Background: an optimization exercise with open tools, aiming at small area. Do not read the settings as production practice. In this exercise RTL edits were held to simulation tests only and were not proved equivalent to the original. The series may have gaps, and a smaller design here may also do less where the tests do not look. Power and IR drop assume default switching activity.

==> flow/run.sh <==
#!/bin/bash
# synth_recipe.tcl (not shown) runs the flow's synth.tcl, then flattens the netlist and writes it again
# the make line also repeats each setting of config.mk as NAME=value (left out here)
make -C /OpenROAD-flow-scripts/flow DESIGN_CONFIG=/design/flow/config.mk WORK_HOME=/design/flow/orfs CLKGATE_MAP_FILE= SYNTH_SCRIPT=/design/flow/synth_recipe.tcl finish
==> flow/config.mk <==
export PLATFORM = sky130hd
export DESIGN_NAME = Core
export DESIGN_NICKNAME = Core
export VERILOG_FILES = /design/flow/design.v
export SDC_FILE = /design/flow/constraint.sdc
export NUM_CORES = 4
export LEC_CHECK = 0
export CAP_MARGIN = 20
export CORE_MARGIN = 2
export CORE_UTILIZATION = 40
export SLEW_MARGIN = 20
==> flow/constraint.sdc <==
create_clock -name core_clock -period 13.0 [get_ports {clock}]
set_input_delay 2.6000 -clock core_clock [delete_from_list [all_inputs] [get_ports {clock}]]
set_output_delay 2.6000 -clock core_clock [all_outputs]
set_load 0.01 [all_outputs]
==> flow/design.v <==
module CSR(
  input         clock,
  input         reset,
  input         io_stall,
  input  [2:0]  io_cmd,
  input  [31:0] io_in,
  output [31:0] io_out,
  input  [31:0] io_pc,
  input  [31:0] io_addr,
  input  [31:0] io_inst,
  input         io_illegal,
  input  [1:0]  io_st_type,
  input  [2:0]  io_ld_type,
  input         io_pc_check,
  output        io_expt,
  output [31:0] io_evec,
  output [31:0] io_epc
);
  wire [11:0] csr_addr = io_inst[31:20];  
  wire [4:0] rs1_addr = io_inst[19:15];  
  reg [31:0] time_;  
  reg [31:0] timeh;  
  reg [31:0] cycle;  
  reg [31:0] cycleh;  
  reg [31:0] instret;  
  reg [31:0] instreth;  
  reg [1:0] PRV;  
  reg [1:0] PRV1;  
  reg  IE;  
  reg  IE1;  
  wire [31:0] mstatus = {22'h0,3'h0,1'h0,PRV1,IE1,PRV,IE};  
  reg  MTIP;  
  reg  MTIE;  
  reg  MSIP;  
  reg  MSIE;  
  wire [31:0] mip = {24'h0,MTIP,1'h0,2'h0,MSIP,1'h0,2'h0};  
  wire [31:0] mie = {24'h0,MTIE,1'h0,2'h0,MSIE,1'h0,2'h0};  
  reg [31:0] mtimecmp;  
  reg [31:0] mscratch;  
  reg [31:0] mepc;  
  reg [31:0] mcause;  
  reg [31:0] mbadaddr;  
  reg [31:0] mtohost;  
  reg [31:0] mfromhost;  
  wire  _io_out_T_1 = 12'hc00 == csr_addr;  
  wire  _io_out_T_3 = 12'hc01 == csr_addr;  
  wire  _io_out_T_5 = 12'hc02 == csr_addr;  
  wire  _io_out_T_7 = 12'hc80 == csr_addr;  
  wire  _io_out_T_9 = 12'hc81 == csr_addr;  
  wire  _io_out_T_11 = 12'hc82 == csr_addr;  
  wire  _io_out_T_13 = 12'h900 == csr_addr;  
  wire  _io_out_T_15 = 12'h901 == csr_addr;  
  wire  _io_out_T_17 = 12'h902 == csr_addr;  
  wire  _io_out_T_19 = 12'h980 == csr_addr;  
  wire  _io_out_T_21 = 12'h981 == csr_addr;  
  wire  _io_out_T_23 = 12'h982 == csr_addr;  
  wire  _io_out_T_25 = 12'hf00 == csr_addr;  
  wire  _io_out_T_27 = 12'hf01 == csr_addr;  
  wire  _io_out_T_29 = 12'hf10 == csr_addr;  
  wire  _io_out_T_31 = 12'h301 == csr_addr;  
  wire  _io_out_T_33 = 12'h302 == csr_addr;  
  wire  _io_out_T_35 = 12'h304 == csr_addr;  
  wire  _io_out_T_37 = 12'h321 == csr_addr;  
  wire  _io_out_T_39 = 12'h701 == csr_addr;  
  wire  _io_out_T_41 = 12'h741 == csr_addr;  
  wire  _io_out_T_43 = 12'h340 == csr_addr;  
  wire  _io_out_T_45 = 12'h341 == csr_addr;  
  wire  _io_out_T_47 = 12'h342 == csr_addr;  
  wire  _io_out_T_49 = 12'h343 == csr_addr;  
  wire  _io_out_T_51 = 12'h344 == csr_addr;  
  wire  _io_out_T_53 = 12'h780 == csr_addr;  
  wire  _io_out_T_55 = 12'h781 == csr_addr;  
  wire  _io_out_T_57 = 12'h300 == csr_addr;  
  wire [31:0] _io_out_T_58 = _io_out_T_57 ? mstatus : 32'h0;  
  wire [31:0] _io_out_T_59 = _io_out_T_55 ? mfromhost : _io_out_T_58;  
  wire [31:0] _io_out_T_60 = _io_out_T_53 ? mtohost : _io_out_T_59;  
  wire [31:0] _io_out_T_61 = _io_out_T_51 ? mip : _io_out_T_60;  
  wire [31:0] _io_out_T_62 = _io_out_T_49 ? mbadaddr : _io_out_T_61;  
  wire [31:0] _io_out_T_63 = _io_out_T_47 ? mcause : _io_out_T_62;  
  wire [31:0] _io_out_T_64 = _io_out_T_45 ? mepc : _io_out_T_63;  
  wire [31:0] _io_out_T_65 = _io_out_T_43 ? mscratch : _io_out_T_64;  
  wire [31:0] _io_out_T_66 = _io_out_T_41 ? timeh : _io_out_T_65;  
  wire [31:0] _io_out_T_67 = _io_out_T_39 ? time_ : _io_out_T_66;  
  wire [31:0] _io_out_T_68 = _io_out_T_37 ? mtimecmp : _io_out_T_67;  
  wire [31:0] _io_out_T_69 = _io_out_T_35 ? mie : _io_out_T_68;  
  wire [31:0] _io_out_T_70 = _io_out_T_33 ? 32'h0 : _io_out_T_69;  
  wire [31:0] _io_out_T_71 = _io_out_T_31 ? 32'h100 : _io_out_T_70;  
  wire [31:0] _io_out_T_72 = _io_out_T_29 ? 32'h0 : _io_out_T_71;  
  wire [31:0] _io_out_T_73 = _io_out_T_27 ? 32'h0 : _io_out_T_72;  
  wire [31:0] _io_out_T_74 = _io_out_T_25 ? 32'h100100 : _io_out_T_73;  
  wire [31:0] _io_out_T_75 = _io_out_T_23 ? instreth : _io_out_T_74;  
  wire [31:0] _io_out_T_76 = _io_out_T_21 ? timeh : _io_out_T_75;  
  wire [31:0] _io_out_T_77 = _io_out_T_19 ? cycleh : _io_out_T_76;  
  wire [31:0] _io_out_T_78 = _io_out_T_17 ? instret : _io_out_T_77;  
  wire [31:0] _io_out_T_79 = _io_out_T_15 ? time_ : _io_out_T_78;  
  wire [31:0] _io_out_T_80 = _io_out_T_13 ? cycle : _io_out_T_79;  
  wire [31:0] _io_out_T_81 = _io_out_T_11 ? instreth : _io_out_T_80;  
  wire [31:0] _io_out_T_82 = _io_out_T_9 ? timeh : _io_out_T_81;  
  wire [31:0] _io_out_T_83 = _io_out_T_7 ? cycleh : _io_out_T_82;  
  wire [31:0] _io_out_T_84 = _io_out_T_5 ? instret : _io_out_T_83;  
  wire [31:0] _io_out_T_85 = _io_out_T_3 ? time_ : _io_out_T_84;  
  wire  privValid = csr_addr[9:8] <= PRV;  
  wire  privInst = io_cmd == 3'h4;  
  wire  _isEcall_T_2 = privInst & ~csr_addr[0];  
  wire  _isEcall_T_4 = ~csr_addr[8];  
  wire  isEcall = privInst & ~csr_addr[0] & ~csr_addr[8];  
  wire  isEbreak = privInst & csr_addr[0] & _isEcall_T_4;  
  wire  isEret = _isEcall_T_2 & csr_addr[8];  
  wire  csrValid = _io_out_T_1 | _io_out_T_3 | _io_out_T_5 | _io_out_T_7 | _io_out_T_9 | _io_out_T_11 | _io_out_T_13 |
    _io_out_T_15 | _io_out_T_17 | _io_out_T_19 | _io_out_T_21 | _io_out_T_23 | _io_out_T_25 | _io_out_T_27 |
    _io_out_T_29 | _io_out_T_31 | _io_out_T_33 | _io_out_T_35 | _io_out_T_37 | _io_out_T_39 | _io_out_T_41 |
    _io_out_T_43 | _io_out_T_45 | _io_out_T_47 | _io_out_T_49 | _io_out_T_51 | _io_out_T_53 | _io_out_T_55 |
    _io_out_T_57;  
  wire  csrRO = &csr_addr[11:10] | csr_addr == 12'h301 | csr_addr == 12'h302;  
  wire  wen = io_cmd == 3'h1 | io_cmd[1] & |rs1_addr;  
  wire [31:0] _wdata_T = io_out | io_in;  
  wire [31:0] _wdata_T_1 = ~io_in;  
  wire [31:0] _wdata_T_2 = io_out & _wdata_T_1;  
  wire [31:0] _wdata_T_4 = 3'h1 == io_cmd ? io_in : 32'h0;  
  wire [31:0] _wdata_T_6 = 3'h2 == io_cmd ? _wdata_T : _wdata_T_4;  
  wire [31:0] wdata = 3'h3 == io_cmd ? _wdata_T_2 : _wdata_T_6;  
  wire  iaddrInvalid = io_pc_check & io_addr[1];  
  wire  _laddrInvalid_T_1 = |io_addr[1:0];  
  wire  _laddrInvalid_T_7 = 3'h2 == io_ld_type ? io_addr[0] : 3'h1 == io_ld_type & _laddrInvalid_T_1;  
  wire  laddrInvalid = 3'h4 == io_ld_type ? io_addr[0] : _laddrInvalid_T_7;  
  wire  saddrInvalid = 2'h2 == io_st_type ? io_addr[0] : 2'h1 == io_st_type & _laddrInvalid_T_1;  
  wire  _io_expt_T_6 = ~privValid;  
  wire  _io_expt_T_8 = |io_cmd[1:0] & (~csrValid | ~privValid);  
  wire  _io_expt_T_9 = io_illegal | iaddrInvalid | laddrInvalid | saddrInvalid | _io_expt_T_8;  
  wire  _io_expt_T_13 = privInst & _io_expt_T_6;  
  wire  _io_expt_T_14 = _io_expt_T_9 | wen & csrRO | _io_expt_T_13;  
  wire [7:0] _io_evec_T = {PRV, 6'h0};  
  wire [31:0] _GEN_260 = {{24'd0}, _io_evec_T};  
  wire [31:0] _time_T_1 = time_ + 32'h1;  
  wire [31:0] _timeh_T_1 = timeh + 32'h1;  
  wire [31:0] _GEN_1 = &time_ ? _timeh_T_1 : timeh;  
  wire [31:0] _cycle_T_1 = cycle + 32'h1;  
  wire [31:0] _cycleh_T_1 = cycleh + 32'h1;  
  wire [31:0] _GEN_2 = &cycle ? _cycleh_T_1 : cycleh;  
  wire  _isInstRet_T_5 = ~io_stall;  
  wire  isInstRet = io_inst != 32'h13 & (~io_expt | isEcall | isEbreak) & ~io_stall;  
  wire [31:0] _instret_T_1 = instret + 32'h1;  
  wire [31:0] _GEN_3 = isInstRet ? _instret_T_1 : instret;  
  wire [31:0] _instreth_T_1 = instreth + 32'h1;  
  wire [31:0] _GEN_4 = isInstRet & &instret ? _instreth_T_1 : instreth;  
  wire [31:0] _mepc_T_1 = {io_pc[31:2], 2'h0};  
  wire [3:0] _GEN_261 = {{2'd0}, PRV};  
  wire [3:0] _mcause_T_1 = 4'h8 + _GEN_261;  
  wire [1:0] _mcause_T_2 = isEbreak ? 2'h3 : 2'h2;  
  wire [3:0] _mcause_T_3 = isEcall ? _mcause_T_1 : {{2'd0}, _mcause_T_2};  
  wire [3:0] _mcause_T_4 = saddrInvalid ? 4'h6 : _mcause_T_3;  
  wire [3:0] _mcause_T_5 = laddrInvalid ? 4'h4 : _mcause_T_4;  
  wire [3:0] _mcause_T_6 = iaddrInvalid ? 4'h0 : _mcause_T_5;  
  wire [31:0] _mepc_T_2 = {{2'd0}, wdata[31:2]};  
  wire [33:0] _GEN_263 = {_mepc_T_2, 2'h0};  
  wire [34:0] _mepc_T_3 = {{1'd0}, _GEN_263};  
  wire [31:0] _mcause_T_7 = wdata & 32'h8000000f;  
  wire [31:0] _GEN_6 = csr_addr == 12'h982 ? wdata : _GEN_4;  
  wire [31:0] _GEN_7 = csr_addr == 12'h981 ? wdata : _GEN_1;  
  wire [31:0] _GEN_8 = csr_addr == 12'h981 ? _GEN_4 : _GEN_6;  
  wire [31:0] _GEN_9 = csr_addr == 12'h980 ? wdata : _GEN_2;  
  wire [31:0] _GEN_10 = csr_addr == 12'h980 ? _GEN_1 : _GEN_7;  
  wire [31:0] _GEN_11 = csr_addr == 12'h980 ? _GEN_4 : _GEN_8;  
  wire [31:0] _GEN_12 = csr_addr == 12'h902 ? wdata : _GEN_3;  
  wire [31:0] _GEN_13 = csr_addr == 12'h902 ? _GEN_2 : _GEN_9;  
  wire [31:0] _GEN_14 = csr_addr == 12'h902 ? _GEN_1 : _GEN_10;  
  wire [31:0] _GEN_15 = csr_addr == 12'h902 ? _GEN_4 : _GEN_11;  
  wire [31:0] _GEN_16 = csr_addr == 12'h901 ? wdata : _time_T_1;  
  wire [31:0] _GEN_17 = csr_addr == 12'h901 ? _GEN_3 : _GEN_12;  
  wire [31:0] _GEN_18 = csr_addr == 12'h901 ? _GEN_2 : _GEN_13;  
  wire [31:0] _GEN_19 = csr_addr == 12'h901 ? _GEN_1 : _GEN_14;  
  wire [31:0] _GEN_20 = csr_addr == 12'h901 ? _GEN_4 : _GEN_15;  
  wire [31:0] _GEN_21 = csr_addr == 12'h900 ? wdata : _cycle_T_1;  
  wire [31:0] _GEN_22 = csr_addr == 12'h900 ? _time_T_1 : _GEN_16;  
  wire [31:0] _GEN_23 = csr_addr == 12'h900 ? _GEN_3 : _GEN_17;  
  wire [31:0] _GEN_24 = csr_addr == 12'h900 ? _GEN_2 : _GEN_18;  
  wire [31:0] _GEN_25 = csr_addr == 12'h900 ? _GEN_1 : _GEN_19;  
  wire [31:0] _GEN_26 = csr_addr == 12'h900 ? _GEN_4 : _GEN_20;  
  wire [31:0] _GEN_27 = csr_addr == 12'h781 ? wdata : mfromhost;  
  wire [31:0] _GEN_28 = csr_addr == 12'h781 ? _cycle_T_1 : _GEN_21;  
  wire [31:0] _GEN_29 = csr_addr == 12'h781 ? _time_T_1 : _GEN_22;  
  wire [31:0] _GEN_30 = csr_addr == 12'h781 ? _GEN_3 : _GEN_23;  
  wire [31:0] _GEN_31 = csr_addr == 12'h781 ? _GEN_2 : _GEN_24;  
  wire [31:0] _GEN_32 = csr_addr == 12'h781 ? _GEN_1 : _GEN_25;  
  wire [31:0] _GEN_33 = csr_addr == 12'h781 ? _GEN_4 : _GEN_26;  
  wire [31:0] _GEN_34 = csr_addr == 12'h780 ? wdata : mtohost;  
  wire [31:0] _GEN_35 = csr_addr == 12'h780 ? mfromhost : _GEN_27;  
  wire [31:0] _GEN_36 = csr_addr == 12'h780 ? _cycle_T_1 : _GEN_28;  
  wire [31:0] _GEN_37 = csr_addr == 12'h780 ? _time_T_1 : _GEN_29;  
  wire [31:0] _GEN_38 = csr_addr == 12'h780 ? _GEN_3 : _GEN_30;  
  wire [31:0] _GEN_39 = csr_addr == 12'h780 ? _GEN_2 : _GEN_31;  
  wire [31:0] _GEN_40 = csr_addr == 12'h780 ? _GEN_1 : _GEN_32;  
  wire [31:0] _GEN_41 = csr_addr == 12'h780 ? _GEN_4 : _GEN_33;  
  wire [31:0] _GEN_42 = csr_addr == 12'h343 ? wdata : mbadaddr;  
  wire [31:0] _GEN_43 = csr_addr == 12'h343 ? mtohost : _GEN_34;  
  wire [31:0] _GEN_44 = csr_addr == 12'h343 ? mfromhost : _GEN_35;  
  wire [31:0] _GEN_45 = csr_addr == 12'h343 ? _cycle_T_1 : _GEN_36;  
  wire [31:0] _GEN_46 = csr_addr == 12'h343 ? _time_T_1 : _GEN_37;  
  wire [31:0] _GEN_47 = csr_addr == 12'h343 ? _GEN_3 : _GEN_38;  
  wire [31:0] _GEN_48 = csr_addr == 12'h343 ? _GEN_2 : _GEN_39;  
  wire [31:0] _GEN_49 = csr_addr == 12'h343 ? _GEN_1 : _GEN_40;  
  wire [31:0] _GEN_50 = csr_addr == 12'h343 ? _GEN_4 : _GEN_41;  
  wire [31:0] _GEN_51 = csr_addr == 12'h342 ? _mcause_T_7 : mcause;  
  wire [31:0] _GEN_52 = csr_addr == 12'h342 ? mbadaddr : _GEN_42;  
  wire [31:0] _GEN_53 = csr_addr == 12'h342 ? mtohost : _GEN_43;  
  wire [31:0] _GEN_54 = csr_addr == 12'h342 ? mfromhost : _GEN_44;  
  wire [31:0] _GEN_55 = csr_addr == 12'h342 ? _cycle_T_1 : _GEN_45;  
  wire [31:0] _GEN_56 = csr_addr == 12'h342 ? _time_T_1 : _GEN_46;  
  wire [31:0] _GEN_57 = csr_addr == 12'h342 ? _GEN_3 : _GEN_47;  
  wire [31:0] _GEN_58 = csr_addr == 12'h342 ? _GEN_2 : _GEN_48;  
  wire [31:0] _GEN_59 = csr_addr == 12'h342 ? _GEN_1 : _GEN_49;  
  wire [31:0] _GEN_60 = csr_addr == 12'h342 ? _GEN_4 : _GEN_50;  
  wire [34:0] _GEN_61 = csr_addr == 12'h341 ? _mepc_T_3 : {{3'd0}, mepc};  
  wire [31:0] _GEN_62 = csr_addr == 12'h341 ? mcause : _GEN_51;  
  wire [31:0] _GEN_63 = csr_addr == 12'h341 ? mbadaddr : _GEN_52;  
  wire [31:0] _GEN_64 = csr_addr == 12'h341 ? mtohost : _GEN_53;  
  wire [31:0] _GEN_65 = csr_addr == 12'h341 ? mfromhost : _GEN_54;  
  wire [31:0] _GEN_66 = csr_addr == 12'h341 ? _cycle_T_1 : _GEN_55;  
  wire [31:0] _GEN_67 = csr_addr == 12'h341 ? _time_T_1 : _GEN_56;  
  wire [31:0] _GEN_68 = csr_addr == 12'h341 ? _GEN_3 : _GEN_57;  
  wire [31:0] _GEN_69 = csr_addr == 12'h341 ? _GEN_2 : _GEN_58;  
  wire [31:0] _GEN_70 = csr_addr == 12'h341 ? _GEN_1 : _GEN_59;  
  wire [31:0] _GEN_71 = csr_addr == 12'h341 ? _GEN_4 : _GEN_60;  
  wire [31:0] _GEN_72 = csr_addr == 12'h340 ? wdata : mscratch;  
  wire [34:0] _GEN_73 = csr_addr == 12'h340 ? {{3'd0}, mepc} : _GEN_61;  
  wire [31:0] _GEN_74 = csr_addr == 12'h340 ? mcause : _GEN_62;  
  wire [31:0] _GEN_75 = csr_addr == 12'h340 ? mbadaddr : _GEN_63;  
  wire [31:0] _GEN_76 = csr_addr == 12'h340 ? mtohost : _GEN_64;  
  wire [31:0] _GEN_77 = csr_addr == 12'h340 ? mfromhost : _GEN_65;  
  wire [31:0] _GEN_78 = csr_addr == 12'h340 ? _cycle_T_1 : _GEN_66;  
  wire [31:0] _GEN_79 = csr_addr == 12'h340 ? _time_T_1 : _GEN_67;  
  wire [31:0] _GEN_80 = csr_addr == 12'h340 ? _GEN_3 : _GEN_68;  
  wire [31:0] _GEN_81 = csr_addr == 12'h340 ? _GEN_2 : _GEN_69;  
  wire [31:0] _GEN_82 = csr_addr == 12'h340 ? _GEN_1 : _GEN_70;  
  wire [31:0] _GEN_83 = csr_addr == 12'h340 ? _GEN_4 : _GEN_71;  
  wire [31:0] _GEN_84 = csr_addr == 12'h321 ? wdata : mtimecmp;  
  wire [31:0] _GEN_85 = csr_addr == 12'h321 ? mscratch : _GEN_72;  
  wire [34:0] _GEN_86 = csr_addr == 12'h321 ? {{3'd0}, mepc} : _GEN_73;  
  wire [31:0] _GEN_87 = csr_addr == 12'h321 ? mcause : _GEN_74;  
  wire [31:0] _GEN_88 = csr_addr == 12'h321 ? mbadaddr : _GEN_75;  
  wire [31:0] _GEN_89 = csr_addr == 12'h321 ? mtohost : _GEN_76;  
  wire [31:0] _GEN_90 = csr_addr == 12'h321 ? mfromhost : _GEN_77;  
  wire [31:0] _GEN_91 = csr_addr == 12'h321 ? _cycle_T_1 : _GEN_78;  
  wire [31:0] _GEN_92 = csr_addr == 12'h321 ? _time_T_1 : _GEN_79;  
  wire [31:0] _GEN_93 = csr_addr == 12'h321 ? _GEN_3 : _GEN_80;  
  wire [31:0] _GEN_94 = csr_addr == 12'h321 ? _GEN_2 : _GEN_81;  
  wire [31:0] _GEN_95 = csr_addr == 12'h321 ? _GEN_1 : _GEN_82;  
  wire [31:0] _GEN_96 = csr_addr == 12'h321 ? _GEN_4 : _GEN_83;  
  wire [31:0] _GEN_97 = csr_addr == 12'h741 ? wdata : _GEN_95;  
  wire [31:0] _GEN_98 = csr_addr == 12'h741 ? mtimecmp : _GEN_84;  
  wire [31:0] _GEN_99 = csr_addr == 12'h741 ? mscratch : _GEN_85;  
  wire [34:0] _GEN_100 = csr_addr == 12'h741 ? {{3'd0}, mepc} : _GEN_86;  
  wire [31:0] _GEN_101 = csr_addr == 12'h741 ? mcause : _GEN_87;  
  wire [31:0] _GEN_102 = csr_addr == 12'h741 ? mbadaddr : _GEN_88;  
  wire [31:0] _GEN_103 = csr_addr == 12'h741 ? mtohost : _GEN_89;  
  wire [31:0] _GEN_104 = csr_addr == 12'h741 ? mfromhost : _GEN_90;  
  wire [31:0] _GEN_105 = csr_addr == 12'h741 ? _cycle_T_1 : _GEN_91;  
  wire [31:0] _GEN_106 = csr_addr == 12'h741 ? _time_T_1 : _GEN_92;  
  wire [31:0] _GEN_107 = csr_addr == 12'h741 ? _GEN_3 : _GEN_93;  
  wire [31:0] _GEN_108 = csr_addr == 12'h741 ? _GEN_2 : _GEN_94;  
  wire [31:0] _GEN_109 = csr_addr == 12'h741 ? _GEN_4 : _GEN_96;  
  wire [31:0] _GEN_110 = csr_addr == 12'h701 ? wdata : _GEN_106;  
  wire [31:0] _GEN_111 = csr_addr == 12'h701 ? _GEN_1 : _GEN_97;  
  wire [31:0] _GEN_112 = csr_addr == 12'h701 ? mtimecmp : _GEN_98;  
  wire [31:0] _GEN_113 = csr_addr == 12'h701 ? mscratch : _GEN_99;  
  wire [34:0] _GEN_114 = csr_addr == 12'h701 ? {{3'd0}, mepc} : _GEN_100;  
  wire [31:0] _GEN_115 = csr_addr == 12'h701 ? mcause : _GEN_101;  
  wire [31:0] _GEN_116 = csr_addr == 12'h701 ? mbadaddr : _GEN_102;  
  wire [31:0] _GEN_117 = csr_addr == 12'h701 ? mtohost : _GEN_103;  
  wire [31:0] _GEN_118 = csr_addr == 12'h701 ? mfromhost : _GEN_104;  
  wire [31:0] _GEN_119 = csr_addr == 12'h701 ? _cycle_T_1 : _GEN_105;  
  wire [31:0] _GEN_120 = csr_addr == 12'h701 ? _GEN_3 : _GEN_107;  
  wire [31:0] _GEN_121 = csr_addr == 12'h701 ? _GEN_2 : _GEN_108;  
  wire [31:0] _GEN_122 = csr_addr == 12'h701 ? _GEN_4 : _GEN_109;  
  wire  _GEN_123 = csr_addr == 12'h304 ? wdata[7] : MTIE;  
  wire  _GEN_124 = csr_addr == 12'h304 ? wdata[3] : MSIE;  
  wire [31:0] _GEN_125 = csr_addr == 12'h304 ? _time_T_1 : _GEN_110;  
  wire [31:0] _GEN_126 = csr_addr == 12'h304 ? _GEN_1 : _GEN_111;  
  wire [31:0] _GEN_127 = csr_addr == 12'h304 ? mtimecmp : _GEN_112;  
  wire [31:0] _GEN_128 = csr_addr == 12'h304 ? mscratch : _GEN_113;  
  wire [34:0] _GEN_129 = csr_addr == 12'h304 ? {{3'd0}, mepc} : _GEN_114;  
  wire [31:0] _GEN_130 = csr_addr == 12'h304 ? mcause : _GEN_115;  
  wire [31:0] _GEN_131 = csr_addr == 12'h304 ? mbadaddr : _GEN_116;  
  wire [31:0] _GEN_132 = csr_addr == 12'h304 ? mtohost : _GEN_117;  
  wire [31:0] _GEN_133 = csr_addr == 12'h304 ? mfromhost : _GEN_118;  
  wire [31:0] _GEN_134 = csr_addr == 12'h304 ? _cycle_T_1 : _GEN_119;  
  wire [31:0] _GEN_135 = csr_addr == 12'h304 ? _GEN_3 : _GEN_120;  
  wire [31:0] _GEN_136 = csr_addr == 12'h304 ? _GEN_2 : _GEN_121;  
  wire [31:0] _GEN_137 = csr_addr == 12'h304 ? _GEN_4 : _GEN_122;  
  wire  _GEN_138 = csr_addr == 12'h344 ? wdata[7] : MTIP;  
  wire  _GEN_139 = csr_addr == 12'h344 ? wdata[3] : MSIP;  
  wire  _GEN_140 = csr_addr == 12'h344 ? MTIE : _GEN_123;  
  wire  _GEN_141 = csr_addr == 12'h344 ? MSIE : _GEN_124;  
  wire [31:0] _GEN_142 = csr_addr == 12'h344 ? _time_T_1 : _GEN_125;  
  wire [31:0] _GEN_143 = csr_addr == 12'h344 ? _GEN_1 : _GEN_126;  
  wire [31:0] _GEN_144 = csr_addr == 12'h344 ? mtimecmp : _GEN_127;  
  wire [31:0] _GEN_145 = csr_addr == 12'h344 ? mscratch : _GEN_128;  
  wire [34:0] _GEN_146 = csr_addr == 12'h344 ? {{3'd0}, mepc} : _GEN_129;  
  wire [31:0] _GEN_147 = csr_addr == 12'h344 ? mcause : _GEN_130;  
  wire [31:0] _GEN_148 = csr_addr == 12'h344 ? mbadaddr : _GEN_131;  
  wire [31:0] _GEN_149 = csr_addr == 12'h344 ? mtohost : _GEN_132;  
  wire [31:0] _GEN_150 = csr_addr == 12'h344 ? mfromhost : _GEN_133;  
  wire [31:0] _GEN_151 = csr_addr == 12'h344 ? _cycle_T_1 : _GEN_134;  
  wire [31:0] _GEN_152 = csr_addr == 12'h344 ? _GEN_3 : _GEN_135;  
  wire [31:0] _GEN_153 = csr_addr == 12'h344 ? _GEN_2 : _GEN_136;  
  wire [31:0] _GEN_154 = csr_addr == 12'h344 ? _GEN_4 : _GEN_137;  
  wire [1:0] _GEN_155 = csr_addr == 12'h300 ? wdata[5:4] : PRV1;  
  wire  _GEN_156 = csr_addr == 12'h300 ? wdata[3] : IE1;  
  wire [1:0] _GEN_157 = csr_addr == 12'h300 ? wdata[2:1] : PRV;  
  wire  _GEN_158 = csr_addr == 12'h300 ? wdata[0] : IE;  
  wire  _GEN_159 = csr_addr == 12'h300 ? MTIP : _GEN_138;  
  wire  _GEN_160 = csr_addr == 12'h300 ? MSIP : _GEN_139;  
  wire  _GEN_161 = csr_addr == 12'h300 ? MTIE : _GEN_140;  
  wire  _GEN_162 = csr_addr == 12'h300 ? MSIE : _GEN_141;  
  wire [31:0] _GEN_163 = csr_addr == 12'h300 ? _time_T_1 : _GEN_142;  
  wire [31:0] _GEN_164 = csr_addr == 12'h300 ? _GEN_1 : _GEN_143;  
  wire [31:0] _GEN_165 = csr_addr == 12'h300 ? mtimecmp : _GEN_144;  
  wire [31:0] _GEN_166 = csr_addr == 12'h300 ? mscratch : _GEN_145;  
  wire [34:0] _GEN_167 = csr_addr == 12'h300 ? {{3'd0}, mepc} : _GEN_146;  
  wire [31:0] _GEN_168 = csr_addr == 12'h300 ? mcause : _GEN_147;  
  wire [31:0] _GEN_169 = csr_addr == 12'h300 ? mbadaddr : _GEN_148;  
  wire [31:0] _GEN_170 = csr_addr == 12'h300 ? mtohost : _GEN_149;  
  wire [31:0] _GEN_171 = csr_addr == 12'h300 ? mfromhost : _GEN_150;  
  wire [31:0] _GEN_172 = csr_addr == 12'h300 ? _cycle_T_1 : _GEN_151;  
  wire [31:0] _GEN_173 = csr_addr == 12'h300 ? _GEN_3 : _GEN_152;  
  wire [31:0] _GEN_174 = csr_addr == 12'h300 ? _GEN_2 : _GEN_153;  
  wire [31:0] _GEN_175 = csr_addr == 12'h300 ? _GEN_4 : _GEN_154;  
  wire [1:0] _GEN_176 = wen ? _GEN_155 : PRV1;  
  wire  _GEN_177 = wen ? _GEN_156 : IE1;  
  wire [1:0] _GEN_178 = wen ? _GEN_157 : PRV;  
  wire  _GEN_179 = wen ? _GEN_158 : IE;  
  wire  _GEN_180 = wen ? _GEN_159 : MTIP;  
  wire  _GEN_181 = wen ? _GEN_160 : MSIP;  
  wire  _GEN_182 = wen ? _GEN_161 : MTIE;  
  wire  _GEN_183 = wen ? _GEN_162 : MSIE;  
  wire [31:0] _GEN_184 = wen ? _GEN_163 : _time_T_1;  
  wire [31:0] _GEN_185 = wen ? _GEN_164 : _GEN_1;  
  wire [34:0] _GEN_188 = wen ? _GEN_167 : {{3'd0}, mepc};  
  wire [31:0] _GEN_191 = wen ? _GEN_170 : mtohost;  
  wire [31:0] _GEN_193 = wen ? _GEN_172 : _cycle_T_1;  
  wire [31:0] _GEN_194 = wen ? _GEN_173 : _GEN_3;  
  wire [31:0] _GEN_195 = wen ? _GEN_174 : _GEN_2;  
  wire [31:0] _GEN_196 = wen ? _GEN_175 : _GEN_4;  
  wire  _GEN_200 = isEret | _GEN_177;  
  wire [34:0] _GEN_209 = isEret ? {{3'd0}, mepc} : _GEN_188;  
  wire [34:0] _GEN_218 = io_expt ? {{3'd0}, _mepc_T_1} : _GEN_209;  
  wire [34:0] _GEN_239 = _isInstRet_T_5 ? _GEN_218 : {{3'd0}, mepc};  
  assign io_out = _io_out_T_1 ? cycle : _io_out_T_85;  
  assign io_expt = _io_expt_T_14 | isEcall | isEbreak;  
  assign io_evec = 32'h100 + _GEN_260;  
  assign io_epc = mepc;  
  always @(posedge clock) begin
    if (reset) begin  
      time_ <= 32'h0;  
    end else if (_isInstRet_T_5) begin  
      if (io_expt) begin  
        time_ <= _time_T_1;  
      end else if (isEret) begin  
        time_ <= _time_T_1;  
      end else begin
        time_ <= _GEN_184;
      end
    end else begin
      time_ <= _time_T_1;  
    end
    if (reset) begin  
      timeh <= 32'h0;  
    end else if (_isInstRet_T_5) begin  
      if (io_expt) begin  
        timeh <= _GEN_1;
      end else if (isEret) begin  
        timeh <= _GEN_1;
      end else begin
        timeh <= _GEN_185;
      end
    end else begin
      timeh <= _GEN_1;
    end
    if (reset) begin  
      cycle <= 32'h0;  
    end else if (_isInstRet_T_5) begin  
      if (io_expt) begin  
        cycle <= _cycle_T_1;  
      end else if (isEret) begin  
        cycle <= _cycle_T_1;  
      end else begin
        cycle <= _GEN_193;
      end
    end else begin
      cycle <= _cycle_T_1;  
    end
    if (reset) begin  
      cycleh <= 32'h0;  
    end else if (_isInstRet_T_5) begin  
      if (io_expt) begin  
        cycleh <= _GEN_2;
      end else if (isEret) begin  
        cycleh <= _GEN_2;
      end else begin
        cycleh <= _GEN_195;
      end
    end else begin
      cycleh <= _GEN_2;
    end
    if (reset) begin  
      instret <= 32'h0;  
    end else if (_isInstRet_T_5) begin  
      if (io_expt) begin  
        instret <= _GEN_3;
      end else if (isEret) begin  
        instret <= _GEN_3;
      end else begin
        instret <= _GEN_194;
      end
    end else begin
      instret <= _GEN_3;
    end
    if (reset) begin  
      instreth <= 32'h0;  
    end else if (_isInstRet_T_5) begin  
      if (io_expt) begin  
        instreth <= _GEN_4;
      end else if (isEret) begin  
        instreth <= _GEN_4;
      end else begin
        instreth <= _GEN_196;
      end
    end else begin
      instreth <= _GEN_4;
    end
    if (reset) begin  
      PRV <= 2'h3;  
    end else if (_isInstRet_T_5) begin  
      if (io_expt) begin  
        PRV <= 2'h3;  
      end else if (isEret) begin  
        PRV <= PRV1;  
      end else begin
        PRV <= _GEN_178;
      end
    end
    if (reset) begin  
      PRV1 <= 2'h3;  
    end else if (_isInstRet_T_5) begin  
      if (io_expt) begin  
        PRV1 <= PRV;  
      end else if (isEret) begin  
        PRV1 <= 2'h0;  
      end else begin
        PRV1 <= _GEN_176;
      end
    end
    if (reset) begin  
      IE <= 1'h0;  
    end else if (_isInstRet_T_5) begin  
      if (io_expt) begin  
        IE <= 1'h0;  
      end else if (isEret) begin  
        IE <= IE1;  
      end else begin
        IE <= _GEN_179;
      end
    end
    if (reset) begin  
      IE1 <= 1'h0;  
    end else if (_isInstRet_T_5) begin  
      if (io_expt) begin  
        IE1 <= IE;  
      end else begin
        IE1 <= _GEN_200;
      end
    end
    if (reset) begin  
      MTIP <= 1'h0;  
    end else if (_isInstRet_T_5) begin  
      if (!(io_expt)) begin  
        if (!(isEret)) begin  
          MTIP <= _GEN_180;
        end
      end
    end
    if (reset) begin  
      MTIE <= 1'h0;  
    end else if (_isInstRet_T_5) begin  
      if (!(io_expt)) begin  
        if (!(isEret)) begin  
          MTIE <= _GEN_182;
        end
      end
    end
    if (reset) begin  
      MSIP <= 1'h0;  
    end else if (_isInstRet_T_5) begin  
      if (!(io_expt)) begin  
        if (!(isEret)) begin  
          MSIP <= _GEN_181;
        end
      end
    end
    if (reset) begin  
      MSIE <= 1'h0;  
    end else if (_isInstRet_T_5) begin  
      if (!(io_expt)) begin  
        if (!(isEret)) begin  
          MSIE <= _GEN_183;
        end
      end
    end
    if (_isInstRet_T_5) begin  
      if (!(io_expt)) begin  
        if (!(isEret)) begin  
          if (wen) begin  
            mtimecmp <= _GEN_165;
          end
        end
      end
    end
    if (_isInstRet_T_5) begin  
      if (!(io_expt)) begin  
        if (!(isEret)) begin  
          if (wen) begin  
            mscratch <= _GEN_166;
          end
        end
      end
    end
    mepc <= _GEN_239[31:0];
    if (_isInstRet_T_5) begin  
      if (io_expt) begin  
        mcause <= {{28'd0}, _mcause_T_6};  
      end else if (!(isEret)) begin  
        if (wen) begin  
          mcause <= _GEN_168;
        end
      end
    end
    if (_isInstRet_T_5) begin  
      if (io_expt) begin  
        if (iaddrInvalid | laddrInvalid | saddrInvalid) begin  
          mbadaddr <= io_addr;  
        end
      end else if (!(isEret)) begin  
        if (wen) begin  
          mbadaddr <= _GEN_169;
        end
      end
    end
    if (reset) begin  
      mtohost <= 32'h0;  
    end else if (_isInstRet_T_5) begin  
      if (!(io_expt)) begin  
        if (!(isEret)) begin  
          mtohost <= _GEN_191;
        end
      end
    end
    if (_isInstRet_T_5) begin  
      if (!(io_expt)) begin  
        if (!(isEret)) begin  
          if (wen) begin  
            mfromhost <= _GEN_171;
          end
        end
      end
    end
  end
endmodule
module RegFile(
  input         clock,
  input  [4:0]  io_raddr1,
  input  [4:0]  io_raddr2,
  output [31:0] io_rdata1,
  output [31:0] io_rdata2,
  input         io_wen,
  input  [4:0]  io_waddr,
  input  [31:0] io_wdata
);
  reg [31:0] regs [0:31];  
  wire  regs_io_rdata1_MPORT_en;  
  wire [4:0] regs_io_rdata1_MPORT_addr;  
  wire [31:0] regs_io_rdata1_MPORT_data;  
  wire  regs_io_rdata2_MPORT_en;  
  wire [4:0] regs_io_rdata2_MPORT_addr;  
  wire [31:0] regs_io_rdata2_MPORT_data;  
  wire [31:0] regs_MPORT_data;  
  wire [4:0] regs_MPORT_addr;  
  wire  regs_MPORT_mask;  
  wire  regs_MPORT_en;  
  wire  _T = |io_waddr;  
  assign regs_io_rdata1_MPORT_en = 1'h1;
  assign regs_io_rdata1_MPORT_addr = io_raddr1;
  assign regs_io_rdata1_MPORT_data = regs[regs_io_rdata1_MPORT_addr];  
  assign regs_io_rdata2_MPORT_en = 1'h1;
  assign regs_io_rdata2_MPORT_addr = io_raddr2;
  assign regs_io_rdata2_MPORT_data = regs[regs_io_rdata2_MPORT_addr];  
  assign regs_MPORT_data = io_wdata;
  assign regs_MPORT_addr = io_waddr;
  assign regs_MPORT_mask = 1'h1;
  assign regs_MPORT_en = io_wen & _T;
  assign io_rdata1 = |io_raddr1 ? regs_io_rdata1_MPORT_data : 32'h0;  
  assign io_rdata2 = |io_raddr2 ? regs_io_rdata2_MPORT_data : 32'h0;  
  always @(posedge clock) begin
    if (regs_MPORT_en & regs_MPORT_mask) begin
      regs[regs_MPORT_addr] <= regs_MPORT_data;  
    end
  end
endmodule
module AluArea(
  input  [31:0] io_A,
  input  [31:0] io_B,
  input  [3:0]  io_alu_op,
  output [31:0] io_out,
  output [31:0] io_sum
);
  wire [31:0] _sum_T_2 = 32'h0 - io_B;  
  wire [31:0] _sum_T_3 = io_alu_op[0] ? _sum_T_2 : io_B;  
  wire [31:0] sum = io_A + _sum_T_3;  
  wire  _cmp_T_7 = io_alu_op[1] ? io_B[31] : io_A[31];  
  wire  cmp = io_A[31] == io_B[31] ? sum[31] : _cmp_T_7;  
  wire [4:0] shamt = io_B[4:0];  
  wire [31:0] _GEN_0 = {{16'd0}, io_A[31:16]};  
  wire [31:0] _shin_T_4 = _GEN_0 & 32'hffff;  
  wire [31:0] _shin_T_6 = {io_A[15:0], 16'h0};  
  wire [31:0] _shin_T_8 = _shin_T_6 & 32'hffff0000;  
  wire [31:0] _shin_T_9 = _shin_T_4 | _shin_T_8;  
  wire [31:0] _GEN_1 = {{8'd0}, _shin_T_9[31:8]};  
  wire [31:0] _shin_T_14 = _GEN_1 & 32'hff00ff;  
  wire [31:0] _shin_T_16 = {_shin_T_9[23:0], 8'h0};  
  wire [31:0] _shin_T_18 = _shin_T_16 & 32'hff00ff00;  
  wire [31:0] _shin_T_19 = _shin_T_14 | _shin_T_18;  
  wire [31:0] _GEN_2 = {{4'd0}, _shin_T_19[31:4]};  
  wire [31:0] _shin_T_24 = _GEN_2 & 32'hf0f0f0f;  
  wire [31:0] _shin_T_26 = {_shin_T_19[27:0], 4'h0};  
  wire [31:0] _shin_T_28 = _shin_T_26 & 32'hf0f0f0f0;  
  wire [31:0] _shin_T_29 = _shin_T_24 | _shin_T_28;  
  wire [31:0] _GEN_3 = {{2'd0}, _shin_T_29[31:2]};  
  wire [31:0] _shin_T_34 = _GEN_3 & 32'h33333333;  
  wire [31:0] _shin_T_36 = {_shin_T_29[29:0], 2'h0};  
  wire [31:0] _shin_T_38 = _shin_T_36 & 32'hcccccccc;  
  wire [31:0] _shin_T_39 = _shin_T_34 | _shin_T_38;  
  wire [31:0] _GEN_4 = {{1'd0}, _shin_T_39[31:1]};  
  wire [31:0] _shin_T_44 = _GEN_4 & 32'h55555555;  
  wire [31:0] _shin_T_46 = {_shin_T_39[30:0], 1'h0};  
  wire [31:0] _shin_T_48 = _shin_T_46 & 32'haaaaaaaa;  
  wire [31:0] _shin_T_49 = _shin_T_44 | _shin_T_48;  
  wire [31:0] shin = io_alu_op[3] ? io_A : _shin_T_49;  
  wire  _shiftr_T_2 = io_alu_op[0] & shin[31];  
  wire [32:0] _shiftr_T_4 = {_shiftr_T_2,shin};  
  wire [32:0] _shiftr_T_5 = $signed(_shiftr_T_4) >>> shamt;  
  wire [31:0] shiftr = _shiftr_T_5[31:0];  
  wire [31:0] _GEN_5 = {{16'd0}, shiftr[31:16]};  
  wire [31:0] _shiftl_T_3 = _GEN_5 & 32'hffff;  
  wire [31:0] _shiftl_T_5 = {shiftr[15:0], 16'h0};  
  wire [31:0] _shiftl_T_7 = _shiftl_T_5 & 32'hffff0000;  
  wire [31:0] _shiftl_T_8 = _shiftl_T_3 | _shiftl_T_7;  
  wire [31:0] _GEN_6 = {{8'd0}, _shiftl_T_8[31:8]};  
  wire [31:0] _shiftl_T_13 = _GEN_6 & 32'hff00ff;  
  wire [31:0] _shiftl_T_15 = {_shiftl_T_8[23:0], 8'h0};  
  wire [31:0] _shiftl_T_17 = _shiftl_T_15 & 32'hff00ff00;  
  wire [31:0] _shiftl_T_18 = _shiftl_T_13 | _shiftl_T_17;  
  wire [31:0] _GEN_7 = {{4'd0}, _shiftl_T_18[31:4]};  
  wire [31:0] _shiftl_T_23 = _GEN_7 & 32'hf0f0f0f;  
  wire [31:0] _shiftl_T_25 = {_shiftl_T_18[27:0], 4'h0};  
  wire [31:0] _shiftl_T_27 = _shiftl_T_25 & 32'hf0f0f0f0;  
  wire [31:0] _shiftl_T_28 = _shiftl_T_23 | _shiftl_T_27;  
  wire [31:0] _GEN_8 = {{2'd0}, _shiftl_T_28[31:2]};  
  wire [31:0] _shiftl_T_33 = _GEN_8 & 32'h33333333;  
  wire [31:0] _shiftl_T_35 = {_shiftl_T_28[29:0], 2'h0};  
  wire [31:0] _shiftl_T_37 = _shiftl_T_35 & 32'hcccccccc;  
  wire [31:0] _shiftl_T_38 = _shiftl_T_33 | _shiftl_T_37;  
  wire [31:0] _GEN_9 = {{1'd0}, _shiftl_T_38[31:1]};  
  wire [31:0] _shiftl_T_43 = _GEN_9 & 32'h55555555;  
  wire [31:0] _shiftl_T_45 = {_shiftl_T_38[30:0], 1'h0};  
  wire [31:0] _shiftl_T_47 = _shiftl_T_45 & 32'haaaaaaaa;  
  wire [31:0] shiftl = _shiftl_T_43 | _shiftl_T_47;  
  wire  _out_T_2 = io_alu_op == 4'h0 | io_alu_op == 4'h1;  
  wire  _out_T_5 = io_alu_op == 4'h5 | io_alu_op == 4'h7;  
  wire  _out_T_8 = io_alu_op == 4'h9 | io_alu_op == 4'h8;  
  wire  _out_T_9 = io_alu_op == 4'h6;  
  wire  _out_T_10 = io_alu_op == 4'h2;  
  wire [31:0] _out_T_11 = io_A & io_B;  
  wire  _out_T_12 = io_alu_op == 4'h3;  
  wire [31:0] _out_T_13 = io_A | io_B;  
  wire [31:0] _out_T_15 = io_A ^ io_B;  
  wire [31:0] _out_T_17 = io_alu_op == 4'ha ? io_A : io_B;  
  wire [31:0] _out_T_18 = io_alu_op == 4'h4 ? _out_T_15 : _out_T_17;  
  wire [31:0] _out_T_19 = _out_T_12 ? _out_T_13 : _out_T_18;  
  wire [31:0] _out_T_20 = _out_T_10 ? _out_T_11 : _out_T_19;  
  wire [31:0] _out_T_21 = _out_T_9 ? shiftl : _out_T_20;  
  wire [31:0] _out_T_22 = _out_T_8 ? shiftr : _out_T_21;  
  wire [31:0] _out_T_23 = _out_T_5 ? {{31'd0}, cmp} : _out_T_22;  
  assign io_out = _out_T_2 ? sum : _out_T_23;  
  assign io_sum = io_A + _sum_T_3;  
endmodule
module ImmGenWire(
  input  [31:0] io_inst,
  input  [2:0]  io_sel,
  output [31:0] io_out
);
  wire [11:0] Iimm = io_inst[31:20];  
  wire [11:0] Simm = {io_inst[31:25],io_inst[11:7]};  
  wire [12:0] Bimm = {io_inst[31],io_inst[7],io_inst[30:25],io_inst[11:8],1'h0};  
  wire [31:0] Uimm = {io_inst[31:12],12'h0};  
  wire [20:0] Jimm = {io_inst[31],io_inst[19:12],io_inst[20],io_inst[30:25],io_inst[24:21],1'h0};  
  wire [5:0] Zimm = {1'b0,$signed(io_inst[19:15])};  
  wire [11:0] _io_out_T_1 = $signed(Iimm) & -12'sh2;  
  wire [11:0] _io_out_T_3 = 3'h1 == io_sel ? $signed(Iimm) : $signed(_io_out_T_1);  
  wire [11:0] _io_out_T_5 = 3'h2 == io_sel ? $signed(Simm) : $signed(_io_out_T_3);  
  wire [12:0] _io_out_T_7 = 3'h5 == io_sel ? $signed(Bimm) : $signed({{1{_io_out_T_5[11]}},_io_out_T_5});  
  wire [31:0] _io_out_T_9 = 3'h3 == io_sel ? $signed(Uimm) : $signed({{19{_io_out_T_7[12]}},_io_out_T_7});  
  wire [31:0] _io_out_T_11 = 3'h4 == io_sel ? $signed({{11{Jimm[20]}},Jimm}) : $signed(_io_out_T_9);  
  assign io_out = 3'h6 == io_sel ? $signed({{26{Zimm[5]}},Zimm}) : $signed(_io_out_T_11);  
endmodule
module BrCondArea(
  input  [31:0] io_rs1,
  input  [31:0] io_rs2,
  input  [2:0]  io_br_type,
  output        io_taken
);
  wire [31:0] diff = io_rs1 - io_rs2;  
  wire  neq = |diff;  
  wire  eq = ~neq;  
  wire  isSameSign = io_rs1[31] == io_rs2[31];  
  wire  lt = isSameSign ? diff[31] : io_rs1[31];  
  wire  ltu = isSameSign ? diff[31] : io_rs2[31];  
  wire  ge = ~lt;  
  wire  geu = ~ltu;  
  wire  _io_taken_T_3 = io_br_type == 3'h6 & neq;  
  wire  _io_taken_T_4 = io_br_type == 3'h3 & eq | _io_taken_T_3;  
  wire  _io_taken_T_6 = io_br_type == 3'h2 & lt;  
  wire  _io_taken_T_7 = _io_taken_T_4 | _io_taken_T_6;  
  wire  _io_taken_T_9 = io_br_type == 3'h5 & ge;  
  wire  _io_taken_T_10 = _io_taken_T_7 | _io_taken_T_9;  
  wire  _io_taken_T_12 = io_br_type == 3'h1 & ltu;  
  wire  _io_taken_T_13 = _io_taken_T_10 | _io_taken_T_12;  
  wire  _io_taken_T_15 = io_br_type == 3'h4 & geu;  
  assign io_taken = _io_taken_T_13 | _io_taken_T_15;  
endmodule
module Datapath(
  input         clock,
  input         reset,
  output        io_icache_req_valid,
  output [31:0] io_icache_req_bits_addr,
  input         io_icache_resp_valid,
  input  [31:0] io_icache_resp_bits_data,
  output        io_dcache_abort,
  output        io_dcache_req_valid,
  output [31:0] io_dcache_req_bits_addr,
  output [31:0] io_dcache_req_bits_data,
  output [3:0]  io_dcache_req_bits_mask,
  input         io_dcache_resp_valid,
  input  [31:0] io_dcache_resp_bits_data,
  output [31:0] io_ctrl_inst,
  input  [1:0]  io_ctrl_pc_sel,
  input         io_ctrl_inst_kill,
  input         io_ctrl_A_sel,
  input         io_ctrl_B_sel,
  input  [2:0]  io_ctrl_imm_sel,
  input  [3:0]  io_ctrl_alu_op,
  input  [2:0]  io_ctrl_br_type,
  input  [1:0]  io_ctrl_st_type,
  input  [2:0]  io_ctrl_ld_type,
  input  [1:0]  io_ctrl_wb_sel,
  input         io_ctrl_wb_en,
  input  [2:0]  io_ctrl_csr_cmd,
  input         io_ctrl_illegal
);
  wire  csr_clock;  
  wire  csr_reset;  
  wire  csr_io_stall;  
  wire [2:0] csr_io_cmd;  
  wire [31:0] csr_io_in;  
  wire [31:0] csr_io_out;  
  wire [31:0] csr_io_pc;  
  wire [31:0] csr_io_addr;  
  wire [31:0] csr_io_inst;  
  wire  csr_io_illegal;  
  wire [1:0] csr_io_st_type;  
  wire [2:0] csr_io_ld_type;  
  wire  csr_io_pc_check;  
  wire  csr_io_expt;  
  wire [31:0] csr_io_evec;  
  wire [31:0] csr_io_epc;  
  wire  regFile_clock;  
  wire [4:0] regFile_io_raddr1;  
  wire [4:0] regFile_io_raddr2;  
  wire [31:0] regFile_io_rdata1;  
  wire [31:0] regFile_io_rdata2;  
  wire  regFile_io_wen;  
  wire [4:0] regFile_io_waddr;  
  wire [31:0] regFile_io_wdata;  
  wire [31:0] alu_io_A;  
  wire [31:0] alu_io_B;  
  wire [3:0] alu_io_alu_op;  
  wire [31:0] alu_io_out;  
  wire [31:0] alu_io_sum;  
  wire [31:0] immGen_io_inst;  
  wire [2:0] immGen_io_sel;  
  wire [31:0] immGen_io_out;  
  wire [31:0] brCond_io_rs1;  
  wire [31:0] brCond_io_rs2;  
  wire [2:0] brCond_io_br_type;  
  wire  brCond_io_taken;  
  reg [31:0] fe_reg_inst;  
  reg [31:0] fe_reg_pc;  
  reg [31:0] ew_reg_inst;  
  reg [31:0] ew_reg_pc;  
  reg [31:0] ew_reg_alu;  
  reg [31:0] ew_reg_csr_in;  
  reg [1:0] st_type;  
  reg [2:0] ld_type;  
  reg [1:0] wb_sel;  
  reg  wb_en;  
  reg [2:0] csr_cmd;  
  reg  illegal;  
  reg  pc_check;  
  reg  started;  
  wire  stall = ~io_icache_resp_valid | ~io_dcache_resp_valid;  
  wire [31:0] _pc_T_1 = 32'h200 - 32'h4;  
  reg [32:0] pc;  
  wire [32:0] _next_pc_T_1 = pc + 33'h4;  
  wire  _next_pc_T_2 = io_ctrl_pc_sel == 2'h3;  
  wire  _next_pc_T_3 = io_ctrl_pc_sel == 2'h1;  
  wire  _next_pc_T_4 = io_ctrl_pc_sel == 2'h1 | brCond_io_taken;  
  wire [31:0] _next_pc_T_5 = {{1'd0}, alu_io_sum[31:1]};  
  wire [32:0] _next_pc_T_6 = {_next_pc_T_5, 1'h0};  
  wire  _next_pc_T_7 = io_ctrl_pc_sel == 2'h2;  
  wire [32:0] _next_pc_T_8 = _next_pc_T_7 ? pc : _next_pc_T_1;  
  wire [32:0] _next_pc_T_9 = _next_pc_T_4 ? _next_pc_T_6 : _next_pc_T_8;  
  wire [32:0] _next_pc_T_10 = _next_pc_T_2 ? {{1'd0}, csr_io_epc} : _next_pc_T_9;  
  wire [32:0] _next_pc_T_11 = csr_io_expt ? {{1'd0}, csr_io_evec} : _next_pc_T_10;  
  wire [32:0] next_pc = stall ? pc : _next_pc_T_11;  
  wire [31:0] inst = started | io_ctrl_inst_kill | brCond_io_taken | csr_io_expt ? 32'h13 : io_icache_resp_bits_data;  
  wire  _io_icache_req_valid_T = ~stall;  
  wire [32:0] _GEN_0 = _io_icache_req_valid_T ? pc : {{1'd0}, fe_reg_pc};  
  wire [4:0] rs1_addr = fe_reg_inst[19:15];  
  wire [4:0] rs2_addr = fe_reg_inst[24:20];  
  wire [4:0] wb_rd_addr = ew_reg_inst[11:7];  
  wire  rs1hazard = wb_en & |rs1_addr & rs1_addr == wb_rd_addr;  
  wire  rs2hazard = wb_en & |rs2_addr & rs2_addr == wb_rd_addr;  
  wire  _rs1_T = wb_sel == 2'h0;  
  wire [31:0] rs1 = wb_sel == 2'h0 & rs1hazard ? ew_reg_alu : regFile_io_rdata1;  
  wire [31:0] rs2 = _rs1_T & rs2hazard ? ew_reg_alu : regFile_io_rdata2;  
  wire [31:0] _daddr_T = stall ? ew_reg_alu : alu_io_sum;  
  wire [31:0] _daddr_T_1 = {{2'd0}, _daddr_T[31:2]};  
  wire [33:0] _GEN_26 = {_daddr_T_1, 2'h0};  
  wire [34:0] daddr = {{1'd0}, _GEN_26};  
  wire [4:0] _GEN_27 = {alu_io_sum[1], 4'h0};  
  wire [7:0] _woffset_T_1 = {{3'd0}, _GEN_27};  
  wire [3:0] _woffset_T_3 = {alu_io_sum[0], 3'h0};  
  wire [7:0] _GEN_28 = {{4'd0}, _woffset_T_3};  
  wire [7:0] woffset = _woffset_T_1 | _GEN_28;  
  wire [286:0] _GEN_13 = {{255'd0}, rs2};  
  wire [286:0] _io_dcache_req_bits_data_T = _GEN_13 << woffset;  
  wire [1:0] _io_dcache_req_bits_mask_T = stall ? st_type : io_ctrl_st_type;  
  wire [4:0] _io_dcache_req_bits_mask_T_2 = 5'h3 << alu_io_sum[1:0];  
  wire [3:0] _io_dcache_req_bits_mask_T_4 = 4'h1 << alu_io_sum[1:0];  
  wire [3:0] _io_dcache_req_bits_mask_T_6 = 2'h1 == _io_dcache_req_bits_mask_T ? 4'hf : 4'h0;  
  wire [4:0] _io_dcache_req_bits_mask_T_8 = 2'h2 == _io_dcache_req_bits_mask_T ? _io_dcache_req_bits_mask_T_2 : {{1
    'd0}, _io_dcache_req_bits_mask_T_6};  
  wire [4:0] _io_dcache_req_bits_mask_T_10 = 2'h3 == _io_dcache_req_bits_mask_T ? {{1'd0}, _io_dcache_req_bits_mask_T_4}
     : _io_dcache_req_bits_mask_T_8;  
  wire  _T_6 = ~csr_io_expt;  
  wire [4:0] _GEN_29 = {ew_reg_alu[1], 4'h0};  
  wire [7:0] _loffset_T_1 = {{3'd0}, _GEN_29};  
  wire [3:0] _loffset_T_3 = {ew_reg_alu[0], 3'h0};  
  wire [7:0] _GEN_30 = {{4'd0}, _loffset_T_3};  
  wire [7:0] loffset = _loffset_T_1 | _GEN_30;  
  wire [31:0] lshift = io_dcache_resp_bits_data >> loffset;  
  wire [32:0] _load_T = {1'b0,$signed(io_dcache_resp_bits_data)};  
  wire [15:0] _load_T_2 = lshift[15:0];  
  wire [7:0] _load_T_4 = lshift[7:0];  
  wire [16:0] _load_T_6 = {1'b0,$signed(lshift[15:0])};  
  wire [8:0] _load_T_8 = {1'b0,$signed(lshift[7:0])};  
  wire [32:0] _load_T_10 = 3'h2 == ld_type ? $signed({{17{_load_T_2[15]}},_load_T_2}) : $signed(_load_T);  
  wire [32:0] _load_T_12 = 3'h3 == ld_type ? $signed({{25{_load_T_4[7]}},_load_T_4}) : $signed(_load_T_10);  
  wire [32:0] _load_T_14 = 3'h4 == ld_type ? $signed({{16{_load_T_6[16]}},_load_T_6}) : $signed(_load_T_12);  
  wire [32:0] load = 3'h5 == ld_type ? $signed({{24{_load_T_8[8]}},_load_T_8}) : $signed(_load_T_14);  
  wire [32:0] _regWrite_T = {1'b0,$signed(ew_reg_alu)};  
  wire [31:0] _regWrite_T_2 = ew_reg_pc + 32'h4;  
  wire [32:0] _regWrite_T_3 = {1'b0,$signed(_regWrite_T_2)};  
  wire [32:0] _regWrite_T_4 = {1'b0,$signed(csr_io_out)};  
  wire [32:0] _regWrite_T_6 = 2'h1 == wb_sel ? $signed(load) : $signed(_regWrite_T);  
  wire [32:0] _regWrite_T_8 = 2'h2 == wb_sel ? $signed(_regWrite_T_3) : $signed(_regWrite_T_6);  
  wire [32:0] regWrite = 2'h3 == wb_sel ? $signed(_regWrite_T_4) : $signed(_regWrite_T_8);  
  wire [32:0] _GEN_31 = reset ? 33'h0 : _GEN_0;  
  CSR csr (  
    .clock(csr_clock),
    .reset(csr_reset),
    .io_stall(csr_io_stall),
    .io_cmd(csr_io_cmd),
    .io_in(csr_io_in),
    .io_out(csr_io_out),
    .io_pc(csr_io_pc),
    .io_addr(csr_io_addr),
    .io_inst(csr_io_inst),
    .io_illegal(csr_io_illegal),
    .io_st_type(csr_io_st_type),
    .io_ld_type(csr_io_ld_type),
    .io_pc_check(csr_io_pc_check),
    .io_expt(csr_io_expt),
    .io_evec(csr_io_evec),
    .io_epc(csr_io_epc)
  );
  RegFile regFile (  
    .clock(regFile_clock),
    .io_raddr1(regFile_io_raddr1),
    .io_raddr2(regFile_io_raddr2),
    .io_rdata1(regFile_io_rdata1),
    .io_rdata2(regFile_io_rdata2),
    .io_wen(regFile_io_wen),
    .io_waddr(regFile_io_waddr),
    .io_wdata(regFile_io_wdata)
  );
  AluArea alu (  
    .io_A(alu_io_A),
    .io_B(alu_io_B),
    .io_alu_op(alu_io_alu_op),
    .io_out(alu_io_out),
    .io_sum(alu_io_sum)
  );
  ImmGenWire immGen (  
    .io_inst(immGen_io_inst),
    .io_sel(immGen_io_sel),
    .io_out(immGen_io_out)
  );
  BrCondArea brCond (  
    .io_rs1(brCond_io_rs1),
    .io_rs2(brCond_io_rs2),
    .io_br_type(brCond_io_br_type),
    .io_taken(brCond_io_taken)
  );
  assign io_icache_req_valid = ~stall;  
  assign io_icache_req_bits_addr = next_pc[31:0];  
  assign io_dcache_abort = csr_io_expt;  
  assign io_dcache_req_valid = _io_icache_req_valid_T & (|io_ctrl_st_type | |io_ctrl_ld_type);  
  assign io_dcache_req_bits_addr = daddr[31:0];  
  assign io_dcache_req_bits_data = _io_dcache_req_bits_data_T[31:0];  
  assign io_dcache_req_bits_mask = _io_dcache_req_bits_mask_T_10[3:0];  
  assign io_ctrl_inst = fe_reg_inst;  
  assign csr_clock = clock;
  assign csr_reset = reset;
  assign csr_io_stall = ~io_icache_resp_valid | ~io_dcache_resp_valid;  
  assign csr_io_cmd = csr_cmd;  
  assign csr_io_in = ew_reg_csr_in;  
  assign csr_io_pc = ew_reg_pc;  
  assign csr_io_addr = ew_reg_alu;  
  assign csr_io_inst = ew_reg_inst;  
  assign csr_io_illegal = illegal;  
  assign csr_io_st_type = st_type;  
  assign csr_io_ld_type = ld_type;  
  assign csr_io_pc_check = pc_check;  
  assign regFile_clock = clock;
  assign regFile_io_raddr1 = fe_reg_inst[19:15];  
  assign regFile_io_raddr2 = fe_reg_inst[24:20];  
  assign regFile_io_wen = wb_en & _io_icache_req_valid_T & _T_6;  
  assign regFile_io_waddr = ew_reg_inst[11:7];  
  assign regFile_io_wdata = regWrite[31:0];  
  assign alu_io_A = io_ctrl_A_sel ? rs1 : fe_reg_pc;  
  assign alu_io_B = io_ctrl_B_sel ? rs2 : immGen_io_out;  
  assign alu_io_alu_op = io_ctrl_alu_op;  
  assign immGen_io_inst = fe_reg_inst;  
  assign immGen_io_sel = io_ctrl_imm_sel;  
  assign brCond_io_rs1 = wb_sel == 2'h0 & rs1hazard ? ew_reg_alu : regFile_io_rdata1;  
  assign brCond_io_rs2 = _rs1_T & rs2hazard ? ew_reg_alu : regFile_io_rdata2;  
  assign brCond_io_br_type = io_ctrl_br_type;  
  always @(posedge clock) begin
    if (reset) begin  
      fe_reg_inst <= 32'h13;  
    end else if (_io_icache_req_valid_T) begin  
      if (inst == 32'h0) begin  
        fe_reg_inst <= 32'h13;
      end else if (started | io_ctrl_inst_kill | brCond_io_taken | csr_io_expt) begin  
        fe_reg_inst <= 32'h13;
      end else begin
        fe_reg_inst <= io_icache_resp_bits_data;
      end
    end
    fe_reg_pc <= _GEN_31[31:0];  
    if (reset) begin  
      ew_reg_inst <= 32'h13;  
    end else if (!(reset | _io_icache_req_valid_T & csr_io_expt)) begin  
      if (_io_icache_req_valid_T & ~csr_io_expt) begin  
        ew_reg_inst <= fe_reg_inst;  
      end
    end
    if (reset) begin  
      ew_reg_pc <= 32'h0;  
    end else if (!(reset | _io_icache_req_valid_T & csr_io_expt)) begin  
      if (_io_icache_req_valid_T & ~csr_io_expt) begin  
        ew_reg_pc <= fe_reg_pc;  
      end
    end
    if (reset) begin  
      ew_reg_alu <= 32'h0;  
    end else if (!(reset | _io_icache_req_valid_T & csr_io_expt)) begin  
      if (_io_icache_req_valid_T & ~csr_io_expt) begin  
        ew_reg_alu <= alu_io_out;  
      end
    end
    if (reset) begin  
      ew_reg_csr_in <= 32'h0;  
    end else if (!(reset | _io_icache_req_valid_T & csr_io_expt)) begin  
      if (_io_icache_req_valid_T & ~csr_io_expt) begin  
        if (io_ctrl_imm_sel == 3'h6) begin  
          ew_reg_csr_in <= immGen_io_out;
        end else begin
          ew_reg_csr_in <= rs1;
        end
      end
    end
    if (reset | _io_icache_req_valid_T & csr_io_expt) begin  
      st_type <= 2'h0;  
    end else if (_io_icache_req_valid_T & ~csr_io_expt) begin  
      st_type <= io_ctrl_st_type;  
    end
    if (reset | _io_icache_req_valid_T & csr_io_expt) begin  
      ld_type <= 3'h0;  
    end else if (_io_icache_req_valid_T & ~csr_io_expt) begin  
      ld_type <= io_ctrl_ld_type;  
    end
    if (!(reset | _io_icache_req_valid_T & csr_io_expt)) begin  
      if (_io_icache_req_valid_T & ~csr_io_expt) begin  
        wb_sel <= io_ctrl_wb_sel;  
      end
    end
    if (reset | _io_icache_req_valid_T & csr_io_expt) begin  
      wb_en <= 1'h0;  
    end else if (_io_icache_req_valid_T & ~csr_io_expt) begin  
      wb_en <= io_ctrl_wb_en;  
    end
    if (reset | _io_icache_req_valid_T & csr_io_expt) begin  
      csr_cmd <= 3'h0;  
    end else if (_io_icache_req_valid_T & ~csr_io_expt) begin  
      csr_cmd <= io_ctrl_csr_cmd;  
    end
    if (reset | _io_icache_req_valid_T & csr_io_expt) begin  
      illegal <= 1'h0;  
    end else if (_io_icache_req_valid_T & ~csr_io_expt) begin  
      illegal <= io_ctrl_illegal;  
    end
    if (reset | _io_icache_req_valid_T & csr_io_expt) begin  
      pc_check <= 1'h0;  
    end else if (_io_icache_req_valid_T & ~csr_io_expt) begin  
      pc_check <= _next_pc_T_3;  
    end
    started <= reset;  
    if (reset) begin  
      pc <= {{1'd0}, _pc_T_1};  
    end else if (!(stall)) begin  
      if (csr_io_expt) begin  
        pc <= {{1'd0}, csr_io_evec};
      end else if (_next_pc_T_2) begin  
        pc <= {{1'd0}, csr_io_epc};
      end else begin
        pc <= _next_pc_T_9;
      end
    end
  end
endmodule
module Control(
  input  [31:0] io_inst,
  output [1:0]  io_pc_sel,
  output        io_inst_kill,
  output        io_A_sel,
  output        io_B_sel,
  output [2:0]  io_imm_sel,
  output [3:0]  io_alu_op,
  output [2:0]  io_br_type,
  output [1:0]  io_st_type,
  output [2:0]  io_ld_type,
  output [1:0]  io_wb_sel,
  output        io_wb_en,
  output [2:0]  io_csr_cmd,
  output        io_illegal
);
  wire [31:0] _ctrlSignals_T = io_inst & 32'h7f;  
  wire  _ctrlSignals_T_1 = 32'h37 == _ctrlSignals_T;  
  wire  _ctrlSignals_T_3 = 32'h17 == _ctrlSignals_T;  
  wire  _ctrlSignals_T_5 = 32'h6f == _ctrlSignals_T;  
  wire [31:0] _ctrlSignals_T_6 = io_inst & 32'h707f;  
  wire  _ctrlSignals_T_7 = 32'h67 == _ctrlSignals_T_6;  
  wire  _ctrlSignals_T_9 = 32'h63 == _ctrlSignals_T_6;  
  wire  _ctrlSignals_T_11 = 32'h1063 == _ctrlSignals_T_6;  
  wire  _ctrlSignals_T_13 = 32'h4063 == _ctrlSignals_T_6;  
  wire  _ctrlSignals_T_15 = 32'h5063 == _ctrlSignals_T_6;  
  wire  _ctrlSignals_T_17 = 32'h6063 == _ctrlSignals_T_6;  
  wire  _ctrlSignals_T_19 = 32'h7063 == _ctrlSignals_T_6;  
  wire  _ctrlSignals_T_21 = 32'h3 == _ctrlSignals_T_6;  
  wire  _ctrlSignals_T_23 = 32'h1003 == _ctrlSignals_T_6;  
  wire  _ctrlSignals_T_25 = 32'h2003 == _ctrlSignals_T_6;  
  wire  _ctrlSignals_T_27 = 32'h4003 == _ctrlSignals_T_6;  
  wire  _ctrlSignals_T_29 = 32'h5003 == _ctrlSignals_T_6;  
  wire  _ctrlSignals_T_31 = 32'h23 == _ctrlSignals_T_6;  
  wire  _ctrlSignals_T_33 = 32'h1023 == _ctrlSignals_T_6;  
  wire  _ctrlSignals_T_35 = 32'h2023 == _ctrlSignals_T_6;  
  wire  _ctrlSignals_T_37 = 32'h13 == _ctrlSignals_T_6;  
  wire  _ctrlSignals_T_39 = 32'h2013 == _ctrlSignals_T_6;  
  wire  _ctrlSignals_T_41 = 32'h3013 == _ctrlSignals_T_6;  
  wire  _ctrlSignals_T_43 = 32'h4013 == _ctrlSignals_T_6;  
  wire  _ctrlSignals_T_45 = 32'h6013 == _ctrlSignals_T_6;  
  wire  _ctrlSignals_T_47 = 32'h7013 == _ctrlSignals_T_6;  
  wire [31:0] _ctrlSignals_T_48 = io_inst & 32'hfe00707f;  
  wire  _ctrlSignals_T_49 = 32'h1013 == _ctrlSignals_T_48;  
  wire  _ctrlSignals_T_51 = 32'h5013 == _ctrlSignals_T_48;  
  wire  _ctrlSignals_T_53 = 32'h40005013 == _ctrlSignals_T_48;  
  wire  _ctrlSignals_T_55 = 32'h33 == _ctrlSignals_T_48;  
  wire  _ctrlSignals_T_57 = 32'h40000033 == _ctrlSignals_T_48;  
  wire  _ctrlSignals_T_59 = 32'h1033 == _ctrlSignals_T_48;  
  wire  _ctrlSignals_T_61 = 32'h2033 == _ctrlSignals_T_48;  
  wire  _ctrlSignals_T_63 = 32'h3033 == _ctrlSignals_T_48;  
  wire  _ctrlSignals_T_65 = 32'h4033 == _ctrlSignals_T_48;  
  wire  _ctrlSignals_T_67 = 32'h5033 == _ctrlSignals_T_48;  
  wire  _ctrlSignals_T_69 = 32'h40005033 == _ctrlSignals_T_48;  
  wire  _ctrlSignals_T_71 = 32'h6033 == _ctrlSignals_T_48;  
  wire  _ctrlSignals_T_73 = 32'h7033 == _ctrlSignals_T_48;  
  wire [31:0] _ctrlSignals_T_74 = io_inst & 32'hf00fffff;  
  wire  _ctrlSignals_T_75 = 32'hf == _ctrlSignals_T_74;  
  wire  _ctrlSignals_T_77 = 32'h100f == io_inst;  
  wire  _ctrlSignals_T_79 = 32'h1073 == _ctrlSignals_T_6;  
  wire  _ctrlSignals_T_81 = 32'h2073 == _ctrlSignals_T_6;  
  wire  _ctrlSignals_T_83 = 32'h3073 == _ctrlSignals_T_6;  
  wire  _ctrlSignals_T_85 = 32'h5073 == _ctrlSignals_T_6;  
  wire  _ctrlSignals_T_87 = 32'h6073 == _ctrlSignals_T_6;  
  wire  _ctrlSignals_T_89 = 32'h7073 == _ctrlSignals_T_6;  
  wire  _ctrlSignals_T_91 = 32'h73 == io_inst;  
  wire  _ctrlSignals_T_93 = 32'h100073 == io_inst;  
  wire  _ctrlSignals_T_95 = 32'h10000073 == io_inst;  
  wire  _ctrlSignals_T_97 = 32'h10200073 == io_inst;  
  wire [1:0] _ctrlSignals_T_99 = _ctrlSignals_T_95 ? 2'h3 : 2'h0;  
  wire [1:0] _ctrlSignals_T_100 = _ctrlSignals_T_93 ? 2'h0 : _ctrlSignals_T_99;  
  wire [1:0] _ctrlSignals_T_101 = _ctrlSignals_T_91 ? 2'h0 : _ctrlSignals_T_100;  
  wire [1:0] _ctrlSignals_T_102 = _ctrlSignals_T_89 ? 2'h2 : _ctrlSignals_T_101;  
  wire [1:0] _ctrlSignals_T_103 = _ctrlSignals_T_87 ? 2'h2 : _ctrlSignals_T_102;  
  wire [1:0] _ctrlSignals_T_104 = _ctrlSignals_T_85 ? 2'h2 : _ctrlSignals_T_103;  
  wire [1:0] _ctrlSignals_T_105 = _ctrlSignals_T_83 ? 2'h2 : _ctrlSignals_T_104;  
  wire [1:0] _ctrlSignals_T_106 = _ctrlSignals_T_81 ? 2'h2 : _ctrlSignals_T_105;  
  wire [1:0] _ctrlSignals_T_107 = _ctrlSignals_T_79 ? 2'h2 : _ctrlSignals_T_106;  
  wire [1:0] _ctrlSignals_T_108 = _ctrlSignals_T_77 ? 2'h2 : _ctrlSignals_T_107;  
  wire [1:0] _ctrlSignals_T_109 = _ctrlSignals_T_75 ? 2'h0 : _ctrlSignals_T_108;  
  wire [1:0] _ctrlSignals_T_110 = _ctrlSignals_T_73 ? 2'h0 : _ctrlSignals_T_109;  
  wire [1:0] _ctrlSignals_T_111 = _ctrlSignals_T_71 ? 2'h0 : _ctrlSignals_T_110;  
  wire [1:0] _ctrlSignals_T_112 = _ctrlSignals_T_69 ? 2'h0 : _ctrlSignals_T_111;  
  wire [1:0] _ctrlSignals_T_113 = _ctrlSignals_T_67 ? 2'h0 : _ctrlSignals_T_112;  
  wire [1:0] _ctrlSignals_T_114 = _ctrlSignals_T_65 ? 2'h0 : _ctrlSignals_T_113;  
  wire [1:0] _ctrlSignals_T_115 = _ctrlSignals_T_63 ? 2'h0 : _ctrlSignals_T_114;  
  wire [1:0] _ctrlSignals_T_116 = _ctrlSignals_T_61 ? 2'h0 : _ctrlSignals_T_115;  
  wire [1:0] _ctrlSignals_T_117 = _ctrlSignals_T_59 ? 2'h0 : _ctrlSignals_T_116;  
  wire [1:0] _ctrlSignals_T_118 = _ctrlSignals_T_57 ? 2'h0 : _ctrlSignals_T_117;  
  wire [1:0] _ctrlSignals_T_119 = _ctrlSignals_T_55 ? 2'h0 : _ctrlSignals_T_118;  
  wire [1:0] _ctrlSignals_T_120 = _ctrlSignals_T_53 ? 2'h0 : _ctrlSignals_T_119;  
  wire [1:0] _ctrlSignals_T_121 = _ctrlSignals_T_51 ? 2'h0 : _ctrlSignals_T_120;  
  wire [1:0] _ctrlSignals_T_122 = _ctrlSignals_T_49 ? 2'h0 : _ctrlSignals_T_121;  
  wire [1:0] _ctrlSignals_T_123 = _ctrlSignals_T_47 ? 2'h0 : _ctrlSignals_T_122;  
  wire [1:0] _ctrlSignals_T_124 = _ctrlSignals_T_45 ? 2'h0 : _ctrlSignals_T_123;  
  wire [1:0] _ctrlSignals_T_125 = _ctrlSignals_T_43 ? 2'h0 : _ctrlSignals_T_124;  
  wire [1:0] _ctrlSignals_T_126 = _ctrlSignals_T_41 ? 2'h0 : _ctrlSignals_T_125;  
  wire [1:0] _ctrlSignals_T_127 = _ctrlSignals_T_39 ? 2'h0 : _ctrlSignals_T_126;  
  wire [1:0] _ctrlSignals_T_128 = _ctrlSignals_T_37 ? 2'h0 : _ctrlSignals_T_127;  
  wire [1:0] _ctrlSignals_T_129 = _ctrlSignals_T_35 ? 2'h0 : _ctrlSignals_T_128;  
  wire [1:0] _ctrlSignals_T_130 = _ctrlSignals_T_33 ? 2'h0 : _ctrlSignals_T_129;  
  wire [1:0] _ctrlSignals_T_131 = _ctrlSignals_T_31 ? 2'h0 : _ctrlSignals_T_130;  
  wire [1:0] _ctrlSignals_T_132 = _ctrlSignals_T_29 ? 2'h2 : _ctrlSignals_T_131;  
  wire [1:0] _ctrlSignals_T_133 = _ctrlSignals_T_27 ? 2'h2 : _ctrlSignals_T_132;  
  wire [1:0] _ctrlSignals_T_134 = _ctrlSignals_T_25 ? 2'h2 : _ctrlSignals_T_133;  
  wire [1:0] _ctrlSignals_T_135 = _ctrlSignals_T_23 ? 2'h2 : _ctrlSignals_T_134;  
  wire [1:0] _ctrlSignals_T_136 = _ctrlSignals_T_21 ? 2'h2 : _ctrlSignals_T_135;  
  wire [1:0] _ctrlSignals_T_137 = _ctrlSignals_T_19 ? 2'h0 : _ctrlSignals_T_136;  
  wire [1:0] _ctrlSignals_T_138 = _ctrlSignals_T_17 ? 2'h0 : _ctrlSignals_T_137;  
  wire [1:0] _ctrlSignals_T_139 = _ctrlSignals_T_15 ? 2'h0 : _ctrlSignals_T_138;  
  wire [1:0] _ctrlSignals_T_140 = _ctrlSignals_T_13 ? 2'h0 : _ctrlSignals_T_139;  
  wire [1:0] _ctrlSignals_T_141 = _ctrlSignals_T_11 ? 2'h0 : _ctrlSignals_T_140;  
  wire [1:0] _ctrlSignals_T_142 = _ctrlSignals_T_9 ? 2'h0 : _ctrlSignals_T_141;  
  wire [1:0] _ctrlSignals_T_143 = _ctrlSignals_T_7 ? 2'h1 : _ctrlSignals_T_142;  
  wire [1:0] _ctrlSignals_T_144 = _ctrlSignals_T_5 ? 2'h1 : _ctrlSignals_T_143;  
  wire [1:0] _ctrlSignals_T_145 = _ctrlSignals_T_3 ? 2'h0 : _ctrlSignals_T_144;  
  wire  _ctrlSignals_T_156 = _ctrlSignals_T_77 ? 1'h0 : _ctrlSignals_T_79 | (_ctrlSignals_T_81 | _ctrlSignals_T_83);  
  wire  _ctrlSignals_T_157 = _ctrlSignals_T_75 ? 1'h0 : _ctrlSignals_T_156;  
  wire  _ctrlSignals_T_185 = _ctrlSignals_T_19 ? 1'h0 : _ctrlSignals_T_21 | (_ctrlSignals_T_23 | (_ctrlSignals_T_25 | (
    _ctrlSignals_T_27 | (_ctrlSignals_T_29 | (_ctrlSignals_T_31 | (_ctrlSignals_T_33 | (_ctrlSignals_T_35 | (
    _ctrlSignals_T_37 | (_ctrlSignals_T_39 | (_ctrlSignals_T_41 | (_ctrlSignals_T_43 | (_ctrlSignals_T_45 | (
    _ctrlSignals_T_47 | (_ctrlSignals_T_49 | (_ctrlSignals_T_51 | (_ctrlSignals_T_53 | (_ctrlSignals_T_55 | (
    _ctrlSignals_T_57 | (_ctrlSignals_T_59 | (_ctrlSignals_T_61 | (_ctrlSignals_T_63 | (_ctrlSignals_T_65 | (
    _ctrlSignals_T_67 | (_ctrlSignals_T_69 | (_ctrlSignals_T_71 | (_ctrlSignals_T_73 | _ctrlSignals_T_157)))))))))))))))
    )))))))))));  
  wire  _ctrlSignals_T_186 = _ctrlSignals_T_17 ? 1'h0 : _ctrlSignals_T_185;  
  wire  _ctrlSignals_T_187 = _ctrlSignals_T_15 ? 1'h0 : _ctrlSignals_T_186;  
  wire  _ctrlSignals_T_188 = _ctrlSignals_T_13 ? 1'h0 : _ctrlSignals_T_187;  
  wire  _ctrlSignals_T_189 = _ctrlSignals_T_11 ? 1'h0 : _ctrlSignals_T_188;  
  wire  _ctrlSignals_T_190 = _ctrlSignals_T_9 ? 1'h0 : _ctrlSignals_T_189;  
  wire  _ctrlSignals_T_192 = _ctrlSignals_T_5 ? 1'h0 : _ctrlSignals_T_7 | _ctrlSignals_T_190;  
  wire  _ctrlSignals_T_193 = _ctrlSignals_T_3 ? 1'h0 : _ctrlSignals_T_192;  
  wire  _ctrlSignals_T_216 = _ctrlSignals_T_53 ? 1'h0 : _ctrlSignals_T_55 | (_ctrlSignals_T_57 | (_ctrlSignals_T_59 | (
    _ctrlSignals_T_61 | (_ctrlSignals_T_63 | (_ctrlSignals_T_65 | (_ctrlSignals_T_67 | (_ctrlSignals_T_69 | (
    _ctrlSignals_T_71 | _ctrlSignals_T_73))))))));  
  wire  _ctrlSignals_T_217 = _ctrlSignals_T_51 ? 1'h0 : _ctrlSignals_T_216;  
  wire  _ctrlSignals_T_218 = _ctrlSignals_T_49 ? 1'h0 : _ctrlSignals_T_217;  
  wire  _ctrlSignals_T_219 = _ctrlSignals_T_47 ? 1'h0 : _ctrlSignals_T_218;  
  wire  _ctrlSignals_T_220 = _ctrlSignals_T_45 ? 1'h0 : _ctrlSignals_T_219;  
  wire  _ctrlSignals_T_221 = _ctrlSignals_T_43 ? 1'h0 : _ctrlSignals_T_220;  
  wire  _ctrlSignals_T_222 = _ctrlSignals_T_41 ? 1'h0 : _ctrlSignals_T_221;  
  wire  _ctrlSignals_T_223 = _ctrlSignals_T_39 ? 1'h0 : _ctrlSignals_T_222;  
  wire  _ctrlSignals_T_224 = _ctrlSignals_T_37 ? 1'h0 : _ctrlSignals_T_223;  
  wire  _ctrlSignals_T_225 = _ctrlSignals_T_35 ? 1'h0 : _ctrlSignals_T_224;  
  wire  _ctrlSignals_T_226 = _ctrlSignals_T_33 ? 1'h0 : _ctrlSignals_T_225;  
  wire  _ctrlSignals_T_227 = _ctrlSignals_T_31 ? 1'h0 : _ctrlSignals_T_226;  
  wire  _ctrlSignals_T_228 = _ctrlSignals_T_29 ? 1'h0 : _ctrlSignals_T_227;  
  wire  _ctrlSignals_T_229 = _ctrlSignals_T_27 ? 1'h0 : _ctrlSignals_T_228;  
  wire  _ctrlSignals_T_230 = _ctrlSignals_T_25 ? 1'h0 : _ctrlSignals_T_229;  
  wire  _ctrlSignals_T_231 = _ctrlSignals_T_23 ? 1'h0 : _ctrlSignals_T_230;  
  wire  _ctrlSignals_T_232 = _ctrlSignals_T_21 ? 1'h0 : _ctrlSignals_T_231;  
  wire  _ctrlSignals_T_233 = _ctrlSignals_T_19 ? 1'h0 : _ctrlSignals_T_232;  
  wire  _ctrlSignals_T_234 = _ctrlSignals_T_17 ? 1'h0 : _ctrlSignals_T_233;  
  wire  _ctrlSignals_T_235 = _ctrlSignals_T_15 ? 1'h0 : _ctrlSignals_T_234;  
  wire  _ctrlSignals_T_236 = _ctrlSignals_T_13 ? 1'h0 : _ctrlSignals_T_235;  
  wire  _ctrlSignals_T_237 = _ctrlSignals_T_11 ? 1'h0 : _ctrlSignals_T_236;  
  wire  _ctrlSignals_T_238 = _ctrlSignals_T_9 ? 1'h0 : _ctrlSignals_T_237;  
  wire  _ctrlSignals_T_239 = _ctrlSignals_T_7 ? 1'h0 : _ctrlSignals_T_238;  
  wire  _ctrlSignals_T_240 = _ctrlSignals_T_5 ? 1'h0 : _ctrlSignals_T_239;  
  wire  _ctrlSignals_T_241 = _ctrlSignals_T_3 ? 1'h0 : _ctrlSignals_T_240;  
  wire [2:0] _ctrlSignals_T_246 = _ctrlSignals_T_89 ? 3'h6 : 3'h0;  
  wire [2:0] _ctrlSignals_T_247 = _ctrlSignals_T_87 ? 3'h6 : _ctrlSignals_T_246;  
  wire [2:0] _ctrlSignals_T_248 = _ctrlSignals_T_85 ? 3'h6 : _ctrlSignals_T_247;  
  wire [2:0] _ctrlSignals_T_249 = _ctrlSignals_T_83 ? 3'h0 : _ctrlSignals_T_248;  
  wire [2:0] _ctrlSignals_T_250 = _ctrlSignals_T_81 ? 3'h0 : _ctrlSignals_T_249;  
  wire [2:0] _ctrlSignals_T_251 = _ctrlSignals_T_79 ? 3'h0 : _ctrlSignals_T_250;  
  wire [2:0] _ctrlSignals_T_252 = _ctrlSignals_T_77 ? 3'h0 : _ctrlSignals_T_251;  
  wire [2:0] _ctrlSignals_T_253 = _ctrlSignals_T_75 ? 3'h0 : _ctrlSignals_T_252;  
  wire [2:0] _ctrlSignals_T_254 = _ctrlSignals_T_73 ? 3'h0 : _ctrlSignals_T_253;  
  wire [2:0] _ctrlSignals_T_255 = _ctrlSignals_T_71 ? 3'h0 : _ctrlSignals_T_254;  
  wire [2:0] _ctrlSignals_T_256 = _ctrlSignals_T_69 ? 3'h0 : _ctrlSignals_T_255;  
  wire [2:0] _ctrlSignals_T_257 = _ctrlSignals_T_67 ? 3'h0 : _ctrlSignals_T_256;  
  wire [2:0] _ctrlSignals_T_258 = _ctrlSignals_T_65 ? 3'h0 : _ctrlSignals_T_257;  
  wire [2:0] _ctrlSignals_T_259 = _ctrlSignals_T_63 ? 3'h0 : _ctrlSignals_T_258;  
  wire [2:0] _ctrlSignals_T_260 = _ctrlSignals_T_61 ? 3'h0 : _ctrlSignals_T_259;  
  wire [2:0] _ctrlSignals_T_261 = _ctrlSignals_T_59 ? 3'h0 : _ctrlSignals_T_260;  
  wire [2:0] _ctrlSignals_T_262 = _ctrlSignals_T_57 ? 3'h0 : _ctrlSignals_T_261;  
  wire [2:0] _ctrlSignals_T_263 = _ctrlSignals_T_55 ? 3'h0 : _ctrlSignals_T_262;  
  wire [2:0] _ctrlSignals_T_264 = _ctrlSignals_T_53 ? 3'h1 : _ctrlSignals_T_263;  
  wire [2:0] _ctrlSignals_T_265 = _ctrlSignals_T_51 ? 3'h1 : _ctrlSignals_T_264;  
  wire [2:0] _ctrlSignals_T_266 = _ctrlSignals_T_49 ? 3'h1 : _ctrlSignals_T_265;  
  wire [2:0] _ctrlSignals_T_267 = _ctrlSignals_T_47 ? 3'h1 : _ctrlSignals_T_266;  
  wire [2:0] _ctrlSignals_T_268 = _ctrlSignals_T_45 ? 3'h1 : _ctrlSignals_T_267;  
  wire [2:0] _ctrlSignals_T_269 = _ctrlSignals_T_43 ? 3'h1 : _ctrlSignals_T_268;  
  wire [2:0] _ctrlSignals_T_270 = _ctrlSignals_T_41 ? 3'h1 : _ctrlSignals_T_269;  
  wire [2:0] _ctrlSignals_T_271 = _ctrlSignals_T_39 ? 3'h1 : _ctrlSignals_T_270;  
  wire [2:0] _ctrlSignals_T_272 = _ctrlSignals_T_37 ? 3'h1 : _ctrlSignals_T_271;  
  wire [2:0] _ctrlSignals_T_273 = _ctrlSignals_T_35 ? 3'h2 : _ctrlSignals_T_272;  
  wire [2:0] _ctrlSignals_T_274 = _ctrlSignals_T_33 ? 3'h2 : _ctrlSignals_T_273;  
  wire [2:0] _ctrlSignals_T_275 = _ctrlSignals_T_31 ? 3'h2 : _ctrlSignals_T_274;  
  wire [2:0] _ctrlSignals_T_276 = _ctrlSignals_T_29 ? 3'h1 : _ctrlSignals_T_275;  
  wire [2:0] _ctrlSignals_T_277 = _ctrlSignals_T_27 ? 3'h1 : _ctrlSignals_T_276;  
  wire [2:0] _ctrlSignals_T_278 = _ctrlSignals_T_25 ? 3'h1 : _ctrlSignals_T_277;  
  wire [2:0] _ctrlSignals_T_279 = _ctrlSignals_T_23 ? 3'h1 : _ctrlSignals_T_278;  
  wire [2:0] _ctrlSignals_T_280 = _ctrlSignals_T_21 ? 3'h1 : _ctrlSignals_T_279;  
  wire [2:0] _ctrlSignals_T_281 = _ctrlSignals_T_19 ? 3'h5 : _ctrlSignals_T_280;  
  wire [2:0] _ctrlSignals_T_282 = _ctrlSignals_T_17 ? 3'h5 : _ctrlSignals_T_281;  
  wire [2:0] _ctrlSignals_T_283 = _ctrlSignals_T_15 ? 3'h5 : _ctrlSignals_T_282;  
  wire [2:0] _ctrlSignals_T_284 = _ctrlSignals_T_13 ? 3'h5 : _ctrlSignals_T_283;  
  wire [2:0] _ctrlSignals_T_285 = _ctrlSignals_T_11 ? 3'h5 : _ctrlSignals_T_284;  
  wire [2:0] _ctrlSignals_T_286 = _ctrlSignals_T_9 ? 3'h5 : _ctrlSignals_T_285;  
  wire [2:0] _ctrlSignals_T_287 = _ctrlSignals_T_7 ? 3'h1 : _ctrlSignals_T_286;  
  wire [2:0] _ctrlSignals_T_288 = _ctrlSignals_T_5 ? 3'h4 : _ctrlSignals_T_287;  
  wire [2:0] _ctrlSignals_T_289 = _ctrlSignals_T_3 ? 3'h3 : _ctrlSignals_T_288;  
  wire [3:0] _ctrlSignals_T_297 = _ctrlSignals_T_83 ? 4'ha : 4'hf;  
  wire [3:0] _ctrlSignals_T_298 = _ctrlSignals_T_81 ? 4'ha : _ctrlSignals_T_297;  
  wire [3:0] _ctrlSignals_T_299 = _ctrlSignals_T_79 ? 4'ha : _ctrlSignals_T_298;  
  wire [3:0] _ctrlSignals_T_300 = _ctrlSignals_T_77 ? 4'hf : _ctrlSignals_T_299;  
  wire [3:0] _ctrlSignals_T_301 = _ctrlSignals_T_75 ? 4'hf : _ctrlSignals_T_300;  
  wire [3:0] _ctrlSignals_T_302 = _ctrlSignals_T_73 ? 4'h2 : _ctrlSignals_T_301;  
  wire [3:0] _ctrlSignals_T_303 = _ctrlSignals_T_71 ? 4'h3 : _ctrlSignals_T_302;  
  wire [3:0] _ctrlSignals_T_304 = _ctrlSignals_T_69 ? 4'h9 : _ctrlSignals_T_303;  
  wire [3:0] _ctrlSignals_T_305 = _ctrlSignals_T_67 ? 4'h8 : _ctrlSignals_T_304;  
  wire [3:0] _ctrlSignals_T_306 = _ctrlSignals_T_65 ? 4'h4 : _ctrlSignals_T_305;  
  wire [3:0] _ctrlSignals_T_307 = _ctrlSignals_T_63 ? 4'h7 : _ctrlSignals_T_306;  
  wire [3:0] _ctrlSignals_T_308 = _ctrlSignals_T_61 ? 4'h5 : _ctrlSignals_T_307;  
  wire [3:0] _ctrlSignals_T_309 = _ctrlSignals_T_59 ? 4'h6 : _ctrlSignals_T_308;  
  wire [3:0] _ctrlSignals_T_310 = _ctrlSignals_T_57 ? 4'h1 : _ctrlSignals_T_309;  
  wire [3:0] _ctrlSignals_T_311 = _ctrlSignals_T_55 ? 4'h0 : _ctrlSignals_T_310;  
  wire [3:0] _ctrlSignals_T_312 = _ctrlSignals_T_53 ? 4'h9 : _ctrlSignals_T_311;  
  wire [3:0] _ctrlSignals_T_313 = _ctrlSignals_T_51 ? 4'h8 : _ctrlSignals_T_312;  
  wire [3:0] _ctrlSignals_T_314 = _ctrlSignals_T_49 ? 4'h6 : _ctrlSignals_T_313;  
  wire [3:0] _ctrlSignals_T_315 = _ctrlSignals_T_47 ? 4'h2 : _ctrlSignals_T_314;  
  wire [3:0] _ctrlSignals_T_316 = _ctrlSignals_T_45 ? 4'h3 : _ctrlSignals_T_315;  
  wire [3:0] _ctrlSignals_T_317 = _ctrlSignals_T_43 ? 4'h4 : _ctrlSignals_T_316;  
  wire [3:0] _ctrlSignals_T_318 = _ctrlSignals_T_41 ? 4'h7 : _ctrlSignals_T_317;  
  wire [3:0] _ctrlSignals_T_319 = _ctrlSignals_T_39 ? 4'h5 : _ctrlSignals_T_318;  
  wire [3:0] _ctrlSignals_T_320 = _ctrlSignals_T_37 ? 4'h0 : _ctrlSignals_T_319;  
  wire [3:0] _ctrlSignals_T_321 = _ctrlSignals_T_35 ? 4'h0 : _ctrlSignals_T_320;  
  wire [3:0] _ctrlSignals_T_322 = _ctrlSignals_T_33 ? 4'h0 : _ctrlSignals_T_321;  
  wire [3:0] _ctrlSignals_T_323 = _ctrlSignals_T_31 ? 4'h0 : _ctrlSignals_T_322;  
  wire [3:0] _ctrlSignals_T_324 = _ctrlSignals_T_29 ? 4'h0 : _ctrlSignals_T_323;  
  wire [3:0] _ctrlSignals_T_325 = _ctrlSignals_T_27 ? 4'h0 : _ctrlSignals_T_324;  
  wire [3:0] _ctrlSignals_T_326 = _ctrlSignals_T_25 ? 4'h0 : _ctrlSignals_T_325;  
  wire [3:0] _ctrlSignals_T_327 = _ctrlSignals_T_23 ? 4'h0 : _ctrlSignals_T_326;  
  wire [3:0] _ctrlSignals_T_328 = _ctrlSignals_T_21 ? 4'h0 : _ctrlSignals_T_327;  
  wire [3:0] _ctrlSignals_T_329 = _ctrlSignals_T_19 ? 4'h0 : _ctrlSignals_T_328;  
  wire [3:0] _ctrlSignals_T_330 = _ctrlSignals_T_17 ? 4'h0 : _ctrlSignals_T_329;  
  wire [3:0] _ctrlSignals_T_331 = _ctrlSignals_T_15 ? 4'h0 : _ctrlSignals_T_330;  
  wire [3:0] _ctrlSignals_T_332 = _ctrlSignals_T_13 ? 4'h0 : _ctrlSignals_T_331;  
  wire [3:0] _ctrlSignals_T_333 = _ctrlSignals_T_11 ? 4'h0 : _ctrlSignals_T_332;  
  wire [3:0] _ctrlSignals_T_334 = _ctrlSignals_T_9 ? 4'h0 : _ctrlSignals_T_333;  
  wire [3:0] _ctrlSignals_T_335 = _ctrlSignals_T_7 ? 4'h0 : _ctrlSignals_T_334;  
  wire [3:0] _ctrlSignals_T_336 = _ctrlSignals_T_5 ? 4'h0 : _ctrlSignals_T_335;  
  wire [3:0] _ctrlSignals_T_337 = _ctrlSignals_T_3 ? 4'h0 : _ctrlSignals_T_336;  
  wire [2:0] _ctrlSignals_T_377 = _ctrlSignals_T_19 ? 3'h4 : 3'h0;  
  wire [2:0] _ctrlSignals_T_378 = _ctrlSignals_T_17 ? 3'h1 : _ctrlSignals_T_377;  
  wire [2:0] _ctrlSignals_T_379 = _ctrlSignals_T_15 ? 3'h5 : _ctrlSignals_T_378;  
  wire [2:0] _ctrlSignals_T_380 = _ctrlSignals_T_13 ? 3'h2 : _ctrlSignals_T_379;  
  wire [2:0] _ctrlSignals_T_381 = _ctrlSignals_T_11 ? 3'h6 : _ctrlSignals_T_380;  
  wire [2:0] _ctrlSignals_T_382 = _ctrlSignals_T_9 ? 3'h3 : _ctrlSignals_T_381;  
  wire [2:0] _ctrlSignals_T_383 = _ctrlSignals_T_7 ? 3'h0 : _ctrlSignals_T_382;  
  wire [2:0] _ctrlSignals_T_384 = _ctrlSignals_T_5 ? 3'h0 : _ctrlSignals_T_383;  
  wire [2:0] _ctrlSignals_T_385 = _ctrlSignals_T_3 ? 3'h0 : _ctrlSignals_T_384;  
  wire  _ctrlSignals_T_388 = _ctrlSignals_T_93 ? 1'h0 : _ctrlSignals_T_95;  
  wire  _ctrlSignals_T_389 = _ctrlSignals_T_91 ? 1'h0 : _ctrlSignals_T_388;  
  wire  _ctrlSignals_T_397 = _ctrlSignals_T_75 ? 1'h0 : _ctrlSignals_T_77 | (_ctrlSignals_T_79 | (_ctrlSignals_T_81 | (
    _ctrlSignals_T_83 | (_ctrlSignals_T_85 | (_ctrlSignals_T_87 | (_ctrlSignals_T_89 | _ctrlSignals_T_389))))));  
  wire  _ctrlSignals_T_398 = _ctrlSignals_T_73 ? 1'h0 : _ctrlSignals_T_397;  
  wire  _ctrlSignals_T_399 = _ctrlSignals_T_71 ? 1'h0 : _ctrlSignals_T_398;  
  wire  _ctrlSignals_T_400 = _ctrlSignals_T_69 ? 1'h0 : _ctrlSignals_T_399;  
  wire  _ctrlSignals_T_401 = _ctrlSignals_T_67 ? 1'h0 : _ctrlSignals_T_400;  
  wire  _ctrlSignals_T_402 = _ctrlSignals_T_65 ? 1'h0 : _ctrlSignals_T_401;  
  wire  _ctrlSignals_T_403 = _ctrlSignals_T_63 ? 1'h0 : _ctrlSignals_T_402;  
  wire  _ctrlSignals_T_404 = _ctrlSignals_T_61 ? 1'h0 : _ctrlSignals_T_403;  
  wire  _ctrlSignals_T_405 = _ctrlSignals_T_59 ? 1'h0 : _ctrlSignals_T_404;  
  wire  _ctrlSignals_T_406 = _ctrlSignals_T_57 ? 1'h0 : _ctrlSignals_T_405;  
  wire  _ctrlSignals_T_407 = _ctrlSignals_T_55 ? 1'h0 : _ctrlSignals_T_406;  
  wire  _ctrlSignals_T_408 = _ctrlSignals_T_53 ? 1'h0 : _ctrlSignals_T_407;  
  wire  _ctrlSignals_T_409 = _ctrlSignals_T_51 ? 1'h0 : _ctrlSignals_T_408;  
  wire  _ctrlSignals_T_410 = _ctrlSignals_T_49 ? 1'h0 : _ctrlSignals_T_409;  
  wire  _ctrlSignals_T_411 = _ctrlSignals_T_47 ? 1'h0 : _ctrlSignals_T_410;  
  wire  _ctrlSignals_T_412 = _ctrlSignals_T_45 ? 1'h0 : _ctrlSignals_T_411;  
  wire  _ctrlSignals_T_413 = _ctrlSignals_T_43 ? 1'h0 : _ctrlSignals_T_412;  
  wire  _ctrlSignals_T_414 = _ctrlSignals_T_41 ? 1'h0 : _ctrlSignals_T_413;  
  wire  _ctrlSignals_T_415 = _ctrlSignals_T_39 ? 1'h0 : _ctrlSignals_T_414;  
  wire  _ctrlSignals_T_416 = _ctrlSignals_T_37 ? 1'h0 : _ctrlSignals_T_415;  
  wire  _ctrlSignals_T_417 = _ctrlSignals_T_35 ? 1'h0 : _ctrlSignals_T_416;  
  wire  _ctrlSignals_T_418 = _ctrlSignals_T_33 ? 1'h0 : _ctrlSignals_T_417;  
  wire  _ctrlSignals_T_419 = _ctrlSignals_T_31 ? 1'h0 : _ctrlSignals_T_418;  
  wire  _ctrlSignals_T_425 = _ctrlSignals_T_19 ? 1'h0 : _ctrlSignals_T_21 | (_ctrlSignals_T_23 | (_ctrlSignals_T_25 | (
    _ctrlSignals_T_27 | (_ctrlSignals_T_29 | _ctrlSignals_T_419))));  
  wire  _ctrlSignals_T_426 = _ctrlSignals_T_17 ? 1'h0 : _ctrlSignals_T_425;  
  wire  _ctrlSignals_T_427 = _ctrlSignals_T_15 ? 1'h0 : _ctrlSignals_T_426;  
  wire  _ctrlSignals_T_428 = _ctrlSignals_T_13 ? 1'h0 : _ctrlSignals_T_427;  
  wire  _ctrlSignals_T_429 = _ctrlSignals_T_11 ? 1'h0 : _ctrlSignals_T_428;  
  wire  _ctrlSignals_T_430 = _ctrlSignals_T_9 ? 1'h0 : _ctrlSignals_T_429;  
  wire  _ctrlSignals_T_433 = _ctrlSignals_T_3 ? 1'h0 : _ctrlSignals_T_5 | (_ctrlSignals_T_7 | _ctrlSignals_T_430);  
  wire [1:0] _ctrlSignals_T_465 = _ctrlSignals_T_35 ? 2'h1 : 2'h0;  
  wire [1:0] _ctrlSignals_T_466 = _ctrlSignals_T_33 ? 2'h2 : _ctrlSignals_T_465;  
  wire [1:0] _ctrlSignals_T_467 = _ctrlSignals_T_31 ? 2'h3 : _ctrlSignals_T_466;  
  wire [1:0] _ctrlSignals_T_468 = _ctrlSignals_T_29 ? 2'h0 : _ctrlSignals_T_467;  
  wire [1:0] _ctrlSignals_T_469 = _ctrlSignals_T_27 ? 2'h0 : _ctrlSignals_T_468;  
  wire [1:0] _ctrlSignals_T_470 = _ctrlSignals_T_25 ? 2'h0 : _ctrlSignals_T_469;  
  wire [1:0] _ctrlSignals_T_471 = _ctrlSignals_T_23 ? 2'h0 : _ctrlSignals_T_470;  
  wire [1:0] _ctrlSignals_T_472 = _ctrlSignals_T_21 ? 2'h0 : _ctrlSignals_T_471;  
  wire [1:0] _ctrlSignals_T_473 = _ctrlSignals_T_19 ? 2'h0 : _ctrlSignals_T_472;  
  wire [1:0] _ctrlSignals_T_474 = _ctrlSignals_T_17 ? 2'h0 : _ctrlSignals_T_473;  
  wire [1:0] _ctrlSignals_T_475 = _ctrlSignals_T_15 ? 2'h0 : _ctrlSignals_T_474;  
  wire [1:0] _ctrlSignals_T_476 = _ctrlSignals_T_13 ? 2'h0 : _ctrlSignals_T_475;  
  wire [1:0] _ctrlSignals_T_477 = _ctrlSignals_T_11 ? 2'h0 : _ctrlSignals_T_476;  
  wire [1:0] _ctrlSignals_T_478 = _ctrlSignals_T_9 ? 2'h0 : _ctrlSignals_T_477;  
  wire [1:0] _ctrlSignals_T_479 = _ctrlSignals_T_7 ? 2'h0 : _ctrlSignals_T_478;  
  wire [1:0] _ctrlSignals_T_480 = _ctrlSignals_T_5 ? 2'h0 : _ctrlSignals_T_479;  
  wire [1:0] _ctrlSignals_T_481 = _ctrlSignals_T_3 ? 2'h0 : _ctrlSignals_T_480;  
  wire [2:0] _ctrlSignals_T_516 = _ctrlSignals_T_29 ? 3'h4 : 3'h0;  
  wire [2:0] _ctrlSignals_T_517 = _ctrlSignals_T_27 ? 3'h5 : _ctrlSignals_T_516;  
  wire [2:0] _ctrlSignals_T_518 = _ctrlSignals_T_25 ? 3'h1 : _ctrlSignals_T_517;  
  wire [2:0] _ctrlSignals_T_519 = _ctrlSignals_T_23 ? 3'h2 : _ctrlSignals_T_518;  
  wire [2:0] _ctrlSignals_T_520 = _ctrlSignals_T_21 ? 3'h3 : _ctrlSignals_T_519;  
  wire [2:0] _ctrlSignals_T_521 = _ctrlSignals_T_19 ? 3'h0 : _ctrlSignals_T_520;  
  wire [2:0] _ctrlSignals_T_522 = _ctrlSignals_T_17 ? 3'h0 : _ctrlSignals_T_521;  
  wire [2:0] _ctrlSignals_T_523 = _ctrlSignals_T_15 ? 3'h0 : _ctrlSignals_T_522;  
  wire [2:0] _ctrlSignals_T_524 = _ctrlSignals_T_13 ? 3'h0 : _ctrlSignals_T_523;  
  wire [2:0] _ctrlSignals_T_525 = _ctrlSignals_T_11 ? 3'h0 : _ctrlSignals_T_524;  
  wire [2:0] _ctrlSignals_T_526 = _ctrlSignals_T_9 ? 3'h0 : _ctrlSignals_T_525;  
  wire [2:0] _ctrlSignals_T_527 = _ctrlSignals_T_7 ? 3'h0 : _ctrlSignals_T_526;  
  wire [2:0] _ctrlSignals_T_528 = _ctrlSignals_T_5 ? 3'h0 : _ctrlSignals_T_527;  
  wire [2:0] _ctrlSignals_T_529 = _ctrlSignals_T_3 ? 3'h0 : _ctrlSignals_T_528;  
  wire [1:0] _ctrlSignals_T_532 = _ctrlSignals_T_93 ? 2'h3 : _ctrlSignals_T_99;  
  wire [1:0] _ctrlSignals_T_533 = _ctrlSignals_T_91 ? 2'h3 : _ctrlSignals_T_532;  
  wire [1:0] _ctrlSignals_T_534 = _ctrlSignals_T_89 ? 2'h3 : _ctrlSignals_T_533;  
  wire [1:0] _ctrlSignals_T_535 = _ctrlSignals_T_87 ? 2'h3 : _ctrlSignals_T_534;  
  wire [1:0] _ctrlSignals_T_536 = _ctrlSignals_T_85 ? 2'h3 : _ctrlSignals_T_535;  
  wire [1:0] _ctrlSignals_T_537 = _ctrlSignals_T_83 ? 2'h3 : _ctrlSignals_T_536;  
  wire [1:0] _ctrlSignals_T_538 = _ctrlSignals_T_81 ? 2'h3 : _ctrlSignals_T_537;  
  wire [1:0] _ctrlSignals_T_539 = _ctrlSignals_T_79 ? 2'h3 : _ctrlSignals_T_538;  
  wire [1:0] _ctrlSignals_T_540 = _ctrlSignals_T_77 ? 2'h0 : _ctrlSignals_T_539;  
  wire [1:0] _ctrlSignals_T_541 = _ctrlSignals_T_75 ? 2'h0 : _ctrlSignals_T_540;  
  wire [1:0] _ctrlSignals_T_542 = _ctrlSignals_T_73 ? 2'h0 : _ctrlSignals_T_541;  
  wire [1:0] _ctrlSignals_T_543 = _ctrlSignals_T_71 ? 2'h0 : _ctrlSignals_T_542;  
  wire [1:0] _ctrlSignals_T_544 = _ctrlSignals_T_69 ? 2'h0 : _ctrlSignals_T_543;  
  wire [1:0] _ctrlSignals_T_545 = _ctrlSignals_T_67 ? 2'h0 : _ctrlSignals_T_544;  
  wire [1:0] _ctrlSignals_T_546 = _ctrlSignals_T_65 ? 2'h0 : _ctrlSignals_T_545;  
  wire [1:0] _ctrlSignals_T_547 = _ctrlSignals_T_63 ? 2'h0 : _ctrlSignals_T_546;  
  wire [1:0] _ctrlSignals_T_548 = _ctrlSignals_T_61 ? 2'h0 : _ctrlSignals_T_547;  
  wire [1:0] _ctrlSignals_T_549 = _ctrlSignals_T_59 ? 2'h0 : _ctrlSignals_T_548;  
  wire [1:0] _ctrlSignals_T_550 = _ctrlSignals_T_57 ? 2'h0 : _ctrlSignals_T_549;  
  wire [1:0] _ctrlSignals_T_551 = _ctrlSignals_T_55 ? 2'h0 : _ctrlSignals_T_550;  
  wire [1:0] _ctrlSignals_T_552 = _ctrlSignals_T_53 ? 2'h0 : _ctrlSignals_T_551;  
  wire [1:0] _ctrlSignals_T_553 = _ctrlSignals_T_51 ? 2'h0 : _ctrlSignals_T_552;  
  wire [1:0] _ctrlSignals_T_554 = _ctrlSignals_T_49 ? 2'h0 : _ctrlSignals_T_553;  
  wire [1:0] _ctrlSignals_T_555 = _ctrlSignals_T_47 ? 2'h0 : _ctrlSignals_T_554;  
  wire [1:0] _ctrlSignals_T_556 = _ctrlSignals_T_45 ? 2'h0 : _ctrlSignals_T_555;  
  wire [1:0] _ctrlSignals_T_557 = _ctrlSignals_T_43 ? 2'h0 : _ctrlSignals_T_556;  
  wire [1:0] _ctrlSignals_T_558 = _ctrlSignals_T_41 ? 2'h0 : _ctrlSignals_T_557;  
  wire [1:0] _ctrlSignals_T_559 = _ctrlSignals_T_39 ? 2'h0 : _ctrlSignals_T_558;  
  wire [1:0] _ctrlSignals_T_560 = _ctrlSignals_T_37 ? 2'h0 : _ctrlSignals_T_559;  
  wire [1:0] _ctrlSignals_T_561 = _ctrlSignals_T_35 ? 2'h0 : _ctrlSignals_T_560;  
  wire [1:0] _ctrlSignals_T_562 = _ctrlSignals_T_33 ? 2'h0 : _ctrlSignals_T_561;  
  wire [1:0] _ctrlSignals_T_563 = _ctrlSignals_T_31 ? 2'h0 : _ctrlSignals_T_562;  
  wire [1:0] _ctrlSignals_T_564 = _ctrlSignals_T_29 ? 2'h1 : _ctrlSignals_T_563;  
  wire [1:0] _ctrlSignals_T_565 = _ctrlSignals_T_27 ? 2'h1 : _ctrlSignals_T_564;  
  wire [1:0] _ctrlSignals_T_566 = _ctrlSignals_T_25 ? 2'h1 : _ctrlSignals_T_565;  
  wire [1:0] _ctrlSignals_T_567 = _ctrlSignals_T_23 ? 2'h1 : _ctrlSignals_T_566;  
  wire [1:0] _ctrlSignals_T_568 = _ctrlSignals_T_21 ? 2'h1 : _ctrlSignals_T_567;  
  wire [1:0] _ctrlSignals_T_569 = _ctrlSignals_T_19 ? 2'h0 : _ctrlSignals_T_568;  
  wire [1:0] _ctrlSignals_T_570 = _ctrlSignals_T_17 ? 2'h0 : _ctrlSignals_T_569;  
  wire [1:0] _ctrlSignals_T_571 = _ctrlSignals_T_15 ? 2'h0 : _ctrlSignals_T_570;  
  wire [1:0] _ctrlSignals_T_572 = _ctrlSignals_T_13 ? 2'h0 : _ctrlSignals_T_571;  
  wire [1:0] _ctrlSignals_T_573 = _ctrlSignals_T_11 ? 2'h0 : _ctrlSignals_T_572;  
  wire [1:0] _ctrlSignals_T_574 = _ctrlSignals_T_9 ? 2'h0 : _ctrlSignals_T_573;  
  wire [1:0] _ctrlSignals_T_575 = _ctrlSignals_T_7 ? 2'h2 : _ctrlSignals_T_574;  
  wire [1:0] _ctrlSignals_T_576 = _ctrlSignals_T_5 ? 2'h2 : _ctrlSignals_T_575;  
  wire [1:0] _ctrlSignals_T_577 = _ctrlSignals_T_3 ? 2'h0 : _ctrlSignals_T_576;  
  wire  _ctrlSignals_T_588 = _ctrlSignals_T_77 ? 1'h0 : _ctrlSignals_T_79 | (_ctrlSignals_T_81 | (_ctrlSignals_T_83 | (
    _ctrlSignals_T_85 | (_ctrlSignals_T_87 | _ctrlSignals_T_89))));  
  wire  _ctrlSignals_T_589 = _ctrlSignals_T_75 ? 1'h0 : _ctrlSignals_T_588;  
  wire  _ctrlSignals_T_609 = _ctrlSignals_T_35 ? 1'h0 : _ctrlSignals_T_37 | (_ctrlSignals_T_39 | (_ctrlSignals_T_41 | (
    _ctrlSignals_T_43 | (_ctrlSignals_T_45 | (_ctrlSignals_T_47 | (_ctrlSignals_T_49 | (_ctrlSignals_T_51 | (
    _ctrlSignals_T_53 | (_ctrlSignals_T_55 | (_ctrlSignals_T_57 | (_ctrlSignals_T_59 | (_ctrlSignals_T_61 | (
    _ctrlSignals_T_63 | (_ctrlSignals_T_65 | (_ctrlSignals_T_67 | (_ctrlSignals_T_69 | (_ctrlSignals_T_71 | (
    _ctrlSignals_T_73 | _ctrlSignals_T_589))))))))))))))))));  
  wire  _ctrlSignals_T_610 = _ctrlSignals_T_33 ? 1'h0 : _ctrlSignals_T_609;  
  wire  _ctrlSignals_T_611 = _ctrlSignals_T_31 ? 1'h0 : _ctrlSignals_T_610;  
  wire  _ctrlSignals_T_617 = _ctrlSignals_T_19 ? 1'h0 : _ctrlSignals_T_21 | (_ctrlSignals_T_23 | (_ctrlSignals_T_25 | (
    _ctrlSignals_T_27 | (_ctrlSignals_T_29 | _ctrlSignals_T_611))));  
  wire  _ctrlSignals_T_618 = _ctrlSignals_T_17 ? 1'h0 : _ctrlSignals_T_617;  
  wire  _ctrlSignals_T_619 = _ctrlSignals_T_15 ? 1'h0 : _ctrlSignals_T_618;  
  wire  _ctrlSignals_T_620 = _ctrlSignals_T_13 ? 1'h0 : _ctrlSignals_T_619;  
  wire  _ctrlSignals_T_621 = _ctrlSignals_T_11 ? 1'h0 : _ctrlSignals_T_620;  
  wire  _ctrlSignals_T_622 = _ctrlSignals_T_9 ? 1'h0 : _ctrlSignals_T_621;  
  wire [2:0] _ctrlSignals_T_627 = _ctrlSignals_T_95 ? 3'h4 : 3'h0;  
  wire [2:0] _ctrlSignals_T_628 = _ctrlSignals_T_93 ? 3'h4 : _ctrlSignals_T_627;  
  wire [2:0] _ctrlSignals_T_629 = _ctrlSignals_T_91 ? 3'h4 : _ctrlSignals_T_628;  
  wire [2:0] _ctrlSignals_T_630 = _ctrlSignals_T_89 ? 3'h3 : _ctrlSignals_T_629;  
  wire [2:0] _ctrlSignals_T_631 = _ctrlSignals_T_87 ? 3'h2 : _ctrlSignals_T_630;  
  wire [2:0] _ctrlSignals_T_632 = _ctrlSignals_T_85 ? 3'h1 : _ctrlSignals_T_631;  
  wire [2:0] _ctrlSignals_T_633 = _ctrlSignals_T_83 ? 3'h3 : _ctrlSignals_T_632;  
  wire [2:0] _ctrlSignals_T_634 = _ctrlSignals_T_81 ? 3'h2 : _ctrlSignals_T_633;  
  wire [2:0] _ctrlSignals_T_635 = _ctrlSignals_T_79 ? 3'h1 : _ctrlSignals_T_634;  
  wire [2:0] _ctrlSignals_T_636 = _ctrlSignals_T_77 ? 3'h0 : _ctrlSignals_T_635;  
  wire [2:0] _ctrlSignals_T_637 = _ctrlSignals_T_75 ? 3'h0 : _ctrlSignals_T_636;  
  wire [2:0] _ctrlSignals_T_638 = _ctrlSignals_T_73 ? 3'h0 : _ctrlSignals_T_637;  
  wire [2:0] _ctrlSignals_T_639 = _ctrlSignals_T_71 ? 3'h0 : _ctrlSignals_T_638;  
  wire [2:0] _ctrlSignals_T_640 = _ctrlSignals_T_69 ? 3'h0 : _ctrlSignals_T_639;  
  wire [2:0] _ctrlSignals_T_641 = _ctrlSignals_T_67 ? 3'h0 : _ctrlSignals_T_640;  
  wire [2:0] _ctrlSignals_T_642 = _ctrlSignals_T_65 ? 3'h0 : _ctrlSignals_T_641;  
  wire [2:0] _ctrlSignals_T_643 = _ctrlSignals_T_63 ? 3'h0 : _ctrlSignals_T_642;  
  wire [2:0] _ctrlSignals_T_644 = _ctrlSignals_T_61 ? 3'h0 : _ctrlSignals_T_643;  
  wire [2:0] _ctrlSignals_T_645 = _ctrlSignals_T_59 ? 3'h0 : _ctrlSignals_T_644;  
  wire [2:0] _ctrlSignals_T_646 = _ctrlSignals_T_57 ? 3'h0 : _ctrlSignals_T_645;  
  wire [2:0] _ctrlSignals_T_647 = _ctrlSignals_T_55 ? 3'h0 : _ctrlSignals_T_646;  
  wire [2:0] _ctrlSignals_T_648 = _ctrlSignals_T_53 ? 3'h0 : _ctrlSignals_T_647;  
  wire [2:0] _ctrlSignals_T_649 = _ctrlSignals_T_51 ? 3'h0 : _ctrlSignals_T_648;  
  wire [2:0] _ctrlSignals_T_650 = _ctrlSignals_T_49 ? 3'h0 : _ctrlSignals_T_649;  
  wire [2:0] _ctrlSignals_T_651 = _ctrlSignals_T_47 ? 3'h0 : _ctrlSignals_T_650;  
  wire [2:0] _ctrlSignals_T_652 = _ctrlSignals_T_45 ? 3'h0 : _ctrlSignals_T_651;  
  wire [2:0] _ctrlSignals_T_653 = _ctrlSignals_T_43 ? 3'h0 : _ctrlSignals_T_652;  
  wire [2:0] _ctrlSignals_T_654 = _ctrlSignals_T_41 ? 3'h0 : _ctrlSignals_T_653;  
  wire [2:0] _ctrlSignals_T_655 = _ctrlSignals_T_39 ? 3'h0 : _ctrlSignals_T_654;  
  wire [2:0] _ctrlSignals_T_656 = _ctrlSignals_T_37 ? 3'h0 : _ctrlSignals_T_655;  
  wire [2:0] _ctrlSignals_T_657 = _ctrlSignals_T_35 ? 3'h0 : _ctrlSignals_T_656;  
  wire [2:0] _ctrlSignals_T_658 = _ctrlSignals_T_33 ? 3'h0 : _ctrlSignals_T_657;  
  wire [2:0] _ctrlSignals_T_659 = _ctrlSignals_T_31 ? 3'h0 : _ctrlSignals_T_658;  
  wire [2:0] _ctrlSignals_T_660 = _ctrlSignals_T_29 ? 3'h0 : _ctrlSignals_T_659;  
  wire [2:0] _ctrlSignals_T_661 = _ctrlSignals_T_27 ? 3'h0 : _ctrlSignals_T_660;  
  wire [2:0] _ctrlSignals_T_662 = _ctrlSignals_T_25 ? 3'h0 : _ctrlSignals_T_661;  
  wire [2:0] _ctrlSignals_T_663 = _ctrlSignals_T_23 ? 3'h0 : _ctrlSignals_T_662;  
  wire [2:0] _ctrlSignals_T_664 = _ctrlSignals_T_21 ? 3'h0 : _ctrlSignals_T_663;  
  wire [2:0] _ctrlSignals_T_665 = _ctrlSignals_T_19 ? 3'h0 : _ctrlSignals_T_664;  
  wire [2:0] _ctrlSignals_T_666 = _ctrlSignals_T_17 ? 3'h0 : _ctrlSignals_T_665;  
  wire [2:0] _ctrlSignals_T_667 = _ctrlSignals_T_15 ? 3'h0 : _ctrlSignals_T_666;  
  wire [2:0] _ctrlSignals_T_668 = _ctrlSignals_T_13 ? 3'h0 : _ctrlSignals_T_667;  
  wire [2:0] _ctrlSignals_T_669 = _ctrlSignals_T_11 ? 3'h0 : _ctrlSignals_T_668;  
  wire [2:0] _ctrlSignals_T_670 = _ctrlSignals_T_9 ? 3'h0 : _ctrlSignals_T_669;  
  wire [2:0] _ctrlSignals_T_671 = _ctrlSignals_T_7 ? 3'h0 : _ctrlSignals_T_670;  
  wire [2:0] _ctrlSignals_T_672 = _ctrlSignals_T_5 ? 3'h0 : _ctrlSignals_T_671;  
  wire [2:0] _ctrlSignals_T_673 = _ctrlSignals_T_3 ? 3'h0 : _ctrlSignals_T_672;  
  wire  _ctrlSignals_T_674 = _ctrlSignals_T_97 ? 1'h0 : 1'h1;  
  wire  _ctrlSignals_T_675 = _ctrlSignals_T_95 ? 1'h0 : _ctrlSignals_T_674;  
  wire  _ctrlSignals_T_676 = _ctrlSignals_T_93 ? 1'h0 : _ctrlSignals_T_675;  
  wire  _ctrlSignals_T_677 = _ctrlSignals_T_91 ? 1'h0 : _ctrlSignals_T_676;  
  wire  _ctrlSignals_T_678 = _ctrlSignals_T_89 ? 1'h0 : _ctrlSignals_T_677;  
  wire  _ctrlSignals_T_679 = _ctrlSignals_T_87 ? 1'h0 : _ctrlSignals_T_678;  
  wire  _ctrlSignals_T_680 = _ctrlSignals_T_85 ? 1'h0 : _ctrlSignals_T_679;  
  wire  _ctrlSignals_T_681 = _ctrlSignals_T_83 ? 1'h0 : _ctrlSignals_T_680;  
  wire  _ctrlSignals_T_682 = _ctrlSignals_T_81 ? 1'h0 : _ctrlSignals_T_681;  
  wire  _ctrlSignals_T_683 = _ctrlSignals_T_79 ? 1'h0 : _ctrlSignals_T_682;  
  wire  _ctrlSignals_T_684 = _ctrlSignals_T_77 ? 1'h0 : _ctrlSignals_T_683;  
  wire  _ctrlSignals_T_685 = _ctrlSignals_T_75 ? 1'h0 : _ctrlSignals_T_684;  
  wire  _ctrlSignals_T_686 = _ctrlSignals_T_73 ? 1'h0 : _ctrlSignals_T_685;  
  wire  _ctrlSignals_T_687 = _ctrlSignals_T_71 ? 1'h0 : _ctrlSignals_T_686;  
  wire  _ctrlSignals_T_688 = _ctrlSignals_T_69 ? 1'h0 : _ctrlSignals_T_687;  
  wire  _ctrlSignals_T_689 = _ctrlSignals_T_67 ? 1'h0 : _ctrlSignals_T_688;  
  wire  _ctrlSignals_T_690 = _ctrlSignals_T_65 ? 1'h0 : _ctrlSignals_T_689;  
  wire  _ctrlSignals_T_691 = _ctrlSignals_T_63 ? 1'h0 : _ctrlSignals_T_690;  
  wire  _ctrlSignals_T_692 = _ctrlSignals_T_61 ? 1'h0 : _ctrlSignals_T_691;  
  wire  _ctrlSignals_T_693 = _ctrlSignals_T_59 ? 1'h0 : _ctrlSignals_T_692;  
  wire  _ctrlSignals_T_694 = _ctrlSignals_T_57 ? 1'h0 : _ctrlSignals_T_693;  
  wire  _ctrlSignals_T_695 = _ctrlSignals_T_55 ? 1'h0 : _ctrlSignals_T_694;  
  wire  _ctrlSignals_T_696 = _ctrlSignals_T_53 ? 1'h0 : _ctrlSignals_T_695;  
  wire  _ctrlSignals_T_697 = _ctrlSignals_T_51 ? 1'h0 : _ctrlSignals_T_696;  
  wire  _ctrlSignals_T_698 = _ctrlSignals_T_49 ? 1'h0 : _ctrlSignals_T_697;  
  wire  _ctrlSignals_T_699 = _ctrlSignals_T_47 ? 1'h0 : _ctrlSignals_T_698;  
  wire  _ctrlSignals_T_700 = _ctrlSignals_T_45 ? 1'h0 : _ctrlSignals_T_699;  
  wire  _ctrlSignals_T_701 = _ctrlSignals_T_43 ? 1'h0 : _ctrlSignals_T_700;  
  wire  _ctrlSignals_T_702 = _ctrlSignals_T_41 ? 1'h0 : _ctrlSignals_T_701;  
  wire  _ctrlSignals_T_703 = _ctrlSignals_T_39 ? 1'h0 : _ctrlSignals_T_702;  
  wire  _ctrlSignals_T_704 = _ctrlSignals_T_37 ? 1'h0 : _ctrlSignals_T_703;  
  wire  _ctrlSignals_T_705 = _ctrlSignals_T_35 ? 1'h0 : _ctrlSignals_T_704;  
  wire  _ctrlSignals_T_706 = _ctrlSignals_T_33 ? 1'h0 : _ctrlSignals_T_705;  
  wire  _ctrlSignals_T_707 = _ctrlSignals_T_31 ? 1'h0 : _ctrlSignals_T_706;  
  wire  _ctrlSignals_T_708 = _ctrlSignals_T_29 ? 1'h0 : _ctrlSignals_T_707;  
  wire  _ctrlSignals_T_709 = _ctrlSignals_T_27 ? 1'h0 : _ctrlSignals_T_708;  
  wire  _ctrlSignals_T_710 = _ctrlSignals_T_25 ? 1'h0 : _ctrlSignals_T_709;  
  wire  _ctrlSignals_T_711 = _ctrlSignals_T_23 ? 1'h0 : _ctrlSignals_T_710;  
  wire  _ctrlSignals_T_712 = _ctrlSignals_T_21 ? 1'h0 : _ctrlSignals_T_711;  
  wire  _ctrlSignals_T_713 = _ctrlSignals_T_19 ? 1'h0 : _ctrlSignals_T_712;  
  wire  _ctrlSignals_T_714 = _ctrlSignals_T_17 ? 1'h0 : _ctrlSignals_T_713;  
  wire  _ctrlSignals_T_715 = _ctrlSignals_T_15 ? 1'h0 : _ctrlSignals_T_714;  
  wire  _ctrlSignals_T_716 = _ctrlSignals_T_13 ? 1'h0 : _ctrlSignals_T_715;  
  wire  _ctrlSignals_T_717 = _ctrlSignals_T_11 ? 1'h0 : _ctrlSignals_T_716;  
  wire  _ctrlSignals_T_718 = _ctrlSignals_T_9 ? 1'h0 : _ctrlSignals_T_717;  
  wire  _ctrlSignals_T_719 = _ctrlSignals_T_7 ? 1'h0 : _ctrlSignals_T_718;  
  wire  _ctrlSignals_T_720 = _ctrlSignals_T_5 ? 1'h0 : _ctrlSignals_T_719;  
  wire  _ctrlSignals_T_721 = _ctrlSignals_T_3 ? 1'h0 : _ctrlSignals_T_720;  
  assign io_pc_sel = _ctrlSignals_T_1 ? 2'h0 : _ctrlSignals_T_145;  
  assign io_inst_kill = _ctrlSignals_T_1 ? 1'h0 : _ctrlSignals_T_433;  
  assign io_A_sel = _ctrlSignals_T_1 ? 1'h0 : _ctrlSignals_T_193;  
  assign io_B_sel = _ctrlSignals_T_1 ? 1'h0 : _ctrlSignals_T_241;  
  assign io_imm_sel = _ctrlSignals_T_1 ? 3'h3 : _ctrlSignals_T_289;  
  assign io_alu_op = _ctrlSignals_T_1 ? 4'hb : _ctrlSignals_T_337;  
  assign io_br_type = _ctrlSignals_T_1 ? 3'h0 : _ctrlSignals_T_385;  
  assign io_st_type = _ctrlSignals_T_1 ? 2'h0 : _ctrlSignals_T_481;  
  assign io_ld_type = _ctrlSignals_T_1 ? 3'h0 : _ctrlSignals_T_529;  
  assign io_wb_sel = _ctrlSignals_T_1 ? 2'h0 : _ctrlSignals_T_577;  
  assign io_wb_en = _ctrlSignals_T_1 | (_ctrlSignals_T_3 | (_ctrlSignals_T_5 | (_ctrlSignals_T_7 | _ctrlSignals_T_622)))
    ;  
  assign io_csr_cmd = _ctrlSignals_T_1 ? 3'h0 : _ctrlSignals_T_673;  
  assign io_illegal = _ctrlSignals_T_1 ? 1'h0 : _ctrlSignals_T_721;  
endmodule
module Core(
  input         clock,
  input         reset,
  output        io_icache_req_valid,
  output [31:0] io_icache_req_bits_addr,
  input         io_icache_resp_valid,
  input  [31:0] io_icache_resp_bits_data,
  output        io_dcache_abort,
  output        io_dcache_req_valid,
  output [31:0] io_dcache_req_bits_addr,
  output [31:0] io_dcache_req_bits_data,
  output [3:0]  io_dcache_req_bits_mask,
  input         io_dcache_resp_valid,
  input  [31:0] io_dcache_resp_bits_data
);
  wire  dpath_clock;  
  wire  dpath_reset;  
  wire  dpath_io_icache_req_valid;  
  wire [31:0] dpath_io_icache_req_bits_addr;  
  wire  dpath_io_icache_resp_valid;  
  wire [31:0] dpath_io_icache_resp_bits_data;  
  wire  dpath_io_dcache_abort;  
  wire  dpath_io_dcache_req_valid;  
  wire [31:0] dpath_io_dcache_req_bits_addr;  
  wire [31:0] dpath_io_dcache_req_bits_data;  
  wire [3:0] dpath_io_dcache_req_bits_mask;  
  wire  dpath_io_dcache_resp_valid;  
  wire [31:0] dpath_io_dcache_resp_bits_data;  
  wire [31:0] dpath_io_ctrl_inst;  
  wire [1:0] dpath_io_ctrl_pc_sel;  
  wire  dpath_io_ctrl_inst_kill;  
  wire  dpath_io_ctrl_A_sel;  
  wire  dpath_io_ctrl_B_sel;  
  wire [2:0] dpath_io_ctrl_imm_sel;  
  wire [3:0] dpath_io_ctrl_alu_op;  
  wire [2:0] dpath_io_ctrl_br_type;  
  wire [1:0] dpath_io_ctrl_st_type;  
  wire [2:0] dpath_io_ctrl_ld_type;  
  wire [1:0] dpath_io_ctrl_wb_sel;  
  wire  dpath_io_ctrl_wb_en;  
  wire [2:0] dpath_io_ctrl_csr_cmd;  
  wire  dpath_io_ctrl_illegal;  
  wire [31:0] ctrl_io_inst;  
  wire [1:0] ctrl_io_pc_sel;  
  wire  ctrl_io_inst_kill;  
  wire  ctrl_io_A_sel;  
  wire  ctrl_io_B_sel;  
  wire [2:0] ctrl_io_imm_sel;  
  wire [3:0] ctrl_io_alu_op;  
  wire [2:0] ctrl_io_br_type;  
  wire [1:0] ctrl_io_st_type;  
  wire [2:0] ctrl_io_ld_type;  
  wire [1:0] ctrl_io_wb_sel;  
  wire  ctrl_io_wb_en;  
  wire [2:0] ctrl_io_csr_cmd;  
  wire  ctrl_io_illegal;  
  Datapath dpath (  
    .clock(dpath_clock),
    .reset(dpath_reset),
    .io_icache_req_valid(dpath_io_icache_req_valid),
    .io_icache_req_bits_addr(dpath_io_icache_req_bits_addr),
    .io_icache_resp_valid(dpath_io_icache_resp_valid),
    .io_icache_resp_bits_data(dpath_io_icache_resp_bits_data),
    .io_dcache_abort(dpath_io_dcache_abort),
    .io_dcache_req_valid(dpath_io_dcache_req_valid),
    .io_dcache_req_bits_addr(dpath_io_dcache_req_bits_addr),
    .io_dcache_req_bits_data(dpath_io_dcache_req_bits_data),
    .io_dcache_req_bits_mask(dpath_io_dcache_req_bits_mask),
    .io_dcache_resp_valid(dpath_io_dcache_resp_valid),
    .io_dcache_resp_bits_data(dpath_io_dcache_resp_bits_data),
    .io_ctrl_inst(dpath_io_ctrl_inst),
    .io_ctrl_pc_sel(dpath_io_ctrl_pc_sel),
    .io_ctrl_inst_kill(dpath_io_ctrl_inst_kill),
    .io_ctrl_A_sel(dpath_io_ctrl_A_sel),
    .io_ctrl_B_sel(dpath_io_ctrl_B_sel),
    .io_ctrl_imm_sel(dpath_io_ctrl_imm_sel),
    .io_ctrl_alu_op(dpath_io_ctrl_alu_op),
    .io_ctrl_br_type(dpath_io_ctrl_br_type),
    .io_ctrl_st_type(dpath_io_ctrl_st_type),
    .io_ctrl_ld_type(dpath_io_ctrl_ld_type),
    .io_ctrl_wb_sel(dpath_io_ctrl_wb_sel),
    .io_ctrl_wb_en(dpath_io_ctrl_wb_en),
    .io_ctrl_csr_cmd(dpath_io_ctrl_csr_cmd),
    .io_ctrl_illegal(dpath_io_ctrl_illegal)
  );
  Control ctrl (  
    .io_inst(ctrl_io_inst),
    .io_pc_sel(ctrl_io_pc_sel),
    .io_inst_kill(ctrl_io_inst_kill),
    .io_A_sel(ctrl_io_A_sel),
    .io_B_sel(ctrl_io_B_sel),
    .io_imm_sel(ctrl_io_imm_sel),
    .io_alu_op(ctrl_io_alu_op),
    .io_br_type(ctrl_io_br_type),
    .io_st_type(ctrl_io_st_type),
    .io_ld_type(ctrl_io_ld_type),
    .io_wb_sel(ctrl_io_wb_sel),
    .io_wb_en(ctrl_io_wb_en),
    .io_csr_cmd(ctrl_io_csr_cmd),
    .io_illegal(ctrl_io_illegal)
  );
  assign io_icache_req_valid = dpath_io_icache_req_valid;  
  assign io_icache_req_bits_addr = dpath_io_icache_req_bits_addr;  
  assign io_dcache_abort = dpath_io_dcache_abort;  
  assign io_dcache_req_valid = dpath_io_dcache_req_valid;  
  assign io_dcache_req_bits_addr = dpath_io_dcache_req_bits_addr;  
  assign io_dcache_req_bits_data = dpath_io_dcache_req_bits_data;  
  assign io_dcache_req_bits_mask = dpath_io_dcache_req_bits_mask;  
  assign dpath_clock = clock;
  assign dpath_reset = reset;
  assign dpath_io_icache_resp_valid = io_icache_resp_valid;  
  assign dpath_io_icache_resp_bits_data = io_icache_resp_bits_data;  
  assign dpath_io_dcache_resp_valid = io_dcache_resp_valid;  
  assign dpath_io_dcache_resp_bits_data = io_dcache_resp_bits_data;  
  assign dpath_io_ctrl_pc_sel = ctrl_io_pc_sel;  
  assign dpath_io_ctrl_inst_kill = ctrl_io_inst_kill;  
  assign dpath_io_ctrl_A_sel = ctrl_io_A_sel;  
  assign dpath_io_ctrl_B_sel = ctrl_io_B_sel;  
  assign dpath_io_ctrl_imm_sel = ctrl_io_imm_sel;  
  assign dpath_io_ctrl_alu_op = ctrl_io_alu_op;  
  assign dpath_io_ctrl_br_type = ctrl_io_br_type;  
  assign dpath_io_ctrl_st_type = ctrl_io_st_type;  
  assign dpath_io_ctrl_ld_type = ctrl_io_ld_type;  
  assign dpath_io_ctrl_wb_sel = ctrl_io_wb_sel;  
  assign dpath_io_ctrl_wb_en = ctrl_io_wb_en;  
  assign dpath_io_ctrl_csr_cmd = ctrl_io_csr_cmd;  
  assign dpath_io_ctrl_illegal = ctrl_io_illegal;  
  assign ctrl_io_inst = dpath_io_ctrl_inst;  
endmodule
==> run_1/pinout.png <==
Pins as bars across the die edge, other pins in gray.
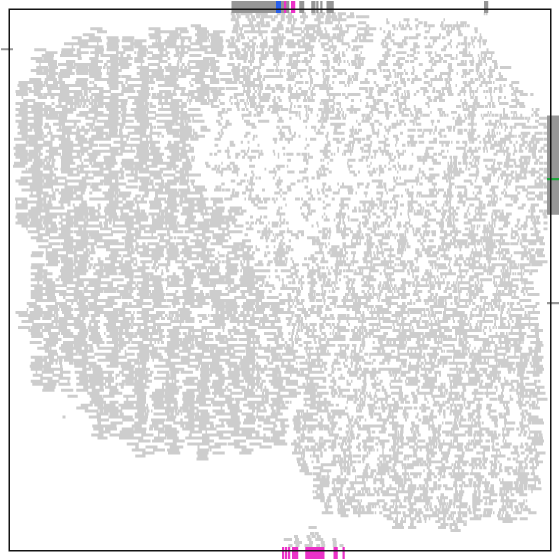
legend:
  `io_dcache_resp_bits_data`:
    color: magenta
    pins: 32
    direction: input
    edge: 28 south, 4 north
  `io_dcache_resp_valid`:
    color: green
    pins: 1
    direction: input
    edge: east
  `io_dcache_req_bits_mask`:
    color: blue
    pins: 4
    direction: output
    edge: north
all pins by edge: 75 north, 67 east, 28 south, 1 west
Die W: 492 um
port bufs: 168
Die Height: 492 um

==> run_1/routed.png <==
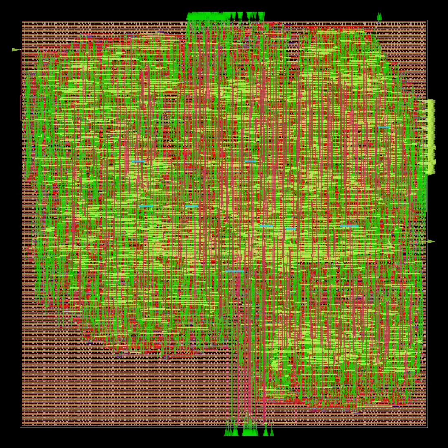
max layer used: met5
Overall Global Routing Usage: 36.4%
vias post-DR: 83.3k
metal2 WL: 198,000 um
DR WL/cell: 37.6 um

==> run_1/m1.png <==
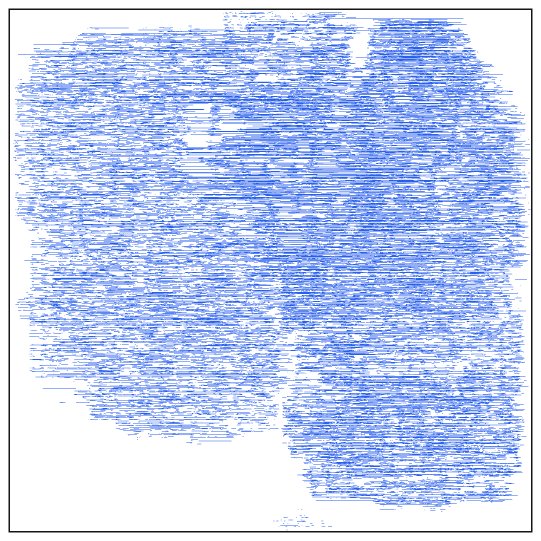
nets with wire on the layer: 8,577
share of all routed wire: 36%
wire length on this layer: 162 mm
longest straight run: 127 um
main direction: horizontal

==> metrics.cfg, run 1 <==
[sta]
finalHoldViolCount = 0
setup_viol = 0
rsz0062_at_grt = no
max_freq_ghz = 0.0801
slew_headroom_pct = 11.9
min_period_ns = 12.49
worst_slack_ns = 0.511
slew_violations = 0
skew_ns = 0.0774
fin_crit_sh_pct = 96.1
final.setup.tns_ns = 0
tightest_slew_ns = 1.32

[layout]
area_growth_pct = 13.8
largest_reg_flops = 1024
top_register = dpath.regFile.regs
drive_gt1_share_pct = 15.8
fin_nets = 9008

[drt]
postRouteAntennaNets = 0
drc = 0
wl_um = 456000
drt-initial-drc-count = 14100
viasPerCell = 6.86
drtPass1Iterations = 12

[die]
io_pins = 171
std_cell_rows = 179
start_util_pct = 40.1
dieArea_sq_mm = 0.242
core-area_sq_mm = 0.237

[clock_network]
cts_buffer_depth = 3
cts.clk_slew.worst_paths_ns = 0.06
ctsHoldBuffers = 0
clk_latency_ns = 0.88
root_buffer = clkbuf_16
cts_tree = done
cts_sinks = 1669
ctsHtreeMaxLevel = 4
cts-buffers-inserted = 181

[placed_design]
place_ws_ns = 0.862
place_congestion = 1.10
hpwl_um = 319000

[global_routing]
grt_pass1_vias = 78000
antenna_found_initial = 29
grt-ovfl-total = 0
grt_max_degree = 97
grt_pass1_wl_um = 624000

[logic_synthesis]
synth_edf_count = 1189
ys_ff_latch = 1669
synth_area_sq_mm = 0.0951
synth_top_family_by_area = compound AO/OA/AOI/OAI gates
synth_compound_area_share_pct = 16.3
synthXorXnorAreaFrac_pct = 2.92
avgSynthCellArea_sq_um = 10.9
synth.most_common_cell = edfxtp_1
async_flop_share_pct = 0
yosys.area_share.simple_pct = 12.5
synthTopCellsByCount = edfxtp_1, nor2_1, nand2_1
synth_mux_area_share_pct = 14.9
ys_types = 123
syn_inst = 8699
synth_warnings = 3
synth_ff_type = edfxtp_1
seq_area_frac_synth_pct = 47.6
synth_top_area_share_pct = 37.5
synth_area_leader_cell = edfxtp_1
synthAdderAreaFrac_pct = 1.90
synthTopCellsByArea = edfxtp_1, mux4_2, dfxtp_1

[pwr]
p_clk_share_pct = 38.0
comb_power_share_pct = 20.8
p_total_mw = 14.1
peakVddDrop_mv = 0.139
internal_power_mw = 9.63
p_per_area_mw_per_mm2 = 130
swShare_pct = 31.8
power_leakage_nw = 36.0
seqPwrFrac_pct = 41.2
power.switching_mw = 4.49

[outcome]
status = complete, no violations

[critical_path]
arrival_ns = 9.89
crit_family = compound AO/OA/AOI/OAI gates
r2r_setup_slack_ns = 3.08
critPathCapture = io_icache_req_bits_addr[5]
path_class = reg -> out
crit_required_ns = 10.40
path_buf_inv = 4
startpoint_type = flip-flop
crit_slowest_cell = clkdlybuf4s50_1
critPathMaxStageDelay_ns = 0.62
worstPathMaxFanout = 38
crit_path_end_kind = output pin
worstSetupPathDepth = 29
reg2reg_depth = 29

[min_path]
min_to = dpath.ew_reg_inst[18]$_SDFFE_PP0P_
min_from = dpath.ew_reg_inst[18]$_SDFFE_PP0P_
hold_class = reg -> reg
hold_depth = 2

[flow_run]
maxCapViolations = 0

-- run 1: what timing repair did --
action,CTS,global route
setup endpoints to repair,3,32
gates resized for setup,1,22
pin swaps,0,5
setup buffers,1,21
gates cloned,0,2
-- run 1: metrics by stage --
stage	hold WS (ns)	std cells	utilization (%)	cell area [sq um]
floorplan	0.431	8732	-	95300
global placement	0.440	11800	42.8	102000
detailed placement	0.444	11800	42.9	102000
CTS	0.453	12100	45.4	108000
global route	0.477	12100	45.6	108000
finish	0.453	12100	45.7	108000
-- run 1: final cells by class --
type	count	area [sq um]
fill	21700	129000
antenna	26	65.1
timing repair buffer	546	4910
inverter	182	683
multi-input combinational	6217	47200
sequential	1669	45300
tap	3167	3960
clock inverter	106	1210
clock buffer	230	4920
-- run 1: power groups by stage --
stage               registers [mW]  clock network (mW)  logic, mW
floorplan                     5.88                   0       1.51
global placement              5.93                   0       2.77
detailed placement            5.93                   0       2.75
CTS                           5.81                5.39       2.76
global route                  5.81                5.59       2.97
finish                        5.82                5.36       2.94
-- run 1: placed cells by master (no fill, tap or decap), types with 51 or more instances in the layout --
| master | instances |
|---|---|
| o211ai_1 | 82 |
| nor3_1 | 116 |
| clkdlybuf4s50_1 | 167 |
| a22o_1 | 57 |
| nor4_1 | 56 |
| and3_1 | 85 |
| o22ai_1 | 99 |
| mux4_2 | 437 |
| inv_1 | 167 |
| xnor2_1 | 200 |
| clkbuf_16 | 186 |
| dfxtp_1 | 469 |
| edfxtp_1 | 1189 |
| a22oi_1 | 225 |
| buf_4 | 346 |
| and2_1 | 56 |
| a221oi_1 | 96 |
| nand2b_1 | 53 |
| nor2b_1 | 55 |
| nand4_1 | 74 |
| nand2_1 | 789 |
| o21ai_0 | 317 |
| a211oi_1 | 289 |
| a222oi_1 | 51 |
| ha_1 | 140 |
| nor2_1 | 750 |
| mux2i_1 | 337 |
| xor2_1 | 117 |
| a21oi_1 | 569 |
| nand3_1 | 273 |
| a31oi_1 | 65 |
-- run 1: metal layers --
metal	wire length, um	global-route usage (%)
met1	162000	45.4
met4	39600	25.8
met5	130	0
met2	198000	54.4
met3	56800	10.0
-- run 1: worst reg2reg max path, delay by kind of cell (launching register included) --
family                     cells  cell delay, ns
muxes                          1            0.36
DFF                            1            0.57
buffers and inverters          4            1.43
AOI/OAI and AO/OA             15            4.17
adders and majority gates      2            0.86
and+or+nand+nor                7            2.37
==> run_1/port_trees.png <==
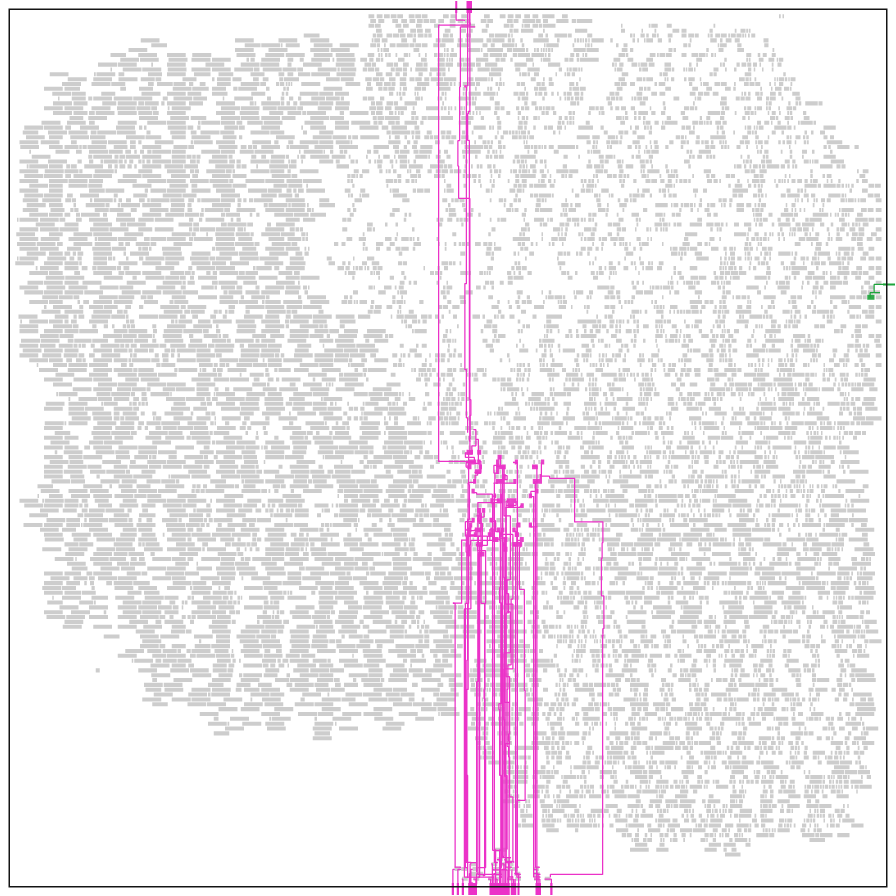

==> run 2: a larger rewrite; changed files in full <==
==> flow/design.v <==
module Core(
  input         clock,
  input         reset,
  output        io_icache_req_valid,
  output [31:0] io_icache_req_bits_addr,
  input         io_icache_resp_valid,
  input  [31:0] io_icache_resp_bits_data,
  output        io_dcache_abort,
  output        io_dcache_req_valid,
  output [31:0] io_dcache_req_bits_addr,
  output [31:0] io_dcache_req_bits_data,
  output [3:0]  io_dcache_req_bits_mask,
  input         io_dcache_resp_valid,
  input  [31:0] io_dcache_resp_bits_data
);
  wire go = io_icache_resp_valid & io_dcache_resp_valid;
  reg         started;
  reg  [31:1] pc;           
  reg  [31:0] fe_inst;
  reg  [31:1] fe_pc;
  reg  [11:0] ew_csr;       
  reg         ew_rs1nz;     
  reg  [2:0]  ew_f3;        
  reg  [4:0]  ew_rd;        
  reg         ew_nop;       
  reg  [31:0] ew_alu;       
  reg         ew_st;        
  reg  [1:0]  wb_sel;       
  reg         wb_en;
  reg  [2:0]  csr_cmd;
  reg         illegal;
  wire [31:0] I = fe_inst;
  wire [2:0]  f3 = I[14:12];
  wire        q11 = I[1:0] == 2'b11;
  wire [4:0]  opc = I[6:2];
  wire o_lui    = q11 & opc == 5'b01101;
  wire o_auipc  = q11 & opc == 5'b00101;
  wire o_jal    = q11 & opc == 5'b11011;
  wire o_jalr   = q11 & opc == 5'b11001;
  wire o_br     = q11 & opc == 5'b11000;
  wire o_ld     = q11 & opc == 5'b00000;
  wire o_st     = q11 & opc == 5'b01000;
  wire o_imm    = q11 & opc == 5'b00100;
  wire o_op     = q11 & opc == 5'b01100;
  wire o_mem    = q11 & opc == 5'b00011;
  wire o_sys    = q11 & opc == 5'b11100;
  wire f7z  = I[31:25] == 7'h00;
  wire f7s  = I[31:25] == 7'h20;
  wire d_jalr  = o_jalr & f3 == 3'd0;
  wire d_br    = o_br & f3[2:1] != 2'b01;
  wire d_ld    = o_ld & (f3[1:0] != 2'b11) & ~(f3[2] & f3[1]);
  wire d_st    = o_st & ~f3[2] & (f3[1:0] != 2'b11);
  wire d_imm   = o_imm & (f3 == 3'd1 ? f7z : f3 == 3'd5 ? (f7z | f7s) : 1'b1);
  wire d_op    = o_op & (f7z | (f7s & (f3 == 3'd0 | f3 == 3'd5)));
  wire d_fence = o_mem & I[31:28] == 4'h0 & I[19:0] == 20'h0000f;
  wire d_fencei= I == 32'h0000100f;
  wire d_csr   = o_sys & f3[1:0] != 2'b00;
  wire d_ecall = I == 32'h00000073;
  wire d_ebrk  = I == 32'h00100073;
  wire d_eret  = I == 32'h10000073;
  wire d_wfi   = I == 32'h10200073;
  wire legal = o_lui | o_auipc | o_jal | d_jalr | d_br | d_ld | d_st | d_imm | d_op |
               d_fence | d_fencei | d_csr | d_ecall | d_ebrk | d_eret | d_wfi;
  wire c_jump = o_jal | d_jalr;
  wire c_hold = d_ld | d_fencei | d_csr;
  wire c_kill = c_jump | c_hold | d_eret;
  wire c_wben = o_lui | o_auipc | c_jump | d_ld | d_imm | d_op | d_csr;
  wire [1:0] c_wbsel = c_jump ? 2'd2 : d_ld ? 2'd1 : d_csr ? 2'd3 : 2'd0;
  wire [2:0] c_cmd = d_csr ? {1'b0, f3[1:0]} : (d_ecall | d_ebrk | d_eret) ? 3'd4 : 3'd0;
  wire i_u = opc[0] & opc[2] & ~opc[4];          
  wire i_j = opc == 5'b11011;
  wire i_b = opc == 5'b11000;
  wire i_s = opc == 5'b01000;
  wire i_z = opc == 5'b11100;
  wire sgn = I[31];
  wire [31:0] imm;
  assign imm[31:20] = i_u ? I[31:20] : i_z ? 12'h0 : {12{sgn}};
  assign imm[19:12] = (i_u | i_j) ? I[19:12] : i_z ? 8'h0 : {8{sgn}};
  assign imm[11]    = i_u ? 1'b0 : i_j ? I[20] : i_b ? I[7] : i_z ? 1'b0 : sgn;
  assign imm[10:5]  = (i_u | i_z) ? 6'h0 : I[30:25];
  assign imm[4:1]   = i_u ? 4'h0 : i_z ? (f3[2] ? I[19:16] : 4'h0) : (i_s | i_b) ? I[11:8] : I[24:21];
  assign imm[0]     = (i_u | i_j | i_b) ? 1'b0 : i_z ? (f3[2] & I[15]) : i_s ? I[7] : I[20];
  wire [4:0] rs1a = I[19:15];
  wire [4:0] rs2a = I[24:20];
  reg  [31:0] rf [1:31];
  reg  [31:0] rf1, rf2;
  integer k;
  always @* begin
    rf1 = 32'h0; rf2 = 32'h0;
    for (k = 1; k < 32; k = k + 1) begin
      rf1 = rf1 | ({32{rs1a == k}} & rf[k]);
      rf2 = rf2 | ({32{rs2a == k}} & rf[k]);
    end
  end
  wire byp = wb_en & wb_sel == 2'd0;
  wire h1 = byp & rs1a != 5'd0 & rs1a == ew_rd;
  wire h2 = byp & rs2a != 5'd0 & rs2a == ew_rd;
  wire [31:0] rs1 = h1 ? ew_alu : rf1;
  wire [31:0] rs2 = h2 ? ew_alu : rf2;
  wire a_pc   = opc[2:0] == 3'b101 & ~opc[3] & ~opc[4] | opc == 5'b11011 | opc == 5'b11000;
  wire a_zero = opc == 5'b01101 | (opc == 5'b11100 & f3[2]);
  wire [31:0] A = a_pc ? {fe_pc, 1'b0} : a_zero ? 32'h0 : rs1;
  wire [31:0] B = o_op ? rs2 : imm;
  wire arith = o_op | o_imm;
  wire [2:0] fn = arith ? f3 : 3'd0;
  wire sub = (o_op & I[30] & f3 == 3'd0) | (arith & f3[2:1] == 2'b01);
  wire [31:0] Bx = sub ? ~B : B;
  wire [32:0] sum33 = {1'b0, A} + {1'b0, Bx} + {32'h0, sub};
  wire [31:0] sum = sum33[31:0];
  wire lt = (A[31] == B[31]) ? sum[31] : (f3[0] ? B[31] : A[31]);
  wire [4:0] sh = B[4:0];
  wire shl = ~f3[2];
  reg  [31:0] shin;
  integer j;
  always @* for (j = 0; j < 32; j = j + 1) shin[j] = shl ? A[31-j] : A[j];
  wire [32:0] shx = {I[30] & ~shl & A[31], shin};
  wire [32:0] shr33 = $signed(shx) >>> sh;
  wire [31:0] shr = shr33[31:0];
  reg  [31:0] shlo;
  always @* for (j = 0; j < 32; j = j + 1) shlo[j] = shr[31-j];
  reg  [31:0] alu;
  always @* begin
    case (fn)
      3'd0: alu = sum;
      3'd1: alu = shlo;
      3'd2, 3'd3: alu = {31'h0, lt};
      3'd4: alu = A ^ B;
      3'd5: alu = shr;
      3'd6: alu = A | B;
      default: alu = A & B;
    endcase
  end
  wire beq  = rs1 == rs2;
  wire bltu = rs1 < rs2;
  wire blt  = bltu ^ rs1[31] ^ rs2[31];
  wire taken = d_br & ((f3[2] ? (f3[1] ? bltu : blt) : beq) ^ f3[0]);
  reg  [31:0] time_, timeh, cycle, cycleh, instret, instreth;
  reg  [1:0]  PRV, PRV1;
  reg         IE, IE1, MTIP, MTIE, MSIP, MSIE;
  reg  [31:0] mtimecmp, mscratch, mbadaddr, mtohost, mfromhost;
  reg  [31:2] mepc;
  reg         mc31;
  reg  [3:0]  mc;
  wire [11:0] ca = ew_csr;
  wire is_ld  = wb_en & wb_sel == 2'd1;
  wire is_jmp = wb_en & wb_sel == 2'd2;
  wire [31:0] addr = ew_alu;
  wire iaddr_bad = is_jmp & addr[1];
  wire mis = (ew_f3[1:0] == 2'd2 & addr[1:0] != 2'd0) | (ew_f3[1:0] == 2'd1 & addr[0]);
  wire laddr_bad = is_ld & mis;
  wire saddr_bad = ew_st & mis;
  wire priv = csr_cmd == 3'd4;
  wire isEcall  = priv & ~ca[0] & ~ca[8];
  wire isEbreak = priv &  ca[0] & ~ca[8];
  wire isEret   = priv & ~ca[0] &  ca[8];
  wire privValid = ca[9:8] <= PRV;
  wire csrValid =
    ca == 12'hc00 | ca == 12'hc01 | ca == 12'hc02 | ca == 12'hc80 | ca == 12'hc81 | ca == 12'hc82 |
    ca == 12'h900 | ca == 12'h901 | ca == 12'h902 | ca == 12'h980 | ca == 12'h981 | ca == 12'h982 |
    ca == 12'hf00 | ca == 12'hf01 | ca == 12'hf10 | ca == 12'h301 | ca == 12'h302 | ca == 12'h304 |
    ca == 12'h321 | ca == 12'h701 | ca == 12'h741 | ca == 12'h340 | ca == 12'h341 | ca == 12'h342 |
    ca == 12'h343 | ca == 12'h344 | ca == 12'h780 | ca == 12'h781 | ca == 12'h300;
  wire csrRO = ca[11:10] == 2'b11 | ca == 12'h301 | ca == 12'h302;
  wire wen = csr_cmd == 3'd1 | (csr_cmd[1] & ew_rs1nz);
  wire expt = illegal | iaddr_bad | laddr_bad | saddr_bad |
              (csr_cmd[1:0] != 2'd0 & (~csrValid | ~privValid)) |
              (wen & csrRO) | (priv & ~privValid) | isEcall | isEbreak;
  wire [31:0] mstatus = {26'h0, PRV1, IE1, PRV, IE};
  reg  [31:0] cout;
  always @* begin
    if (ca[11]) begin
      if (ca[10] & ca[8])        cout = (~ca[4] & ~ca[0]) ? 32'h00100100 : 32'h0;   
      else case ({ca[7], ca[1:0]})                                                   
        3'b000: cout = cycle;
        3'b001: cout = time_;
        3'b010: cout = instret;
        3'b100: cout = cycleh;
        3'b101: cout = timeh;
        default: cout = instreth;
      endcase
    end else if (ca[10]) begin                                                       
      if (ca[7])      cout = ca[0] ? mfromhost : mtohost;
      else            cout = ca[6] ? timeh : time_;
    end else if (ca[6]) begin                                                        
      if (ca[2])      cout = {24'h0, MTIP, 3'h0, MSIP, 3'h0};
      else case (ca[1:0])
        2'd0: cout = mscratch;
        2'd1: cout = {mepc, 2'b00};
        2'd2: cout = {mc31, 27'h0, mc};
        default: cout = mbadaddr;
      endcase
    end else if (ca[5]) cout = mtimecmp;                                             
    else if (ca[2])     cout = {24'h0, MTIE, 3'h0, MSIE, 3'h0};                      
    else case (ca[1:0])                                                              
      2'd0: cout = mstatus;
      2'd1: cout = 32'h100;
      default: cout = 32'h0;
    endcase
  end
  wire [31:0] cin = ew_alu;
  wire [31:0] wdata = csr_cmd[1] ? (csr_cmd[0] ? (cout & ~cin) : (cout | cin)) : cin;
  wire wr = go & ~expt & wen;
  wire g9 = ca[11];
  wire g7 = ~ca[11] & ca[10];
  wire g3 = ~ca[11] & ~ca[10];
  wire w_cycle    = wr & g9 & ~ca[7] & ca[1:0] == 2'd0;
  wire w_time     = wr & ((g9 & ~ca[7] & ca[1:0] == 2'd1) | (g7 & ~ca[7] & ~ca[6]));
  wire w_instret  = wr & g9 & ~ca[7] & ca[1:0] == 2'd2;
  wire w_cycleh   = wr & g9 &  ca[7] & ca[1:0] == 2'd0;
  wire w_timeh    = wr & ((g9 & ca[7] & ca[1:0] == 2'd1) | (g7 & ~ca[7] & ca[6]));
  wire w_instreth = wr & g9 &  ca[7] & ca[1:0] == 2'd2;
  wire w_tohost   = wr & g7 & ca[7] & ~ca[0];
  wire w_fromhost = wr & g7 & ca[7] &  ca[0];
  wire w_mstatus  = wr & g3 & ~ca[6] & ~ca[5] & ~ca[2];
  wire w_mie      = wr & g3 & ~ca[6] & ~ca[5] &  ca[2];
  wire w_mtimecmp = wr & g3 & ~ca[6] &  ca[5];
  wire w_mscratch = wr & g3 & ca[6] & ~ca[2] & ca[1:0] == 2'd0;
  wire w_mepc     = wr & g3 & ca[6] & ~ca[2] & ca[1:0] == 2'd1;
  wire w_mcause   = wr & g3 & ca[6] & ~ca[2] & ca[1:0] == 2'd2;
  wire w_mbad     = wr & g3 & ca[6] & ~ca[2] & ca[1:0] == 2'd3;
  wire w_mip      = wr & g3 & ca[6] &  ca[2];
  wire trap = go & expt;
  wire eret = go & ~expt & isEret;
  wire isInstRet = ~ew_nop & (~expt | isEcall | isEbreak) & go;
  wire [3:0] cause = iaddr_bad ? 4'h0 : laddr_bad ? 4'h4 : saddr_bad ? 4'h6 :
                     isEcall ? {2'b10, PRV} : isEbreak ? 4'h3 : 4'h2;
  wire tcarry = &time_;
  wire ccarry = &cycle;
  wire icarry = &instret;
  wire [31:0] wdr = reset ? 32'h0 : wdata;
  always @(posedge clock) begin
    time_    <= (w_time     | reset) ? wdr : time_ + 32'h1;
    timeh    <= (w_timeh    | reset) ? wdr : timeh + {31'h0, tcarry};
    cycle    <= (w_cycle    | reset) ? wdr : cycle + 32'h1;
    cycleh   <= (w_cycleh   | reset) ? wdr : cycleh + {31'h0, ccarry};
    instret  <= (w_instret  | reset) ? wdr : instret + {31'h0, isInstRet};
    instreth <= (w_instreth | reset) ? wdr : instreth + {31'h0, isInstRet & icarry};
    if (w_tohost | reset) mtohost <= wdr;
    if (reset) begin
      PRV <= 2'h3; PRV1 <= 2'h3; IE <= 1'b0; IE1 <= 1'b0;
      MTIP <= 1'b0; MTIE <= 1'b0; MSIP <= 1'b0; MSIE <= 1'b0;
    end else begin
      if (trap) begin
        PRV <= 2'h3; PRV1 <= PRV; IE <= 1'b0; IE1 <= IE;
      end else if (eret) begin
        PRV <= PRV1; PRV1 <= 2'h0; IE <= IE1; IE1 <= 1'b1;
      end else if (w_mstatus) begin
        PRV1 <= wdata[5:4]; IE1 <= wdata[3]; PRV <= wdata[2:1]; IE <= wdata[0];
      end
      if (w_mip) begin MTIP <= wdata[7]; MSIP <= wdata[3]; end
      if (w_mie) begin MTIE <= wdata[7]; MSIE <= wdata[3]; end
    end
    if (w_mtimecmp) mtimecmp <= wdata;
    if (w_mscratch) mscratch <= wdata;
    if (w_fromhost) mfromhost <= wdata;
    if (trap) mepc <= fe_pc[31:2] - 30'h1;    
    else if (w_mepc) mepc <= wdata[31:2];
    if (trap) begin mc31 <= 1'b0; mc <= cause; end
    else if (w_mcause) begin mc31 <= wdata[31]; mc <= wdata[3:0]; end
    if (trap) begin if (iaddr_bad | laddr_bad | saddr_bad) mbadaddr <= addr; end
    else if (w_mbad) mbadaddr <= wdata;
  end
  wire [31:0] d = io_dcache_resp_bits_data;
  wire [1:0]  lo = ew_alu[1:0];
  wire [7:0]  lb = lo == 2'd0 ? d[7:0] : lo == 2'd1 ? d[15:8] : lo == 2'd2 ? d[23:16] : d[31:24];
  wire [7:0]  lh = lo == 2'd0 ? d[15:8] : lo == 2'd1 ? d[23:16] : lo == 2'd2 ? d[31:24] : 8'h0;
  wire        lmsb = ew_f3[0] ? lh[7] : lb[7];
  wire        lext = ~ew_f3[2] & lmsb;
  wire [31:0] load = ew_f3[1] ? d :
                     ew_f3[0] ? {{16{lext}}, lh, lb} : {{24{lext}}, lb};
  wire [31:1] link = fe_pc;
  wire [31:0] wbd = wb_sel == 2'd0 ? ew_alu : wb_sel == 2'd1 ? load :
                    wb_sel == 2'd2 ? {link, 1'b0} : cout;
  wire rf_we = wb_en & go & ~expt;
  genvar g;
  generate for (g = 1; g < 32; g = g + 1) begin : regs
    always @(posedge clock) if (rf_we & ew_rd == g) rf[g] <= wbd;
  end endgenerate
  wire [31:1] evec = {23'h0, 1'b1, PRV, 5'h0};           
  wire [31:1] pc4 = {pc[31:2] + 30'h1, pc[1]};
  wire [31:1] npc = expt ? evec : d_eret ? {mepc, 1'b0} :
                    (c_jump | taken) ? sum[31:1] : c_hold ? pc : pc4;
  wire kill = started | c_kill | taken | expt;
  wire [31:0] idata = io_icache_resp_bits_data;
  always @(posedge clock) begin
    started <= reset;
    if (reset) pc <= 31'h0fe;                                
    else if (go) pc <= npc;
    if (reset) fe_inst <= 32'h13;
    else if (go) fe_inst <= (kill | idata == 32'h0) ? 32'h13 : idata;
    if (go) fe_pc <= pc;
    if (reset) begin
      ew_nop <= 1'b1; ew_st <= 1'b0; wb_en <= 1'b0; csr_cmd <= 3'd0; illegal <= 1'b0;
    end else if (go & expt) begin
      ew_st <= 1'b0; wb_en <= 1'b0; csr_cmd <= 3'd0; illegal <= 1'b0;
    end else if (go) begin
      ew_nop <= fe_inst == 32'h13;
      ew_st <= d_st; wb_en <= c_wben; csr_cmd <= c_cmd; illegal <= ~legal;
    end
    if (go & ~expt) begin
      ew_csr <= I[31:20]; ew_rs1nz <= rs1a != 5'd0; ew_f3 <= f3; ew_rd <= I[11:7];
      ew_alu <= alu; wb_sel <= c_wbsel;
    end
  end
  assign io_icache_req_valid = go;
  assign io_icache_req_bits_addr = {npc, 1'b0};
  assign io_dcache_abort = expt;
  assign io_dcache_req_valid = go & (d_ld | d_st);
  assign io_dcache_req_bits_addr = {sum[31:2], 2'b00};
  wire [1:0] so = sum[1:0];
  assign io_dcache_req_bits_data = rs2 << {so, 3'b000};
  assign io_dcache_req_bits_mask = ~d_st ? 4'h0 : f3[1] ? 4'hf :
                                   f3[0] ? (4'h3 << so) : (4'h1 << so);
endmodule
==> flow/config.mk <==
export PLATFORM = sky130hd
export DESIGN_NAME = Core
export DESIGN_NICKNAME = Core
export VERILOG_FILES = /design/flow/design.v
export SDC_FILE = /design/flow/constraint.sdc
export NUM_CORES = 4
export LEC_CHECK = 0
export CAP_MARGIN = 20
export CORE_MARGIN = 2
export CORE_UTILIZATION = 40
export SETUP_SLACK_MARGIN = 0.5
export SLEW_MARGIN = 20
==> run_2/port_trees.png <==
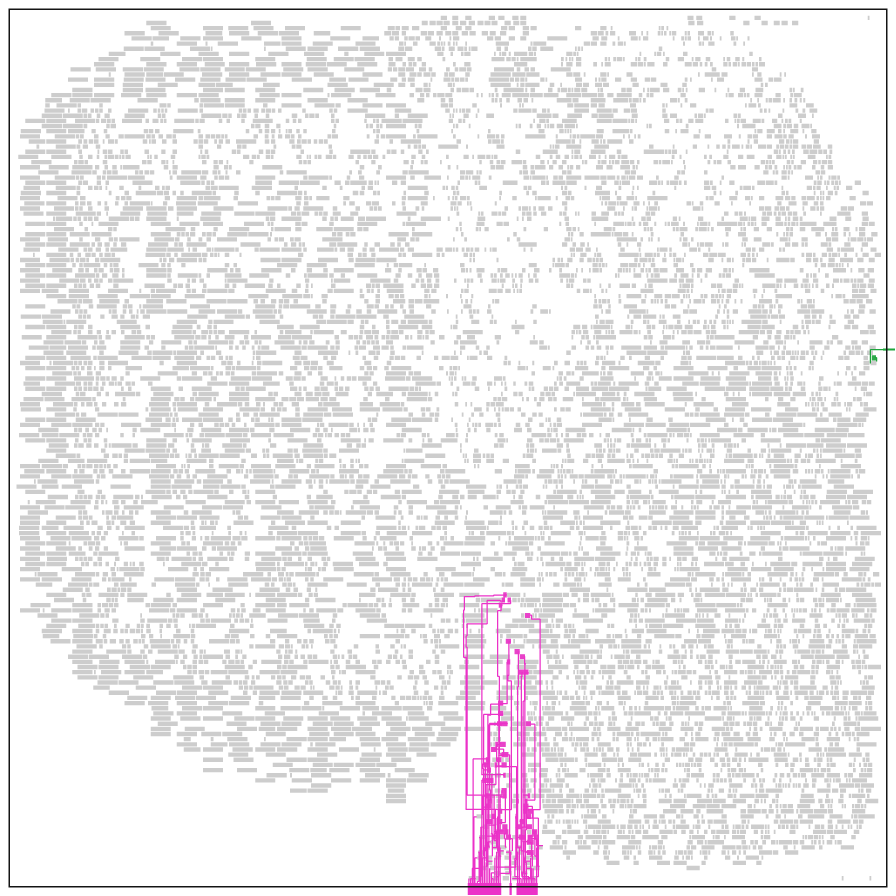
legend:
  `io_dcache_resp_bits_data`:
    color: magenta
    bits: 32
    direction: input
    edge: south
    end_cells: 65
    buffers: 32
    wire: 2,980 um
  `io_dcache_resp_valid`:
    color: green
    bits: 1
    direction: input
    edge: east
    end_cells: 1
    buffers: 1
    wire: 18.3 um

==> run 2 against run 1 <==
Effect of this change: critical path depth decreased by 7; critical endpoint is now io_icache_req_bits_addr[30]; total power fell by 14%; global-route usage rose by 5.3 points; core utilization increased by 0.29 points; combinational power down 46%.
==> metrics.cfg, run 2 <==
[drt]
top_signal_layer_used = met5  ; unchanged
viasPerCell = 7.21  ; was 6.86
wl_um = 465000  ; was 456,000 um
met1Wirelength_um = 157000  ; was 162,000 um
drc = 0  ; unchanged
drtPass1Iterations = 14  ; was 12
vias = 79500  ; was 83.3k
wl_met3_um = 65200  ; was 56,800 um
postRouteAntennaNets = 0  ; unchanged

[placed_design]
place_area_sq_mm = 0.0902  ; was 0.102 sq mm
hpwl_um = 309000  ; was 319,000 um

[flow_run]
maxCapViolations = 0  ; unchanged

[sta]
setup_viol = 0  ; unchanged
slew_violations = 0  ; unchanged
min_period_ns = 12.44  ; was 12.49 ns
worst_slack_ns = 0.556  ; was 0.511 ns
fin_crit_sh_pct = 95.7  ; was 96.1%
skew_ns = 0.0838  ; was 0.0774 ns
whs_ns = 0.488  ; was 0.453 ns
tightest_slew_ns = 1.39  ; was 1.32 ns

[logic_synthesis]
avgSynthCellArea_sq_um = 10.5  ; was 10.9 sq um
synth_edf_count = 1272  ; was 1,189
synth_ff_type = edfxtp_1  ; unchanged
synthTopCellsByArea = edfxtp_1, dfxtp_1, a22oi_1  ; was edfxtp_1, mux4_2, dfxtp_1
ys_types = 114  ; was 123
synth_top_area_share_pct = 45.4  ; was 37.5%
synth_area_leader_cell = edfxtp_1  ; unchanged

[global_routing]
grt_use_met2_pct = 62.1  ; was 54.4%
grt_pass1_vias = 73700  ; was 78.0k
use_met3_pct = 15.0  ; was 10.0%
grt_max_degree = 135  ; was 97
grt-ovfl-total = 0  ; unchanged
antenna_found_initial = 34  ; was 29
grt_use_total_pct = 41.6  ; was 36.4%
grt-busiest-layer = met2  ; unchanged
gr-usage-met1_pct = 48.9  ; was 45.4%

[layout]
final_core_util_pct = 45.9  ; was 45.7%
top_register = rf  ; was dpath.regFile.regs
area_growth_pct = 14.3  ; was 13.8%
drive_gt1_share_pct = 11.5  ; was 15.8%
n_fill_cell = 19300  ; was 21.7k
fin_nets = 8271  ; was 9,008
final_common_cell = edfxtp_1  ; unchanged

[pwr]
power_leakage_nw = 34.4  ; was 36.0 nW
p_clk_share_pct = 41.2  ; was 38.0%
p_total_mw = 12.2  ; was 14.1 mW
seqPwrFrac_pct = 45.8  ; was 41.2%
clk-power_mw = 5.03  ; was 5.36 mW
comb-power_mw = 1.58  ; was 2.94 mW
swShare_pct = 28.2  ; was 31.8%

[min_path]
hold_class = reg -> reg  ; unchanged

[outcome]
status = complete, no violations  ; unchanged

[critical_path]
critPathCapture = io_icache_req_bits_addr[30]  ; was io_icache_req_bits_addr[5]
arrival_ns = 9.84  ; was 9.89 ns
path_class = reg -> out  ; unchanged

[clock_network]
root_buffer = clkbuf_16  ; unchanged
cts_tree = done  ; unchanged
cts_resized = 0  ; was 1
cts-buffers-inserted = 172  ; was 181
clk_latency_ns = 0.89  ; was 0.88 ns
cts_sinks = 1546  ; was 1,669
cts.clk_slew.worst_paths_ns = 0.07  ; was 0.06 ns

[die]
core-area_sq_mm = 0.209  ; was 0.237 sq mm
std_cell_rows = 168  ; was 179

==> run_2/pinout.png <==
Pins as bars across the die edge, other pins in gray.
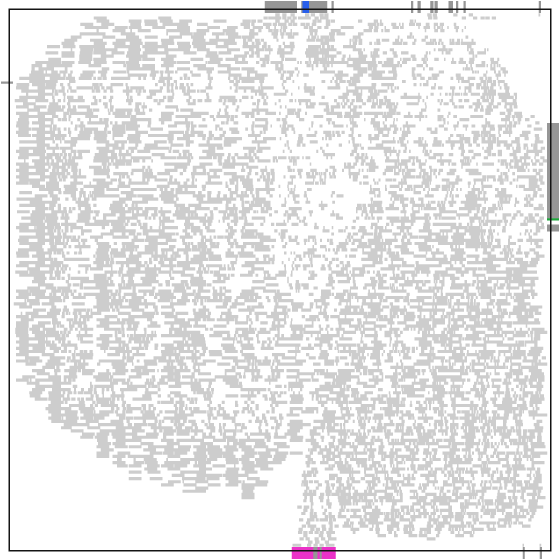
legend:
  `io_dcache_resp_valid`:
    color: green
    pins: 1
    direction: input
    edge: east
  `io_dcache_req_bits_mask`:
    color: blue
    pins: 4
    direction: output
    edge: north
  `io_dcache_resp_bits_data`:
    color: magenta
    pins: 32
    direction: input
    edge: south
all pins by edge: 65 east, 63 north, 42 south, 1 west
port bufs: 167
Die Height: 462 um
Die W: 462 um

-- run 2: changes by cell type after synthesis, moves of 48 or more --
cell       previous run  this run
a22oi_1             232       655
a221oi_1             96        48
nand4_1              74       145
nor2_1              800       730
mux4_2              437        62
and3_1               86       383
dfxtp_1             480       274
a211oi_1            291       186
mux2i_1             338       189
a2111oi_0            13        76
nand2_1             793       561
edfxtp_1           1189      1272
o21ai_0             327       273
a21oi_1             600       432
-- run 2: cell type report --
| type | instances | area (sq um) | share of cell area (%) |
|---|---|---|---|
| clock inverters | 105 | 1100 | 1.14 |
| clock buffers | 215 | 4610 | 4.80 |
| repair buffers | 500 | 4260 | 4.43 |
| flip-flops and latches | 1546 | 43700 | 45.5 |
| diodes | 25 | 62.6 | 0.0651 |
| multi-input cells | 5639 | 38100 | 39.7 |
| well taps | 2805 | 3510 | 3.65 |
| inverters | 203 | 762 | 0.793 |
-- run 2: worst min-delay path by stage --
stage	start	to	slack, ns	depth (start not counted)
2_1_floorplan	fe_inst[20]$_SDFFE_PP0P_	ew_csr[0]$_DFFE_PP_	0.40	0
3_3_place_gp	MTIE$_SDFFE_PP0P_	MTIE$_SDFFE_PP0P_	0.46	2
3_5_place_dp	pc[31]$_SDFFE_PP0P_	fe_pc[31]$_DFFE_PP_	0.47	0
4_1_cts	mc31$_SDFFE_PP0P_	mc31$_SDFFE_PP0P_	0.48	2
5_1_grt	pc[31]$_SDFFE_PP0P_	fe_pc[31]$_DFFE_PP_	0.50	0
6_report	mc31$_SDFFE_PP0P_	mc31$_SDFFE_PP0P_	0.49	2
-- run 2: logic make-up (layout without fill, tap and decap cells) --
family / Yosys count / count (layout) / synth area share, %
DFF: 1546 / 1546 / 52.0
AOI/OAI and AO/OA: 2248 / 2248 / 18.7
xor gates and xnor gates: 308 / 308 / 3.22
muxes: 300 / 300 / 4.57
adders and majority gates: 141 / 141 / 2.11
other: 1 / 28 / 0.00446
buffers and inverters: 797 / 1023 / 3.91
and+or+nand+nor: 2639 / 2639 / 15.5
-- run 2: critical path: cells and delay by family, from the launching register on --
family | cells | cell delay (ns)
AOI/OAI and AO/OA | 10 | 3.53
and+or+nand+nor | 6 | 2.03
DFF | 1 | 1.03
buffers and inverters | 2 | 1.03
xor gates and xnor gates | 2 | 0.71
adders and majority gates | 1 | 0.40
muxes | 1 | 0.21

## static timing again, ports no longer ideal
In the flow no input, the clock included, has a driving cell. The finished layouts below were timed again as built, in two steps.
Step 1 (the two cells are an assumption about what drives the block):
set clk [get_ports {clock}]
set_driving_cell -lib_cell sky130_fd_sc_hd__clkbuf_16 $clk
set_driving_cell -lib_cell sky130_fd_sc_hd__buf_2 [delete_from_list [all_inputs] $clk]
Step 2 adds t to the input delays and takes it off the output delays; t is the mean of the earliest and latest rising clock arrival at the registers after step 1. Input paths then give back, and output paths get back, about the clock's delay inside the block.
Three values: no drivers, after step 1, after step 2; two values: the first two.
run | t, ns | setup slack, ns | clock arrival spread, ns | worst register clock-pin slew, ns | cell pins on the clock port's net
run 1 | 0.942 | 0.511 / 0.413 / 1.354 | 0.077 / 0.077 | 0.08 / 0.08 | 1
run 2 | 0.941 | 0.556 / 0.461 / 1.402 | 0.084 / 0.084 | 0.07 / 0.07 | 1
After both steps every run listed still meets setup and hold.
